What follows belongs to an exercise in optimizing a design on an open flow for small area; a production flow would make more cautious choices.
RTL that was checked went through simulation tests only; none was proved equivalent to the original.
Some runs may be left out. An edit can pass the tests and still lose a function that they never use.
For runs 2, 4 and 5, only the layout was checked, not whether the RTL still works.
Power is estimated from default activity; no workload was simulated.

[run.sh]
#!/bin/bash
# synth_recipe.tcl (not shown) runs the flow's synth.tcl, then flattens the netlist and writes it again
# the make line also repeats each setting of config.mk as NAME=value (left out here)
make -C /OpenROAD-flow-scripts/flow DESIGN_CONFIG=/design/flow/config.mk WORK_HOME=/design/flow/orfs CLKGATE_MAP_FILE= SYNTH_SCRIPT=/design/flow/synth_recipe.tcl finish
[constraint.sdc]
create_clock -name core_clock -period 10.0 [get_ports {clk}]
set_input_delay 2.0000 -clock core_clock [delete_from_list [all_inputs] [get_ports {clk}]]
set_output_delay 2.0000 -clock core_clock [all_outputs]
set_load 0.01 [all_outputs]
[design.v]
localparam [5:0] INSTR_ADD   = 6'h01;
localparam [5:0] INSTR_SUB   = 6'h02;
localparam [5:0] INSTR_XOR   = 6'h03;
localparam [5:0] INSTR_OR    = 6'h04;
localparam [5:0] INSTR_AND   = 6'h05;
localparam [5:0] INSTR_SLL   = 6'h06;
localparam [5:0] INSTR_SRL   = 6'h07;
localparam [5:0] INSTR_SRA   = 6'h08;
localparam [5:0] INSTR_SLT   = 6'h09;
localparam [5:0] INSTR_SLTU  = 6'h0A;
localparam [5:0] INSTR_ADDI  = 6'h0B;
localparam [5:0] INSTR_XORI  = 6'h0C;
localparam [5:0] INSTR_ORI   = 6'h0D;
localparam [5:0] INSTR_ANDI  = 6'h0E;
localparam [5:0] INSTR_SLLI  = 6'h0F;
localparam [5:0] INSTR_SRLI  = 6'h10;
localparam [5:0] INSTR_SRAI  = 6'h11;
localparam [5:0] INSTR_SLTI  = 6'h12;
localparam [5:0] INSTR_SLTIU = 6'h13;
localparam [5:0] INSTR_LB    = 6'h14;
localparam [5:0] INSTR_LH    = 6'h15;
localparam [5:0] INSTR_LW    = 6'h16;
localparam [5:0] INSTR_LBU   = 6'h17;
localparam [5:0] INSTR_LHU   = 6'h18;
localparam [5:0] INSTR_SB    = 6'h19;
localparam [5:0] INSTR_SH    = 6'h1A;
localparam [5:0] INSTR_SW    = 6'h1B;
localparam [5:0] INSTR_BEQ   = 6'h1C;
localparam [5:0] INSTR_BNE   = 6'h1D;
localparam [5:0] INSTR_BLT   = 6'h1E;
localparam [5:0] INSTR_BGE   = 6'h1F;
localparam [5:0] INSTR_BLTU  = 6'h20;
localparam [5:0] INSTR_BGEU  = 6'h21;
localparam [5:0] INSTR_JAL   = 6'h22;
localparam [5:0] INSTR_JALR  = 6'h23;
localparam [5:0] INSTR_LUI   = 6'h24;
localparam [5:0] INSTR_AUIPC = 6'h25;
localparam [5:0] INSTR_FENCE_I = 6'h26;
localparam [5:0] INSTR_CSRRW  = 6'h27;
localparam [5:0] INSTR_CSRRS  = 6'h28;
localparam [5:0] INSTR_CSRRC  = 6'h29;
localparam [5:0] INSTR_CSRRWI = 6'h2A;
localparam [5:0] INSTR_CSRRSI = 6'h2B;
localparam [5:0] INSTR_CSRRCI = 6'h2C;
localparam [5:0] INSTR_MRET    = 6'h2D;
localparam [5:0] INSTR_ECALL   = 6'h2E;
localparam [5:0] INSTR_EBREAK  = 6'h2F;
localparam [5:0] INSTR_INVALID = 6'h00;
module pc(
   input clk,
   input rst,
   input j_signal,
   input stall,          
   input [31:0] jump,
   output[31:0] out
);
   reg [31:0] next_pc;
    always @ (posedge clk) begin
        if(rst)
            next_pc <= 32'b0;
        else if(j_signal) begin
            next_pc <= jump;
        end
        else if(stall) begin
            next_pc <= next_pc;
        end
        else begin
            next_pc <= next_pc + 32'h4;
        end
    end
    assign out = next_pc;
endmodule
module IF_ID(
    input wire clk,
    input wire rst,
    input wire [31:0] pc_in,
    input wire [31:0] instruction_in,
    input wire stall,                    
    output reg [31:0] pc_out,
    output reg [31:0] instruction_out
);
    always @(posedge clk or posedge rst) begin
        if (rst) begin
            pc_out <= 32'b0;
            instruction_out <= 32'b0;
        end else if (stall) begin
            pc_out <= pc_out;
            instruction_out <= instruction_out;
        end else begin
            pc_out <= pc_in;
            instruction_out <= instruction_in;
        end
    end
endmodule
`default_nettype none
module decoder (
    input  wire [31:0] instr,
    output wire [ 4:0] rs2,
    output wire [ 4:0] rs1,
    output wire [31:0] imm,
    output wire [ 4:0] rd,
    output wire rs1_valid,
    output wire rs2_valid,
    output wire rd_valid,
    output wire [6:0] opcode,
    output reg  [5:0] instr_id   
);
localparam [5:0] INSTR_ADD   = 6'h01;
localparam [5:0] INSTR_SUB   = 6'h02;
localparam [5:0] INSTR_XOR   = 6'h03;
localparam [5:0] INSTR_OR    = 6'h04;
localparam [5:0] INSTR_AND   = 6'h05;
localparam [5:0] INSTR_SLL   = 6'h06;
localparam [5:0] INSTR_SRL   = 6'h07;
localparam [5:0] INSTR_SRA   = 6'h08;
localparam [5:0] INSTR_SLT   = 6'h09;
localparam [5:0] INSTR_SLTU  = 6'h0A;
localparam [5:0] INSTR_ADDI  = 6'h0B;
localparam [5:0] INSTR_XORI  = 6'h0C;
localparam [5:0] INSTR_ORI   = 6'h0D;
localparam [5:0] INSTR_ANDI  = 6'h0E;
localparam [5:0] INSTR_SLLI  = 6'h0F;
localparam [5:0] INSTR_SRLI  = 6'h10;
localparam [5:0] INSTR_SRAI  = 6'h11;
localparam [5:0] INSTR_SLTI  = 6'h12;
localparam [5:0] INSTR_SLTIU = 6'h13;
localparam [5:0] INSTR_LB    = 6'h14;
localparam [5:0] INSTR_LH    = 6'h15;
localparam [5:0] INSTR_LW    = 6'h16;
localparam [5:0] INSTR_LBU   = 6'h17;
localparam [5:0] INSTR_LHU   = 6'h18;
localparam [5:0] INSTR_SB    = 6'h19;
localparam [5:0] INSTR_SH    = 6'h1A;
localparam [5:0] INSTR_SW    = 6'h1B;
localparam [5:0] INSTR_BEQ   = 6'h1C;
localparam [5:0] INSTR_BNE   = 6'h1D;
localparam [5:0] INSTR_BLT   = 6'h1E;
localparam [5:0] INSTR_BGE   = 6'h1F;
localparam [5:0] INSTR_BLTU  = 6'h20;
localparam [5:0] INSTR_BGEU  = 6'h21;
localparam [5:0] INSTR_JAL   = 6'h22;
localparam [5:0] INSTR_JALR  = 6'h23;
localparam [5:0] INSTR_LUI   = 6'h24;
localparam [5:0] INSTR_AUIPC = 6'h25;
localparam [5:0] INSTR_FENCE_I = 6'h26;
localparam [5:0] INSTR_CSRRW  = 6'h27;
localparam [5:0] INSTR_CSRRS  = 6'h28;
localparam [5:0] INSTR_CSRRC  = 6'h29;
localparam [5:0] INSTR_CSRRWI = 6'h2A;
localparam [5:0] INSTR_CSRRSI = 6'h2B;
localparam [5:0] INSTR_CSRRCI = 6'h2C;
localparam [5:0] INSTR_MRET    = 6'h2D;
localparam [5:0] INSTR_ECALL   = 6'h2E;
localparam [5:0] INSTR_EBREAK  = 6'h2F;
localparam [5:0] INSTR_INVALID = 6'h00;
    wire is_r_instr, is_u_instr, is_s_instr, is_b_instr, is_j_instr, is_i_instr, is_csr_instr;
    wire [2:0] func3;
    wire [6:0] func7;
    assign opcode = instr[6:0];
    assign is_i_instr = (opcode == 7'b0000011) || (opcode == 7'b0010011) || (opcode == 7'b1100111) ? 1'b1 : 1'b0;
    assign is_u_instr = (opcode == 7'b0010111) || (opcode == 7'b0110111) ? 1'b1 : 1'b0;
    assign is_b_instr = (opcode == 7'b1100011) ? 1'b1 : 1'b0;
    assign is_j_instr = (opcode == 7'b1101111) ? 1'b1 : 1'b0;
    assign is_s_instr = (opcode == 7'b0100011) ? 1'b1 : 1'b0;
    assign is_r_instr = (opcode == 7'b0110011) || (opcode == 7'b0100111) || (opcode == 7'b1010011) ? 1'b1 : 1'b0;
    assign is_csr_instr = (opcode == 7'b1110011) ? 1'b1 : 1'b0;   
    assign rs2 = (is_r_instr || is_s_instr || is_b_instr) ? instr[24:20] : 5'b0;
    assign rs1 = (is_r_instr || is_s_instr || is_b_instr || is_i_instr || is_csr_instr) ? instr[19:15] : 5'b0;
    assign rd = (is_r_instr || is_u_instr || is_j_instr || is_i_instr || is_csr_instr) ? instr[11:7] : 5'b0;
    assign func3 = instr[14:12];
    assign func7 = is_r_instr ? instr[31:25] : 7'b0;
    assign rs1_valid = is_r_instr || is_i_instr || is_s_instr || is_b_instr || 
                      (is_csr_instr && (func3[2] == 1'b0));   
    assign rs2_valid = is_r_instr || is_s_instr || is_b_instr;   
    assign rd_valid = is_r_instr || is_u_instr || is_j_instr || is_i_instr || is_csr_instr;   
    assign imm = 
        is_i_instr ? { {21{instr[31]}}, instr[30:20] } :
        is_s_instr ? { {21{instr[31]}}, instr[30:25], instr[11:7] } :
        is_b_instr ? { {20{instr[31]}}, instr[7], instr[30:25], instr[11:8], 1'b0 } :
        is_u_instr ? { instr[31:12], 12'b0 } :
        is_j_instr ? { {12{instr[31]}}, instr[19:12], instr[20], instr[30:25], instr[24:21], 1'b0 } :
        is_csr_instr ? { 20'b0, instr[31:20] } :   
        32'b0;
    always @(*) begin
        case (opcode)
            7'b0110011: begin   
                case ({
                    func7, func3
                })
                    {7'h00, 3'h0} : instr_id = INSTR_ADD;
                    {7'h20, 3'h0} : instr_id = INSTR_SUB;
                    {7'h00, 3'h4} : instr_id = INSTR_XOR;
                    {7'h00, 3'h6} : instr_id = INSTR_OR;
                    {7'h00, 3'h7} : instr_id = INSTR_AND;
                    {7'h00, 3'h1} : instr_id = INSTR_SLL;
                    {7'h00, 3'h5} : instr_id = INSTR_SRL;
                    {7'h20, 3'h5} : instr_id = INSTR_SRA;
                    {7'h00, 3'h2} : instr_id = INSTR_SLT;
                    {7'h00, 3'h3} : instr_id = INSTR_SLTU;
                    default:        instr_id = INSTR_INVALID;
                endcase
            end
            7'b0010011: begin   
                case (func3)
                    3'h0: instr_id = INSTR_ADDI;
                    3'h4: instr_id = INSTR_XORI;
                    3'h6: instr_id = INSTR_ORI;
                    3'h7: instr_id = INSTR_ANDI;
                    3'h1: instr_id = (imm[11:5] == 7'h00) ? INSTR_SLLI : INSTR_INVALID;
                    3'h5:
                    instr_id = (imm[11:5] == 7'h00) ? INSTR_SRLI : 
                              (imm[11:5] == 7'h20) ? INSTR_SRAI : INSTR_INVALID;
                    3'h2: instr_id = INSTR_SLTI;
                    3'h3: instr_id = INSTR_SLTIU;
                    default: instr_id = INSTR_INVALID;
                endcase
            end
            7'b0000011: begin   
                case (func3)
                    3'h0: instr_id = INSTR_LB;
                    3'h1: instr_id = INSTR_LH;
                    3'h2: instr_id = INSTR_LW;
                    3'h4: instr_id = INSTR_LBU;
                    3'h5: instr_id = INSTR_LHU;
                    default: instr_id = INSTR_INVALID;
                endcase
            end
            7'b0100011: begin   
                case (func3)
                    3'h0: instr_id = INSTR_SB;
                    3'h1: instr_id = INSTR_SH;
                    3'h2: instr_id = INSTR_SW;
                    default: instr_id = INSTR_INVALID;
                endcase
            end
            7'b1100011: begin   
                case (func3)
                    3'h0: instr_id = INSTR_BEQ;
                    3'h1: instr_id = INSTR_BNE;
                    3'h4: instr_id = INSTR_BLT;
                    3'h5: instr_id = INSTR_BGE;
                    3'h6: instr_id = INSTR_BLTU;
                    3'h7: instr_id = INSTR_BGEU;
                    default: instr_id = INSTR_INVALID;
                endcase
            end
            7'b1101111: instr_id = INSTR_JAL;
            7'b1100111: instr_id = INSTR_JALR;
            7'b0110111: instr_id = INSTR_LUI;
            7'b0010111: instr_id = INSTR_AUIPC;
            7'b0001111: begin
                case (func3)
                    3'h1: instr_id = INSTR_FENCE_I;
                    default: instr_id = INSTR_INVALID;
                endcase
            end
            7'b1110011: begin   
                if (instr == 32'h30200073) begin       
                    instr_id = INSTR_MRET;
                end else if (instr == 32'h00000073) begin   
                    instr_id = INSTR_ECALL;
                end else if (instr == 32'h00100073) begin   
                    instr_id = INSTR_EBREAK;
                end else begin
                    case (func3)
                        3'h1: instr_id = INSTR_CSRRW;
                        3'h2: instr_id = INSTR_CSRRS;
                        3'h3: instr_id = INSTR_CSRRC;
                        3'h5: instr_id = INSTR_CSRRWI;
                        3'h6: instr_id = INSTR_CSRRSI;
                        3'h7: instr_id = INSTR_CSRRCI;
                        default: instr_id = INSTR_INVALID;
                    endcase
                end
            end
            default:    instr_id = INSTR_INVALID;
        endcase
    end
endmodule
`default_nettype none
module load_use_detector (
    input wire [4:0] rs1_id,
    input wire [4:0] rs2_id,
    input wire rs1_valid_id,
    input wire rs2_valid_id,
    input wire [5:0] instr_id_ex,
    input wire [4:0] rd_ex,
    input wire rd_valid_ex,
    output reg stall_pipeline
);
localparam [5:0] INSTR_ADD   = 6'h01;
localparam [5:0] INSTR_SUB   = 6'h02;
localparam [5:0] INSTR_XOR   = 6'h03;
localparam [5:0] INSTR_OR    = 6'h04;
localparam [5:0] INSTR_AND   = 6'h05;
localparam [5:0] INSTR_SLL   = 6'h06;
localparam [5:0] INSTR_SRL   = 6'h07;
localparam [5:0] INSTR_SRA   = 6'h08;
localparam [5:0] INSTR_SLT   = 6'h09;
localparam [5:0] INSTR_SLTU  = 6'h0A;
localparam [5:0] INSTR_ADDI  = 6'h0B;
localparam [5:0] INSTR_XORI  = 6'h0C;
localparam [5:0] INSTR_ORI   = 6'h0D;
localparam [5:0] INSTR_ANDI  = 6'h0E;
localparam [5:0] INSTR_SLLI  = 6'h0F;
localparam [5:0] INSTR_SRLI  = 6'h10;
localparam [5:0] INSTR_SRAI  = 6'h11;
localparam [5:0] INSTR_SLTI  = 6'h12;
localparam [5:0] INSTR_SLTIU = 6'h13;
localparam [5:0] INSTR_LB    = 6'h14;
localparam [5:0] INSTR_LH    = 6'h15;
localparam [5:0] INSTR_LW    = 6'h16;
localparam [5:0] INSTR_LBU   = 6'h17;
localparam [5:0] INSTR_LHU   = 6'h18;
localparam [5:0] INSTR_SB    = 6'h19;
localparam [5:0] INSTR_SH    = 6'h1A;
localparam [5:0] INSTR_SW    = 6'h1B;
localparam [5:0] INSTR_BEQ   = 6'h1C;
localparam [5:0] INSTR_BNE   = 6'h1D;
localparam [5:0] INSTR_BLT   = 6'h1E;
localparam [5:0] INSTR_BGE   = 6'h1F;
localparam [5:0] INSTR_BLTU  = 6'h20;
localparam [5:0] INSTR_BGEU  = 6'h21;
localparam [5:0] INSTR_JAL   = 6'h22;
localparam [5:0] INSTR_JALR  = 6'h23;
localparam [5:0] INSTR_LUI   = 6'h24;
localparam [5:0] INSTR_AUIPC = 6'h25;
localparam [5:0] INSTR_FENCE_I = 6'h26;
localparam [5:0] INSTR_CSRRW  = 6'h27;
localparam [5:0] INSTR_CSRRS  = 6'h28;
localparam [5:0] INSTR_CSRRC  = 6'h29;
localparam [5:0] INSTR_CSRRWI = 6'h2A;
localparam [5:0] INSTR_CSRRSI = 6'h2B;
localparam [5:0] INSTR_CSRRCI = 6'h2C;
localparam [5:0] INSTR_MRET    = 6'h2D;
localparam [5:0] INSTR_ECALL   = 6'h2E;
localparam [5:0] INSTR_EBREAK  = 6'h2F;
localparam [5:0] INSTR_INVALID = 6'h00;
    wire is_load_in_ex;
    assign is_load_in_ex = (instr_id_ex == INSTR_LB) || 
                           (instr_id_ex == INSTR_LH) || 
                           (instr_id_ex == INSTR_LW) || 
                           (instr_id_ex == INSTR_LBU) || 
                           (instr_id_ex == INSTR_LHU);
    always @(*) begin
        stall_pipeline = 1'b0;
        if (is_load_in_ex && rd_valid_ex && (rd_ex != 5'b0)) begin
            if ((rs1_valid_id && (rs1_id == rd_ex)) || 
                (rs2_valid_id && (rs2_id == rd_ex))) begin
                stall_pipeline = 1'b1;
            end
        end
    end
endmodule
`default_nettype none
module registerfile (
    input wire clk,
    input wire rst,
    input wire [4:0] rs1,
    input wire [4:0] rs2,
    input wire rs1_valid,
    input wire rs2_valid,
    input wire [4:0] rd,
    input wire wr_en,
    input wire [31:0] rd_value,
    output reg [31:0] rs1_value,
    output reg [31:0] rs2_value
);
    reg [31:0] register_file[31:0];
    integer i;
    always @(*) begin
        if (rs1_valid) begin
            if (rs1 == rd && wr_en && rd != 5'b0) begin
                rs1_value = rd_value;  
            end else begin
                rs1_value = register_file[rs1];
            end
        end else begin
            rs1_value = 32'b0;
        end
        if (rs2_valid) begin
            if (rs2 == rd && wr_en && rd != 5'b0) begin
                rs2_value = rd_value;  
            end else begin
                rs2_value = register_file[rs2];
            end
        end else begin
            rs2_value = 32'b0;
        end
    end
    always @(posedge clk or posedge rst) begin
        if (rst) begin
            for (i = 0; i < 32; i = i + 1) begin
                register_file[i] <= 32'b0;
            end
        end else begin
            register_file[0] <= 32'b0;
            if (wr_en && rd != 5'b0) begin
                register_file[rd] <= rd_value;
            end
        end
    end
endmodule
module ID_EX(
    input wire clk,
    input wire rst,
    input wire rs1_valid_in,
    input wire rs2_valid_in,
    input wire rd_valid_in,
    input wire [31:0] imm_in,
    input wire [4:0] rs1_addr_in,
    input wire [4:0] rs2_addr_in,
    input wire [4:0] rd_addr_in,
    input wire [6:0] opcode_in,
    input wire [5:0] instr_id_in,
    input wire [31:0] pc_in,
    input wire [31:0] rs1_value_in,
    input wire [31:0] rs2_value_in,
    input wire stall,                
    output reg rs1_valid_out,
    output reg rs2_valid_out,
    output reg rd_valid_out,
    output reg [31:0] imm_out,
    output reg [4:0] rs1_addr_out,
    output reg [4:0] rs2_addr_out,
    output reg [4:0] rd_addr_out,
    output reg [6:0] opcode_out,
    output reg [5:0] instr_id_out,
    output reg [31:0] pc_out,
    output reg [31:0] rs1_value_out,
    output reg [31:0] rs2_value_out
);
    always @(posedge clk or posedge rst) begin
        if (rst) begin
            rs1_valid_out <= 1'b0;
            rs2_valid_out <= 1'b0;
            rd_valid_out <= 1'b0;
            imm_out <= 32'b0;
            rs1_addr_out <= 5'b0;
            rs2_addr_out <= 5'b0;
            rd_addr_out <= 5'b0;
            opcode_out <= 7'b0;
            instr_id_out <= 6'b0;
            pc_out <= 32'b0;
            rs1_value_out <= 32'b0;
            rs2_value_out <= 32'b0;
        end else if (stall) begin
            rs1_valid_out <= 1'b0;
            rs2_valid_out <= 1'b0;
            rd_valid_out <= 1'b0;
            imm_out <= 32'b0;
            rs1_addr_out <= 5'b0;
            rs2_addr_out <= 5'b0;
            rd_addr_out <= 5'b0;
            opcode_out <= 7'b0;
            instr_id_out <= 6'b0;
            pc_out <= pc_in;         
            rs1_value_out <= 32'b0;
            rs2_value_out <= 32'b0;
        end else begin
            rs1_valid_out <= rs1_valid_in;
            rs2_valid_out <= rs2_valid_in;
            rd_valid_out <= rd_valid_in;
            imm_out <= imm_in;
            rs1_addr_out <= rs1_addr_in;
            rs2_addr_out <= rs2_addr_in;
            rd_addr_out <= rd_addr_in;
            opcode_out <= opcode_in;
            instr_id_out <= instr_id_in;
            pc_out <= pc_in;
            rs1_value_out <= rs1_value_in;
            rs2_value_out <= rs2_value_in;
        end
    end
endmodule
`default_nettype none
module forwarding_unit (
    input wire [4:0] rs1_addr_ex,
    input wire [4:0] rs2_addr_ex,
    input wire rs1_valid_ex,
    input wire rs2_valid_ex,
    input wire [4:0] rd_addr_mem,
    input wire rd_valid_mem,
    input wire [5:0] instr_id_mem,
    input wire [4:0] rd_addr_wb,
    input wire rd_valid_wb,
    input wire wr_en_wb,
    output reg [1:0] forward_a,  
    output reg [1:0] forward_b   
);
localparam [5:0] INSTR_ADD   = 6'h01;
localparam [5:0] INSTR_SUB   = 6'h02;
localparam [5:0] INSTR_XOR   = 6'h03;
localparam [5:0] INSTR_OR    = 6'h04;
localparam [5:0] INSTR_AND   = 6'h05;
localparam [5:0] INSTR_SLL   = 6'h06;
localparam [5:0] INSTR_SRL   = 6'h07;
localparam [5:0] INSTR_SRA   = 6'h08;
localparam [5:0] INSTR_SLT   = 6'h09;
localparam [5:0] INSTR_SLTU  = 6'h0A;
localparam [5:0] INSTR_ADDI  = 6'h0B;
localparam [5:0] INSTR_XORI  = 6'h0C;
localparam [5:0] INSTR_ORI   = 6'h0D;
localparam [5:0] INSTR_ANDI  = 6'h0E;
localparam [5:0] INSTR_SLLI  = 6'h0F;
localparam [5:0] INSTR_SRLI  = 6'h10;
localparam [5:0] INSTR_SRAI  = 6'h11;
localparam [5:0] INSTR_SLTI  = 6'h12;
localparam [5:0] INSTR_SLTIU = 6'h13;
localparam [5:0] INSTR_LB    = 6'h14;
localparam [5:0] INSTR_LH    = 6'h15;
localparam [5:0] INSTR_LW    = 6'h16;
localparam [5:0] INSTR_LBU   = 6'h17;
localparam [5:0] INSTR_LHU   = 6'h18;
localparam [5:0] INSTR_SB    = 6'h19;
localparam [5:0] INSTR_SH    = 6'h1A;
localparam [5:0] INSTR_SW    = 6'h1B;
localparam [5:0] INSTR_BEQ   = 6'h1C;
localparam [5:0] INSTR_BNE   = 6'h1D;
localparam [5:0] INSTR_BLT   = 6'h1E;
localparam [5:0] INSTR_BGE   = 6'h1F;
localparam [5:0] INSTR_BLTU  = 6'h20;
localparam [5:0] INSTR_BGEU  = 6'h21;
localparam [5:0] INSTR_JAL   = 6'h22;
localparam [5:0] INSTR_JALR  = 6'h23;
localparam [5:0] INSTR_LUI   = 6'h24;
localparam [5:0] INSTR_AUIPC = 6'h25;
localparam [5:0] INSTR_FENCE_I = 6'h26;
localparam [5:0] INSTR_CSRRW  = 6'h27;
localparam [5:0] INSTR_CSRRS  = 6'h28;
localparam [5:0] INSTR_CSRRC  = 6'h29;
localparam [5:0] INSTR_CSRRWI = 6'h2A;
localparam [5:0] INSTR_CSRRSI = 6'h2B;
localparam [5:0] INSTR_CSRRCI = 6'h2C;
localparam [5:0] INSTR_MRET    = 6'h2D;
localparam [5:0] INSTR_ECALL   = 6'h2E;
localparam [5:0] INSTR_EBREAK  = 6'h2F;
localparam [5:0] INSTR_INVALID = 6'h00;
    localparam NO_FORWARDING = 2'b00;    
    localparam FORWARD_FROM_MEM = 2'b01;  
    localparam FORWARD_FROM_WB = 2'b10;   
    wire is_mem_load;
    assign is_mem_load = (instr_id_mem == INSTR_LB) || 
                         (instr_id_mem == INSTR_LH) || 
                         (instr_id_mem == INSTR_LW) || 
                         (instr_id_mem == INSTR_LBU) || 
                         (instr_id_mem == INSTR_LHU);
    always @(*) begin
        forward_a = NO_FORWARDING;
        forward_b = NO_FORWARDING;
        if (rs1_valid_ex) begin
            if (rd_valid_mem && (rd_addr_mem != 5'b0) && (rd_addr_mem == rs1_addr_ex) && !is_mem_load) begin
                forward_a = FORWARD_FROM_MEM;
            end
            else if (rd_valid_wb && wr_en_wb && (rd_addr_wb != 5'b0) && (rd_addr_wb == rs1_addr_ex)) begin
                forward_a = FORWARD_FROM_WB;
            end
        end
        if (rs2_valid_ex) begin
            if (rd_valid_mem && (rd_addr_mem != 5'b0) && (rd_addr_mem == rs2_addr_ex) && !is_mem_load) begin
                forward_b = FORWARD_FROM_MEM;
            end
            else if (rd_valid_wb && wr_en_wb && (rd_addr_wb != 5'b0) && (rd_addr_wb == rs2_addr_ex)) begin
                forward_b = FORWARD_FROM_WB;
            end
        end
    end
endmodule
`default_nettype none
module interrupt_controller (
    input wire clk,
    input wire rst,
    input wire timer_interrupt,
    input wire software_interrupt,
    input wire external_interrupt,
    input wire [31:0] mstatus,
    input wire [31:0] mie,
    input wire [31:0] mip,
    output reg interrupt_pending,
    output reg [31:0] interrupt_cause,
    input wire interrupt_taken,
    input wire [31:0] current_pc,
    output reg [31:0] interrupt_pc
);
    localparam MACHINE_SOFTWARE_INTERRUPT = 32'h80000003;
    localparam MACHINE_TIMER_INTERRUPT    = 32'h80000007;
    localparam MACHINE_EXTERNAL_INTERRUPT = 32'h8000000B;
    wire msie = mie[3];   
    wire mtie = mie[7];   
    wire meie = mie[11];  
    wire mie_global = mstatus[3];  
    wire msip = mip[3];   
    wire mtip = mip[7];   
    wire meip = mip[11];  
    always @(*) begin
        interrupt_pending = 1'b0;
        interrupt_cause = 32'b0;
        interrupt_pc = current_pc;
        if (mie_global) begin
            if (meip && meie) begin
                interrupt_pending = 1'b1;
                interrupt_cause = MACHINE_EXTERNAL_INTERRUPT;
            end else if (mtip && mtie) begin
                interrupt_pending = 1'b1;
                interrupt_cause = MACHINE_TIMER_INTERRUPT;
            end else if (msip && msie) begin
                interrupt_pending = 1'b1;
                interrupt_cause = MACHINE_SOFTWARE_INTERRUPT;
            end
        end
    end
endmodule
`default_nettype none
module csr_file (
    input wire clk,
    input wire rst,
    input wire [11:0] csr_addr,
    input wire [31:0] write_data,
    input wire write_enable,
    input wire read_enable,
    output reg [31:0] read_data,
    output wire csr_valid,
    input wire interrupt_pending,
    input wire [31:0] interrupt_cause_in,
    input wire [31:0] interrupt_pc_in,
    input wire interrupt_taken,
    input wire mret_instruction,
    input wire ecall_exception,
    input wire ebreak_exception,
    input wire timer_interrupt,
    input wire software_interrupt,
    input wire external_interrupt,
    output wire [31:0] mstatus_out,
    output wire [31:0] mie_out,
    output wire [31:0] mip_out,
    output wire [31:0] mtvec_out,
    output wire [31:0] mepc_out
);
    localparam CSR_MSTATUS   = 12'h300;
    localparam CSR_MISA      = 12'h301;
    localparam CSR_MIE       = 12'h304;
    localparam CSR_MTVEC     = 12'h305;
    localparam CSR_MSCRATCH  = 12'h340;
    localparam CSR_MEPC      = 12'h341;
    localparam CSR_MCAUSE    = 12'h342;
    localparam CSR_MTVAL     = 12'h343;
    localparam CSR_MIP       = 12'h344;
    localparam CSR_CYCLE     = 12'hC00;
    localparam CSR_CYCLEH    = 12'hC80;
    reg [31:0] mstatus;
    reg [31:0] misa;
    reg [31:0] mie;
    reg [31:0] mtvec;
    reg [31:0] mscratch;
    reg [31:0] mepc;
    reg [31:0] mcause;
    reg [31:0] mtval;
    reg [31:0] mip;
    reg [63:0] cycle_counter;
    assign mstatus_out = mstatus;
    assign mie_out = mie;
    assign mip_out = mip;
    assign mtvec_out = mtvec;
    assign mepc_out = mepc;
    assign csr_valid = (csr_addr == CSR_MSTATUS) || (csr_addr == CSR_MISA) ||
                       (csr_addr == CSR_MIE) || (csr_addr == CSR_MTVEC) ||
                       (csr_addr == CSR_MSCRATCH) || (csr_addr == CSR_MEPC) ||
                       (csr_addr == CSR_MCAUSE) || (csr_addr == CSR_MTVAL) ||
                       (csr_addr == CSR_MIP) || (csr_addr == CSR_CYCLE) ||
                       (csr_addr == CSR_CYCLEH);
    always @(posedge clk or posedge rst) begin
        if (rst) begin
            mstatus <= 32'h00001800;   
            misa <= 32'h40000100;      
            mie <= 32'h0;
            mtvec <= 32'h0;
            mscratch <= 32'h0;
            mepc <= 32'h0;
            mcause <= 32'h0;
            mtval <= 32'h0;
            mip <= 32'h0;
            cycle_counter <= 64'h0;
        end else begin
            cycle_counter <= cycle_counter + 1;
            mip[3] <= software_interrupt;   
            mip[7] <= timer_interrupt;      
            mip[11] <= external_interrupt;  
            if (interrupt_taken) begin
                mepc <= interrupt_pc_in;         
                mcause <= interrupt_cause_in;    
                mstatus[7] <= mstatus[3];         
                mstatus[3] <= 1'b0;               
            end
            else if (mret_instruction) begin
                mstatus[3] <= mstatus[7];         
                mstatus[7] <= 1'b1;               
            end
            else if (ecall_exception) begin
                mepc <= interrupt_pc_in;          
                mcause <= 32'h0000000B;           
                mstatus[7] <= mstatus[3];         
                mstatus[3] <= 1'b0;               
            end
            else if (ebreak_exception) begin
                mepc <= interrupt_pc_in;          
                mcause <= 32'h00000003;           
                mstatus[7] <= mstatus[3];         
                mstatus[3] <= 1'b0;               
            end
            else if (write_enable && csr_valid) begin
                case (csr_addr)
                    CSR_MSTATUS:  mstatus <= write_data;
                    CSR_MIE:      mie <= write_data;
                    CSR_MTVEC:    mtvec <= write_data;
                    CSR_MSCRATCH: mscratch <= write_data;
                    CSR_MEPC:     mepc <= write_data;
                    CSR_MCAUSE:   mcause <= write_data;
                    CSR_MTVAL:    mtval <= write_data;
                    CSR_MIP:      mip <= (mip & 32'h888) | (write_data & 32'h777);
                    default: ;
                endcase
            end
        end
    end
    always @(*) begin
        if (read_enable && csr_valid) begin
            case (csr_addr)
                CSR_MSTATUS:  read_data = mstatus;
                CSR_MISA:     read_data = misa;
                CSR_MIE:      read_data = mie;
                CSR_MTVEC:    read_data = mtvec;
                CSR_MSCRATCH: read_data = mscratch;
                CSR_MEPC:     read_data = mepc;
                CSR_MCAUSE:   read_data = mcause;
                CSR_MTVAL:    read_data = mtval;
                CSR_MIP:      read_data = mip;
                CSR_CYCLE:    read_data = cycle_counter[31:0];
                CSR_CYCLEH:   read_data = cycle_counter[63:32];
                default:      read_data = 32'h0;
            endcase
        end else begin
            read_data = 32'h0;
        end
    end
endmodule
`default_nettype none
module csr_exec (
    input wire [5:0] instr_id,
    input wire [31:0] rs1_value,
    input wire [4:0] rs1_addr,      
    input wire [31:0] csr_read_data,
    output reg [31:0] csr_write_data,
    output reg csr_write_enable,
    output reg [31:0] rd_value
);
localparam [5:0] INSTR_ADD   = 6'h01;
localparam [5:0] INSTR_SUB   = 6'h02;
localparam [5:0] INSTR_XOR   = 6'h03;
localparam [5:0] INSTR_OR    = 6'h04;
localparam [5:0] INSTR_AND   = 6'h05;
localparam [5:0] INSTR_SLL   = 6'h06;
localparam [5:0] INSTR_SRL   = 6'h07;
localparam [5:0] INSTR_SRA   = 6'h08;
localparam [5:0] INSTR_SLT   = 6'h09;
localparam [5:0] INSTR_SLTU  = 6'h0A;
localparam [5:0] INSTR_ADDI  = 6'h0B;
localparam [5:0] INSTR_XORI  = 6'h0C;
localparam [5:0] INSTR_ORI   = 6'h0D;
localparam [5:0] INSTR_ANDI  = 6'h0E;
localparam [5:0] INSTR_SLLI  = 6'h0F;
localparam [5:0] INSTR_SRLI  = 6'h10;
localparam [5:0] INSTR_SRAI  = 6'h11;
localparam [5:0] INSTR_SLTI  = 6'h12;
localparam [5:0] INSTR_SLTIU = 6'h13;
localparam [5:0] INSTR_LB    = 6'h14;
localparam [5:0] INSTR_LH    = 6'h15;
localparam [5:0] INSTR_LW    = 6'h16;
localparam [5:0] INSTR_LBU   = 6'h17;
localparam [5:0] INSTR_LHU   = 6'h18;
localparam [5:0] INSTR_SB    = 6'h19;
localparam [5:0] INSTR_SH    = 6'h1A;
localparam [5:0] INSTR_SW    = 6'h1B;
localparam [5:0] INSTR_BEQ   = 6'h1C;
localparam [5:0] INSTR_BNE   = 6'h1D;
localparam [5:0] INSTR_BLT   = 6'h1E;
localparam [5:0] INSTR_BGE   = 6'h1F;
localparam [5:0] INSTR_BLTU  = 6'h20;
localparam [5:0] INSTR_BGEU  = 6'h21;
localparam [5:0] INSTR_JAL   = 6'h22;
localparam [5:0] INSTR_JALR  = 6'h23;
localparam [5:0] INSTR_LUI   = 6'h24;
localparam [5:0] INSTR_AUIPC = 6'h25;
localparam [5:0] INSTR_FENCE_I = 6'h26;
localparam [5:0] INSTR_CSRRW  = 6'h27;
localparam [5:0] INSTR_CSRRS  = 6'h28;
localparam [5:0] INSTR_CSRRC  = 6'h29;
localparam [5:0] INSTR_CSRRWI = 6'h2A;
localparam [5:0] INSTR_CSRRSI = 6'h2B;
localparam [5:0] INSTR_CSRRCI = 6'h2C;
localparam [5:0] INSTR_MRET    = 6'h2D;
localparam [5:0] INSTR_ECALL   = 6'h2E;
localparam [5:0] INSTR_EBREAK  = 6'h2F;
localparam [5:0] INSTR_INVALID = 6'h00;
    wire [31:0] uimm = {27'b0, rs1_addr};  
    always @(*) begin
        csr_write_data = 32'b0;
        csr_write_enable = 1'b0;
        rd_value = csr_read_data;  
        case (instr_id)
            INSTR_CSRRW: begin
                csr_write_data = rs1_value;
                csr_write_enable = 1'b1;
            end
            INSTR_CSRRS: begin
                csr_write_data = csr_read_data | rs1_value;
                csr_write_enable = (rs1_addr != 5'b0);  
            end
            INSTR_CSRRC: begin
                csr_write_data = csr_read_data & (~rs1_value);
                csr_write_enable = (rs1_addr != 5'b0);  
            end
            INSTR_CSRRWI: begin
                csr_write_data = uimm;
                csr_write_enable = 1'b1;
            end
            INSTR_CSRRSI: begin
                csr_write_data = csr_read_data | uimm;
                csr_write_enable = (rs1_addr != 5'b0);  
            end
            INSTR_CSRRCI: begin
                csr_write_data = csr_read_data & (~uimm);
                csr_write_enable = (rs1_addr != 5'b0);  
            end
            default: begin
                csr_write_data = 32'b0;  
                csr_write_enable = 1'b0;  
            end
        endcase
    end
endmodule
`default_nettype none
module alu (
    input wire [31:0] rs1,
    input wire [31:0] rs2,
    input wire [31:0] imm,
    input wire [ 5:0] instr_id,
    input wire [31:0] pc_input,
    output reg [31:0] ALUoutput
);
localparam [5:0] INSTR_ADD   = 6'h01;
localparam [5:0] INSTR_SUB   = 6'h02;
localparam [5:0] INSTR_XOR   = 6'h03;
localparam [5:0] INSTR_OR    = 6'h04;
localparam [5:0] INSTR_AND   = 6'h05;
localparam [5:0] INSTR_SLL   = 6'h06;
localparam [5:0] INSTR_SRL   = 6'h07;
localparam [5:0] INSTR_SRA   = 6'h08;
localparam [5:0] INSTR_SLT   = 6'h09;
localparam [5:0] INSTR_SLTU  = 6'h0A;
localparam [5:0] INSTR_ADDI  = 6'h0B;
localparam [5:0] INSTR_XORI  = 6'h0C;
localparam [5:0] INSTR_ORI   = 6'h0D;
localparam [5:0] INSTR_ANDI  = 6'h0E;
localparam [5:0] INSTR_SLLI  = 6'h0F;
localparam [5:0] INSTR_SRLI  = 6'h10;
localparam [5:0] INSTR_SRAI  = 6'h11;
localparam [5:0] INSTR_SLTI  = 6'h12;
localparam [5:0] INSTR_SLTIU = 6'h13;
localparam [5:0] INSTR_LB    = 6'h14;
localparam [5:0] INSTR_LH    = 6'h15;
localparam [5:0] INSTR_LW    = 6'h16;
localparam [5:0] INSTR_LBU   = 6'h17;
localparam [5:0] INSTR_LHU   = 6'h18;
localparam [5:0] INSTR_SB    = 6'h19;
localparam [5:0] INSTR_SH    = 6'h1A;
localparam [5:0] INSTR_SW    = 6'h1B;
localparam [5:0] INSTR_BEQ   = 6'h1C;
localparam [5:0] INSTR_BNE   = 6'h1D;
localparam [5:0] INSTR_BLT   = 6'h1E;
localparam [5:0] INSTR_BGE   = 6'h1F;
localparam [5:0] INSTR_BLTU  = 6'h20;
localparam [5:0] INSTR_BGEU  = 6'h21;
localparam [5:0] INSTR_JAL   = 6'h22;
localparam [5:0] INSTR_JALR  = 6'h23;
localparam [5:0] INSTR_LUI   = 6'h24;
localparam [5:0] INSTR_AUIPC = 6'h25;
localparam [5:0] INSTR_FENCE_I = 6'h26;
localparam [5:0] INSTR_CSRRW  = 6'h27;
localparam [5:0] INSTR_CSRRS  = 6'h28;
localparam [5:0] INSTR_CSRRC  = 6'h29;
localparam [5:0] INSTR_CSRRWI = 6'h2A;
localparam [5:0] INSTR_CSRRSI = 6'h2B;
localparam [5:0] INSTR_CSRRCI = 6'h2C;
localparam [5:0] INSTR_MRET    = 6'h2D;
localparam [5:0] INSTR_ECALL   = 6'h2E;
localparam [5:0] INSTR_EBREAK  = 6'h2F;
localparam [5:0] INSTR_INVALID = 6'h00;
    always @(*) begin
        case (instr_id)
            INSTR_ADD:   ALUoutput = $signed(rs1) + $signed(rs2);    
            INSTR_SUB:   ALUoutput = $signed(rs1) - $signed(rs2);    
            INSTR_XOR:   ALUoutput = rs1 ^ rs2;    
            INSTR_OR:    ALUoutput = rs1 | rs2;    
            INSTR_AND:   ALUoutput = rs1 & rs2;    
            INSTR_SLL:   ALUoutput = rs1 << rs2[4:0];   
            INSTR_SRL:   ALUoutput = rs1 >> rs2[4:0];   
            INSTR_SRA:   ALUoutput = $signed(rs1) >>> rs2[4:0];   
            INSTR_SLT:   ALUoutput = {31'b0, $signed(rs1) < $signed(rs2)};   
            INSTR_SLTU:  ALUoutput = {31'b0, rs1 < rs2};   
            INSTR_ADDI:  ALUoutput = $signed(rs1) + $signed(imm);   
            INSTR_XORI:  ALUoutput = rs1 ^ imm;   
            INSTR_ORI:   ALUoutput = rs1 | imm;   
            INSTR_ANDI:  ALUoutput = rs1 & imm;   
            INSTR_SLLI:  ALUoutput = rs1 << imm[4:0];   
            INSTR_SRLI:  ALUoutput = rs1 >> imm[4:0];   
            INSTR_SRAI:  ALUoutput = $signed(rs1) >>> imm[4:0];   
            INSTR_SLTI:  ALUoutput = {31'b0, $signed(rs1) < $signed(imm)};   
            INSTR_SLTIU: ALUoutput = {31'b0, rs1 < imm};   
            default:     ALUoutput = 0;   
        endcase
    end
endmodule
`default_nettype none
module execution_unit(
    input wire [31:0] rs1,
    input wire [31:0] rs2,
    input wire [31:0] imm,
    input wire [4:0] rs1_addr,
    input wire [4:0] rs2_addr,
    input wire [6:0] opcode,
    input wire [5:0] instr_id,
    input wire rs1_valid,
    input wire rs2_valid,
    input wire [31:0] pc_input,
    input wire [1:0] forward_a,
    input wire [1:0] forward_b,
    input wire [31:0] ex_mem_result,
    input wire [31:0] mem_wb_result,
    input wire [31:0] csr_read_data,
    input wire csr_valid,
    output wire [11:0] csr_addr,
    output wire csr_read_enable,
    output wire [31:0] csr_write_data,
    output wire csr_write_enable,
    output reg [31:0] exec_output,
    output reg jump_signal,
    output reg [31:0] jump_addr,
    output reg [31:0] mem_addr,
    output reg [31:0] rs1_value_out,
    output reg [31:0] rs2_value_out,
    output reg flush_pipeline,
    input wire interrupt_pending,
    input wire [31:0] interrupt_cause,
    input wire [31:0] mtvec,
    input wire [31:0] mepc,
    output reg interrupt_taken,
    output reg mret_instruction,
    output reg ecall_exception,
    output reg ebreak_exception
);
localparam [5:0] INSTR_ADD   = 6'h01;
localparam [5:0] INSTR_SUB   = 6'h02;
localparam [5:0] INSTR_XOR   = 6'h03;
localparam [5:0] INSTR_OR    = 6'h04;
localparam [5:0] INSTR_AND   = 6'h05;
localparam [5:0] INSTR_SLL   = 6'h06;
localparam [5:0] INSTR_SRL   = 6'h07;
localparam [5:0] INSTR_SRA   = 6'h08;
localparam [5:0] INSTR_SLT   = 6'h09;
localparam [5:0] INSTR_SLTU  = 6'h0A;
localparam [5:0] INSTR_ADDI  = 6'h0B;
localparam [5:0] INSTR_XORI  = 6'h0C;
localparam [5:0] INSTR_ORI   = 6'h0D;
localparam [5:0] INSTR_ANDI  = 6'h0E;
localparam [5:0] INSTR_SLLI  = 6'h0F;
localparam [5:0] INSTR_SRLI  = 6'h10;
localparam [5:0] INSTR_SRAI  = 6'h11;
localparam [5:0] INSTR_SLTI  = 6'h12;
localparam [5:0] INSTR_SLTIU = 6'h13;
localparam [5:0] INSTR_LB    = 6'h14;
localparam [5:0] INSTR_LH    = 6'h15;
localparam [5:0] INSTR_LW    = 6'h16;
localparam [5:0] INSTR_LBU   = 6'h17;
localparam [5:0] INSTR_LHU   = 6'h18;
localparam [5:0] INSTR_SB    = 6'h19;
localparam [5:0] INSTR_SH    = 6'h1A;
localparam [5:0] INSTR_SW    = 6'h1B;
localparam [5:0] INSTR_BEQ   = 6'h1C;
localparam [5:0] INSTR_BNE   = 6'h1D;
localparam [5:0] INSTR_BLT   = 6'h1E;
localparam [5:0] INSTR_BGE   = 6'h1F;
localparam [5:0] INSTR_BLTU  = 6'h20;
localparam [5:0] INSTR_BGEU  = 6'h21;
localparam [5:0] INSTR_JAL   = 6'h22;
localparam [5:0] INSTR_JALR  = 6'h23;
localparam [5:0] INSTR_LUI   = 6'h24;
localparam [5:0] INSTR_AUIPC = 6'h25;
localparam [5:0] INSTR_FENCE_I = 6'h26;
localparam [5:0] INSTR_CSRRW  = 6'h27;
localparam [5:0] INSTR_CSRRS  = 6'h28;
localparam [5:0] INSTR_CSRRC  = 6'h29;
localparam [5:0] INSTR_CSRRWI = 6'h2A;
localparam [5:0] INSTR_CSRRSI = 6'h2B;
localparam [5:0] INSTR_CSRRCI = 6'h2C;
localparam [5:0] INSTR_MRET    = 6'h2D;
localparam [5:0] INSTR_ECALL   = 6'h2E;
localparam [5:0] INSTR_EBREAK  = 6'h2F;
localparam [5:0] INSTR_INVALID = 6'h00;
reg [31:0] rs1_value;
reg [31:0] rs2_value;
assign rs1_value_out = rs1_value;
assign rs2_value_out = rs2_value;
localparam NO_FORWARDING = 2'b00;
localparam FORWARD_FROM_MEM = 2'b01;
localparam FORWARD_FROM_WB = 2'b10;
assign csr_addr = imm[11:0];   
assign csr_read_enable = (instr_id == INSTR_CSRRW) || (instr_id == INSTR_CSRRS) || 
                        (instr_id == INSTR_CSRRC) || (instr_id == INSTR_CSRRWI) || 
                        (instr_id == INSTR_CSRRSI) || (instr_id == INSTR_CSRRCI);
wire [31:0] csr_rd_value;
csr_exec csr_exec_inst (
    .instr_id(instr_id),
    .rs1_value(rs1_value),
    .rs1_addr(rs1_addr),
    .csr_read_data(csr_read_data),
    .csr_write_data(csr_write_data),
    .csr_write_enable(csr_write_enable),
    .rd_value(csr_rd_value)
);
always @(*) begin
    case (forward_a)
        NO_FORWARDING: rs1_value = rs1;
        FORWARD_FROM_MEM: rs1_value = ex_mem_result;
        FORWARD_FROM_WB: rs1_value = mem_wb_result;
        default: rs1_value = rs1;
    endcase
    case (forward_b)
        NO_FORWARDING: rs2_value = rs2;
        FORWARD_FROM_MEM: rs2_value = ex_mem_result;
        FORWARD_FROM_WB: rs2_value = mem_wb_result;
        default: rs2_value = rs2;
    endcase
end
wire [31:0] alu_result;
alu alu_inst(
    .rs1(rs1_value),
    .rs2(rs2_value),
    .imm(imm),
    .instr_id(instr_id),
    .pc_input(jump_addr),
    .ALUoutput(alu_result)
);
always @(*) begin
    exec_output = 0;
    jump_signal = 0;
    jump_addr = 0;
    mem_addr = 0;
    flush_pipeline = 0;
    interrupt_taken = 0;
    mret_instruction = 0;
    ecall_exception = 0;
    ebreak_exception = 0;
    if (interrupt_pending) begin
        jump_signal = 1;
        jump_addr = mtvec;   
        flush_pipeline = 1;
        interrupt_taken = 1;
    end else begin
        case (opcode)
            7'b0110011: begin  
            exec_output = alu_result;
            end
            7'b0010011: begin  
            exec_output = alu_result;
            end
            7'b0000011: begin  
            mem_addr = rs1_value + imm;
            end
            7'b0100011: begin  
            mem_addr = rs1_value + imm;
            end
            7'b1100011: begin  
            case (instr_id)
                6'h1C: begin  
                    if (rs1_value == rs2_value) begin
                        jump_signal = 1;
                        jump_addr = pc_input + imm;
                        flush_pipeline = 1;
                    end
                end
                6'h1D: begin  
                    if (rs1_value != rs2_value) begin
                        jump_signal = 1;
                        jump_addr = pc_input + imm;
                        flush_pipeline = 1;
                    end
                end
                6'h1E: begin  
                    if ($signed(rs1_value) < $signed(rs2_value)) begin
                        jump_signal = 1;
                        jump_addr = pc_input + imm;
                        flush_pipeline = 1;
                    end
                end
                6'h1F: begin  
                    if ($signed(rs1_value) >= $signed(rs2_value)) begin
                        jump_signal = 1;
                        jump_addr = pc_input + imm;
                        flush_pipeline = 1;
                    end
                end
                6'h20: begin  
                    if (rs1_value < rs2_value) begin
                        jump_signal = 1;
                        jump_addr = pc_input + imm;
                        flush_pipeline = 1;
                    end
                end
                6'h21: begin  
                    if (rs1_value >= rs2_value) begin
                        jump_signal = 1;
                        jump_addr = pc_input + imm;
                        flush_pipeline = 1;
                    end
                end
                default: begin
                end
            endcase
            end
            7'b1101111: begin  
            jump_signal = 1;
            jump_addr = pc_input + imm;
            exec_output = pc_input + 4;
            flush_pipeline = 1;
            end
            7'b1100111: begin  
            jump_signal = 1;
            jump_addr = (rs1_value + imm) & 32'hFFFFFFFE;
            exec_output = pc_input + 4;
            flush_pipeline = 1;
            end
            7'b0110111: begin  
            exec_output = imm;
            end
            7'b0010111: begin  
            exec_output = pc_input + imm;
            end
            7'b1110011: begin  
            case (instr_id)
                INSTR_MRET: begin
                    jump_signal = 1;
                    jump_addr = mepc;   
                    flush_pipeline = 1;
                    mret_instruction = 1;
                end
                INSTR_ECALL: begin
                    jump_signal = 1;
                    jump_addr = mtvec;   
                    flush_pipeline = 1;
                    ecall_exception = 1;
                end
                INSTR_EBREAK: begin
                    jump_signal = 1;
                    jump_addr = mtvec;   
                    flush_pipeline = 1;
                    ebreak_exception = 1;
                end
                default: begin
                    exec_output = csr_rd_value;   
                end
            endcase
            end
            7'b0001111: begin  
            if (instr_id == INSTR_FENCE_I) begin
                flush_pipeline = 1;
            end
            end
            default: begin
            end
        endcase
    end
end
endmodule
module EX_MEM (
    input wire clk,
    input wire rst,
    input wire [4:0] rs1_addr_in,
    input wire [4:0] rs2_addr_in,
    input wire [4:0] rd_addr_in,
    input wire [31:0] rs1_value_in,
    input wire [31:0] rs2_value_in,
    input wire [31:0] pc_in,
    input wire [31:0] mem_addr_in,
    input wire [31:0] exec_output_in,
    input wire jump_signal_in,
    input wire [31:0] jump_addr_in,
    input wire [5:0] instr_id_in,
    input wire rd_valid_in,
    output reg [4:0] rs1_addr_out,
    output reg [4:0] rs2_addr_out,
    output reg [4:0] rd_addr_out,
    output reg [31:0] rs1_value_out,
    output reg [31:0] rs2_value_out,
    output reg [31:0] pc_out,
    output reg [31:0] mem_addr_out,
    output reg [31:0] exec_output_out,
    output reg jump_signal_out,
    output reg [31:0] jump_addr_out,
    output reg [5:0] instr_id_out,
    output reg rd_valid_out
);
    always @(posedge clk or posedge rst) begin
        if (rst) begin
            rs1_addr_out <= 5'b0;
            rs2_addr_out <= 5'b0;
            rd_addr_out <= 5'b0;
            rs1_value_out <= 32'b0;
            rs2_value_out <= 32'b0;
            pc_out <= 32'b0;
            mem_addr_out <= 32'b0;
            exec_output_out <= 32'b0;
            jump_signal_out <= 1'b0;
            jump_addr_out <= 32'b0;
            instr_id_out <= 6'b0;
            rd_valid_out <= 1'b0;
        end else begin
            rs1_addr_out <= rs1_addr_in;
            rs2_addr_out <= rs2_addr_in;
            rd_addr_out <= rd_addr_in;
            rs1_value_out <= rs1_value_in;
            rs2_value_out <= rs2_value_in;
            pc_out <= pc_in;
            mem_addr_out <= mem_addr_in;
            exec_output_out <= exec_output_in;
            jump_signal_out <= jump_signal_in;
            jump_addr_out <= jump_addr_in;
            instr_id_out <= instr_id_in;    
            rd_valid_out <= rd_valid_in;   
        end
    end
endmodule
`default_nettype none
module memory_unit (
    input wire [5:0] instr_id,
    input wire [31:0] rs2_value,
    input wire [31:0] mem_addr,
    output wire wr_enable,
    output wire read_enable,
    output wire [31:0] wr_data,
    output wire [31:0] read_addr,
    output wire [31:0] wr_addr,
    output wire [3:0] write_byte_enable,   
    output wire [2:0] load_type            
);
localparam [5:0] INSTR_ADD   = 6'h01;
localparam [5:0] INSTR_SUB   = 6'h02;
localparam [5:0] INSTR_XOR   = 6'h03;
localparam [5:0] INSTR_OR    = 6'h04;
localparam [5:0] INSTR_AND   = 6'h05;
localparam [5:0] INSTR_SLL   = 6'h06;
localparam [5:0] INSTR_SRL   = 6'h07;
localparam [5:0] INSTR_SRA   = 6'h08;
localparam [5:0] INSTR_SLT   = 6'h09;
localparam [5:0] INSTR_SLTU  = 6'h0A;
localparam [5:0] INSTR_ADDI  = 6'h0B;
localparam [5:0] INSTR_XORI  = 6'h0C;
localparam [5:0] INSTR_ORI   = 6'h0D;
localparam [5:0] INSTR_ANDI  = 6'h0E;
localparam [5:0] INSTR_SLLI  = 6'h0F;
localparam [5:0] INSTR_SRLI  = 6'h10;
localparam [5:0] INSTR_SRAI  = 6'h11;
localparam [5:0] INSTR_SLTI  = 6'h12;
localparam [5:0] INSTR_SLTIU = 6'h13;
localparam [5:0] INSTR_LB    = 6'h14;
localparam [5:0] INSTR_LH    = 6'h15;
localparam [5:0] INSTR_LW    = 6'h16;
localparam [5:0] INSTR_LBU   = 6'h17;
localparam [5:0] INSTR_LHU   = 6'h18;
localparam [5:0] INSTR_SB    = 6'h19;
localparam [5:0] INSTR_SH    = 6'h1A;
localparam [5:0] INSTR_SW    = 6'h1B;
localparam [5:0] INSTR_BEQ   = 6'h1C;
localparam [5:0] INSTR_BNE   = 6'h1D;
localparam [5:0] INSTR_BLT   = 6'h1E;
localparam [5:0] INSTR_BGE   = 6'h1F;
localparam [5:0] INSTR_BLTU  = 6'h20;
localparam [5:0] INSTR_BGEU  = 6'h21;
localparam [5:0] INSTR_JAL   = 6'h22;
localparam [5:0] INSTR_JALR  = 6'h23;
localparam [5:0] INSTR_LUI   = 6'h24;
localparam [5:0] INSTR_AUIPC = 6'h25;
localparam [5:0] INSTR_FENCE_I = 6'h26;
localparam [5:0] INSTR_CSRRW  = 6'h27;
localparam [5:0] INSTR_CSRRS  = 6'h28;
localparam [5:0] INSTR_CSRRC  = 6'h29;
localparam [5:0] INSTR_CSRRWI = 6'h2A;
localparam [5:0] INSTR_CSRRSI = 6'h2B;
localparam [5:0] INSTR_CSRRCI = 6'h2C;
localparam [5:0] INSTR_MRET    = 6'h2D;
localparam [5:0] INSTR_ECALL   = 6'h2E;
localparam [5:0] INSTR_EBREAK  = 6'h2F;
localparam [5:0] INSTR_INVALID = 6'h00;
assign read_enable = (instr_id == INSTR_LB) || (instr_id == INSTR_LH) || (instr_id == INSTR_LW) || (instr_id == INSTR_LBU) || (instr_id == INSTR_LHU) ? 1'b1 : 1'b0;
assign wr_enable = (instr_id == INSTR_SB) || (instr_id == INSTR_SH) || (instr_id == INSTR_SW) ? 1'b1 : 1'b0;
assign wr_addr = mem_addr;
assign read_addr = mem_addr;
assign write_byte_enable = 
    (instr_id == INSTR_SB) ? 4'b0001 :   
    (instr_id == INSTR_SH) ? (
        (mem_addr[0] == 1'b0) ? 4'b0011 : 4'b0000   
    ) :
    (instr_id == INSTR_SW) ? (
        (mem_addr[1:0] == 2'b00) ? 4'b1111 : 4'b0000   
    ) : 4'b0000;
assign load_type = 
    (instr_id == INSTR_LB)  ? 3'b000 :
    (instr_id == INSTR_LH)  ? 3'b001 :
    (instr_id == INSTR_LW)  ? 3'b010 :
    (instr_id == INSTR_LBU) ? 3'b100 :
    (instr_id == INSTR_LHU) ? 3'b101 :
    3'b111;
assign wr_data = 
    (instr_id == INSTR_SB) ? {24'b0, rs2_value[7:0]} :
    (instr_id == INSTR_SH) ? {16'b0, rs2_value[15:0]} :
    (instr_id == INSTR_SW) ? rs2_value :
    32'b0;
endmodule
`default_nettype none
module store_load_detector (
    input  wire [5:0] load_instr_id,
    input  wire [31:0] load_addr,
    input  wire [5:0] prev_store_instr_id,
    input  wire [31:0] prev_store_addr,
    input  wire [31:0] rs2_value,  
    output wire        store_load_hazard,
    output wire [31:0] forwarded_data
);
localparam [5:0] INSTR_ADD   = 6'h01;
localparam [5:0] INSTR_SUB   = 6'h02;
localparam [5:0] INSTR_XOR   = 6'h03;
localparam [5:0] INSTR_OR    = 6'h04;
localparam [5:0] INSTR_AND   = 6'h05;
localparam [5:0] INSTR_SLL   = 6'h06;
localparam [5:0] INSTR_SRL   = 6'h07;
localparam [5:0] INSTR_SRA   = 6'h08;
localparam [5:0] INSTR_SLT   = 6'h09;
localparam [5:0] INSTR_SLTU  = 6'h0A;
localparam [5:0] INSTR_ADDI  = 6'h0B;
localparam [5:0] INSTR_XORI  = 6'h0C;
localparam [5:0] INSTR_ORI   = 6'h0D;
localparam [5:0] INSTR_ANDI  = 6'h0E;
localparam [5:0] INSTR_SLLI  = 6'h0F;
localparam [5:0] INSTR_SRLI  = 6'h10;
localparam [5:0] INSTR_SRAI  = 6'h11;
localparam [5:0] INSTR_SLTI  = 6'h12;
localparam [5:0] INSTR_SLTIU = 6'h13;
localparam [5:0] INSTR_LB    = 6'h14;
localparam [5:0] INSTR_LH    = 6'h15;
localparam [5:0] INSTR_LW    = 6'h16;
localparam [5:0] INSTR_LBU   = 6'h17;
localparam [5:0] INSTR_LHU   = 6'h18;
localparam [5:0] INSTR_SB    = 6'h19;
localparam [5:0] INSTR_SH    = 6'h1A;
localparam [5:0] INSTR_SW    = 6'h1B;
localparam [5:0] INSTR_BEQ   = 6'h1C;
localparam [5:0] INSTR_BNE   = 6'h1D;
localparam [5:0] INSTR_BLT   = 6'h1E;
localparam [5:0] INSTR_BGE   = 6'h1F;
localparam [5:0] INSTR_BLTU  = 6'h20;
localparam [5:0] INSTR_BGEU  = 6'h21;
localparam [5:0] INSTR_JAL   = 6'h22;
localparam [5:0] INSTR_JALR  = 6'h23;
localparam [5:0] INSTR_LUI   = 6'h24;
localparam [5:0] INSTR_AUIPC = 6'h25;
localparam [5:0] INSTR_FENCE_I = 6'h26;
localparam [5:0] INSTR_CSRRW  = 6'h27;
localparam [5:0] INSTR_CSRRS  = 6'h28;
localparam [5:0] INSTR_CSRRC  = 6'h29;
localparam [5:0] INSTR_CSRRWI = 6'h2A;
localparam [5:0] INSTR_CSRRSI = 6'h2B;
localparam [5:0] INSTR_CSRRCI = 6'h2C;
localparam [5:0] INSTR_MRET    = 6'h2D;
localparam [5:0] INSTR_ECALL   = 6'h2E;
localparam [5:0] INSTR_EBREAK  = 6'h2F;
localparam [5:0] INSTR_INVALID = 6'h00;
    wire is_load = (load_instr_id == INSTR_LB)  ||
                   (load_instr_id == INSTR_LH)  ||
                   (load_instr_id == INSTR_LW)  ||
                   (load_instr_id == INSTR_LBU) ||
                   (load_instr_id == INSTR_LHU);
    wire is_store = (prev_store_instr_id == INSTR_SB) ||
                    (prev_store_instr_id == INSTR_SH) ||
                    (prev_store_instr_id == INSTR_SW);
    wire addr_match = (load_addr == prev_store_addr);
    wire byte_match =
        ((load_instr_id == INSTR_LB)  || (load_instr_id == INSTR_LBU)) &&
        (prev_store_instr_id == INSTR_SB);
    wire halfword_match =
        ((load_instr_id == INSTR_LH)  || (load_instr_id == INSTR_LHU)) &&
        (prev_store_instr_id == INSTR_SH);
    wire word_match =
        (load_instr_id == INSTR_LW) &&
        (prev_store_instr_id == INSTR_SW);
    wire type_match = byte_match || halfword_match || word_match;
    assign store_load_hazard = is_load && is_store && addr_match && type_match;
    wire [7:0]  byte_data     = rs2_value[7:0];
    wire [15:0] halfword_data = rs2_value[15:0];
    assign forwarded_data = store_load_hazard ? (
        (load_instr_id == INSTR_LB)  ? {{24{byte_data[7]}},     byte_data}      :
        (load_instr_id == INSTR_LBU) ? {24'h0,                 byte_data}      :
        (load_instr_id == INSTR_LH)  ? {{16{halfword_data[15]}}, halfword_data} :
        (load_instr_id == INSTR_LHU) ? {16'h0,                 halfword_data}  :
        (load_instr_id == INSTR_LW)  ? rs2_value                                   :
                                     32'h0
    ) : 32'h0;
endmodule
`default_nettype none
module MEM_WB (
    input wire clk,
    input wire rst,
    input wire [4:0] rs1_addr_in,
    input wire [4:0] rs2_addr_in,
    input wire [4:0] rd_addr_in,
    input wire [31:0] rs1_value_in,
    input wire [31:0] rs2_value_in,
    input wire [31:0] pc_in,
    input wire [31:0] mem_addr_in,
    input wire [31:0] exec_output_in,
    input wire jump_signal_in,
    input wire [31:0] jump_addr_in,
    input wire [5:0] instr_id_in,
    input wire rd_valid_in,
    input wire [31:0] mem_data_in,   
    output reg [4:0] rs1_addr_out,
    output reg [4:0] rs2_addr_out,
    output reg [4:0] rd_addr_out,
    output reg [31:0] rs1_value_out,
    output reg [31:0] rs2_value_out,
    output reg [31:0] pc_out,
    output reg [31:0] mem_addr_out,
    output reg [31:0] exec_output_out,
    output reg jump_signal_out,
    output reg [31:0] jump_addr_out,
    output reg [5:0] instr_id_out,
    output reg rd_valid_out,
    output reg [31:0] mem_data_out    
);
    always @(posedge clk or posedge rst) begin
        if (rst) begin
            rs1_addr_out <= 5'b0;
            rs2_addr_out <= 5'b0;
            rd_addr_out <= 5'b0;
            rs1_value_out <= 32'b0;
            rs2_value_out <= 32'b0;
            pc_out <= 32'b0;
            mem_addr_out <= 32'b0;
            exec_output_out <= 32'b0;
            jump_signal_out <= 1'b0;
            jump_addr_out <= 32'b0;
            instr_id_out <= 6'b0;
            rd_valid_out <= 1'b0;
            mem_data_out <= 32'b0;
        end
        else begin
            rs1_addr_out <= rs1_addr_in;
            rs2_addr_out <= rs2_addr_in;
            rd_addr_out <= rd_addr_in;
            rs1_value_out <= rs1_value_in;
            rs2_value_out <= rs2_value_in;
            pc_out <= pc_in;
            mem_addr_out <= mem_addr_in;
            exec_output_out <= exec_output_in;
            jump_signal_out <= jump_signal_in;
            jump_addr_out <= jump_addr_in;
            instr_id_out <= instr_id_in;
            rd_valid_out <= rd_valid_in;
            mem_data_out <= mem_data_in;
        end
    end
endmodule
`default_nettype none
module writeback (
    input wire rd_valid_in,
    input wire [4:0] rd_addr_in,
    input wire [31:0] rd_value_in,         
    input wire [31:0] mem_data_in,         
    input wire [5:0] instr_id_in,          
    output wire [4:0] rd_addr_out,
    output wire [31:0] rd_value_out,
    output wire wr_en_out
);
localparam [5:0] INSTR_ADD   = 6'h01;
localparam [5:0] INSTR_SUB   = 6'h02;
localparam [5:0] INSTR_XOR   = 6'h03;
localparam [5:0] INSTR_OR    = 6'h04;
localparam [5:0] INSTR_AND   = 6'h05;
localparam [5:0] INSTR_SLL   = 6'h06;
localparam [5:0] INSTR_SRL   = 6'h07;
localparam [5:0] INSTR_SRA   = 6'h08;
localparam [5:0] INSTR_SLT   = 6'h09;
localparam [5:0] INSTR_SLTU  = 6'h0A;
localparam [5:0] INSTR_ADDI  = 6'h0B;
localparam [5:0] INSTR_XORI  = 6'h0C;
localparam [5:0] INSTR_ORI   = 6'h0D;
localparam [5:0] INSTR_ANDI  = 6'h0E;
localparam [5:0] INSTR_SLLI  = 6'h0F;
localparam [5:0] INSTR_SRLI  = 6'h10;
localparam [5:0] INSTR_SRAI  = 6'h11;
localparam [5:0] INSTR_SLTI  = 6'h12;
localparam [5:0] INSTR_SLTIU = 6'h13;
localparam [5:0] INSTR_LB    = 6'h14;
localparam [5:0] INSTR_LH    = 6'h15;
localparam [5:0] INSTR_LW    = 6'h16;
localparam [5:0] INSTR_LBU   = 6'h17;
localparam [5:0] INSTR_LHU   = 6'h18;
localparam [5:0] INSTR_SB    = 6'h19;
localparam [5:0] INSTR_SH    = 6'h1A;
localparam [5:0] INSTR_SW    = 6'h1B;
localparam [5:0] INSTR_BEQ   = 6'h1C;
localparam [5:0] INSTR_BNE   = 6'h1D;
localparam [5:0] INSTR_BLT   = 6'h1E;
localparam [5:0] INSTR_BGE   = 6'h1F;
localparam [5:0] INSTR_BLTU  = 6'h20;
localparam [5:0] INSTR_BGEU  = 6'h21;
localparam [5:0] INSTR_JAL   = 6'h22;
localparam [5:0] INSTR_JALR  = 6'h23;
localparam [5:0] INSTR_LUI   = 6'h24;
localparam [5:0] INSTR_AUIPC = 6'h25;
localparam [5:0] INSTR_FENCE_I = 6'h26;
localparam [5:0] INSTR_CSRRW  = 6'h27;
localparam [5:0] INSTR_CSRRS  = 6'h28;
localparam [5:0] INSTR_CSRRC  = 6'h29;
localparam [5:0] INSTR_CSRRWI = 6'h2A;
localparam [5:0] INSTR_CSRRSI = 6'h2B;
localparam [5:0] INSTR_CSRRCI = 6'h2C;
localparam [5:0] INSTR_MRET    = 6'h2D;
localparam [5:0] INSTR_ECALL   = 6'h2E;
localparam [5:0] INSTR_EBREAK  = 6'h2F;
localparam [5:0] INSTR_INVALID = 6'h00;
    wire is_load_instr;
    assign is_load_instr = (instr_id_in == INSTR_LB) || 
                           (instr_id_in == INSTR_LH) || 
                           (instr_id_in == INSTR_LW) || 
                           (instr_id_in == INSTR_LBU) || 
                           (instr_id_in == INSTR_LHU);
    assign rd_addr_out = rd_addr_in;
    assign rd_value_out = is_load_instr ? mem_data_in : rd_value_in;
    assign wr_en_out = rd_valid_in;
endmodule
`default_nettype none
module riscv_cpu (
    input wire clk,
    input wire rst,
    input wire [31:0] module_instr_in,
    input wire [31:0] module_read_data_in,
    output wire [31:0] module_pc_out,
    output wire [31:0] module_wr_data_out,
    output wire module_mem_wr_en,
    output wire module_mem_rd_en,
    output wire [31:0] module_read_addr,
    output wire [31:0] module_write_addr,
    output wire [3:0] module_write_byte_enable,   
    output wire [2:0] module_load_type,           
    input wire timer_interrupt,
    input wire software_interrupt,
    input wire external_interrupt,
    input wire icache_stall,                      
    output wire fence_i_signal                    
);
localparam [5:0] INSTR_ADD   = 6'h01;
localparam [5:0] INSTR_SUB   = 6'h02;
localparam [5:0] INSTR_XOR   = 6'h03;
localparam [5:0] INSTR_OR    = 6'h04;
localparam [5:0] INSTR_AND   = 6'h05;
localparam [5:0] INSTR_SLL   = 6'h06;
localparam [5:0] INSTR_SRL   = 6'h07;
localparam [5:0] INSTR_SRA   = 6'h08;
localparam [5:0] INSTR_SLT   = 6'h09;
localparam [5:0] INSTR_SLTU  = 6'h0A;
localparam [5:0] INSTR_ADDI  = 6'h0B;
localparam [5:0] INSTR_XORI  = 6'h0C;
localparam [5:0] INSTR_ORI   = 6'h0D;
localparam [5:0] INSTR_ANDI  = 6'h0E;
localparam [5:0] INSTR_SLLI  = 6'h0F;
localparam [5:0] INSTR_SRLI  = 6'h10;
localparam [5:0] INSTR_SRAI  = 6'h11;
localparam [5:0] INSTR_SLTI  = 6'h12;
localparam [5:0] INSTR_SLTIU = 6'h13;
localparam [5:0] INSTR_LB    = 6'h14;
localparam [5:0] INSTR_LH    = 6'h15;
localparam [5:0] INSTR_LW    = 6'h16;
localparam [5:0] INSTR_LBU   = 6'h17;
localparam [5:0] INSTR_LHU   = 6'h18;
localparam [5:0] INSTR_SB    = 6'h19;
localparam [5:0] INSTR_SH    = 6'h1A;
localparam [5:0] INSTR_SW    = 6'h1B;
localparam [5:0] INSTR_BEQ   = 6'h1C;
localparam [5:0] INSTR_BNE   = 6'h1D;
localparam [5:0] INSTR_BLT   = 6'h1E;
localparam [5:0] INSTR_BGE   = 6'h1F;
localparam [5:0] INSTR_BLTU  = 6'h20;
localparam [5:0] INSTR_BGEU  = 6'h21;
localparam [5:0] INSTR_JAL   = 6'h22;
localparam [5:0] INSTR_JALR  = 6'h23;
localparam [5:0] INSTR_LUI   = 6'h24;
localparam [5:0] INSTR_AUIPC = 6'h25;
localparam [5:0] INSTR_FENCE_I = 6'h26;
localparam [5:0] INSTR_CSRRW  = 6'h27;
localparam [5:0] INSTR_CSRRS  = 6'h28;
localparam [5:0] INSTR_CSRRC  = 6'h29;
localparam [5:0] INSTR_CSRRWI = 6'h2A;
localparam [5:0] INSTR_CSRRSI = 6'h2B;
localparam [5:0] INSTR_CSRRCI = 6'h2C;
localparam [5:0] INSTR_MRET    = 6'h2D;
localparam [5:0] INSTR_ECALL   = 6'h2E;
localparam [5:0] INSTR_EBREAK  = 6'h2F;
localparam [5:0] INSTR_INVALID = 6'h00;
    wire [31:0] pc_inst0_out;
    wire pc_inst0_j_signal;
    wire [31:0] pc_inst0_jump;
    wire stall_pipeline;  
    wire combined_stall;
    assign combined_stall = stall_pipeline || icache_stall;
    assign fence_i_signal = (id_ex_inst0_instr_id_out == INSTR_FENCE_I);
    assign pc_inst0_j_signal = ex_inst0_jump_signal_out;
    assign pc_inst0_jump = ex_inst0_jump_addr_out;
    pc pc_inst0 (
        .clk(clk),
        .rst(rst),
        .j_signal(pc_inst0_j_signal),
        .jump(pc_inst0_jump),
        .stall(combined_stall),  
        .out(pc_inst0_out)
    );
    assign module_pc_out = pc_inst0_out;
    wire [31:0] if_id_pc_out;
    wire [31:0] if_id_instr_out;
    wire branch_flush;
    assign branch_flush = ex_inst0_jump_signal_out;
    wire if_id_stall;
    assign if_id_stall = combined_stall && !branch_flush;
    IF_ID if_id_inst0 (
        .clk(clk),
        .rst(rst),
        .pc_in(pc_inst0_out),
        .instruction_in(branch_flush ? 32'h13 : module_instr_in),
        .stall(if_id_stall),
        .pc_out(if_id_pc_out),
        .instruction_out(if_id_instr_out)
    );
    wire [4:0] decoder_inst0_rs1_out;
    wire [4:0] decoder_inst0_rs2_out;
    wire [4:0] decoder_inst0_rd_out;
    wire [31:0] decoder_inst0_imm_out;
    wire decoder_inst0_rs1_valid_out;
    wire decoder_inst0_rs2_valid_out;
    wire decoder_inst0_rd_valid_out;
    wire [6:0] decoder_inst0_opcode_out;
    wire [5:0] decoder_inst0_instr_id_out;
    decoder decoder_inst0 (
        .instr(if_id_instr_out),
        .rs2(decoder_inst0_rs2_out),
        .rs1(decoder_inst0_rs1_out),
        .imm(decoder_inst0_imm_out),
        .rd(decoder_inst0_rd_out),
        .rs1_valid(decoder_inst0_rs1_valid_out),
        .rs2_valid(decoder_inst0_rs2_valid_out),
        .rd_valid(decoder_inst0_rd_valid_out),
        .opcode(decoder_inst0_opcode_out),
        .instr_id(decoder_inst0_instr_id_out)
    );
    load_use_detector load_use_detector_inst0 (
        .rs1_id(decoder_inst0_rs1_out),
        .rs2_id(decoder_inst0_rs2_out),
        .rs1_valid_id(decoder_inst0_rs1_valid_out),
        .rs2_valid_id(decoder_inst0_rs2_valid_out),
        .instr_id_ex(id_ex_inst0_instr_id_out),
        .rd_ex(id_ex_inst0_rd_addr_out),
        .rd_valid_ex(id_ex_inst0_rd_valid_out),
        .stall_pipeline(stall_pipeline)
    );
    wire [31:0] rf_inst0_rs1_value_out;
    wire [31:0] rf_inst0_rs2_value_out;
    wire [4:0] rf_inst0_rd_in;
    wire rf_inst0_wr_en;
    wire [31:0] rf_inst0_rd_value_in;
    registerfile rf_inst0 (
        .clk(clk),
        .rst(rst),
        .rs1(decoder_inst0_rs1_out),
        .rs2(decoder_inst0_rs2_out),
        .rs1_valid(decoder_inst0_rs1_valid_out),
        .rs2_valid(decoder_inst0_rs2_valid_out),
        .rd(rf_inst0_rd_in),
        .wr_en(rf_inst0_wr_en),
        .rd_value(rf_inst0_rd_value_in),
        .rs1_value(rf_inst0_rs1_value_out),
        .rs2_value(rf_inst0_rs2_value_out)
    );
    wire id_ex_inst0_rs1_valid_out;
    wire id_ex_inst0_rs2_valid_out;
    wire id_ex_inst0_rd_valid_out;
    wire [31:0] id_ex_inst0_imm_out;
    wire [4:0] id_ex_inst0_rs1_addr_out;
    wire [4:0] id_ex_inst0_rs2_addr_out;
    wire [4:0] id_ex_inst0_rd_addr_out;
    wire [6:0] id_ex_inst0_opcode_out;
    wire [5:0] id_ex_inst0_instr_id_out;
    wire [31:0] id_ex_inst0_pc_out;
    wire [31:0] id_ex_inst0_rs1_value_out;
    wire [31:0] id_ex_inst0_rs2_value_out;
    wire execution_flush;
    wire pipeline_flush;
    assign pipeline_flush = branch_flush || execution_flush;
    ID_EX id_ex_inst0 (
        .clk(clk),
        .rst(rst),
        .rs1_valid_in(decoder_inst0_rs1_valid_out),
        .rs2_valid_in(decoder_inst0_rs2_valid_out),
        .rd_valid_in(decoder_inst0_rd_valid_out),
        .imm_in(decoder_inst0_imm_out),
        .rs1_addr_in(decoder_inst0_rs1_out),
        .rs2_addr_in(decoder_inst0_rs2_out),
        .rd_addr_in(decoder_inst0_rd_out),
        .opcode_in(decoder_inst0_opcode_out),
        .instr_id_in(decoder_inst0_instr_id_out),
        .pc_in(if_id_pc_out),
        .rs1_value_in(rf_inst0_rs1_value_out),
        .rs2_value_in(rf_inst0_rs2_value_out),
        .stall(pipeline_flush || combined_stall),  
        .rs1_valid_out(id_ex_inst0_rs1_valid_out),
        .rs2_valid_out(id_ex_inst0_rs2_valid_out),
        .rd_valid_out(id_ex_inst0_rd_valid_out),
        .imm_out(id_ex_inst0_imm_out),
        .rs1_addr_out(id_ex_inst0_rs1_addr_out),
        .rs2_addr_out(id_ex_inst0_rs2_addr_out),
        .rd_addr_out(id_ex_inst0_rd_addr_out),
        .opcode_out(id_ex_inst0_opcode_out),
        .instr_id_out(id_ex_inst0_instr_id_out),
        .pc_out(id_ex_inst0_pc_out),
        .rs1_value_out(id_ex_inst0_rs1_value_out),
        .rs2_value_out(id_ex_inst0_rs2_value_out)
    );
    wire [31:0] ex_inst0_exec_output_out;
    wire ex_inst0_jump_signal_out;
    wire [31:0] ex_inst0_jump_addr_out;
    wire [31:0] ex_inst0_mem_addr_out;
    wire [31:0] ex_inst0_rs1_value_out;
    wire [31:0] ex_inst0_rs2_value_out;
    wire [1:0] forward_a;
    wire [1:0] forward_b;
    forwarding_unit forwarding_unit_inst0 (
        .rs1_addr_ex(id_ex_inst0_rs1_addr_out),
        .rs2_addr_ex(id_ex_inst0_rs2_addr_out),
        .rs1_valid_ex(id_ex_inst0_rs1_valid_out),
        .rs2_valid_ex(id_ex_inst0_rs2_valid_out),
        .rd_addr_mem(ex_mem_inst0_rd_addr_out),
        .rd_valid_mem(ex_mem_inst0_rd_valid_out),
        .instr_id_mem(ex_mem_inst0_instr_id_out),
        .rd_addr_wb(mem_wb_inst0_rd_addr_out),
        .rd_valid_wb(mem_wb_inst0_rd_valid_out),
        .wr_en_wb(wb_inst0_wr_en_out),
        .forward_a(forward_a),
        .forward_b(forward_b)
    );
    wire [11:0] csr_addr;
    wire [31:0] csr_read_data;
    wire [31:0] csr_write_data;
    wire csr_write_enable;
    wire csr_read_enable;
    wire csr_valid;
    wire interrupt_pending;
    wire [31:0] interrupt_cause;
    wire [31:0] interrupt_pc;
    wire interrupt_taken;
    wire mret_instruction;
    wire ecall_exception;
    wire ebreak_exception;
    wire [31:0] csr_mstatus;
    wire [31:0] csr_mie;
    wire [31:0] csr_mip;
    wire [31:0] csr_mtvec;
    wire [31:0] csr_mepc;
    interrupt_controller int_ctrl_inst (
        .clk(clk),
        .rst(rst),
        .timer_interrupt(timer_interrupt),
        .software_interrupt(software_interrupt),
        .external_interrupt(external_interrupt),
        .mstatus(csr_mstatus),
        .mie(csr_mie),
        .mip(csr_mip),
        .interrupt_pending(interrupt_pending),
        .interrupt_cause(interrupt_cause),
        .interrupt_taken(interrupt_taken),
        .current_pc(pc_inst0_out),
        .interrupt_pc(interrupt_pc)
    );
    csr_file csr_file_inst (
        .clk(clk),
        .rst(rst),
        .csr_addr(csr_addr),
        .write_data(csr_write_data),
        .write_enable(csr_write_enable),
        .read_enable(csr_read_enable),
        .read_data(csr_read_data),
        .csr_valid(csr_valid),
        .interrupt_pending(interrupt_pending),
        .interrupt_cause_in(interrupt_cause),
        .interrupt_pc_in(interrupt_pc),
        .interrupt_taken(interrupt_taken),
        .mret_instruction(mret_instruction),
        .ecall_exception(ecall_exception),
        .ebreak_exception(ebreak_exception),
        .timer_interrupt(timer_interrupt),
        .software_interrupt(software_interrupt),
        .external_interrupt(external_interrupt),
        .mstatus_out(csr_mstatus),
        .mie_out(csr_mie),
        .mip_out(csr_mip),
        .mtvec_out(csr_mtvec),
        .mepc_out(csr_mepc)
    );
    execution_unit ex_unit_inst0 (
        .rs1(id_ex_inst0_rs1_value_out),
        .rs2(id_ex_inst0_rs2_value_out),
        .imm(id_ex_inst0_imm_out),
        .rs1_addr(id_ex_inst0_rs1_addr_out),
        .rs2_addr(id_ex_inst0_rs2_addr_out),
        .opcode(id_ex_inst0_opcode_out),
        .instr_id(id_ex_inst0_instr_id_out),
        .rs1_valid(id_ex_inst0_rs1_valid_out),
        .rs2_valid(id_ex_inst0_rs2_valid_out),
        .pc_input(id_ex_inst0_pc_out),
        .forward_a(forward_a),
        .forward_b(forward_b),
        .ex_mem_result(ex_mem_inst0_exec_output_out),
        .mem_wb_result(wb_inst0_rd_value_out),
        .csr_read_data(csr_read_data),
        .csr_valid(csr_valid),
        .csr_addr(csr_addr),
        .csr_read_enable(csr_read_enable),
        .csr_write_data(csr_write_data),
        .csr_write_enable(csr_write_enable),
        .exec_output(ex_inst0_exec_output_out),
        .jump_signal(ex_inst0_jump_signal_out),
        .jump_addr(ex_inst0_jump_addr_out),
        .mem_addr(ex_inst0_mem_addr_out),
        .rs1_value_out(ex_inst0_rs1_value_out),
        .rs2_value_out(ex_inst0_rs2_value_out),
        .flush_pipeline(execution_flush),
        .interrupt_pending(interrupt_pending),
        .interrupt_cause(interrupt_cause),
        .mtvec(csr_mtvec),
        .mepc(csr_mepc),
        .interrupt_taken(interrupt_taken),
        .mret_instruction(mret_instruction),
        .ecall_exception(ecall_exception),
        .ebreak_exception(ebreak_exception)
    );
    wire [4:0] ex_mem_inst0_rs1_addr_out;
    wire [4:0] ex_mem_inst0_rs2_addr_out;
    wire [4:0] ex_mem_inst0_rd_addr_out;
    wire [31:0] ex_mem_inst0_rs1_value_out;
    wire [31:0] ex_mem_inst0_rs2_value_out;
    wire [31:0] ex_mem_inst0_pc_out;
    wire [31:0] ex_mem_inst0_mem_addr_out;
    wire [31:0] ex_mem_inst0_exec_output_out;
    wire ex_mem_inst0_jump_signal_out;
    wire [31:0] ex_mem_inst0_jump_addr_out;
    wire [5:0] ex_mem_inst0_instr_id_out;
    wire ex_mem_inst0_rd_valid_out;
    EX_MEM ex_mem_inst0 (
        .clk(clk),
        .rst(rst),
        .rs1_addr_in(id_ex_inst0_rs1_addr_out),
        .rs2_addr_in(id_ex_inst0_rs2_addr_out),
        .rd_addr_in(id_ex_inst0_rd_addr_out),
        .rs1_value_in(ex_inst0_rs1_value_out),
        .rs2_value_in(ex_inst0_rs2_value_out),
        .pc_in(id_ex_inst0_pc_out),
        .mem_addr_in(ex_inst0_mem_addr_out),
        .exec_output_in(ex_inst0_exec_output_out),
        .jump_signal_in(ex_inst0_jump_signal_out),
        .jump_addr_in(ex_inst0_jump_addr_out),
        .instr_id_in(id_ex_inst0_instr_id_out),
        .rd_valid_in(id_ex_inst0_rd_valid_out),
        .rs1_addr_out(ex_mem_inst0_rs1_addr_out),
        .rs2_addr_out(ex_mem_inst0_rs2_addr_out),
        .rd_addr_out(ex_mem_inst0_rd_addr_out),
        .rs1_value_out(ex_mem_inst0_rs1_value_out),
        .rs2_value_out(ex_mem_inst0_rs2_value_out),
        .pc_out(ex_mem_inst0_pc_out),
        .mem_addr_out(ex_mem_inst0_mem_addr_out),
        .exec_output_out(ex_mem_inst0_exec_output_out),
        .jump_signal_out(ex_mem_inst0_jump_signal_out),
        .jump_addr_out(ex_mem_inst0_jump_addr_out),
        .instr_id_out(ex_mem_inst0_instr_id_out),
        .rd_valid_out(ex_mem_inst0_rd_valid_out)
    );
    wire mem_unit_inst0_wr_enable_out;
    wire mem_unit_inst0_read_enable_out;
    wire [31:0] mem_unit_inst0_wr_data_out;
    wire [31:0] mem_unit_inst0_read_addr_out;
    wire [31:0] mem_unit_inst0_wr_addr_out;
    wire [3:0] mem_unit_inst0_write_byte_enable_out;   
    wire [2:0] mem_unit_inst0_load_type_out;           
    assign module_mem_wr_en = mem_unit_inst0_wr_enable_out;
    assign module_mem_rd_en = mem_unit_inst0_read_enable_out;
    assign module_write_addr = mem_unit_inst0_wr_addr_out;
    assign module_read_addr = mem_unit_inst0_read_addr_out;
    assign module_wr_data_out = mem_unit_inst0_wr_data_out;
    assign module_write_byte_enable = mem_unit_inst0_write_byte_enable_out;
    assign module_load_type = mem_unit_inst0_load_type_out;
    memory_unit mem_unit_inst0 (
        .instr_id(ex_mem_inst0_instr_id_out),
        .rs2_value(ex_mem_inst0_rs2_value_out),
        .mem_addr(ex_mem_inst0_mem_addr_out),
        .wr_enable(mem_unit_inst0_wr_enable_out),
        .read_enable(mem_unit_inst0_read_enable_out),
        .wr_data(mem_unit_inst0_wr_data_out),
        .read_addr(mem_unit_inst0_read_addr_out),
        .wr_addr(mem_unit_inst0_wr_addr_out),
        .write_byte_enable(mem_unit_inst0_write_byte_enable_out),
        .load_type(mem_unit_inst0_load_type_out)
    );
    wire [4:0] mem_wb_inst0_rs1_addr_out;
    wire [4:0] mem_wb_inst0_rs2_addr_out;
    wire [4:0] mem_wb_inst0_rd_addr_out;
    wire [31:0] mem_wb_inst0_rs1_value_out;
    wire [31:0] mem_wb_inst0_rs2_value_out;
    wire [31:0] mem_wb_inst0_pc_out;
    wire [31:0] mem_wb_inst0_mem_addr_out;
    wire [31:0] mem_wb_inst0_exec_output_out;
    wire mem_wb_inst0_jump_signal_out;
    wire [31:0] mem_wb_inst0_jump_addr_out;
    wire [5:0] mem_wb_inst0_instr_id_out;
    wire mem_wb_inst0_rd_valid_out;
    wire [31:0] mem_wb_inst0_mem_data_out;
    wire store_load_hazard;
    wire [31:0] forwarded_store_data;
    store_load_detector store_load_detector_inst0 (
        .load_instr_id(ex_mem_inst0_instr_id_out),
        .load_addr(ex_mem_inst0_mem_addr_out),
        .prev_store_instr_id(mem_wb_inst0_instr_id_out),
        .prev_store_addr(mem_wb_inst0_mem_addr_out),
        .rs2_value(mem_wb_inst0_rs2_value_out),
        .store_load_hazard(store_load_hazard),
        .forwarded_data(forwarded_store_data)
    );
    wire [31:0] mem_data_to_wb;
    assign mem_data_to_wb = store_load_hazard ? forwarded_store_data : module_read_data_in;
    MEM_WB mem_wb_inst0 (
        .clk(clk),
        .rst(rst),
        .rs1_addr_in(ex_mem_inst0_rs1_addr_out),
        .rs2_addr_in(ex_mem_inst0_rs2_addr_out),
        .rd_addr_in(ex_mem_inst0_rd_addr_out),
        .rs1_value_in(ex_mem_inst0_rs1_value_out),
        .rs2_value_in(ex_mem_inst0_rs2_value_out),
        .pc_in(ex_mem_inst0_pc_out),
        .mem_addr_in(ex_mem_inst0_mem_addr_out),
        .exec_output_in(ex_mem_inst0_exec_output_out),
        .jump_signal_in(ex_mem_inst0_jump_signal_out),
        .jump_addr_in(ex_mem_inst0_jump_addr_out),
        .instr_id_in(ex_mem_inst0_instr_id_out),
        .rd_valid_in(ex_mem_inst0_rd_valid_out),
        .mem_data_in(mem_data_to_wb),
        .rs1_addr_out(mem_wb_inst0_rs1_addr_out),
        .rs2_addr_out(mem_wb_inst0_rs2_addr_out),
        .rd_addr_out(mem_wb_inst0_rd_addr_out),
        .rs1_value_out(mem_wb_inst0_rs1_value_out),
        .rs2_value_out(mem_wb_inst0_rs2_value_out),
        .pc_out(mem_wb_inst0_pc_out),
        .mem_addr_out(mem_wb_inst0_mem_addr_out),
        .exec_output_out(mem_wb_inst0_exec_output_out),
        .jump_signal_out(mem_wb_inst0_jump_signal_out),
        .jump_addr_out(mem_wb_inst0_jump_addr_out),
        .instr_id_out(mem_wb_inst0_instr_id_out),
        .rd_valid_out(mem_wb_inst0_rd_valid_out),
        .mem_data_out(mem_wb_inst0_mem_data_out)   
    );
    wire wb_inst0_wr_en_out;
    wire [4:0] wb_inst0_rd_addr_out;
    wire [31:0] wb_inst0_rd_value_out;
    assign rf_inst0_rd_in = wb_inst0_rd_addr_out;
    assign rf_inst0_wr_en = wb_inst0_wr_en_out;
    assign rf_inst0_rd_value_in = wb_inst0_rd_value_out;
    writeback wb_inst0 (
        .rd_valid_in(mem_wb_inst0_rd_valid_out),
        .rd_addr_in(mem_wb_inst0_rd_addr_out),
        .rd_value_in(mem_wb_inst0_exec_output_out),
        .mem_data_in(mem_wb_inst0_mem_data_out),   
        .instr_id_in(mem_wb_inst0_instr_id_out),
        .rd_addr_out(wb_inst0_rd_addr_out),
        .rd_value_out(wb_inst0_rd_value_out),
        .wr_en_out(wb_inst0_wr_en_out)
    );
endmodule
[config.mk]
export PLATFORM = sky130hd
export DESIGN_NAME = riscv_cpu
export DESIGN_NICKNAME = riscv_cpu
export VERILOG_FILES = /design/flow/design.v
export SDC_FILE = /design/flow/constraint.sdc
export NUM_CORES = 4
export LEC_CHECK = 0
export CAP_MARGIN = 20
export CORE_MARGIN = 2
export CORE_UTILIZATION = 30
export SLEW_MARGIN = 20
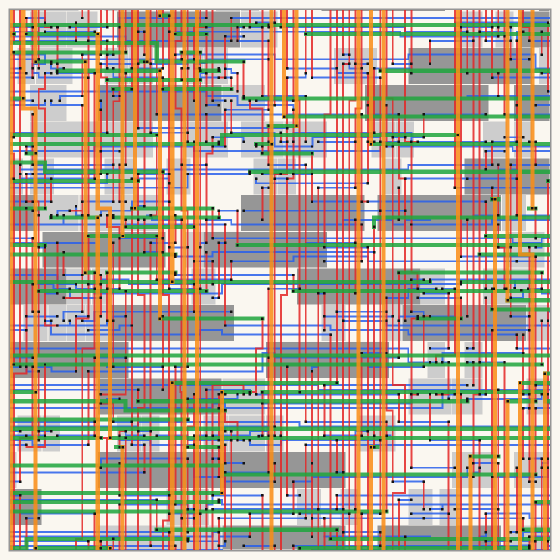
*Layout detail, run 1*
Window x 419 to 459, y 126 to 166 um. Cells in gray, sequential cells in the stronger gray; small squares are vias.
[metal 1] blue
[metal 4] orange
[metal 3] green
[metal 2] red
sequential cells in the window: 19
most frequent: dfrtp_1 (19), nand2_1 (12), o21ai_0 (11)
cells with their middle in the window: 92
netlist names of flops here include: rf_inst0.register_file (19)

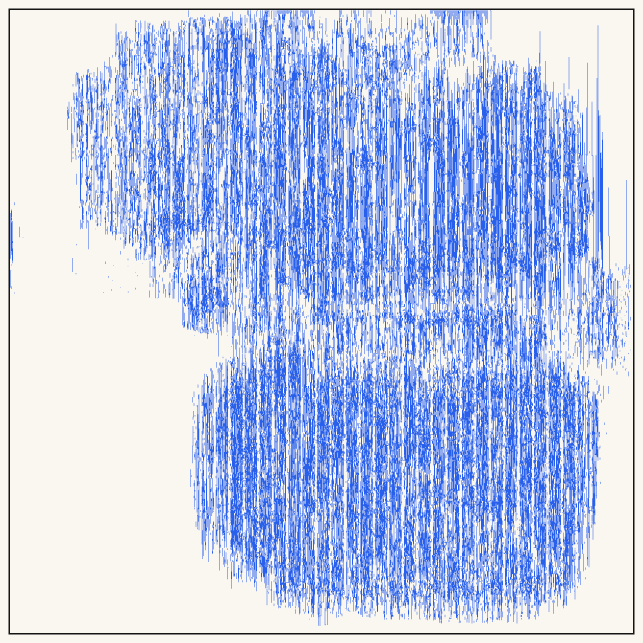
*M2 wires, run 1*
wire length on this layer: 228 mm
longest straight run: 219 um
main direction: vertical
share of all routed wire: 39%
nets with wire on the layer: 8898
met2 Usage GRT: 0.448
Vias: 102000
routed wire length: 586000 um

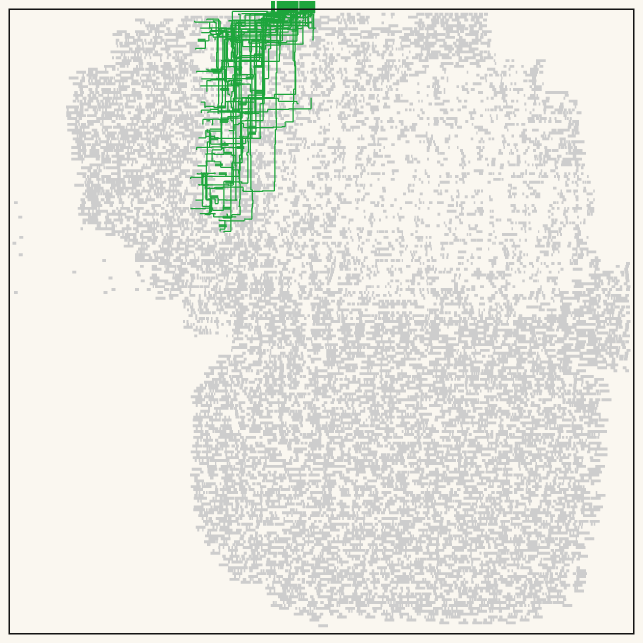
*I/O nets highlighted, run 1*
[module_pc_out] green | bits: 32 | direction: output | edge: top | end cells: 32 | buffers: 32 | wire: 7360 um
Port Buffers: 207
num ports: 208

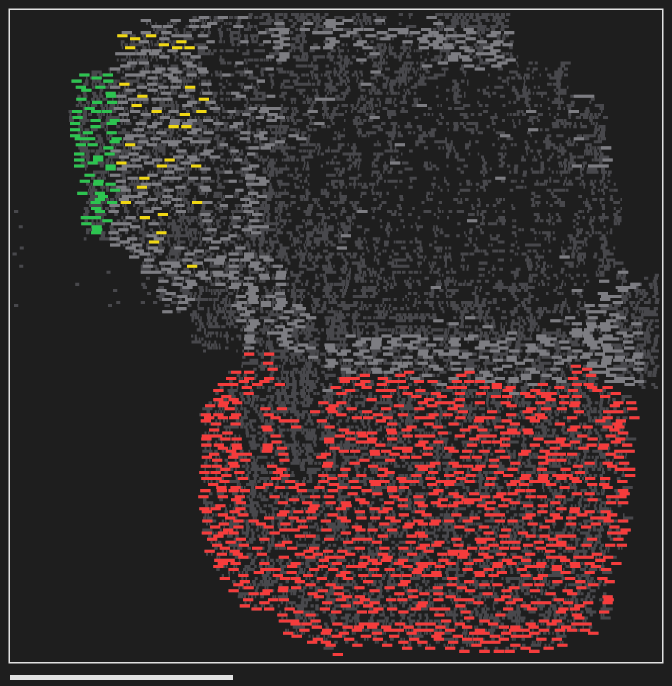
*Sequential cells grouped by signal name, run 1*
Bar = 200 um.
[csr_file_inst.cycle_counter] green | sequential cells: 64 | where: upper left
[csr_file_inst.mtvec] yellow | sequential cells: 32 | where: upper left
[rf_inst0.register_file] red | sequential cells: 1024
not colored: 707
Register Area: 0.0456 mm^2
P_seq: 7620 uW

run 1: power breakdown:
group	internal (uW)	switching, uW	total [uW]
Sequential	7470	156	7620
Combinational	368	936	1300
Clock	4490	3470	7960
Total	12300	4560	16900
run 1: worst max-delay path by stage:
| stage | endpoint | from | slack [ns] |
|---|---|---|---|
| global placement | if_id_inst0.pc_out[27]$_DFFE_PP0N_ | ex_mem_inst0.instr_id_out[1]$_DFF_PP0_ | 1.03 |
| finish | if_id_inst0.pc_out[27]$_DFFE_PP0N_ | ex_mem_inst0.instr_id_out[1]$_DFF_PP0_ | 0.57 |
| global route | if_id_inst0.pc_out[27]$_DFFE_PP0N_ | ex_mem_inst0.instr_id_out[1]$_DFF_PP0_ | 0.37 |
| floorplan | pc_inst0.next_pc[1]$_SDFFE_PP0P_ | rst | -18.36 |
| CTS | if_id_inst0.pc_out[27]$_DFFE_PP0N_ | ex_mem_inst0.instr_id_out[1]$_DFF_PP0_ | 0.96 |
| detailed placement | if_id_inst0.pc_out[27]$_DFFE_PP0N_ | ex_mem_inst0.instr_id_out[1]$_DFF_PP0_ | 1.06 |
==> impl_metrics.tcl, run 1 <==
set metrics [dict create \
    max_cap_viol_count 0 \
    cts_setup_buffers 0 \
    slew_headroom 0.0869 \
    die-area_mm2 0.342 \
    cp.depth 22 \
    outcome "complete, no violations" \
    rsz0062_at_grt "false" \
    grtUsageMet1 0.442 \
    synthAdderAreaFrac 0.0207 \
    synth_most_common_cell "dfrtp_1" \
    post_dp_cell_area_mm2 0.110 \
    globalRouteOverflowTotal 0 \
    final_layout_size_suffix_gt1_frac 0.104 \
    grt_pass1_vias 94400 \
    grt.total_usage 0.331 \
    netlist_instances 11400 \
    initial_core_util 0.301 \
    path_buf_inv 4 \
    power.leakage_uw 0.0488 \
    finClkSkew_ns 0.106 \
    yosys_warnings 17 \
    final_cell_mix "dfrtp_1 (1791), nand2_1 (1260), nor2_1 (1107)" \
    clk_share 0.0590 \
    min_to "id_ex_inst0.pc_out[0]$_DFF_PP0_" \
    netlist_area_mm2 0.101 \
    nNetsFinal 11500 \
    holdBufCountCts 0 \
    synthSimpleGateAreaFrac 0.150 \
    cts_made_buffers 202 \
    inverters 172 \
    buffers 638 \
    yosys-top-cells-count "dfrtp_1 (1793), nand2_1 (1277), nor2_1 (1181)" \
    cts_buffer_depth 4 \
    synthTopCellsByArea "dfrtp_1 (44%), o21ai_0 (5.3%), a21oi_1 (4.9%), nand2_1 (4.7%), nor2_1 (4.4%)" \
    setup_tns_ns 0 \
    htree_levels 4 \
    die_w_um 585 \
    cts_root_buf "clkbuf_16" \
    viasPerCell 6.41 \
    critPathKind "reg2reg" \
    synth.avg_cell_area_um2 8.91 \
    highest_layer "met5" \
    layout_min_cycle_time_ns 9.43 \
]
### Placement view, run 1

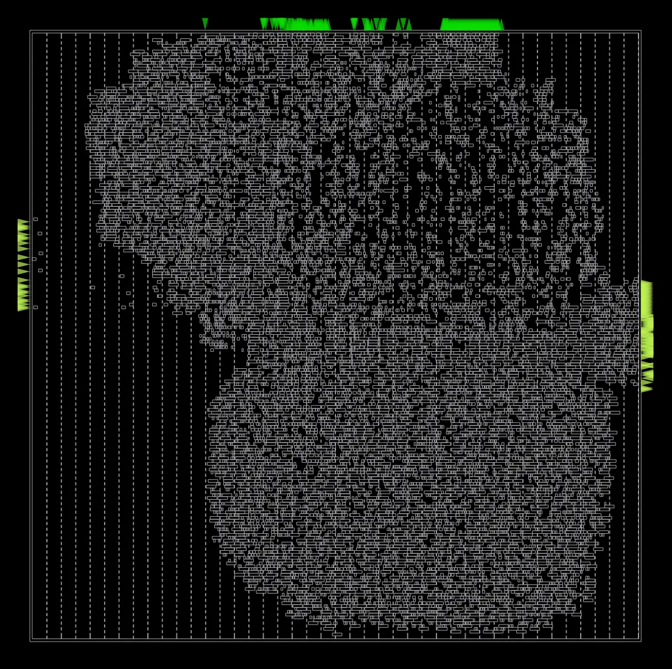

## Run 2: files that changed since run 1, shown whole
==> design.v <==
localparam [5:0] INSTR_ADD   = 6'h01;
localparam [5:0] INSTR_SUB   = 6'h02;
localparam [5:0] INSTR_XOR   = 6'h03;
localparam [5:0] INSTR_OR    = 6'h04;
localparam [5:0] INSTR_AND   = 6'h05;
localparam [5:0] INSTR_SLL   = 6'h06;
localparam [5:0] INSTR_SRL   = 6'h07;
localparam [5:0] INSTR_SRA   = 6'h08;
localparam [5:0] INSTR_SLT   = 6'h09;
localparam [5:0] INSTR_SLTU  = 6'h0A;
localparam [5:0] INSTR_ADDI  = 6'h0B;
localparam [5:0] INSTR_XORI  = 6'h0C;
localparam [5:0] INSTR_ORI   = 6'h0D;
localparam [5:0] INSTR_ANDI  = 6'h0E;
localparam [5:0] INSTR_SLLI  = 6'h0F;
localparam [5:0] INSTR_SRLI  = 6'h10;
localparam [5:0] INSTR_SRAI  = 6'h11;
localparam [5:0] INSTR_SLTI  = 6'h12;
localparam [5:0] INSTR_SLTIU = 6'h13;
localparam [5:0] INSTR_LB    = 6'h14;
localparam [5:0] INSTR_LH    = 6'h15;
localparam [5:0] INSTR_LW    = 6'h16;
localparam [5:0] INSTR_LBU   = 6'h17;
localparam [5:0] INSTR_LHU   = 6'h18;
localparam [5:0] INSTR_SB    = 6'h19;
localparam [5:0] INSTR_SH    = 6'h1A;
localparam [5:0] INSTR_SW    = 6'h1B;
localparam [5:0] INSTR_BEQ   = 6'h1C;
localparam [5:0] INSTR_BNE   = 6'h1D;
localparam [5:0] INSTR_BLT   = 6'h1E;
localparam [5:0] INSTR_BGE   = 6'h1F;
localparam [5:0] INSTR_BLTU  = 6'h20;
localparam [5:0] INSTR_BGEU  = 6'h21;
localparam [5:0] INSTR_JAL   = 6'h22;
localparam [5:0] INSTR_JALR  = 6'h23;
localparam [5:0] INSTR_LUI   = 6'h24;
localparam [5:0] INSTR_AUIPC = 6'h25;
localparam [5:0] INSTR_FENCE_I = 6'h26;
localparam [5:0] INSTR_CSRRW  = 6'h27;
localparam [5:0] INSTR_CSRRS  = 6'h28;
localparam [5:0] INSTR_CSRRC  = 6'h29;
localparam [5:0] INSTR_CSRRWI = 6'h2A;
localparam [5:0] INSTR_CSRRSI = 6'h2B;
localparam [5:0] INSTR_CSRRCI = 6'h2C;
localparam [5:0] INSTR_MRET    = 6'h2D;
localparam [5:0] INSTR_ECALL   = 6'h2E;
localparam [5:0] INSTR_EBREAK  = 6'h2F;
localparam [5:0] INSTR_INVALID = 6'h00;
`default_nettype none
module rdsel (
    input wire [30:0] d,
    input wire [30:0] s,
    output wire y
);
    wire [10:0] n;
    genvar i;
    generate for (i = 0; i < 10; i = i + 1) begin : g
        aoi3 u (.d(d[3*i+2:3*i]), .s(s[3*i+2:3*i]), .y(n[i]));
    end endgenerate
    assign n[10] = ~(d[30] & s[30]);
    nand11 r (.n(n), .y(y));
endmodule
module aoi3 (
    input wire [2:0] d,
    input wire [2:0] s,
    output wire y
);
    assign y = ~|(d & s);
endmodule
module nand11 (
    input wire [10:0] n,
    output wire y
);
    assign y = ~&n;
endmodule
`default_nettype none
module bkadd #(parameter N = 32, parameter TOP = 16) (
    input wire [N-1:0] a,
    input wire [N-1:0] b,
    input wire ci,
    output wire [N-1:0] s,
    output wire [N-1:0] pv,
    output wire [N-1:0] gv
);
    localparam M = N + 1;
    reg [M-1:0] g, p, G, P;
    integer i, d;
    always @(*) begin
        g = {a & b, ci};
        p = {a ^ b, 1'b0};
        G = g;
        P = p;
        for (d = 1; d < M; d = d * 2)
            for (i = 2 * d - 1; i < M; i = i + 2 * d) begin
                G[i] = G[i] | (P[i] & G[i - d]);
                P[i] = P[i] & P[i - d];
            end
        for (d = TOP; d >= 1; d = d / 2)
            for (i = 3 * d - 1; i < M; i = i + 2 * d) begin
                G[i] = G[i] | (P[i] & G[i - d]);
                P[i] = P[i] & P[i - d];
            end
    end
    assign s = p[M-1:1] ^ G[M-2:0];
    assign pv = p[M-1:1];
    assign gv = g[M-1:1];
endmodule
module rinc #(parameter N = 30) (
    input wire [N-1:0] a,
    input wire ci,
    output reg [N-1:0] s
);
    reg c;
    integer i;
    always @(*) begin
        c = ci;
        for (i = 0; i < N; i = i + 1) begin
            s[i] = a[i] ^ c;
            c = a[i] & c;
        end
    end
endmodule
module rdec #(parameter N = 29) (
    input wire [N-1:0] a,
    output reg [N-1:0] s
);
    reg b;
    integer i;
    always @(*) begin
        b = 1'b1;
        for (i = 0; i < N; i = i + 1) begin
            s[i] = a[i] ^ b;
            b = ~a[i] & b;
        end
    end
endmodule
`default_nettype none
module riscv_cpu (
    input wire clk,
    input wire rst,
    input wire [31:0] module_instr_in,
    input wire [31:0] module_read_data_in,
    output wire [31:0] module_pc_out,
    output wire [31:0] module_wr_data_out,
    output wire module_mem_wr_en,
    output wire module_mem_rd_en,
    output wire [31:0] module_read_addr,
    output wire [31:0] module_write_addr,
    output wire [3:0] module_write_byte_enable,
    output wire [2:0] module_load_type,
    input wire timer_interrupt,
    input wire software_interrupt,
    input wire external_interrupt,
    input wire icache_stall,
    output wire fence_i_signal
);
    integer k;
    reg  [31:0] pc;           
    reg  [31:0] d_ins;        
    reg  [31:0] e_ins;        
    reg  [31:0] m_res;        
    reg  [31:0] m_sd;         
    reg  [4:0]  m_rd;         
    reg  [2:0]  m_lt;         
    reg         m_sv;         
    reg  [1:0]  m_sf;         
    reg         m_hit;        
    wire [6:0] dop = d_ins[6:0];
    wire d_r  = (dop == 7'b0110011) | (dop == 7'b0100111) | (dop == 7'b1010011);
    wire d_i  = (dop == 7'b0000011) | (dop == 7'b0010011) | (dop == 7'b1100111);
    wire d_s  = (dop == 7'b0100011);
    wire d_b  = (dop == 7'b1100011);
    wire d_c  = (dop == 7'b1110011);
    wire d_rs1v = d_r | d_i | d_s | d_b | (d_c & ~d_ins[14]);
    wire d_rs2v = d_r | d_s | d_b;
    wire [6:0] op = e_ins[6:0];
    wire [2:0] f3 = e_ins[14:12];
    wire [6:0] f7 = e_ins[31:25];
    wire [4:0] a1 = e_ins[19:15];
    wire [4:0] a2 = e_ins[24:20];
    wire e_rr   = (op == 7'b0110011);
    wire e_ri   = (op == 7'b0010011);
    wire e_ld   = (op == 7'b0000011);
    wire e_st   = (op == 7'b0100011);
    wire e_br   = (op == 7'b1100011);
    wire e_jal  = (op == 7'b1101111);
    wire e_jalr = (op == 7'b1100111);
    wire e_lui  = (op == 7'b0110111);
    wire e_aui  = (op == 7'b0010111);
    wire e_sys  = (op == 7'b1110011);
    wire e_misc = (op == 7'b0001111);
    wire e_rx   = e_rr | (op == 7'b0100111) | (op == 7'b1010011);
    wire e_rdv  = e_rx | e_aui | e_lui | e_jal | e_ld | e_ri | e_jalr | e_sys;
    wire e_ldv  = e_ld & (f3 != 3'd3) & (f3 != 3'd6) & (f3 != 3'd7);
    wire e_stv  = e_st & ~f3[2] & (f3[1:0] != 2'd3);
    wire e_fnc  = e_misc & (f3 == 3'd1);
    wire e_mret = (e_ins == 32'h30200073);
    wire e_ecal = (e_ins == 32'h00000073);
    wire e_ebrk = (e_ins == 32'h00100073);
    wire e_csr  = e_sys & (f3[1:0] != 2'd0);
    reg [31:0] imm;
    always @(*) begin
        if (e_st)
            imm = {{21{e_ins[31]}}, e_ins[30:25], e_ins[11:7]};
        else if (e_br)
            imm = {{20{e_ins[31]}}, e_ins[7], e_ins[30:25], e_ins[11:8], 1'b0};
        else if (e_lui | e_aui)
            imm = {e_ins[31:12], 12'b0};
        else if (e_jal)
            imm = {{12{e_ins[31]}}, e_ins[19:12], e_ins[20], e_ins[30:21], 1'b0};
        else
            imm = {{21{e_ins[31]}}, e_ins[30:20]};
    end
    wire alu_v = e_rr ? ((f7 == 7'h00) | ((f7 == 7'h20) & ((f3 == 3'd0) | (f3 == 3'd5))))
                      : ((f3 == 3'd1) ? (f7 == 7'h00) :
                         (f3 == 3'd5) ? ((f7 == 7'h00) | (f7 == 7'h20)) : 1'b1);
    reg [31:0] rf [1:31];
    reg [31:1] rfv;
    wire        rf_we = (m_rd != 5'd0);
    wire [31:0] rf_wd;
    always @(posedge clk) begin
        for (k = 1; k < 32; k = k + 1)
            if (m_rd == k) rf[k] <= rf_wd;
    end
    always @(posedge clk or posedge rst) begin
        if (rst) rfv <= 31'b0;
        else for (k = 1; k < 32; k = k + 1)
            if (m_rd == k) rfv[k] <= 1'b1;
    end
    reg [30:0] s1, s2;
    always @(*) begin
        for (k = 1; k < 32; k = k + 1) begin
            s1[k-1] = (a1 == k) & rfv[k];
            s2[k-1] = (a2 == k) & rfv[k];
        end
    end
    wire [31:0] r1, r2;
    genvar gb, gj;
    generate for (gb = 0; gb < 32; gb = gb + 1) begin : rd
        wire [30:0] col;
        for (gj = 1; gj < 32; gj = gj + 1) begin : c
            assign col[gj-1] = rf[gj][gb];
        end
        rdsel u1 (.d(col), .s(s1), .y(r1[gb]));
        rdsel u2 (.d(col), .s(s2), .y(r2[gb]));
    end endgenerate
    wire m_ld = ~(m_lt[1] & m_lt[0]);
    wire fa = rf_we & ~m_ld & (m_rd == a1);
    wire fb = rf_we & ~m_ld & (m_rd == a2);
    wire [31:0] rs1 = fa ? m_res : r1;
    wire [31:0] rs2 = fb ? m_res : r2;
    reg [31:0] mstatus, mie, mtvec, mscratch, mepc, mcause, mtval;
    reg [11:0] mip;
    reg [63:0] cycle;
    wire irq_e = mip[11] & mie[11];
    wire irq_t = mip[7] & mie[7];
    wire irq_s = mip[3] & mie[3];
    wire intr  = mstatus[3] & (irq_e | irq_t | irq_s);
    wire [11:0] caddr = e_ins[31:20];
    wire c_mstatus  = (caddr == 12'h300);
    wire c_misa     = (caddr == 12'h301);
    wire c_mie      = (caddr == 12'h304);
    wire c_mtvec    = (caddr == 12'h305);
    wire c_mscratch = (caddr == 12'h340);
    wire c_mepc     = (caddr == 12'h341);
    wire c_mcause   = (caddr == 12'h342);
    wire c_mtval    = (caddr == 12'h343);
    wire c_mip      = (caddr == 12'h344);
    wire c_cycle    = (caddr == 12'hC00);
    wire c_cycleh   = (caddr == 12'hC80);
    wire cval = c_mstatus | c_misa | c_mie | c_mtvec | c_mscratch | c_mepc |
                c_mcause | c_mtval | c_mip | c_cycle | c_cycleh;
    wire [31:0] crd = ({32{c_mstatus}}  & mstatus) |
                      ({32{c_misa}}     & 32'h40000100) |
                      ({32{c_mie}}      & mie) |
                      ({32{c_mtvec}}    & mtvec) |
                      ({32{c_mscratch}} & mscratch) |
                      ({32{c_mepc}}     & mepc) |
                      ({32{c_mcause}}   & mcause) |
                      ({32{c_mtval}}    & mtval) |
                      ({32{c_mip}}      & {20'b0, mip}) |
                      ({32{c_cycle}}    & cycle[31:0]) |
                      ({32{c_cycleh}}   & cycle[63:32]);
    wire [31:0] csrc    = f3[2] ? {27'b0, a1} : rs1;
    wire [31:0] csr_wd  = (f3[1:0] == 2'd1) ? csrc :
                          (f3[1:0] == 2'd2) ? (crd | csrc) : (crd & ~csrc);
    wire [31:0] wdr     = rst ? 32'b0 : csr_wd;
    wire t_mret = ~intr & e_mret;
    wire t_trap = intr | e_ecal | e_ebrk;
    wire cw = e_csr & ((f3[1:0] == 2'd1) | (a1 != 5'd0)) & ~intr;
    always @(posedge clk) begin
        if (rst | (cw & c_mie))      mie      <= wdr;
        if (rst | (cw & c_mtvec))    mtvec    <= wdr;
        if (rst | (cw & c_mscratch)) mscratch <= wdr;
        if (rst | (cw & c_mtval))    mtval    <= wdr;
        if (rst | t_trap | (cw & c_mepc))
            mepc <= rst ? 32'b0 : t_trap ? pc : csr_wd;
        if (rst | t_trap | (cw & c_mcause))
            mcause <= rst ? 32'b0 :
                      ~t_trap ? csr_wd :
                      intr ? {1'b1, 27'b0, irq_e ? 4'hB : irq_t ? 4'h7 : 4'h3} :
                      e_ecal ? 32'h0000000B : 32'h00000003;
        if (rst | (cw & c_mstatus)) begin
            mstatus[31:8] <= rst ? 24'h000018 : csr_wd[31:8];
            mstatus[6:4]  <= wdr[6:4];
            mstatus[2:0]  <= wdr[2:0];
        end
        if (rst)
            {mstatus[7], mstatus[3]} <= 2'b00;
        else if (t_trap)
            {mstatus[7], mstatus[3]} <= {mstatus[3], 1'b0};
        else if (t_mret)
            {mstatus[7], mstatus[3]} <= {1'b1, mstatus[7]};
        else if (cw & c_mstatus)
            {mstatus[7], mstatus[3]} <= {csr_wd[7], csr_wd[3]};
        if (rst)
            {mip[11], mip[7], mip[3]} <= 3'b000;
        else if (!(cw & c_mip))
            {mip[11], mip[7], mip[3]} <= {external_interrupt, timer_interrupt, software_interrupt};
        if (rst | (cw & c_mip)) begin
            mip[10:8] <= wdr[10:8];
            mip[6:4]  <= wdr[6:4];
            mip[2:0]  <= wdr[2:0];
        end
    end
    wire [31:0] cyc_lo, cyc_hi;
    rinc #(32) cinc_lo (.a(cycle[31:0]), .ci(1'b1), .s(cyc_lo));
    rinc #(32) cinc_hi (.a(cycle[63:32]), .ci(&cycle[31:0]), .s(cyc_hi));
    always @(posedge clk or posedge rst) begin
        if (rst) cycle <= 64'h0;
        else cycle <= {cyc_hi, cyc_lo};
    end
    wire use_rs2 = e_rr | e_br;
    wire [31:0] opb = use_rs2 ? rs2 : imm;
    wire is_sub = e_br | ((e_rr | e_ri) & (f3[2:1] == 2'b01)) | (e_rr & (f3 == 3'd0) & f7[5]);
    wire sgn    = e_br ? ~f3[1] : ~f3[0];
    wire [32:0] sum, sump, sumg;
    bkadd #(33) addr_main (.a({sgn & rs1[31], rs1}),
                           .b({sgn & opb[31], opb} ^ {33{is_sub}}),
                           .ci(is_sub), .s(sum), .pv(sump), .gv(sumg));
    wire lt = sum[32];
    wire eq = &sump[31:0];
    wire shl = (f3 == 3'd1);
    reg  [31:0] shin, shout;
    always @(*) begin
        for (k = 0; k < 32; k = k + 1) shin[k] = shl ? rs1[31-k] : rs1[k];
    end
    wire [31:0] shr = $signed({f7[5] & ~shl & rs1[31], shin}) >>> opb[4:0];
    always @(*) begin
        for (k = 0; k < 32; k = k + 1) shout[k] = shl ? shr[31-k] : shr[k];
    end
    wire [31:0] alu = ({32{f3 == 3'd0}} & sum[31:0]) |
                      ({32{f3[1:0] == 2'd1}} & shout) |
                      ({32{f3[2:1] == 2'b01}} & {31'b0, lt}) |
                      ({32{f3[2] & ~f3[0]}} & sump[31:0]) |
                      ({32{f3[2] & f3[1]}} & sumg[31:0]);
    wire [28:0] pcm8;
    rdec #(29) dec_pc (.a(pc[31:3]), .s(pcm8));
    wire [31:0] e_pc = {pcm8, pc[2:0]};
    wire [31:0] pc_imm;
    bkadd #(32) addr_pc (.a(e_pc), .b(imm), .ci(1'b0), .s(pc_imm), .pv(), .gv());
    wire [31:0] pc_four = {pc[2] ? {pc[31:3], 1'b0} : {pcm8, 1'b1}, pc[1:0]};
    reg br_t;
    always @(*) begin
        case (f3)
            3'd0: br_t = eq;
            3'd1: br_t = ~eq;
            3'd4: br_t = lt;
            3'd5: br_t = ~lt;
            3'd6: br_t = lt;
            3'd7: br_t = ~lt;
            default: br_t = 1'b0;
        endcase
    end
    wire j_vec = intr | e_ecal | e_ebrk;
    wire jump  = j_vec | (e_br & br_t) | e_jal | e_jalr | e_mret;
    wire [31:0] jaddr = ({32{j_vec}} & mtvec) |
                        ({32{~j_vec & e_mret}} & mepc) |
                        ({32{~j_vec & e_jalr}} & {sum[31:1], 1'b0}) |
                        ({32{~j_vec & (e_br | e_jal)}} & pc_imm);
    wire x_alu = ~intr & (e_rr | e_ri) & alu_v;
    wire x_adr = ~intr & (e_ldv | e_stv);
    wire x_lnk = ~intr & (e_jal | e_jalr);
    wire x_lui = ~intr & e_lui;
    wire x_aui = ~intr & e_aui;
    wire x_csr = ~intr & e_csr;
    wire [31:0] res = ({32{x_alu}} & alu) |
                      ({32{x_adr}} & sum[31:0]) |
                      ({32{x_lnk}} & pc_four) |
                      ({32{x_lui}} & imm) |
                      ({32{x_aui}} & pc_imm) |
                      ({32{x_csr}} & crd);
    assign fence_i_signal = e_fnc;
    wire stall_lu = e_ldv & (e_ins[11:7] != 5'd0) &
                    ((d_rs1v & (d_ins[19:15] == e_ins[11:7])) |
                     (d_rs2v & (d_ins[24:20] == e_ins[11:7])));
    wire cstall = stall_lu | icache_stall;
    wire [29:0] pc_next;
    rinc #(30) inc_pc (.a(pc[31:2]), .ci(1'b1), .s(pc_next));
    always @(posedge clk) begin
        if (rst) pc <= 32'b0;
        else if (jump) pc <= jaddr;
        else if (!cstall) pc <= {pc_next, pc[1:0]};
    end
    assign module_pc_out = pc;
    always @(posedge clk) begin
        if (rst) d_ins <= 32'b0;
        else if (jump) d_ins <= 32'h00000013;
        else if (!cstall) d_ins <= module_instr_in;
    end
    always @(posedge clk or posedge rst) begin
        if (rst) e_ins <= 32'b0;
        else if (jump | e_fnc | cstall) e_ins <= 32'b0;
        else e_ins <= d_ins;
    end
    wire hit = e_ldv & m_sv & (m_sf == f3[1:0]) & (res == m_res);
    always @(posedge clk or posedge rst) begin
        if (rst) begin
            m_rd  <= 5'b0;
            m_lt[1:0] <= 2'b11;
            m_sv  <= 1'b0;
            m_hit <= 1'b0;
        end else begin
            m_rd  <= e_rdv ? e_ins[11:7] : 5'b0;
            m_lt[1:0] <= e_ldv ? f3[1:0] : 2'b11;
            m_sv  <= e_stv;
            m_hit <= hit;
        end
    end
    always @(posedge clk) begin
        m_lt[2] <= f3[2];
        m_sf  <= f3[1:0];
        m_res <= res;
        if (e_stv) m_sd <= rs2;
    end
    assign module_mem_wr_en = m_sv;
    assign module_mem_rd_en = m_ld;
    assign module_read_addr = m_res;
    assign module_write_addr = m_res;
    assign module_load_type = m_lt;
    assign module_write_byte_enable =
        (m_sf == 2'd0) ? 4'b0001 :
        (m_sf == 2'd1) ? (m_res[0] ? 4'b0000 : 4'b0011) :
                         ((m_res[1:0] == 2'b00) ? 4'b1111 : 4'b0000);
    assign module_wr_data_out = {m_sf[1] ? m_sd[31:16] : 16'b0,
                                 (m_sf != 2'd0) ? m_sd[15:8] : 8'b0,
                                 m_sd[7:0]};
    wire [31:0] fwd = (m_lt[1:0] == 2'd0) ? {{24{m_sd[7] & ~m_lt[2]}}, m_sd[7:0]} :
                      (m_lt[1:0] == 2'd1) ? {{16{m_sd[15] & ~m_lt[2]}}, m_sd[15:0]} :
                                            m_sd;
    wire [31:0] ldata = m_hit ? fwd : module_read_data_in;
    assign rf_wd = m_ld ? ldata : m_res;
endmodule
==> config.mk <==
export PLATFORM = sky130hd
export DESIGN_NAME = riscv_cpu
export DESIGN_NICKNAME = riscv_cpu
export VERILOG_FILES = /design/flow/design.v
export SDC_FILE = /design/flow/constraint.sdc
export NUM_CORES = 4
export LEC_CHECK = 0
export CAP_MARGIN = 20
export CORE_MARGIN = 2
export CORE_UTILIZATION = 30
export CTS_CLUSTER_DIAMETER = 60
export CTS_CLUSTER_SIZE = 20
export SLEW_MARGIN = 20
export SYNTH_HIERARCHICAL = 1
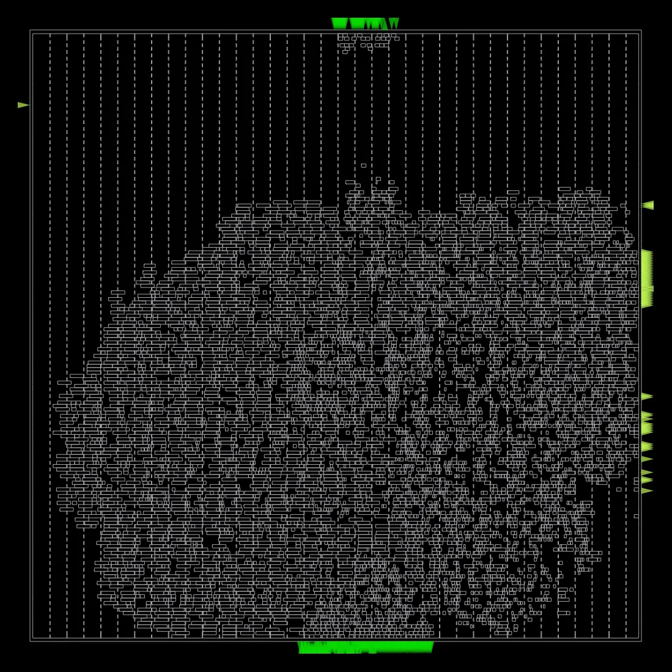
*Placement view, run 2*
Rows: 181
Well Taps: 3202

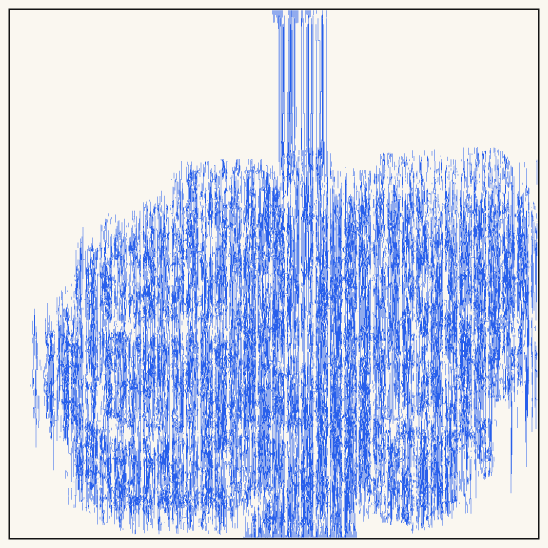
*M2 wires, run 2*
share of all routed wire: 45%
longest straight run: 185 um
met2 Usage GRT: 0.398
routed wire length: 333000 um
Vias: 60600

==> impl_metrics.tcl, run 2 <==
set metrics [dict create \
    outcome "complete, no violations" \
    critPathLaunch "e_ins[20]$_DFF_PP0_" \
    cts.sinks 1495 \
    synth.avg_cell_area_um2 12.8 \
    cts_setup_buffers 0 \
    die_y_um 498 \
    rsz0062_at_grt "false" \
    htree_levels 3 \
    path_buf_inv 1 \
    dp_worst_setup_slack_ns 0.957 \
    path_delay_family "simple AND/OR/NAND/NOR gates" \
    yosys_warnings 13 \
    initial_core_util 0.301 \
    final_layout_size_suffix_gt1_frac 0.118 \
    grt.total_usage 0.256 \
    cts_root_buf "clkbuf_16" \
    hold_start "cycle[63]$_DFF_PP0_" \
    finClkSkew_ns 0.0596 \
    clk_pin_slew_ns 0.09 \
    final_cell_mix "edfxtp_1 (1255), a222oi_1 (665), nand2_1 (414)" \
    critPathArrivalTime_ns 10.12 \
    grtUsageMet1 0.318 \
    end_kind "flip-flop" \
    tritoncts "yes" \
    cp_slowest_cell "and3_1" \
    nNetsFinal 6297 \
    holdBufCountCts 0 \
    dpl.cell_count 9106 \
    hold_violations 0 \
    worst_pin_slew_ns 1.33 \
    die_w_um 498 \
    cts_buffer_depth 3 \
    post_drt_wl_per_cell_um 35.8 \
    layout_min_cycle_time_ns 9.41 \
    post_cts_resized 0 \
    reg_top3 "rf x992, cycle x64" \
    rr_worst_depth 26 \
    drt_iter0_drc 13300 \
    dr_wl_met3_um 41800 \
    fin_cells 9301 \
    portBuffers 207 \
    met3_usage 0.0676 \
    globalRouteOverflowTotal 0 \
    max_stage_delay_ns 1.14 \
    dr_wl_met2_um 149000 \
    holdCritPathClass "reg2reg" \
    die-area_mm2 0.248 \
    netlist_instances 5716 \
    viasPerCell 6.52 \
    cp.depth 26 \
    whs_path_depth 1 \
    grt_pass1_vias 56700 \
    highest_layer "met5" \
    critPathKind "reg2reg" \
    worst_slack_ns 0.593 \
    grt_busiest_layer "met2" \
    setup_viol 0 \
    slew_headroom 0.107 \
    drv_slew 0 \
    core_region_area_mm2 0.243 \
    max_cap_viol_count 0 \
    cp_data_required_time_ns 10.71 \
    start_kind "flip-flop" \
    antenna_found_initial 28 \
    setup_tns_ns 0 \
    pin_count 208 \
    power.leakage_uw 0.0307 \
    post-route-drc-count 0 \
    cts_made_buffers 106 \
    hpwlAfterDp_um 228000 \
    grt_max_degree 69 \
    netlist_area_mm2 0.0732 \
]
-- run 2: final cells by class --
class | instances | area (um^2)
Sequential cell | 1495 | 43200
Inverter | 155 | 589
Fill cell | 23600 | 159000
Clock buffer | 133 | 2850
Antenna cell | 10 | 25.0
Timing Repair Buffer | 496 | 4400
Tap cell | 3202 | 4010
Multi-Input combinational cell | 3758 | 28700
Clock inverter | 52 | 621
-- run 2: power breakdown --
part	total (uW)	switching, uW	internal (uW)
Sequential	6790	51.8	6740
Clock	4570	2410	2150
Combinational	682	457	226
Total	12000	2920	9110
-- run 2: through the flow --
stage	instance area [um^2]	hold WS [ns]	power, uW
CTS	84400	0.471	12000
global placement	80900	0.454	7590
finish	84400	0.464	12000
detailed placement	80900	0.457	7590
global route	84400	0.493	12300
floorplan	73200	0.342	7310
-- run 2: path summary, 6_finish.rpt --
path / to / slack, ns
worst min-delay path: cycle[63]$_DFF_PP0_ / 0.46
worst max register to register: m_hit$_DFF_PP0_ / 0.59
min in group asynchronous: m_hit$_DFF_PP0_ / 1.72
max in group asynchronous: e_ins[27]$_DFF_PP0_ / 6.28
worst min register to register: cycle[63]$_DFF_PP0_ / 0.46
worst max-delay path: m_hit$_DFF_PP0_ / 0.59
### Sequential cells grouped by signal name, run 2

Bar = 100 um.
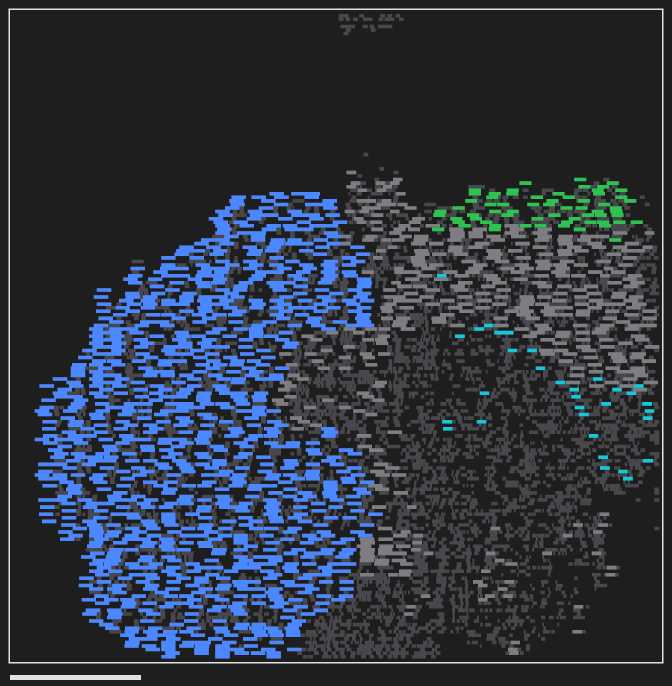

==> run 3: changes to the inputs <==
--- a/design.v
+++ b/design.v
@@ -52,35 +52,14 @@
     input wire [30:0] s,
     output wire y
 );
-    wire [10:0] n;
-    genvar i;
-    generate for (i = 0; i < 10; i = i + 1) begin : g
-        aoi3 u (.d(d[3*i+2:3*i]), .s(s[3*i+2:3*i]), .y(n[i]));
-    end endgenerate
-    assign n[10] = ~(d[30] & s[30]);
-    nand11 r (.n(n), .y(y));
-endmodule
-module aoi3 (
-    input wire [2:0] d,
-    input wire [2:0] s,
-    output wire y
-);
-    assign y = ~|(d & s);
-endmodule
-module nand11 (
-    input wire [10:0] n,
-    output wire y
-);
-    assign y = ~&n;
+    assign y = |(d & s);
 endmodule
 `default_nettype none
 module bkadd #(parameter N = 32, parameter TOP = 16) (
     input wire [N-1:0] a,
     input wire [N-1:0] b,
     input wire ci,
-    output wire [N-1:0] s,
-    output wire [N-1:0] pv,
-    output wire [N-1:0] gv
+    output wire [N-1:0] s
 );
     localparam M = N + 1;
     reg [M-1:0] g, p, G, P;
@@ -102,8 +81,6 @@
             end
     end
     assign s = p[M-1:1] ^ G[M-2:0];
-    assign pv = p[M-1:1];
-    assign gv = g[M-1:1];
 endmodule
 module rinc #(parameter N = 30) (
     input wire [N-1:0] a,
@@ -120,20 +97,6 @@
         end
     end
 endmodule
-module rdec #(parameter N = 29) (
-    input wire [N-1:0] a,
-    output reg [N-1:0] s
-);
-    reg b;
-    integer i;
-    always @(*) begin
-        b = 1'b1;
-        for (i = 0; i < N; i = i + 1) begin
-            s[i] = a[i] ^ b;
-            b = ~a[i] & b;
-        end
-    end
-endmodule
 `default_nettype none
 module riscv_cpu (
     input wire clk,
@@ -157,7 +120,9 @@
     integer k;
     reg  [31:0] pc;           
     reg  [31:0] d_ins;        
+    reg  [31:0] d_pc;         
     reg  [31:0] e_ins;        
+    reg  [31:0] e_pc;         
     reg  [31:0] m_res;        
     reg  [31:0] m_sd;         
     reg  [4:0]  m_rd;         
@@ -334,12 +299,12 @@
     wire [31:0] opb = use_rs2 ? rs2 : imm;
     wire is_sub = e_br | ((e_rr | e_ri) & (f3[2:1] == 2'b01)) | (e_rr & (f3 == 3'd0) & f7[5]);
     wire sgn    = e_br ? ~f3[1] : ~f3[0];
-    wire [32:0] sum, sump, sumg;
+    wire [32:0] sum;
     bkadd #(33) addr_main (.a({sgn & rs1[31], rs1}),
                            .b({sgn & opb[31], opb} ^ {33{is_sub}}),
-                           .ci(is_sub), .s(sum), .pv(sump), .gv(sumg));
+                           .ci(is_sub), .s(sum));
     wire lt = sum[32];
-    wire eq = &sump[31:0];
+    wire eq = (sum[31:0] == 32'b0);
     wire shl = (f3 == 3'd1);
     reg  [31:0] shin, shout;
     always @(*) begin
@@ -352,14 +317,14 @@
     wire [31:0] alu = ({32{f3 == 3'd0}} & sum[31:0]) |
                       ({32{f3[1:0] == 2'd1}} & shout) |
                       ({32{f3[2:1] == 2'b01}} & {31'b0, lt}) |
-                      ({32{f3[2] & ~f3[0]}} & sump[31:0]) |
-                      ({32{f3[2] & f3[1]}} & sumg[31:0]);
-    wire [28:0] pcm8;
-    rdec #(29) dec_pc (.a(pc[31:3]), .s(pcm8));
-    wire [31:0] e_pc = {pcm8, pc[2:0]};
+                      ({32{f3 == 3'd4}} & (rs1 ^ opb)) |
+                      ({32{f3 == 3'd6}} & (rs1 | opb)) |
+                      ({32{f3 == 3'd7}} & (rs1 & opb));
     wire [31:0] pc_imm;
-    bkadd #(32) addr_pc (.a(e_pc), .b(imm), .ci(1'b0), .s(pc_imm), .pv(), .gv());
-    wire [31:0] pc_four = {pc[2] ? {pc[31:3], 1'b0} : {pcm8, 1'b1}, pc[1:0]};
+    bkadd #(32) addr_pc (.a(e_pc), .b(imm), .ci(1'b0), .s(pc_imm));
+    wire [29:0] link_hi;
+    rinc #(30) inc_link (.a(e_pc[31:2]), .ci(1'b1), .s(link_hi));
+    wire [31:0] pc_four = {link_hi, e_pc[1:0]};
     reg br_t;
     always @(*) begin
         case (f3)
@@ -403,16 +368,20 @@
         else if (!cstall) pc <= {pc_next, pc[1:0]};
     end
     assign module_pc_out = pc;
-    always @(posedge clk) begin
+    always @(posedge clk or posedge rst) begin
         if (rst) d_ins <= 32'b0;
         else if (jump) d_ins <= 32'h00000013;
         else if (!cstall) d_ins <= module_instr_in;
     end
+    always @(posedge clk) begin
+        if (jump | ~cstall) d_pc <= pc;
+    end
     always @(posedge clk or posedge rst) begin
         if (rst) e_ins <= 32'b0;
         else if (jump | e_fnc | cstall) e_ins <= 32'b0;
         else e_ins <= d_ins;
     end
+    always @(posedge clk) e_pc <= d_pc;
     wire hit = e_ldv & m_sv & (m_sf == f3[1:0]) & (res == m_res);
     always @(posedge clk or posedge rst) begin
         if (rst) begin
--- a/config.mk
+++ b/config.mk
@@ -8,7 +8,5 @@
 export CAP_MARGIN = 20
 export CORE_MARGIN = 2
 export CORE_UTILIZATION = 30
-export CTS_CLUSTER_DIAMETER = 60
-export CTS_CLUSTER_SIZE = 20
 export SLEW_MARGIN = 20
 export SYNTH_HIERARCHICAL = 1
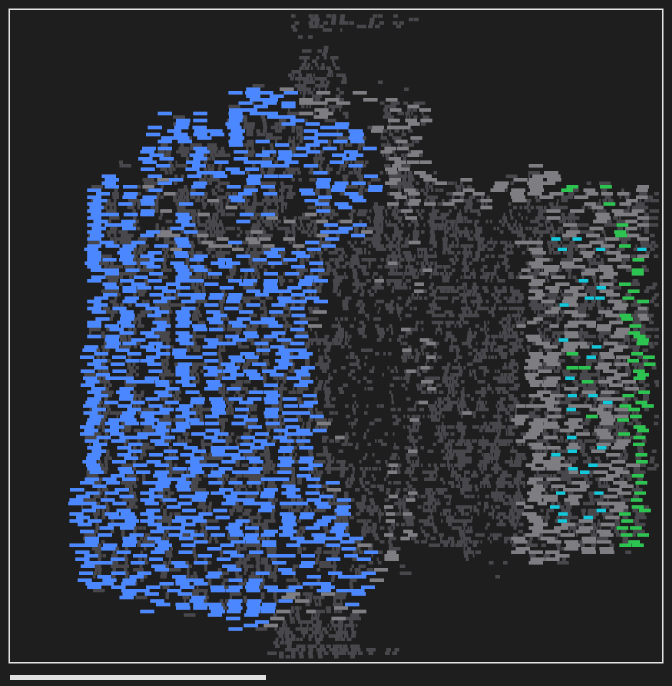
*Sequential cells grouped by signal name, run 3*
Bar = 200 um.
[cycle] green | sequential cells: 64
[rf] blue | sequential cells: 992
[pc] cyan | sequential cells: 32
Seq area share: 0.498
P_seq: 7240 uW

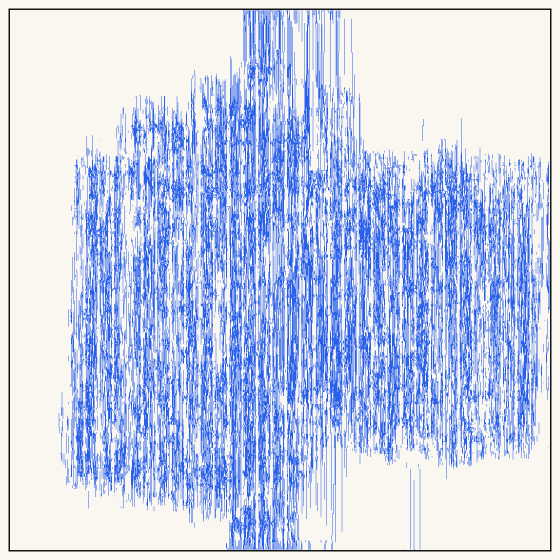
*M2 wires, run 3*
main direction: vertical
wire length on this layer: 150 mm
nets with wire on the layer: 5880
share of all routed wire: 46%
longest straight run: 174 um
Vias: 61200
routed wire length: 328000 um
met2 Usage GRT: 0.387

==> impl_metrics.tcl, run 3 <==
set metrics [dict create \
    powerComb_uw 1560 \
    cts_setup_buffers 0 \
    final_cell_mix "edfxtp_1 (1287), a22oi_1 (872), mux2i_1 (274)" \
    cts_root_buf "clkbuf_16" \
    path_delay_family "simple AND/OR/NAND/NOR gates" \
    final_layout_size_suffix_gt1_frac 0.123 \
    cp.depth 30 \
    crit_end "pc[16]$_SDFFE_PP0P_" \
    die-area_mm2 0.259 \
    regToRegSetupSlack_ns 0.31 \
    dp_worst_setup_slack_ns 0.582 \
    post_cts_resized 0 \
    fin_util 0.356 \
    postLayoutCellArea_mm2 0.0903 \
    whs_ns 0.310 \
    reg_top3 "rf x992, cycle x64" \
    end_kind "flip-flop" \
    initial_core_util 0.302 \
    synth_largest_area_cell "edfxtp_1" \
    setup_viol 0 \
    tritoncts "yes" \
    met3_usage 0.0554 \
    cts_buffer_depth 3 \
    htree_levels 4 \
    finalPower_uw 15000 \
    cp_slowest_cell "nor4_1" \
    cp_data_required_time_ns 10.73 \
    grt.total_usage 0.243 \
    clk_pin_slew_ns 0.07 \
    rows 185 \
    power_frac_comb 0.104 \
    power.leakage_uw 0.0338 \
    path_buf_inv 4 \
    highest_layer "met5" \
    die_y_um 509 \
    p_seq_frac 0.482 \
    rr_worst_depth 30 \
    post_drt_wl_per_cell_um 33.0 \
    worst_pin_slew_ns 1.20 \
    rsz0062_at_grt "false" \
    pin_count 208 \
    netlist_area_mm2 0.0766 \
    clock_power_share 0.414 \
    area.growth.synth_to_final_pct 17.9 \
    synth.avg_cell_area_um2 12.7 \
    die_w_um 509 \
    grt_busiest_layer "met2" \
    globalRouteOverflowTotal 0 \
    worst_slack_ns 0.307 \
    outcome "complete, no violations" \
    netSwitchingPower_uw 3990 \
    netlist_instances 6031 \
    holdCritPathClass "reg2reg" \
    viasPerCell 6.17 \
    fin_cells 9922 \
    drv_slew 0 \
    post-route-drc-count 0 \
    critPathKind "reg2reg" \
    post_dp_cell_area_mm2 0.0848 \
    yosys-top-cells-count "edfxtp_1 (1287), a22oi_1 (872), mux2i_1 (274)" \
    synthTopCellsByArea "edfxtp_1 (50%), a22oi_1 (8.5%), dfrtp_1 (5.4%), ha_1 (4.0%), mux2i_1 (3.6%)" \
    drt_iter0_drc 10500 \
    yosys_warnings 12 \
    cts.sinks 1559 \
    setup_tns_ns 0 \
    core_region_area_mm2 0.254 \
    finClkSkew_ns 0.0898 \
    critPathArrivalTime_ns 10.43 \
    n_fill_cell 24400 \
    hold_violations 0 \
    dr_wl_met3_um 33500 \
    holdBufCountCts 0 \
    r2r_end "pc[16]$_SDFFE_PP0P_" \
    critPathLaunch "e_ins[22]$_DFF_PP0_" \
    dr_wl_met2_um 150000 \
    p_clk_uw 6210 \
    antenna_found_initial 21 \
    hold_start "d_pc[27]$_DFFE_PP_" \
    power.group.top "sequential cells" \
    synth_most_common_cell "edfxtp_1" \
    intPower_uw 11000 \
    whs_path_depth 0 \
    grt_pass1_vias 57700 \
    swShare 0.266 \
]
==> run 3: cell types whose count changed in the layout (fill, tap and decap cells not counted), moves of 61 or more <==
| cell | delta |
|---|---|
| or3_1 | -69 |
| ha_1 | +61 |
| a22o_1 | +95 |
| a222oi_1 | -525 |
| a22oi_1 | +780 |
| nand3_1 | +84 |
| a221oi_1 | -61 |
| a221oi_2 | +64 |
| nand2_1 | -168 |
| or4_1 | +64 |
==> run 3: cell type report <==
| cell class | instances | area [um^2] | area share |
|---|---|---|---|
| inverters | 204 | 773 | 0.00856 |
| multi-input cells | 3987 | 30400 | 0.336 |
| diodes | 6 | 15.0 | 0.000166 |
| clock inverters | 90 | 1040 | 0.0115 |
| clock buffers | 216 | 4420 | 0.0489 |
| repair buffers | 494 | 4540 | 0.0502 |
| well taps | 3366 | 4210 | 0.0466 |
| flip-flops and latches | 1559 | 44900 | 0.498 |
==> run 3: kinds of logic after synthesis <==
family                   count (synthesis)  synth area share
AO/OA/AOI/OAI                         1920             0.192
buffers and inverters                  487            0.0265
other                                    2         0.0000980
XOR/XNOR                               115            0.0131
flip-flops                            1559             0.587
adder cells (fa/ha/maj)                276            0.0483
AND/OR/NAND/NOR                       1377            0.0940
multiplexers                           295            0.0390
### Placement view, run 3

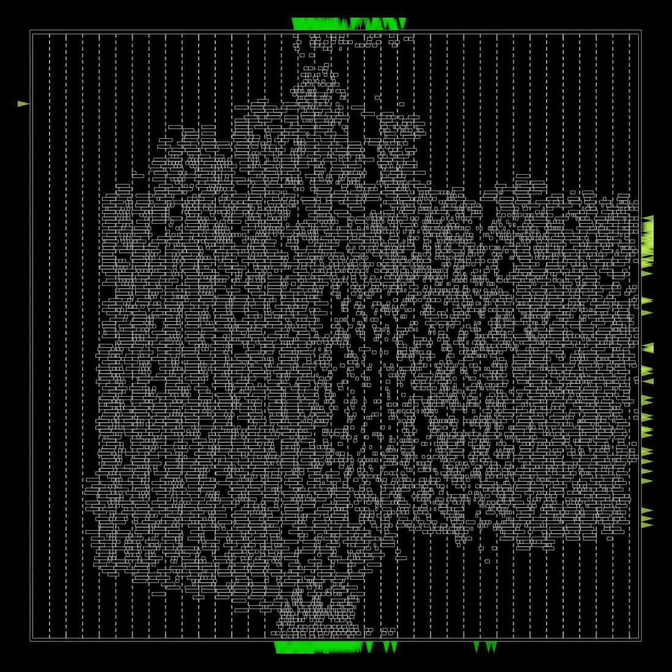

==> run 4: changes to the inputs <==
--- a/design.v
+++ b/design.v
@@ -52,14 +52,35 @@
     input wire [30:0] s,
     output wire y
 );
-    assign y = |(d & s);
+    wire [10:0] n;
+    genvar i;
+    generate for (i = 0; i < 10; i = i + 1) begin : g
+        aoi3 u (.d(d[3*i+2:3*i]), .s(s[3*i+2:3*i]), .y(n[i]));
+    end endgenerate
+    assign n[10] = ~(d[30] & s[30]);
+    nand11 r (.n(n), .y(y));
+endmodule
+module aoi3 (
+    input wire [2:0] d,
+    input wire [2:0] s,
+    output wire y
+);
+    assign y = ~|(d & s);
+endmodule
+module nand11 (
+    input wire [10:0] n,
+    output wire y
+);
+    assign y = ~&n;
 endmodule
 `default_nettype none
 module bkadd #(parameter N = 32, parameter TOP = 16) (
     input wire [N-1:0] a,
     input wire [N-1:0] b,
     input wire ci,
-    output wire [N-1:0] s
+    output wire [N-1:0] s,
+    output wire [N-1:0] pv,
+    output wire [N-1:0] gv
 );
     localparam M = N + 1;
     reg [M-1:0] g, p, G, P;
@@ -81,6 +102,8 @@
             end
     end
     assign s = p[M-1:1] ^ G[M-2:0];
+    assign pv = p[M-1:1];
+    assign gv = g[M-1:1];
 endmodule
 module rinc #(parameter N = 30) (
     input wire [N-1:0] a,
@@ -97,6 +120,20 @@
         end
     end
 endmodule
+module rdec #(parameter N = 29) (
+    input wire [N-1:0] a,
+    output reg [N-1:0] s
+);
+    reg b;
+    integer i;
+    always @(*) begin
+        b = 1'b1;
+        for (i = 0; i < N; i = i + 1) begin
+            s[i] = a[i] ^ b;
+            b = ~a[i] & b;
+        end
+    end
+endmodule
 `default_nettype none
 module riscv_cpu (
     input wire clk,
@@ -120,9 +157,9 @@
     integer k;
     reg  [31:0] pc;           
     reg  [31:0] d_ins;        
-    reg  [31:0] d_pc;         
+    reg         d_v;          
     reg  [31:0] e_ins;        
-    reg  [31:0] e_pc;         
+    reg         e_v;          
     reg  [31:0] m_res;        
     reg  [31:0] m_sd;         
     reg  [4:0]  m_rd;         
@@ -136,32 +173,32 @@
     wire d_s  = (dop == 7'b0100011);
     wire d_b  = (dop == 7'b1100011);
     wire d_c  = (dop == 7'b1110011);
-    wire d_rs1v = d_r | d_i | d_s | d_b | (d_c & ~d_ins[14]);
-    wire d_rs2v = d_r | d_s | d_b;
+    wire d_rs1v = d_v & (d_r | d_i | d_s | d_b | (d_c & ~d_ins[14]));
+    wire d_rs2v = d_v & (d_r | d_s | d_b);
     wire [6:0] op = e_ins[6:0];
     wire [2:0] f3 = e_ins[14:12];
     wire [6:0] f7 = e_ins[31:25];
     wire [4:0] a1 = e_ins[19:15];
     wire [4:0] a2 = e_ins[24:20];
-    wire e_rr   = (op == 7'b0110011);
-    wire e_ri   = (op == 7'b0010011);
-    wire e_ld   = (op == 7'b0000011);
-    wire e_st   = (op == 7'b0100011);
-    wire e_br   = (op == 7'b1100011);
-    wire e_jal  = (op == 7'b1101111);
-    wire e_jalr = (op == 7'b1100111);
-    wire e_lui  = (op == 7'b0110111);
-    wire e_aui  = (op == 7'b0010111);
-    wire e_sys  = (op == 7'b1110011);
-    wire e_misc = (op == 7'b0001111);
-    wire e_rx   = e_rr | (op == 7'b0100111) | (op == 7'b1010011);
+    wire e_rr   = e_v & (op == 7'b0110011);
+    wire e_ri   = e_v & (op == 7'b0010011);
+    wire e_ld   = e_v & (op == 7'b0000011);
+    wire e_st   = e_v & (op == 7'b0100011);
+    wire e_br   = e_v & (op == 7'b1100011);
+    wire e_jal  = e_v & (op == 7'b1101111);
+    wire e_jalr = e_v & (op == 7'b1100111);
+    wire e_lui  = e_v & (op == 7'b0110111);
+    wire e_aui  = e_v & (op == 7'b0010111);
+    wire e_sys  = e_v & (op == 7'b1110011);
+    wire e_misc = e_v & (op == 7'b0001111);
+    wire e_rx   = e_rr | (e_v & ((op == 7'b0100111) | (op == 7'b1010011)));
     wire e_rdv  = e_rx | e_aui | e_lui | e_jal | e_ld | e_ri | e_jalr | e_sys;
     wire e_ldv  = e_ld & (f3 != 3'd3) & (f3 != 3'd6) & (f3 != 3'd7);
     wire e_stv  = e_st & ~f3[2] & (f3[1:0] != 2'd3);
     wire e_fnc  = e_misc & (f3 == 3'd1);
-    wire e_mret = (e_ins == 32'h30200073);
-    wire e_ecal = (e_ins == 32'h00000073);
-    wire e_ebrk = (e_ins == 32'h00100073);
+    wire e_mret = e_v & (e_ins == 32'h30200073);
+    wire e_ecal = e_v & (e_ins == 32'h00000073);
+    wire e_ebrk = e_v & (e_ins == 32'h00100073);
     wire e_csr  = e_sys & (f3[1:0] != 2'd0);
     reg [31:0] imm;
     always @(*) begin
@@ -299,12 +336,12 @@
     wire [31:0] opb = use_rs2 ? rs2 : imm;
     wire is_sub = e_br | ((e_rr | e_ri) & (f3[2:1] == 2'b01)) | (e_rr & (f3 == 3'd0) & f7[5]);
     wire sgn    = e_br ? ~f3[1] : ~f3[0];
-    wire [32:0] sum;
+    wire [32:0] sum, sump, sumg;
     bkadd #(33) addr_main (.a({sgn & rs1[31], rs1}),
                            .b({sgn & opb[31], opb} ^ {33{is_sub}}),
-                           .ci(is_sub), .s(sum));
+                           .ci(is_sub), .s(sum), .pv(sump), .gv(sumg));
     wire lt = sum[32];
-    wire eq = (sum[31:0] == 32'b0);
+    wire eq = &sump[31:0];
     wire shl = (f3 == 3'd1);
     reg  [31:0] shin, shout;
     always @(*) begin
@@ -317,14 +354,14 @@
     wire [31:0] alu = ({32{f3 == 3'd0}} & sum[31:0]) |
                       ({32{f3[1:0] == 2'd1}} & shout) |
                       ({32{f3[2:1] == 2'b01}} & {31'b0, lt}) |
-                      ({32{f3 == 3'd4}} & (rs1 ^ opb)) |
-                      ({32{f3 == 3'd6}} & (rs1 | opb)) |
-                      ({32{f3 == 3'd7}} & (rs1 & opb));
+                      ({32{f3[2] & ~f3[0]}} & sump[31:0]) |
+                      ({32{f3[2] & f3[1]}} & sumg[31:0]);
+    wire [28:0] pcm8;
+    rdec #(29) dec_pc (.a(pc[31:3]), .s(pcm8));
+    wire [31:0] e_pc = {pcm8, pc[2:0]};
     wire [31:0] pc_imm;
-    bkadd #(32) addr_pc (.a(e_pc), .b(imm), .ci(1'b0), .s(pc_imm));
-    wire [29:0] link_hi;
-    rinc #(30) inc_link (.a(e_pc[31:2]), .ci(1'b1), .s(link_hi));
-    wire [31:0] pc_four = {link_hi, e_pc[1:0]};
+    bkadd #(32) addr_pc (.a(e_pc), .b(imm), .ci(1'b0), .s(pc_imm), .pv(), .gv());
+    wire [31:0] pc_four = {pc[2] ? {pc[31:3], 1'b0} : {pcm8, 1'b1}, pc[1:0]};
     reg br_t;
     always @(*) begin
         case (f3)
@@ -368,20 +405,18 @@
         else if (!cstall) pc <= {pc_next, pc[1:0]};
     end
     assign module_pc_out = pc;
-    always @(posedge clk or posedge rst) begin
-        if (rst) d_ins <= 32'b0;
-        else if (jump) d_ins <= 32'h00000013;
-        else if (!cstall) d_ins <= module_instr_in;
+    always @(posedge clk) begin
+        if (rst | jump) d_v <= 1'b0;
+        else if (!cstall) d_v <= 1'b1;
     end
     always @(posedge clk) begin
-        if (jump | ~cstall) d_pc <= pc;
+        if (!cstall) d_ins <= module_instr_in;
     end
     always @(posedge clk or posedge rst) begin
-        if (rst) e_ins <= 32'b0;
-        else if (jump | e_fnc | cstall) e_ins <= 32'b0;
-        else e_ins <= d_ins;
+        if (rst) e_v <= 1'b0;
+        else e_v <= d_v & ~(jump | e_fnc | cstall);
     end
-    always @(posedge clk) e_pc <= d_pc;
+    always @(posedge clk) e_ins <= d_ins;
     wire hit = e_ldv & m_sv & (m_sf == f3[1:0]) & (res == m_res);
     always @(posedge clk or posedge rst) begin
         if (rst) begin
--- a/config.mk
+++ b/config.mk
@@ -5,8 +5,10 @@
 export SDC_FILE = /design/flow/constraint.sdc
 export NUM_CORES = 4
 export LEC_CHECK = 0
-export CAP_MARGIN = 20
+export CAP_MARGIN = 0
 export CORE_MARGIN = 2
 export CORE_UTILIZATION = 30
-export SLEW_MARGIN = 20
+export CTS_CLUSTER_DIAMETER = 70
+export CTS_CLUSTER_SIZE = 30
+export SLEW_MARGIN = 0
 export SYNTH_HIERARCHICAL = 1
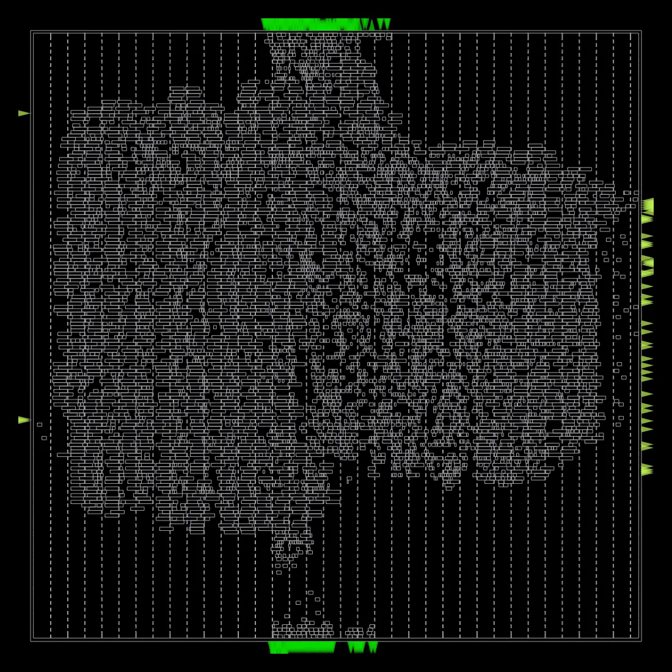
*Placement view, run 4*
Util after Layout: 0.348
Well Taps: 3185

==> impl_metrics.tcl, run 4 <==
set metrics [dict create \
    grt.total_usage 0.238 \
    grt_busiest_layer "met2" \
    path_buf_inv 2 \
    multi_input_area_mm2 0.0275 \
    cts_buffer_depth 3 \
    grt_max_degree 68 \
    crit_end "m_hit$_DFF_PP0_" \
    hold_violations 0 \
    clock_power_share 0.366 \
    grt_pass1_vias 54300 \
    cts.sinks 1497 \
    initial_core_util 0.301 \
    critPathArrivalTime_ns 10.30 \
    portBuffers 207 \
    vias 57900 \
    dominant-cell-class "registers" \
    cp_data_required_time_ns 10.62 \
    swShare 0.271 \
    cts_setup_buffers 0 \
    final-nonclk-buf-share 0.0507 \
    dr_wl_met3_um 35800 \
    cts_made_buffers 91 \
    pin_count 208 \
    die_w_um 494 \
    path_delay_family "compound AO/OA/AOI/OAI gates" \
    regToRegSetupSlack_ns 0.32 \
    nNetsFinal 6128 \
    drv_slew 0 \
    post-route-drc-count 0 \
    post_drt_wl_per_cell_um 33.3 \
    post_cts_resized 0 \
    slew_headroom 0.0161 \
    tritoncts "yes" \
    cp.depth 27 \
    reg_top3 "rf x992, cycle x64" \
    cp_slowest_cell "a2111oi_1" \
    n_fill_cell 23300 \
    whs_path_depth 0 \
    outcome "complete, no violations" \
    final_cell_mix "edfxtp_1 (1287), a222oi_1 (675), nand2_1 (451)" \
    nClkBuffers 94 \
    setup_tns_ns 0 \
    buffers 485 \
    setup_viol 0 \
    multi_input_gates 3589 \
    postLayoutCellArea_mm2 0.0834 \
    final_layout_size_suffix_gt1_frac 0.115 \
    grtUsageMet1 0.305 \
    start_kind "flip-flop" \
    dr_wl_met2_um 136000 \
    design.seq.count 1497 \
    end_kind "flip-flop" \
    finClkSkew_ns 0.0902 \
    yosys_warnings 13 \
    antenna_found_initial 19 \
    hpwlAfterDp_um 217000 \
    highest_layer "met5" \
    synth.avg_cell_area_um2 13.0 \
    die-area_mm2 0.244 \
    netlist_instances 5552 \
    cts_root_buf "clkbuf_16" \
    layout_min_cycle_time_ns 9.68 \
    rr_worst_depth 27 \
    holdCritPathClass "reg2reg" \
    rsz0062_at_grt "false" \
    critPathLaunch "e_ins[22]$_DFF_P_" \
    netSwitchingPower_uw 3410 \
    critPathKind "reg2reg" \
    met3_usage 0.0534 \
    min_to "e_ins[8]$_DFF_P_" \
    htree_levels 3 \
    num_antenna_cells 12 \
    wl_um 304000 \
    rows 180 \
    clk_pin_slew_ns 0.11 \
    max_cap_viol_count 0 \
]
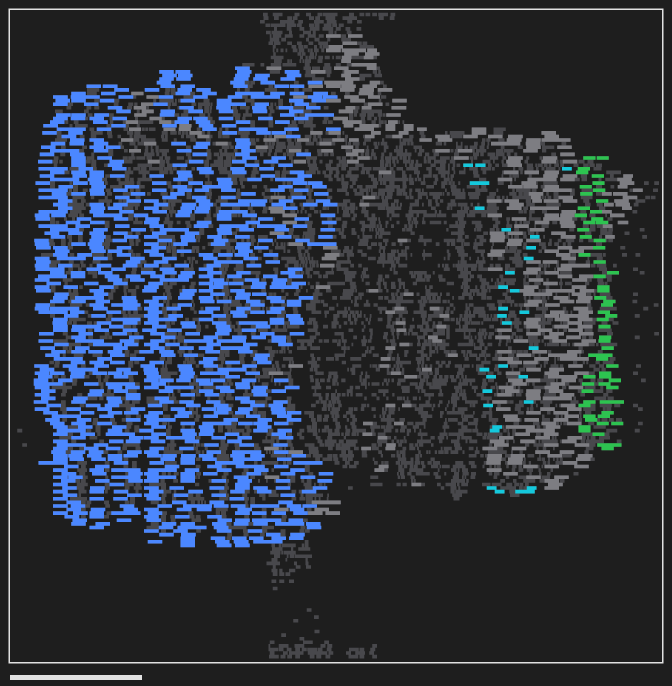
*Sequential cells grouped by signal name, run 4*
Bar = 100 um.
[pc] cyan | sequential cells: 32
[rf] blue | sequential cells: 992
[cycle] green | sequential cells: 64 | where: middle right
not colored: 409
P_seq: 6870 uW
Register Area: 0.0434 mm^2
Seq area share: 0.520

## run 4: changes by cell type in the layout (fill, tap and decap cells not counted), sizes merged, moves of 43 or more
cell	previous run	this run
or4	72	4
a22oi	872	117
clkbuf	216	94
dfrtp	166	103
a21oi	205	158
a222oi	140	675
ha	243	182
nand2	256	452
a221oi	80	37
or3	10	76
and2	91	47
a22o	106	10
## run 4: power by group through the flow
stage	Sequential, uW	Clock [uW]	Combinational (uW)
2_1_floorplan	6970	0	642
3_3_place_gp	7010	0	1040
3_5_place_dp	7010	0	1040
4_1_cts	6870	4630	1050
5_1_grt	6880	4850	1140
6_report	6870	4600	1090
## run 4: per-stage QoR
| stage | cells | hold WS, ns | util | power (uW) | setup slack [ns] |
|---|---|---|---|---|---|
| finish | 9118 | 0.343 | 0.348 | 12600 | 0.323 |
| detailed placement | 8932 | 0.327 | 0.332 | 8060 | 0.637 |
| global placement | 8932 | 0.328 | 0.332 | 8050 | 0.688 |
| global route | 9108 | 0.341 | 0.348 | 12900 | 0.228 |
| floorplan | 5553 | 0.323 | - | 7620 | 2.03 |
| CTS | 9103 | 0.331 | 0.347 | 12500 | 0.503 |
### I/O nets highlighted, run 4

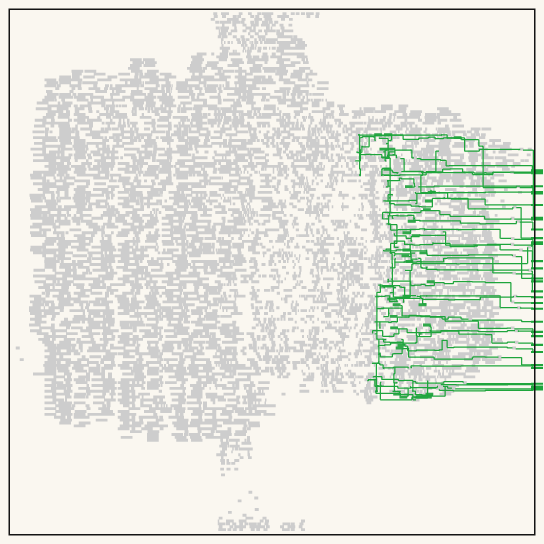

==> run 5: changes to the inputs <==
--- a/design.v
+++ b/design.v
@@ -349,10 +349,11 @@
     end
     wire [31:0] shr = $signed({f7[5] & ~shl & rs1[31], shin}) >>> opb[4:0];
     always @(*) begin
-        for (k = 0; k < 32; k = k + 1) shout[k] = shl ? shr[31-k] : shr[k];
+        for (k = 0; k < 32; k = k + 1) shout[k] = shr[31-k];
     end
     wire [31:0] alu = ({32{f3 == 3'd0}} & sum[31:0]) |
-                      ({32{f3[1:0] == 2'd1}} & shout) |
+                      ({32{f3 == 3'd1}} & shout) |
+                      ({32{f3 == 3'd5}} & shr) |
                       ({32{f3[2:1] == 2'b01}} & {31'b0, lt}) |
                       ({32{f3[2] & ~f3[0]}} & sump[31:0]) |
                       ({32{f3[2] & f3[1]}} & sumg[31:0]);
==> flow/run.sh (new file) <==
#!/bin/bash
# The standard layout (standard.sh, standard synthesis unchanged) with
# three changes after synthesis:
#  - port buffers use the smallest buffer cell instead of clkdlybuf4s50_1;
#  - CTS clusters up to 30 sinks within 80 um and inserts no dummy loads;
#  - power recovery after global routing downsizes cells on paths with slack.
# The make output of every step goes to run_std.log here; each ORFS tool keeps
# its own log under orfs/logs/.
set -euo pipefail
bash standard.sh \
  "BUFFER_PORTS_ARGS=-buffer_cell sky130_fd_sc_hd__buf_1" \
  "CTS_ARGS=-sink_clustering_enable -repair_clock_nets -sink_clustering_size 30 -sink_clustering_max_diameter 80 -dont_use_dummy_load" \
  "RECOVER_POWER=100" \
  finish > run_std.log 2>&1
==> standard.sh (new file) <==
#!/bin/bash
# synth_recipe.tcl (not shown) runs the flow's synth.tcl, then flattens the netlist and writes it again
# the make line also repeats each setting of config.mk as NAME=value (left out here)
make -C /OpenROAD-flow-scripts/flow DESIGN_CONFIG=/design/flow/config.mk WORK_HOME=/design/flow/orfs CLKGATE_MAP_FILE= SYNTH_SCRIPT=/design/flow/synth_recipe.tcl "${@:-finish}"
==> config.mk (replaced) <==
export PLATFORM = sky130hd
export DESIGN_NAME = riscv_cpu
export DESIGN_NICKNAME = riscv_cpu
export VERILOG_FILES = /design/flow/design.v
export SDC_FILE = /design/flow/constraint.sdc
export NUM_CORES = 4
export LEC_CHECK = 0
export CAP_MARGIN = 20
export CORE_MARGIN = 2
export CORE_UTILIZATION = 30
export SLEW_MARGIN = 20
export SYNTH_HIERARCHICAL = 1
removed: run.sh
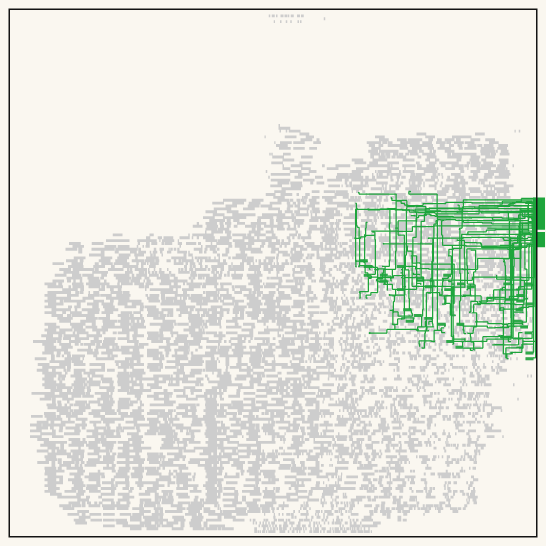
*I/O nets highlighted, run 5*

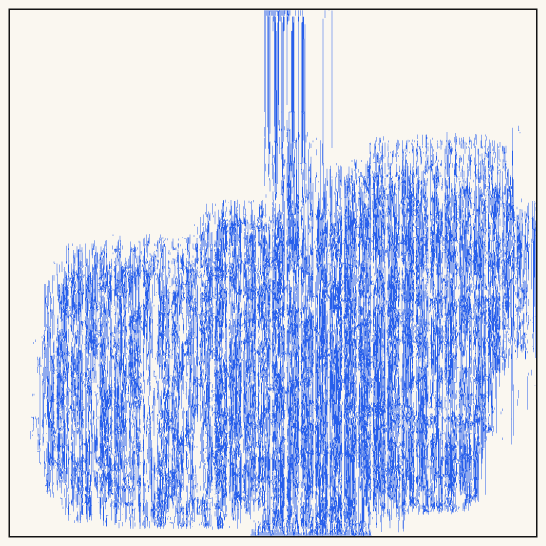
*M2 wires, run 5*
met2 Usage GRT: 0.392
routed wire length: 321000 um
Vias: 59900

==> impl_metrics.tcl, run 5 <==
set metrics [dict create \
    outcome "failed layout checks" \
    so_faults "capacitance limit, slew limit" \
    wl_met1_um 116000 \
    period_share 0.963 \
    cts_made_buffers 75 \
    power.leakage_uw 0.0282 \
    rsz0062_at_grt "false" \
    gp_congestion 0.984 \
    hold_start "d_ins[10]$_DFFE_PN_" \
    finalPower_uw 11300 \
    cts_buffer_depth 3 \
    die_w_um 496 \
    die-area_mm2 0.246 \
    grt_max_degree 68 \
    mostFrequentLayoutCell "edfxtp_1" \
    fin_util 0.335 \
    initial_core_util 0.302 \
    post_drt_wl_per_cell_um 35.1 \
    dr_wl_met2_um 143000 \
    cp_data_required_time_ns 10.56 \
    htree_levels 3 \
    max_flop_register "rf" \
    drt_iter0_drc 14100 \
    holdBufCountCts 0 \
    postLayoutCellArea_mm2 0.0806 \
    tritoncts "yes" \
    nNetsFinal 6221 \
    final_layout_size_suffix_gt1_frac 0.0716 \
    drv_slew 2349 \
    highest_layer "met5" \
    p_per_area_mw_per_mm2 140 \
    rows 180 \
    holdCritPathClass "reg2reg" \
    hpwlAfterDp_um 222000 \
    max_stage_delay_ns 1.16 \
    grt.total_usage 0.249 \
    worst_slack_ns 0.372 \
    dp_worst_setup_slack_ns 0.774 \
    yosys_warnings 13 \
    dpl.cell_count 9042 \
    worst_pin_slew_ns 4.76 \
    critPathKind "reg2reg" \
    cts_setup_buffers 0 \
    grt_busiest_layer "met2" \
    viasPerCell 6.55 \
    cts_root_buf "clkbuf_16" \
    post_cts_resized 0 \
    netlist_area_mm2 0.0728 \
    cp_slowest_cell "and3_1" \
    ant_nets 0 \
    whs_ns 0.323 \
    core_region_area_mm2 0.241 \
    rr_startpoint "e_ins[16]$_DFF_P_" \
    fin_cells 9137 \
    slew_headroom -2.21 \
    post-route-drc-count 0 \
    max_cap_viol_count 72 \
    clock_latency_ns 0.79 \
    setup_viol 0 \
    grt_pass1_wl_um 438000 \
    start_kind "flip-flop" \
    grt_pass1_vias 54800 \
    clk_pin_slew_ns 0.11 \
    end_kind "flip-flop" \
    pin_count 208 \
    die_y_um 496 \
    drt_pre_antenna_iters 13 \
    cts.sinks 1497 \
    final_cell_mix "edfxtp_1 (1287), a222oi_1 (656), nand2_1 (501)" \
    finClkSkew_ns 0.150 \
    portBuffers 207 \
    hold_violations 0 \
    post_dp_cell_area_mm2 0.0793 \
    layout_min_cycle_time_ns 9.63 \
    dr_wl_met3_um 42400 \
    ir_worst_vdd_v 0.000141 \
    netlist_instances 5666 \
    critPathLaunch "e_ins[16]$_DFF_P_" \
    reg_top3 "rf x992, cycle x64" \
    fmax_ghz 0.104 \
    antenna_found_initial 35 \
    setup_tns_ns 0 \
    largest_reg_flops 992 \
    globalRouteOverflowTotal 0 \
    synth.avg_cell_area_um2 12.8 \
    area.growth.synth_to_final_pct 10.8 \
    met3_usage 0.0586 \
    critPathArrivalTime_ns 10.18 \
    critPathMaxFanout 18 \
    grtUsageMet1 0.325 \
]
[run 5: where the power goes]
group          internal (uW)  switching (uW)
combinational            322             770
clock                   1340            1970
sequential              6800            84.8
total                   8470            2820
[run 5: critical path: cells and delay by family, from the launching register on]
kind | cells | cell delay (ns)
AOI/OAI and AO/OA | 8 | 1.56
adders and majority gates | 2 | 0.81
buffers and inverters | 4 | 1.24
DFF | 1 | 0.57
and+or+nand+nor | 13 | 5.18
[run 5: final cells by class]
cell class | instances | area (um^2)
antenna | 18 | 45.0
clock buffer | 75 | 1880
fill | 23700 | 160000
inverter | 173 | 651
multi-input combinational | 3696 | 27900
sequential | 1497 | 43400
tap | 3185 | 3990
timing repair buffer | 493 | 2820
[run 5: worst paths after layout]
kind	end	slack, ns	depth (start not counted)
worst min register to register	e_ins[10]$_DFF_P_	0.32	0
max in group asynchronous	cycle[48]$_DFF_PP0_	2.91	3
worst min-delay path	e_ins[10]$_DFF_P_	0.32	0
min in group asynchronous	e_v$_DFF_PP0_	2.93	2
worst max register to register	m_hit$_DFF_PP0_	0.37	27
worst max-delay path	m_hit$_DFF_PP0_	0.37	27
### Sequential cells grouped by signal name, run 5

Bar = 100 um.
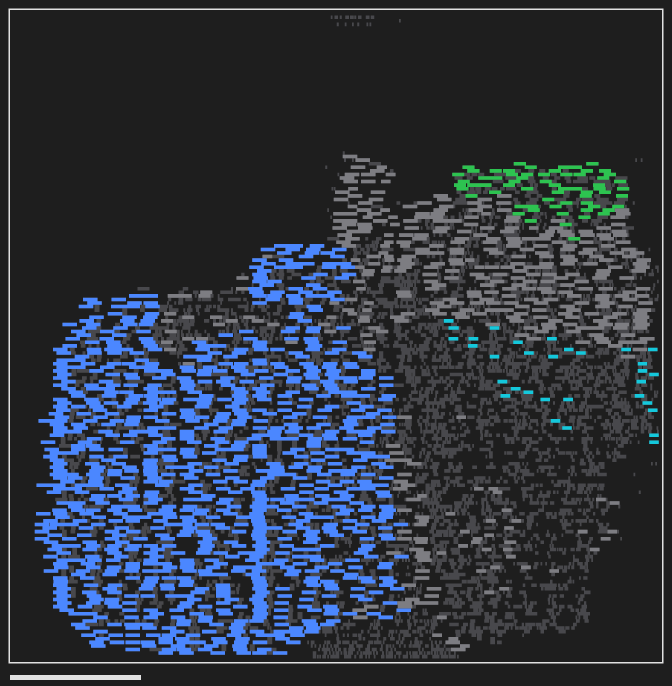

==> run 6: changes to the inputs <==
--- a/design.v
+++ b/design.v
@@ -48,8 +48,8 @@
 localparam [5:0] INSTR_INVALID = 6'h00;
 `default_nettype none
 module rdsel (
-    input wire [30:0] d,
-    input wire [30:0] s,
+    input wire [31:0] d,
+    input wire [31:0] s,
     output wire y
 );
     wire [10:0] n;
@@ -57,7 +57,7 @@
     generate for (i = 0; i < 10; i = i + 1) begin : g
         aoi3 u (.d(d[3*i+2:3*i]), .s(s[3*i+2:3*i]), .y(n[i]));
     end endgenerate
-    assign n[10] = ~(d[30] & s[30]);
+    assign n[10] = ~((d[30] & s[30]) | (d[31] & s[31]));
     nand11 r (.n(n), .y(y));
 endmodule
 module aoi3 (
@@ -229,28 +229,26 @@
         else for (k = 1; k < 32; k = k + 1)
             if (m_rd == k) rfv[k] <= 1'b1;
     end
+    wire m_ld = ~(m_lt[1] & m_lt[0]);
+    wire fa = rf_we & ~m_ld & (m_rd == a1);
+    wire fb = rf_we & ~m_ld & (m_rd == a2);
     reg [30:0] s1, s2;
     always @(*) begin
         for (k = 1; k < 32; k = k + 1) begin
-            s1[k-1] = (a1 == k) & rfv[k];
-            s2[k-1] = (a2 == k) & rfv[k];
+            s1[k-1] = (a1 == k) & rfv[k] & ~fa;
+            s2[k-1] = (a2 == k) & rfv[k] & ~fb;
         end
     end
-    wire [31:0] r1, r2;
+    wire [31:0] rs1, rs2;
     genvar gb, gj;
     generate for (gb = 0; gb < 32; gb = gb + 1) begin : rd
         wire [30:0] col;
         for (gj = 1; gj < 32; gj = gj + 1) begin : c
             assign col[gj-1] = rf[gj][gb];
         end
-        rdsel u1 (.d(col), .s(s1), .y(r1[gb]));
-        rdsel u2 (.d(col), .s(s2), .y(r2[gb]));
+        rdsel u1 (.d({m_res[gb], col}), .s({fa, s1}), .y(rs1[gb]));
+        rdsel u2 (.d({m_res[gb], col}), .s({fb, s2}), .y(rs2[gb]));
     end endgenerate
-    wire m_ld = ~(m_lt[1] & m_lt[0]);
-    wire fa = rf_we & ~m_ld & (m_rd == a1);
-    wire fb = rf_we & ~m_ld & (m_rd == a2);
-    wire [31:0] rs1 = fa ? m_res : r1;
-    wire [31:0] rs2 = fb ? m_res : r2;
     reg [31:0] mstatus, mie, mtvec, mscratch, mepc, mcause, mtval;
     reg [11:0] mip;
     reg [63:0] cycle;
@@ -418,7 +416,8 @@
         else e_v <= d_v & ~(jump | e_fnc | cstall);
     end
     always @(posedge clk) e_ins <= d_ins;
-    wire hit = e_ldv & m_sv & (m_sf == f3[1:0]) & (res == m_res);
+    wire hit = e_ldv & m_sv & (m_sf == f3[1:0]) &
+               (intr ? (m_res == 32'b0) : (sum[31:0] == m_res));
     always @(posedge clk or posedge rst) begin
         if (rst) begin
             m_rd  <= 5'b0;
==> flow/run.sh (replaced) <==
#!/bin/bash
# The standard layout (standard.sh, standard synthesis unchanged) with
# two changes after synthesis:
#  - port buffers use the smallest buffer cell instead of clkdlybuf4s50_1;
#  - CTS clusters up to 30 sinks within 75 um and inserts no dummy loads.
# The make output of every step goes to run_std.log here; each ORFS tool keeps
# its own log under orfs/logs/.
set -euo pipefail
bash standard.sh \
  "BUFFER_PORTS_ARGS=-buffer_cell sky130_fd_sc_hd__buf_1" \
  "CTS_ARGS=-sink_clustering_enable -repair_clock_nets -sink_clustering_size 16 -sink_clustering_max_diameter 50 -dont_use_dummy_load -buf_list sky130_fd_sc_hd__clkbuf_8" \
  finish > run_std.log 2>&1
--- a/config.mk
+++ b/config.mk
@@ -5,8 +5,8 @@
 export SDC_FILE = /design/flow/constraint.sdc
 export NUM_CORES = 4
 export LEC_CHECK = 0
-export CAP_MARGIN = 20
+export CAP_MARGIN = 10
 export CORE_MARGIN = 2
 export CORE_UTILIZATION = 30
-export SLEW_MARGIN = 20
+export SLEW_MARGIN = 10
 export SYNTH_HIERARCHICAL = 1
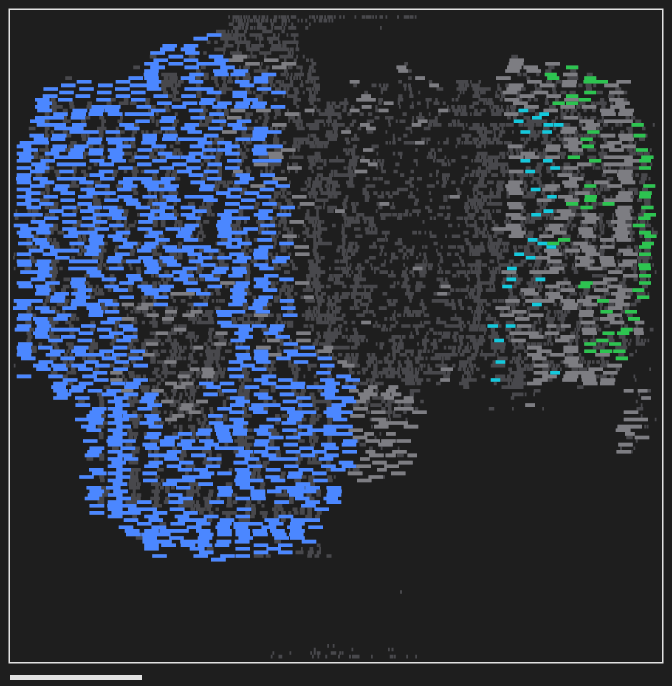
*Sequential cells grouped by signal name, run 6*
Bar = 100 um.
[pc] cyan | sequential cells: 32
[cycle] green | sequential cells: 64
[rf] blue | sequential cells: 992
not colored: 409
Util after Layout: 0.338
Seq area share: 0.540
Register Area: 0.0434 mm^2

==> impl_metrics.tcl, run 6 <==
set metrics [dict create \
    yosys_warnings 13 \
    regToRegSetupSlack_ns 0.71 \
    nNetsFinal 5983 \
    power.leakage_uw 0.0280 \
    post-route-drc-count 0 \
    critPathArrivalTime_ns 10.03 \
    end_kind "flip-flop" \
    path_delay_family "simple AND/OR/NAND/NOR gates" \
    cts.sinks 1497 \
    clock_power_share 0.295 \
    post_drt_wl_per_cell_um 37.1 \
    die_w_um 494 \
    start_kind "flip-flop" \
    critPathKind "reg2reg" \
    viasPerCell 6.52 \
    holdBufCountCts 0 \
    portBuffers 207 \
    cp_data_required_time_ns 10.74 \
    fin_cells 8895 \
    globalRouteOverflowTotal 0 \
    intPower_uw 8420 \
    postLayoutCellArea_mm2 0.0804 \
    ir_worst_vdd_v 0.000107 \
    rows 179 \
    netlist_area_mm2 0.0719 \
    cp.depth 30 \
    finalPower_uw 11400 \
    mostFrequentLayoutCell "edfxtp_1" \
    setup_tns_ns 0 \
    period_share 0.929 \
    hold_violations 0 \
    layout_min_cycle_time_ns 9.29 \
    largest_reg_flops 992 \
    wl_um 330000 \
    gp_congestion 1.00 \
    cts_buffer_depth 3 \
    reg_top3 "rf x992, cycle x64" \
    dpl.cell_count 8718 \
    power_frac_comb 0.100 \
    holdCritPathClass "reg2reg" \
    area.growth.synth_to_final_pct 11.8 \
    pin_count 208 \
    powerSeq_uw 6890 \
    p_clk_uw 3350 \
    whs_path_depth 0 \
    cp_slowest_cell "or3_1" \
    grt_pass1_vias 54000 \
    grt_max_degree 71 \
    n_fill_cell 23300 \
    netlist_instances 5316 \
    clock_latency_ns 1.00 \
    dp_worst_setup_slack_ns 1.07 \
    post_dp_cell_area_mm2 0.0783 \
    max_cap_viol_count 0 \
    worst_pin_slew_ns 1.39 \
    max_stage_delay_ns 0.59 \
    power.group.top "sequential cells" \
    grt_pass1_wl_um 446000 \
    grt.total_usage 0.259 \
    vias 58000 \
    max_flop_register "rf" \
    synth.avg_cell_area_um2 13.5 \
    path_buf_inv 3 \
    outcome "complete, no violations" \
    whs_ns 0.334 \
    swShare 0.260 \
    min_to "e_ins[26]$_DFF_P_" \
    p_per_area_mw_per_mm2 142 \
    final_layout_size_suffix_gt1_frac 0.136 \
    tritoncts "yes" \
    critPathMaxFanout 66 \
    die-area_mm2 0.244 \
    powerComb_uw 1140 \
    core_region_area_mm2 0.238 \
    cts_made_buffers 145 \
    rr_worst_depth 30 \
    cts_setup_buffers 0 \
    ant_nets 0 \
]
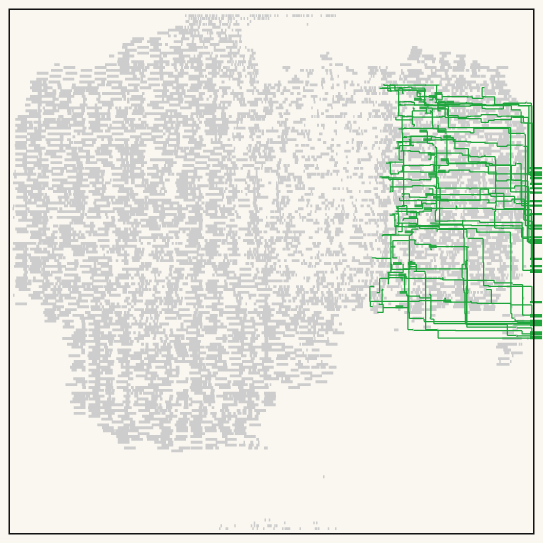
*I/O nets highlighted, run 6*

-- run 6: cell type report --
| type | count | area (um^2) | area share |
|---|---|---|---|
| clock buffers | 145 | 2000 | 0.0248 |
| inverters | 163 | 617 | 0.00767 |
| repair buffers | 506 | 3040 | 0.0378 |
| multi-input cells | 3385 | 27300 | 0.340 |
| diodes | 32 | 80.1 | 0.000996 |
| well taps | 3167 | 3960 | 0.0493 |
| flip-flops and latches | 1497 | 43400 | 0.540 |
-- run 6: worst max-delay path by stage --
stage	startpoint	to
2_1_floorplan	rst	mstatus[0]$_DFFE_PP_
3_3_place_gp	m_rd[0]$_DFF_PP0_	pc[26]$_SDFFE_PP0P_
3_5_place_dp	m_rd[1]$_DFF_PP0_	pc[25]$_SDFFE_PP0P_
4_1_cts	m_rd[1]$_DFF_PP0_	pc[2]$_SDFFE_PP0P_
5_1_grt	m_rd[1]$_DFF_PP0_	pc[3]$_SDFFE_PP0P_
6_report	m_rd[1]$_DFF_PP0_	pc[3]$_SDFFE_PP0P_
-- run 6: metal layers --
metal	wire, um	GRT usage	vias to the layer above
met4	21800	0.150	16
met1	121000	0.333	29300
met5	250	0	-
met2	146000	0.393	4696
met3	41400	0.0698	754
li1	-	-	23300
### M2 wires, run 6

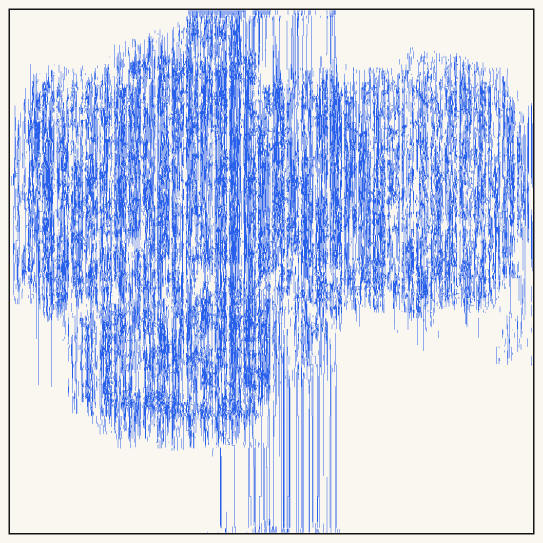

==> run 7: changes to the inputs <==
--- a/flow/run.sh
+++ b/flow/run.sh
@@ -8,5 +8,5 @@
 set -euo pipefail
 bash standard.sh \
   "BUFFER_PORTS_ARGS=-buffer_cell sky130_fd_sc_hd__buf_1" \
-  "CTS_ARGS=-sink_clustering_enable -repair_clock_nets -sink_clustering_size 16 -sink_clustering_max_diameter 50 -dont_use_dummy_load -buf_list sky130_fd_sc_hd__clkbuf_8" \
+  "CTS_ARGS=-sink_clustering_enable -repair_clock_nets -sink_clustering_size 30 -sink_clustering_max_diameter 75 -dont_use_dummy_load" \
   finish > run_std.log 2>&1
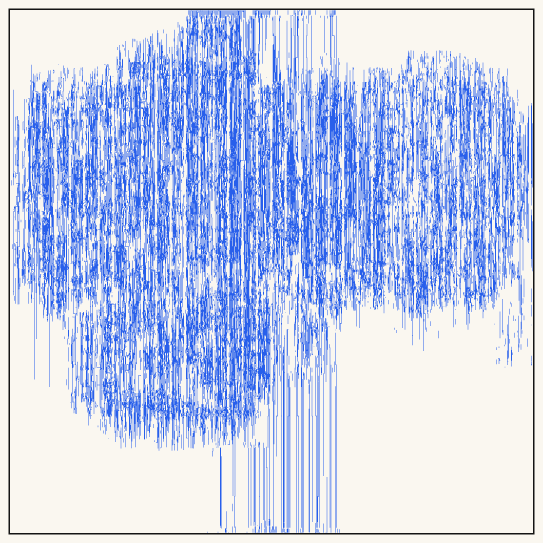
*M2 wires, run 7*
Vias: 57900
routed wire length: 329000 um
met2 Usage GRT: 0.396

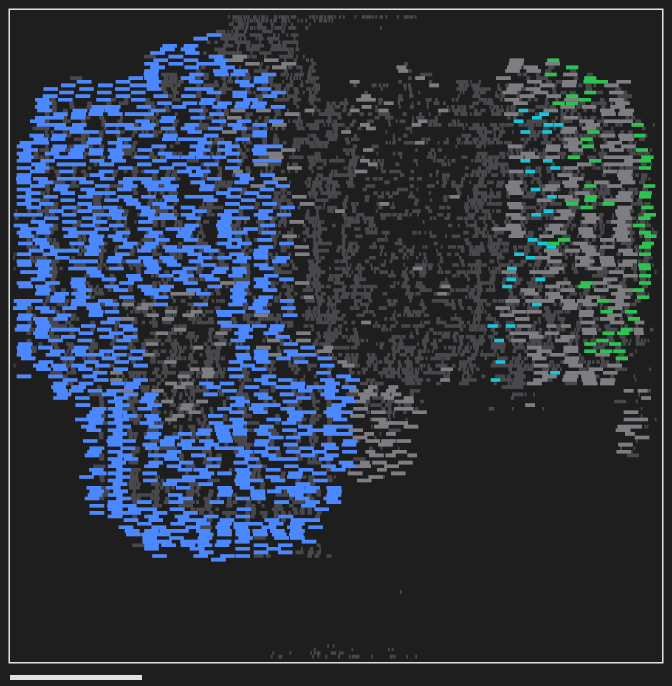
*Sequential cells grouped by signal name, run 7*
Bar = 100 um.
[pc] cyan | sequential cells: 32
[rf] blue | sequential cells: 992
[cycle] green | sequential cells: 64
not colored: 409
Seq area share: 0.539
P_seq: 6890 uW
Util after Layout: 0.338

==> impl_metrics.tcl, run 7 <==
set metrics [dict create \
    holdCritPathClass "reg2reg" \
    grtUsageMet1 0.333 \
    pin_count 208 \
    cts.sinks 1497 \
    ir_worst_vdd_v 0.000149 \
    fin_cells 8839 \
    hold_violations 0 \
    cts_made_buffers 85 \
    r2r_end "pc[5]$_SDFFE_PP0P_" \
    cts_root_buf "clkbuf_16" \
    grt.total_usage 0.259 \
    rr_worst_depth 30 \
    dr_wl_met3_um 42300 \
    grt_pass1_vias 53500 \
    grt_pass1_wl_um 445000 \
    finClkSkew_ns 0.151 \
    p_seq_frac 0.596 \
    max_stage_delay_ns 0.58 \
    start_kind "flip-flop" \
    setup_viol 0 \
    power_frac_comb 0.098 \
    path_buf_inv 3 \
    portBuffers 207 \
    mostFrequentLayoutCell "edfxtp_1" \
    area.growth.synth_to_final_pct 12.0 \
    critPathLaunch "m_rd[1]$_DFF_PP0_" \
    nClkBuffers 85 \
    netSwitchingPower_uw 2910 \
    slew_headroom 0.132 \
    dr_wl_met2_um 145000 \
    antenna_found_initial 48 \
    netlist_instances 5316 \
    num_antenna_cells 36 \
    final_cell_mix "edfxtp_1 (1287), a222oi_1 (661), buf_4 (298)" \
    grt_busiest_layer "met2" \
    regToRegSetupSlack_ns 0.68 \
    rsz0062_at_grt "false" \
    hpwlAfterDp_um 231000 \
    multi_input_area_share 0.339 \
    netlist_area_mm2 0.0719 \
    htree_levels 3 \
    path_delay_family "simple AND/OR/NAND/NOR gates" \
    initial_core_util 0.302 \
    final-seq-area_mm2 0.0434 \
    inverters 163 \
    final_layout_size_suffix_gt1_frac 0.128 \
    final-nonclk-buf-share 0.0377 \
    design.seq.count 1497 \
    whs_path_depth 0 \
    power.leakage_uw 0.0280 \
    drv_slew 0 \
    fmax_ghz 0.107 \
    highest_layer "met5" \
    cp.depth 30 \
    viasPerCell 6.55 \
    tritoncts "yes" \
    grt_max_degree 71 \
    drt_pre_antenna_iters 15 \
    whs_ns 0.343 \
    cts_setup_buffers 0 \
    clock_power_share 0.305 \
    layout_min_cycle_time_ns 9.32 \
    post_dp_cell_area_mm2 0.0783 \
    critPathKind "reg2reg" \
    ant_nets 0 \
    outcome "complete, no violations" \
    synth.avg_cell_area_um2 13.5 \
    postLayoutCellArea_mm2 0.0805 \
    rows 179 \
    n_fill_cell 23200 \
    clock_latency_ns 0.83 \
    post_drt_wl_per_cell_um 37.2 \
    yosys_warnings 13 \
    nNetsFinal 5923 \
    cp_data_required_time_ns 10.61 \
    drt_iter0_drc 13600 \
    post-route-drc-count 0 \
    dominant-cell-class "registers" \
    gp_congestion 1.00 \
    holdBufCountCts 0 \
    core_region_area_mm2 0.238 \
    max_flop_register "rf" \
    intPower_uw 8640 \
    multi_input_area_mm2 0.0273 \
    p_per_area_mw_per_mm2 143 \
    cts_buffer_depth 3 \
    nWellTaps 3167 \
    period_share 0.932 \
    met3_usage 0.0663 \
    globalRouteOverflowTotal 0 \
    reg_top3 "rf x992, cycle x64" \
    setup_tns_ns 0 \
    critPathArrivalTime_ns 9.92 \
    worst_pin_slew_ns 1.30 \
    wl_met1_um 119000 \
    rr_startpoint "m_rd[1]$_DFF_PP0_" \
]
-- run 7: worst min path at each step --
stage	from	end	slack (ns)
final	d_ins[26]$_DFFE_PN_	e_ins[26]$_DFF_P_	0.34
after floorplan	d_ins[10]$_DFFE_PN_	e_ins[10]$_DFF_P_	0.32
after CTS	d_ins[26]$_DFFE_PN_	e_ins[26]$_DFF_P_	0.34
after detailed placement	d_ins[10]$_DFFE_PN_	e_ins[10]$_DFF_P_	0.33
after global routing	d_ins[27]$_DFFE_PN_	e_ins[27]$_DFF_P_	0.34
after global placement	d_ins[11]$_DFFE_PN_	e_ins[11]$_DFF_P_	0.33
-- run 7: power by group through the flow --
| stage | registers [uW] | clock network, uW | logic (uW) |
|---|---|---|---|
| after detailed placement | 7020 | 0 | 1090 |
| final | 6890 | 3530 | 1140 |
| after floorplan | 6980 | 0 | 658 |
| after global routing | 6890 | 3750 | 1180 |
| after global placement | 7020 | 0 | 1080 |
| after CTS | 6880 | 3550 | 1090 |
### Placement view, run 7

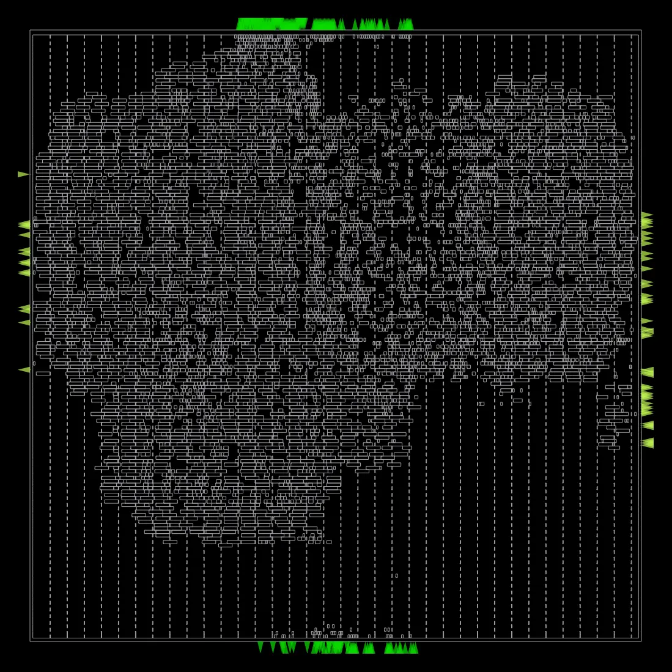

==> run 8: changes to the inputs <==
--- a/design.v
+++ b/design.v
@@ -163,9 +163,9 @@
     reg  [31:0] m_res;        
     reg  [31:0] m_sd;         
     reg  [4:0]  m_rd;         
-    reg  [2:0]  m_lt;         
+    reg         m_lv;         
     reg         m_sv;         
-    reg  [1:0]  m_sf;         
+    reg  [2:0]  m_f3;         
     reg         m_hit;        
     wire [6:0] dop = d_ins[6:0];
     wire d_r  = (dop == 7'b0110011) | (dop == 7'b0100111) | (dop == 7'b1010011);
@@ -229,7 +229,7 @@
         else for (k = 1; k < 32; k = k + 1)
             if (m_rd == k) rfv[k] <= 1'b1;
     end
-    wire m_ld = ~(m_lt[1] & m_lt[0]);
+    wire m_ld = m_lv;
     wire fa = rf_we & ~m_ld & (m_rd == a1);
     wire fb = rf_we & ~m_ld & (m_rd == a2);
     reg [30:0] s1, s2;
@@ -416,24 +416,23 @@
         else e_v <= d_v & ~(jump | e_fnc | cstall);
     end
     always @(posedge clk) e_ins <= d_ins;
-    wire hit = e_ldv & m_sv & (m_sf == f3[1:0]) &
+    wire hit = e_ldv & m_sv & (m_f3[1:0] == f3[1:0]) &
                (intr ? (m_res == 32'b0) : (sum[31:0] == m_res));
     always @(posedge clk or posedge rst) begin
         if (rst) begin
             m_rd  <= 5'b0;
-            m_lt[1:0] <= 2'b11;
+            m_lv  <= 1'b0;
             m_sv  <= 1'b0;
             m_hit <= 1'b0;
         end else begin
             m_rd  <= e_rdv ? e_ins[11:7] : 5'b0;
-            m_lt[1:0] <= e_ldv ? f3[1:0] : 2'b11;
+            m_lv  <= e_ldv;
             m_sv  <= e_stv;
             m_hit <= hit;
         end
     end
     always @(posedge clk) begin
-        m_lt[2] <= f3[2];
-        m_sf  <= f3[1:0];
+        m_f3  <= f3;
         m_res <= res;
         if (e_stv) m_sd <= rs2;
     end
@@ -441,16 +440,16 @@
     assign module_mem_rd_en = m_ld;
     assign module_read_addr = m_res;
     assign module_write_addr = m_res;
-    assign module_load_type = m_lt;
+    assign module_load_type = m_f3;
     assign module_write_byte_enable =
-        (m_sf == 2'd0) ? 4'b0001 :
-        (m_sf == 2'd1) ? (m_res[0] ? 4'b0000 : 4'b0011) :
+        (m_f3[1:0] == 2'd0) ? 4'b0001 :
+        (m_f3[1:0] == 2'd1) ? (m_res[0] ? 4'b0000 : 4'b0011) :
                          ((m_res[1:0] == 2'b00) ? 4'b1111 : 4'b0000);
-    assign module_wr_data_out = {m_sf[1] ? m_sd[31:16] : 16'b0,
-                                 (m_sf != 2'd0) ? m_sd[15:8] : 8'b0,
+    assign module_wr_data_out = {m_f3[1] ? m_sd[31:16] : 16'b0,
+                                 (m_f3[1:0] != 2'd0) ? m_sd[15:8] : 8'b0,
                                  m_sd[7:0]};
-    wire [31:0] fwd = (m_lt[1:0] == 2'd0) ? {{24{m_sd[7] & ~m_lt[2]}}, m_sd[7:0]} :
-                      (m_lt[1:0] == 2'd1) ? {{16{m_sd[15] & ~m_lt[2]}}, m_sd[15:0]} :
+    wire [31:0] fwd = (m_f3[1:0] == 2'd0) ? {{24{m_sd[7] & ~m_f3[2]}}, m_sd[7:0]} :
+                      (m_f3[1:0] == 2'd1) ? {{16{m_sd[15] & ~m_f3[2]}}, m_sd[15:0]} :
                                             m_sd;
     wire [31:0] ldata = m_hit ? fwd : module_read_data_in;
     assign rf_wd = m_ld ? ldata : m_res;
==> flow/run.sh (replaced) <==
#!/bin/bash
# The standard layout (standard.sh, standard synthesis unchanged) with
# two changes after synthesis:
#  - port buffers use the smallest buffer cell instead of clkdlybuf4s50_1;
#  - CTS uses clkbuf_8, clusters up to 16 sinks within 50 um, and inserts no dummy loads.
# The make output of every step goes to run_std.log here; each ORFS tool keeps
# its own log under orfs/logs/.
set -euo pipefail
bash standard.sh \
  "BUFFER_PORTS_ARGS=-buffer_cell sky130_fd_sc_hd__buf_1" \
  "CTS_ARGS=-sink_clustering_enable -repair_clock_nets -sink_clustering_size 16 -sink_clustering_max_diameter 50 -dont_use_dummy_load -buf_list sky130_fd_sc_hd__clkbuf_8" \
  finish > run_std.log 2>&1
--- a/config.mk
+++ b/config.mk
@@ -8,5 +8,6 @@
 export CAP_MARGIN = 10
 export CORE_MARGIN = 2
 export CORE_UTILIZATION = 30
+export PLACE_DENSITY = 0.75
 export SLEW_MARGIN = 10
 export SYNTH_HIERARCHICAL = 1
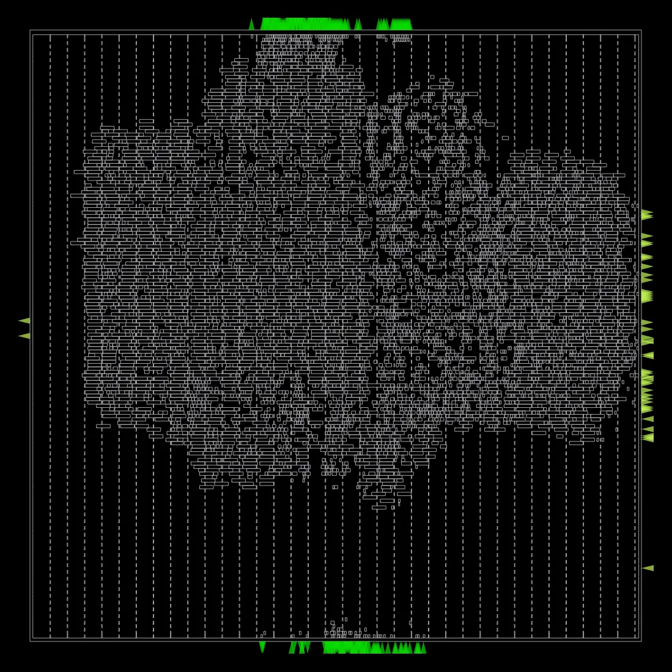
*Placement view, run 8*
sequential cell count: 1496
Final Non-Filler Cells: 8689
Util after Layout: 0.336
Rows: 178
Well Taps: 3150

==> impl_metrics.tcl, run 8 <==
set metrics [dict create \
    highest_layer "met5" \
    critPathMaxFanout 64 \
    cp.depth 31 \
    ant_nets 0 \
    area.growth.synth_to_final_pct 11.2 \
    final_layout_size_suffix_gt1_frac 0.119 \
    cts_setup_buffers 0 \
    p_seq_frac 0.608 \
    max_stage_delay_ns 0.74 \
    max_flop_register "rf" \
    grt_busiest_layer "met2" \
    cp_slowest_cell "dfxtp_1" \
    drv_slew 18 \
    grtUsageMet1 0.295 \
    critPathKind "reg2reg" \
    whs_ns 0.314 \
    clock_power_share 0.288 \
    dp_worst_setup_slack_ns 0.843 \
    drt_iter0_drc 14300 \
    grt_pass1_vias 54600 \
    end_kind "flip-flop" \
    cts_made_buffers 138 \
    p_per_area_mw_per_mm2 143 \
    max_cap_viol_count 1 \
    n_fill_cell 22900 \
    finClkSkew_ns 0.159 \
    wl_met1_um 103000 \
    start_kind "flip-flop" \
    intPower_uw 8390 \
    post_dp_cell_area_mm2 0.0770 \
    initial_core_util 0.302 \
    power_frac_comb 0.104 \
    clk_pin_slew_ns 0.10 \
    power.group.top "sequential cells" \
    globalRouteOverflowTotal 0 \
    final-seq-area_mm2 0.0434 \
    die_w_um 491 \
    worst_slack_ns 0.538 \
    netSwitchingPower_uw 2950 \
    pin_count 208 \
    netlist_area_mm2 0.0711 \
    holdCritPathClass "reg2reg" \
    so_faults "capacitance limit, slew limit" \
    tritoncts "yes" \
    critPathLaunch "e_ins[22]$_DFF_P_" \
    crit_end "pc[16]$_SDFFE_PP0P_" \
    ir_worst_vdd_v 0.000201 \
    outcome "failed layout checks" \
    layout_min_cycle_time_ns 9.46 \
]
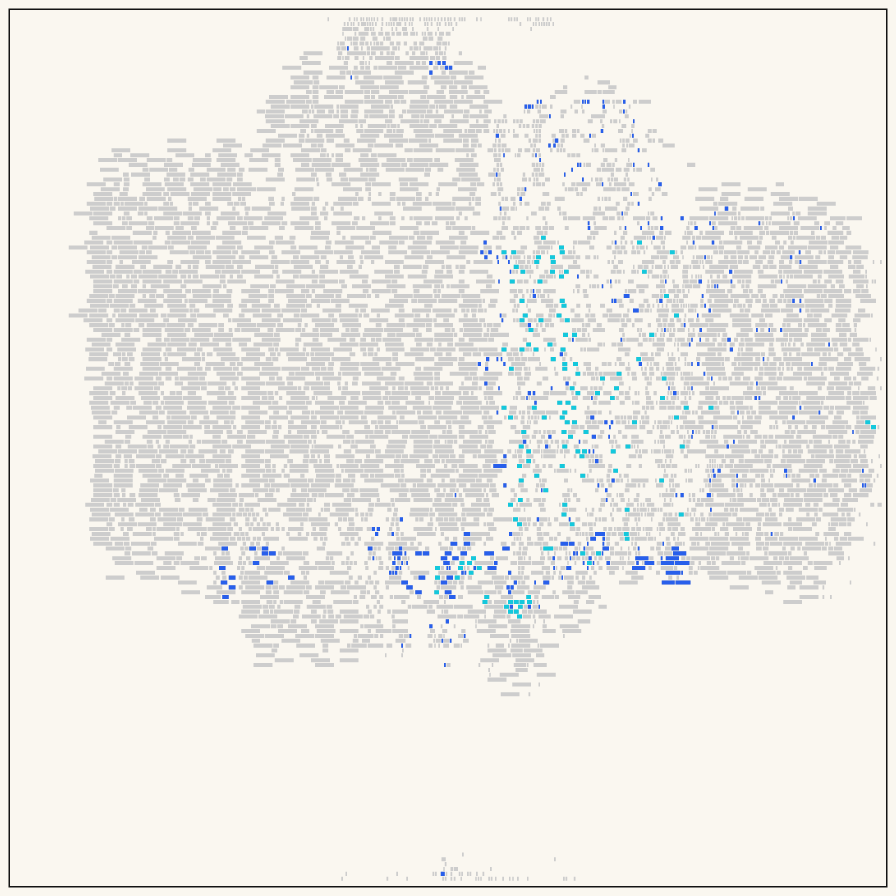
*Gate families picked out, run 8*
[xor and xnor cells] cyan | cells: 131
[nor cells] blue | cells: 323
commonest non-fill, non-tap cell in the layout: edfxtp_1
fraction of area in multi-input gates: 0.334

[run 8: cell types whose count changed in the layout (fill, tap and decap cells not counted), moves of 19 or more]
cell       previous run  this run
nand2_1             228       171
clkbuf_16            85         0
clkbuf_8              0       138
a221oi_1             63        40
o22ai_1              43        24
o221ai_1             27        53
a2111oi_0             2        27
diode_2              36        13
a21oi_1             177       158
nor2_1              195       158
buf_4               298       244
a22o_1               53        73
[run 8: area by class of cell]
cell class                 instances  area share
inverter                         176     0.00839
tap                             3150      0.0499
multi-input combinational       3260       0.334
antenna                           13    0.000412
clock buffer                     138      0.0240
sequential                      1496       0.549
timing repair buffer             456      0.0343
[run 8: how the worst min path moves through the flow]
stage	from	end	slack (ns)	cells after the start
CTS	d_ins[28]$_DFFE_PN_	e_ins[28]$_DFF_P_	0.33	0
finish	d_ins[27]$_DFFE_PN_	e_ins[27]$_DFF_P_	0.31	0
floorplan	d_ins[10]$_DFFE_PN_	e_ins[10]$_DFF_P_	0.32	0
global placement	d_ins[31]$_DFFE_PN_	e_ins[31]$_DFF_P_	0.33	0
global route	d_ins[28]$_DFFE_PN_	e_ins[28]$_DFF_P_	0.33	0
detailed placement	d_ins[12]$_DFFE_PN_	e_ins[12]$_DFF_P_	0.33	0
### I/O nets highlighted, run 8

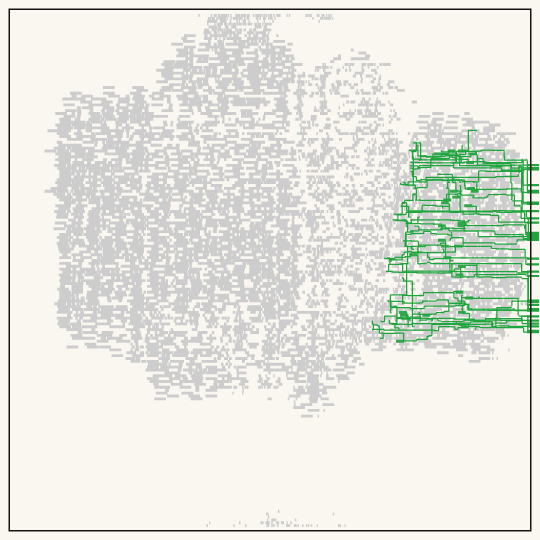

==> run 9: changes to the inputs <==
--- a/design.v
+++ b/design.v
@@ -349,12 +349,6 @@
     always @(*) begin
         for (k = 0; k < 32; k = k + 1) shout[k] = shr[31-k];
     end
-    wire [31:0] alu = ({32{f3 == 3'd0}} & sum[31:0]) |
-                      ({32{f3 == 3'd1}} & shout) |
-                      ({32{f3 == 3'd5}} & shr) |
-                      ({32{f3[2:1] == 2'b01}} & {31'b0, lt}) |
-                      ({32{f3[2] & ~f3[0]}} & sump[31:0]) |
-                      ({32{f3[2] & f3[1]}} & sumg[31:0]);
     wire [28:0] pcm8;
     rdec #(29) dec_pc (.a(pc[31:3]), .s(pcm8));
     wire [31:0] e_pc = {pcm8, pc[2:0]};
@@ -385,8 +379,13 @@
     wire x_lui = ~intr & e_lui;
     wire x_aui = ~intr & e_aui;
     wire x_csr = ~intr & e_csr;
-    wire [31:0] res = ({32{x_alu}} & alu) |
-                      ({32{x_adr}} & sum[31:0]) |
+    wire x_sum = (x_alu & (f3 == 3'd0)) | x_adr;
+    wire [31:0] res = ({32{x_sum}} & sum[31:0]) |
+                      ({32{x_alu & (f3 == 3'd1)}} & shout) |
+                      ({32{x_alu & (f3 == 3'd5)}} & shr) |
+                      ({32{x_alu & (f3[2:1] == 2'b01)}} & {31'b0, lt}) |
+                      ({32{x_alu & f3[2] & ~f3[0]}} & sump[31:0]) |
+                      ({32{x_alu & f3[2] & f3[1]}} & sumg[31:0]) |
                       ({32{x_lnk}} & pc_four) |
                       ({32{x_lui}} & imm) |
                       ({32{x_aui}} & pc_imm) |
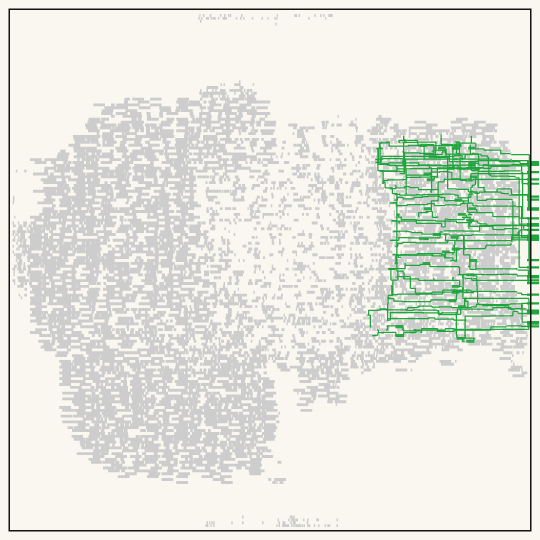
*I/O nets highlighted, run 9*
[module_pc_out] green | bits: 32 | direction: output | edge: right | end cells: 32 | buffers: 35 | wire: 6410 um

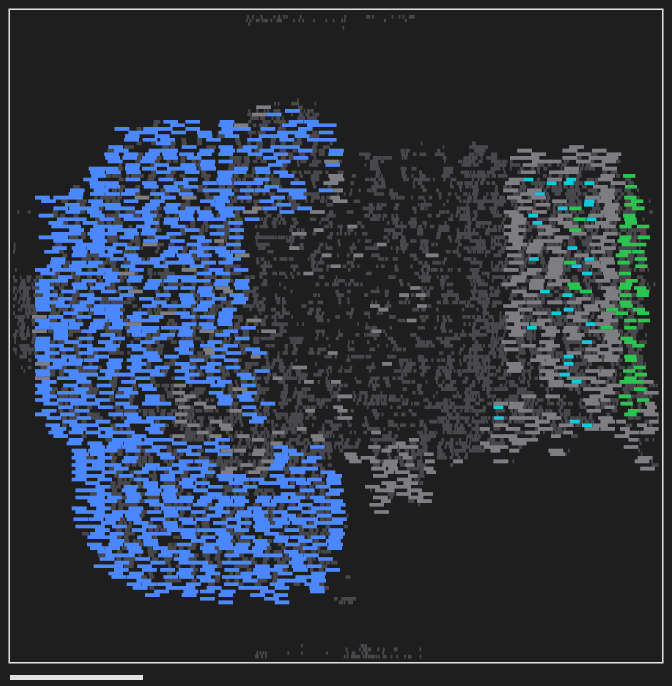
*Sequential cells grouped by signal name, run 9*
Bar = 100 um.
Seq area share: 0.548
Register Area: 0.0434 mm^2
P_seq: 6880 uW
Util after Layout: 0.336

==> impl_metrics.tcl, run 9 <==
set metrics [dict create \
    outcome "complete, no violations" \
    globalRouteOverflowTotal 0 \
    whs_ns 0.347 \
    initial_core_util 0.302 \
    postLayoutCellArea_mm2 0.0792 \
    critPathKind "reg2reg" \
    final_cell_mix "edfxtp_1 (1287), a222oi_1 (674), buf_4 (278)" \
    nClkBuffers 136 \
    worst_pin_slew_ns 1.40 \
    start_kind "flip-flop" \
    dominant-cell-class "registers" \
    largest_reg_flops 992 \
    htree_levels 4 \
    fin_cells 8754 \
    regToRegSetupSlack_ns 0.87 \
    nWellTaps 3150 \
    netlist_area_mm2 0.0711 \
    viasPerCell 6.68 \
    holdCritPathClass "reg2reg" \
    clk_share 0.0236 \
    power_frac_comb 0.108 \
    synth.avg_cell_area_um2 13.7 \
    worst_slack_ns 0.867 \
    max_stage_delay_ns 0.63 \
    grt_pass1_vias 53800 \
    yosys_warnings 13 \
    setup_tns_ns 0 \
    drt_iter0_drc 15900 \
    powerComb_uw 1220 \
    fmax_ghz 0.109 \
    core_region_area_mm2 0.235 \
    buffers 486 \
    rr_startpoint "m_rd[4]$_DFF_PP0_" \
    vias 58500 \
    crit_end "pc[14]$_SDFFE_PP0P_" \
    area.growth.synth_to_final_pct 11.4 \
    final-nonclk-buf-share 0.0365 \
    critPathMaxFanout 65 \
    drv_slew 0 \
    gp_congestion 1.04 \
    clock_power_share 0.285 \
    cts.sinks 1496 \
    cp_slowest_cell "buf_4" \
    dpl.cell_count 8592 \
    nNetsFinal 5865 \
    antenna_found_initial 49 \
    critPathLaunch "m_rd[4]$_DFF_PP0_" \
    critPathArrivalTime_ns 9.94 \
    max_flop_register "rf" \
    max_cap_viol_count 0 \
    rows 178 \
    netSwitchingPower_uw 2960 \
    rsz0062_at_grt "false" \
    cts_made_buffers 136 \
    slew_headroom 0.0674 \
    design.seq.count 1496 \
    path_buf_inv 3 \
    power.group.top "sequential cells" \
    post_dp_cell_area_mm2 0.0772 \
]
==> run 9: metal layers <==
metal | vias up | global-route usage | part of all wire
met1 | 28900 | 0.331 | 0.35
met4 | 46 | 0.140 | 0.069
met2 | 5619 | 0.385 | 0.43
li1 | 22900 | - | -
met3 | 981 | 0.0838 | 0.15
met5 | - | 0 | 0.00093
==> run 9: worst min path at each step <==
stage | from | end | slack, ns | cells past startpoint
after floorplan | d_ins[10]$_DFFE_PN_ | e_ins[10]$_DFF_P_ | 0.32 | 0
after global placement | d_ins[13]$_DFFE_PN_ | e_ins[13]$_DFF_P_ | 0.33 | 0
after detailed placement | d_ins[26]$_DFFE_PN_ | e_ins[26]$_DFF_P_ | 0.33 | 0
after CTS | d_ins[8]$_DFFE_PN_ | e_ins[8]$_DFF_P_ | 0.35 | 0
after global routing | d_ins[13]$_DFFE_PN_ | e_ins[13]$_DFF_P_ | 0.36 | 0
final | d_ins[8]$_DFFE_PN_ | e_ins[8]$_DFF_P_ | 0.35 | 0
==> run 9: through the flow <==
stage	utilization	total power, uW
2_1_floorplan	-	7670
3_5_place_dp	0.328	8180
5_1_grt	0.336	11600
4_1_cts	0.336	11300
3_3_place_gp	0.328	8180
6_report	0.336	11300
### M2 wires, run 9

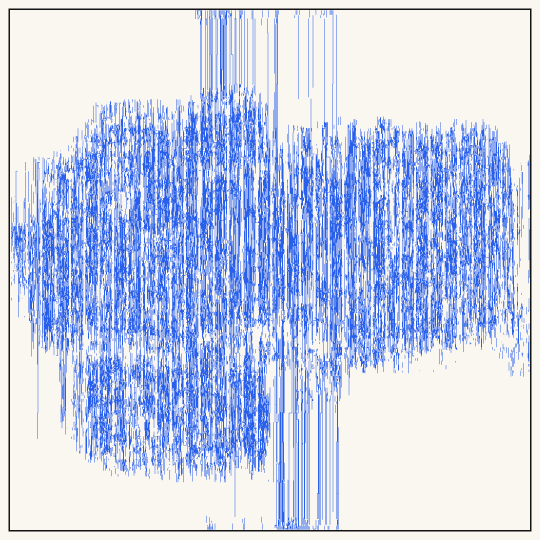

==> run 10: changes to the inputs <==
--- a/config.mk
+++ b/config.mk
@@ -5,9 +5,9 @@
 export SDC_FILE = /design/flow/constraint.sdc
 export NUM_CORES = 4
 export LEC_CHECK = 0
-export CAP_MARGIN = 10
+export CAP_MARGIN = 20
 export CORE_MARGIN = 2
 export CORE_UTILIZATION = 30
-export PLACE_DENSITY = 0.75
-export SLEW_MARGIN = 10
+export PLACE_DENSITY = 0.85
+export SLEW_MARGIN = 20
 export SYNTH_HIERARCHICAL = 1
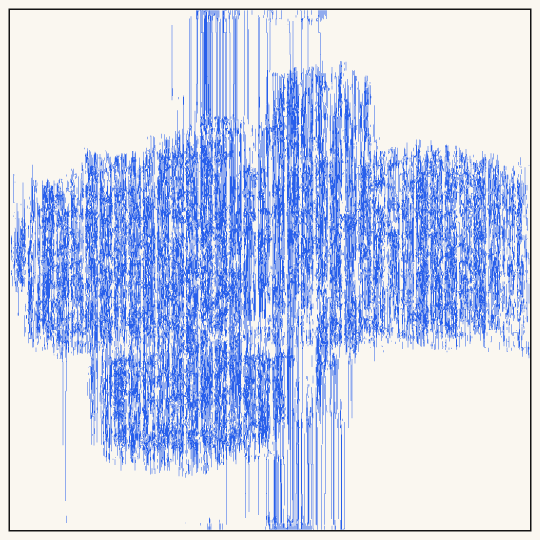
*M2 wires, run 10*
share of all routed wire: 42%
wire length on this layer: 137 mm
met2 Usage GRT: 0.382
routed wire length: 329000 um

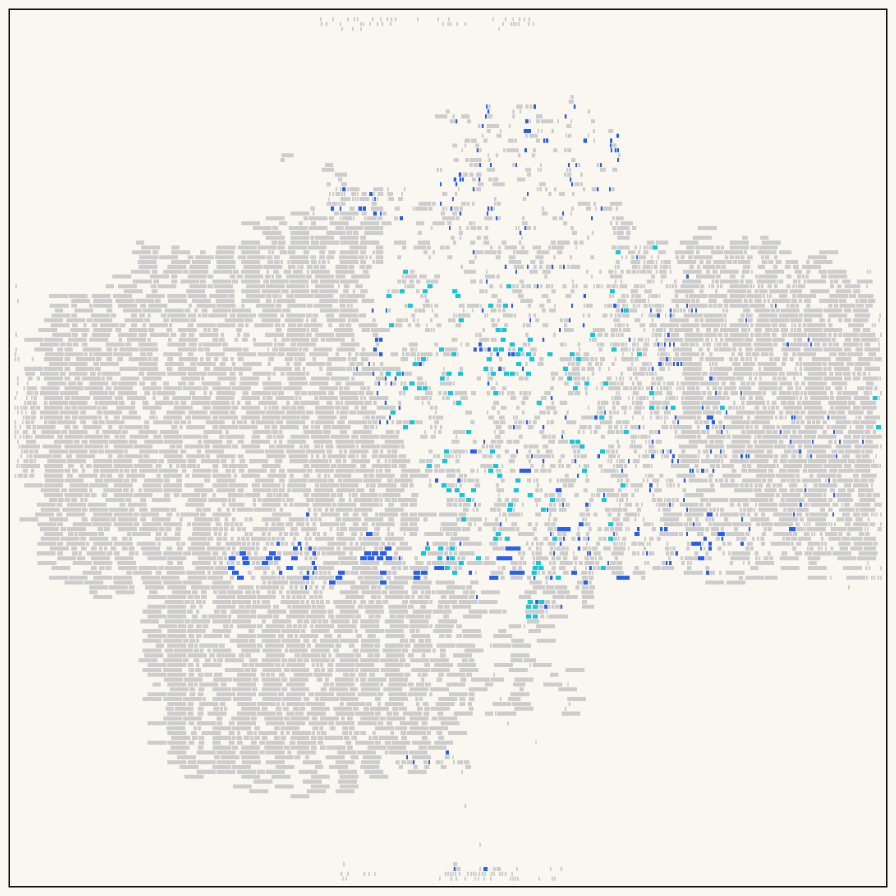
*Gate families picked out, run 10*
[xor and xnor cells] cyan | cells: 131 | where: center
[nor cells] blue | cells: 332
fraction of area in multi-input gates: 0.334
Final Non-Filler Cells: 8725

==> impl_metrics.tcl, run 10 <==
set metrics [dict create \
    outcome "complete, no violations" \
    p_clk_uw 3190 \
    max_flop_register "rf" \
    hpwlAfterDp_um 230000 \
    die_y_um 491 \
    whs_ns 0.337 \
    post_cts_resized 0 \
    finalPower_uw 11300 \
    setup_viol 0 \
    gp_congestion 1.08 \
    cts_setup_buffers 0 \
    mostFrequentLayoutCell "edfxtp_1" \
    globalRouteOverflowTotal 0 \
    end_kind "flip-flop" \
    fin_util 0.336 \
    post_drt_wl_per_cell_um 37.8 \
    setup_tns_ns 0 \
    final_layout_size_suffix_gt1_frac 0.123 \
    netSwitchingPower_uw 2990 \
    ant_nets 0 \
    max_cap_viol_count 0 \
    power.group.top "sequential cells" \
    cts_root_buf "clkbuf_8" \
    initial_core_util 0.302 \
    htree_levels 4 \
    rsz0062_at_grt "false" \
    r2r_end "pc[19]$_SDFFE_PP0P_" \
    antenna_found_initial 51 \
    powerSeq_uw 6890 \
    whs_path_depth 0 \
    viasPerCell 6.87 \
    p_per_area_mw_per_mm2 143 \
    critPathArrivalTime_ns 10.51 \
    cts_buffer_depth 3 \
    tritoncts "yes" \
    final-seq-area_mm2 0.0434 \
    hold_violations 0 \
    pin_count 208 \
    multi_input_area_mm2 0.0264 \
    grt_pass1_vias 55700 \
    netlist_area_mm2 0.0711 \
    post_dp_cell_area_mm2 0.0772 \
    intPower_uw 8330 \
    powerComb_uw 1250 \
    grt.total_usage 0.260 \
]
## run 10: changes by cell type in the layout (fill, tap and decap cells not counted), moves of 3 or more
| cell | before | now |
|---|---|---|
| buf_12 | 1 | 5 |
| o21ai_4 | 8 | 11 |
| diode_2 | 26 | 20 |
| buf_4 | 278 | 248 |
| clkbuf_8 | 136 | 132 |
| buf_16 | 0 | 6 |
| and3_2 | 3 | 6 |
| and3_1 | 111 | 108 |
| o21ai_2 | 22 | 19 |
## run 10: cell type report
class,instances,share of cell area
timing repair buffer,467,0.0369
clock buffer,132,0.0229
tap,3150,0.0498
sequential,1496,0.547
antenna,20,0.000632
inverter,177,0.00842
multi-input combinational,3283,0.334
## run 10: metal layers
metal	vias up	track usage	wire (um)
li1	22800	-	-
met1	29100	0.310	107000
met3	1429	0.115	58100
met2	6607	0.382	137000
met4	34	0.160	27200
met5	-	0	246
## run 10: worst max-delay path: cells and delay by family, from the launching register on
kind | cells | cell delay (ns)
AO/OA/AOI/OAI | 12 | 2.90
AND/OR/NAND/NOR | 12 | 3.95
XOR/XNOR | 3 | 0.53
buffers and inverters | 2 | 0.74
flip-flops | 1 | 0.55
adder cells (fa/ha/maj) | 2 | 0.79

==> gallery <==
Layout detail.
panel A
Window x 354 to 394, y 105 to 145 um. Cells in gray, sequential cells in the stronger gray; small squares are vias.
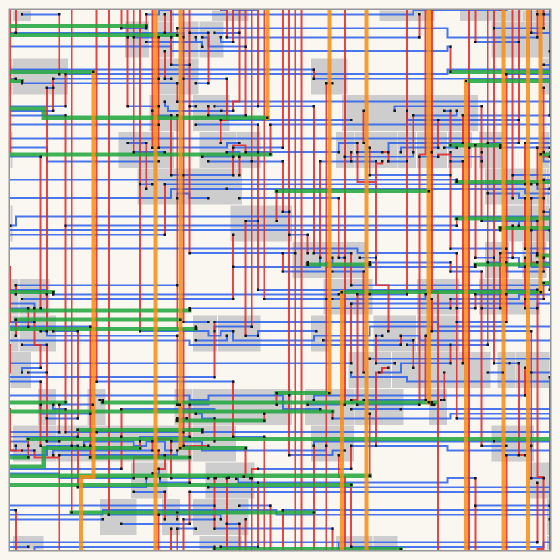
panel B
Window x 352 to 392, y 104 to 144 um. Cells in gray, sequential cells in the stronger gray; small squares are vias.
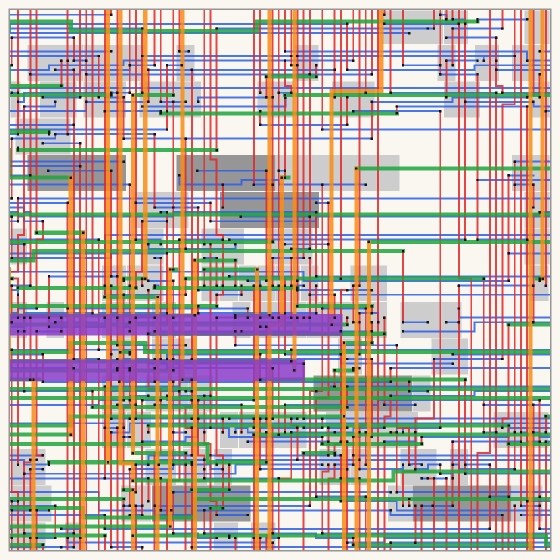
panel C
Window x 351 to 391, y 104 to 144 um. Cells in gray, sequential cells in the stronger gray; small squares are vias.
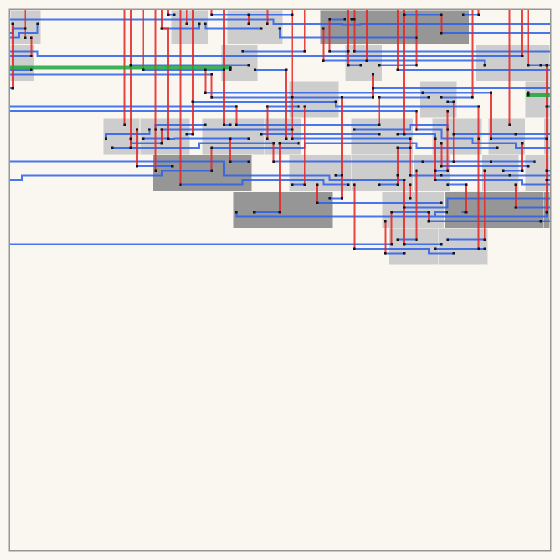
panel D
Window x 362 to 402, y 107 to 147 um. Cells in gray, sequential cells in the stronger gray; small squares are vias.
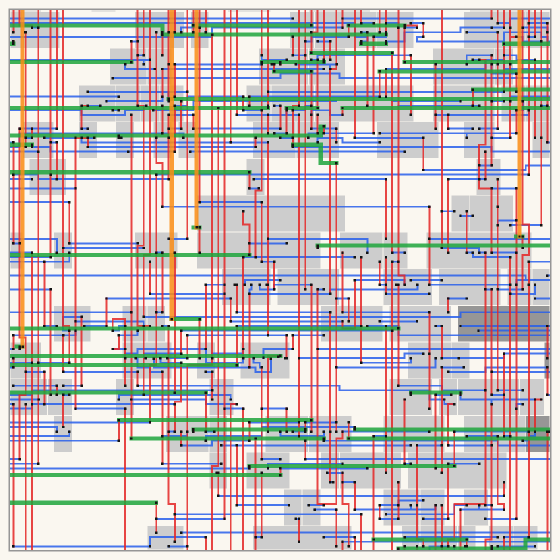
For run 4, see panel C.
For run 5, see panel B.
For run 2, see panel A.
For run 3, see panel D.

Key to panel D:
[metal 3] green
[metal 4] orange
[metal 1] blue
[metal 2] red
cells with their middle in the window: 96
most frequent: inv_1 (12), ha_1 (12), a21oi_1 (11)
sequential cells in the window: 1
netlist names of flops here include: e_pc (1)

==> port drivers added, routing unchanged <==
Ports are ideal in the flow. The routed layouts listed here were re-timed in OpenROAD.
Step 1 (the two cells are an assumption about what drives the block):
set clk [get_ports {clk}]
set_driving_cell -lib_cell sky130_fd_sc_hd__clkbuf_16 $clk
set_driving_cell -lib_cell sky130_fd_sc_hd__buf_2 [delete_from_list [all_inputs] $clk]
Step 2, shift: input delay + t, output delay - t, t = (earliest + latest rising clock arrival at the registers) / 2. This alone moves slack from input paths to output paths.
a / b / c = ideal / step 1 / step 2; a / b = the first two.
| run | t (ns) | setup slack, ns | worst setup path after step 2 | worst data-port slew with drivers (ns) |
|---|---|---|---|---|
| run 1 | 1.018 | 0.573 / 0.573 / 0.573 | register to register | 0.15 |
| run 2 | 0.877 | 0.593 / 0.593 / 0.593 | register to register | 0.17 |
| run 3 | 0.966 | 0.307 / 0.307 / 0.307 | register to register | 0.09 |
| run 4 | 0.862 | 0.323 / 0.323 / 0.323 | register to register | 0.09 |
| run 5 | 0.808 | 0.372 / 0.372 / 0.372 | register to register | 0.13 |
| run 6 | 1.000 | 0.707 / 0.707 / 0.707 | register to register | 0.14 |
| run 7 | 0.837 | 0.685 / 0.685 / 0.685 | register to register | 0.14 |
| run 8 | 1.050 | 0.538 / 0.538 / 0.538 | register to register | 0.11 |
| run 9 | 0.946 | 0.867 / 0.867 / 0.867 | register to register | 0.11 |
| run 10 | 0.980 | 0.308 / 0.308 / 0.308 | register to register | 0.11 |
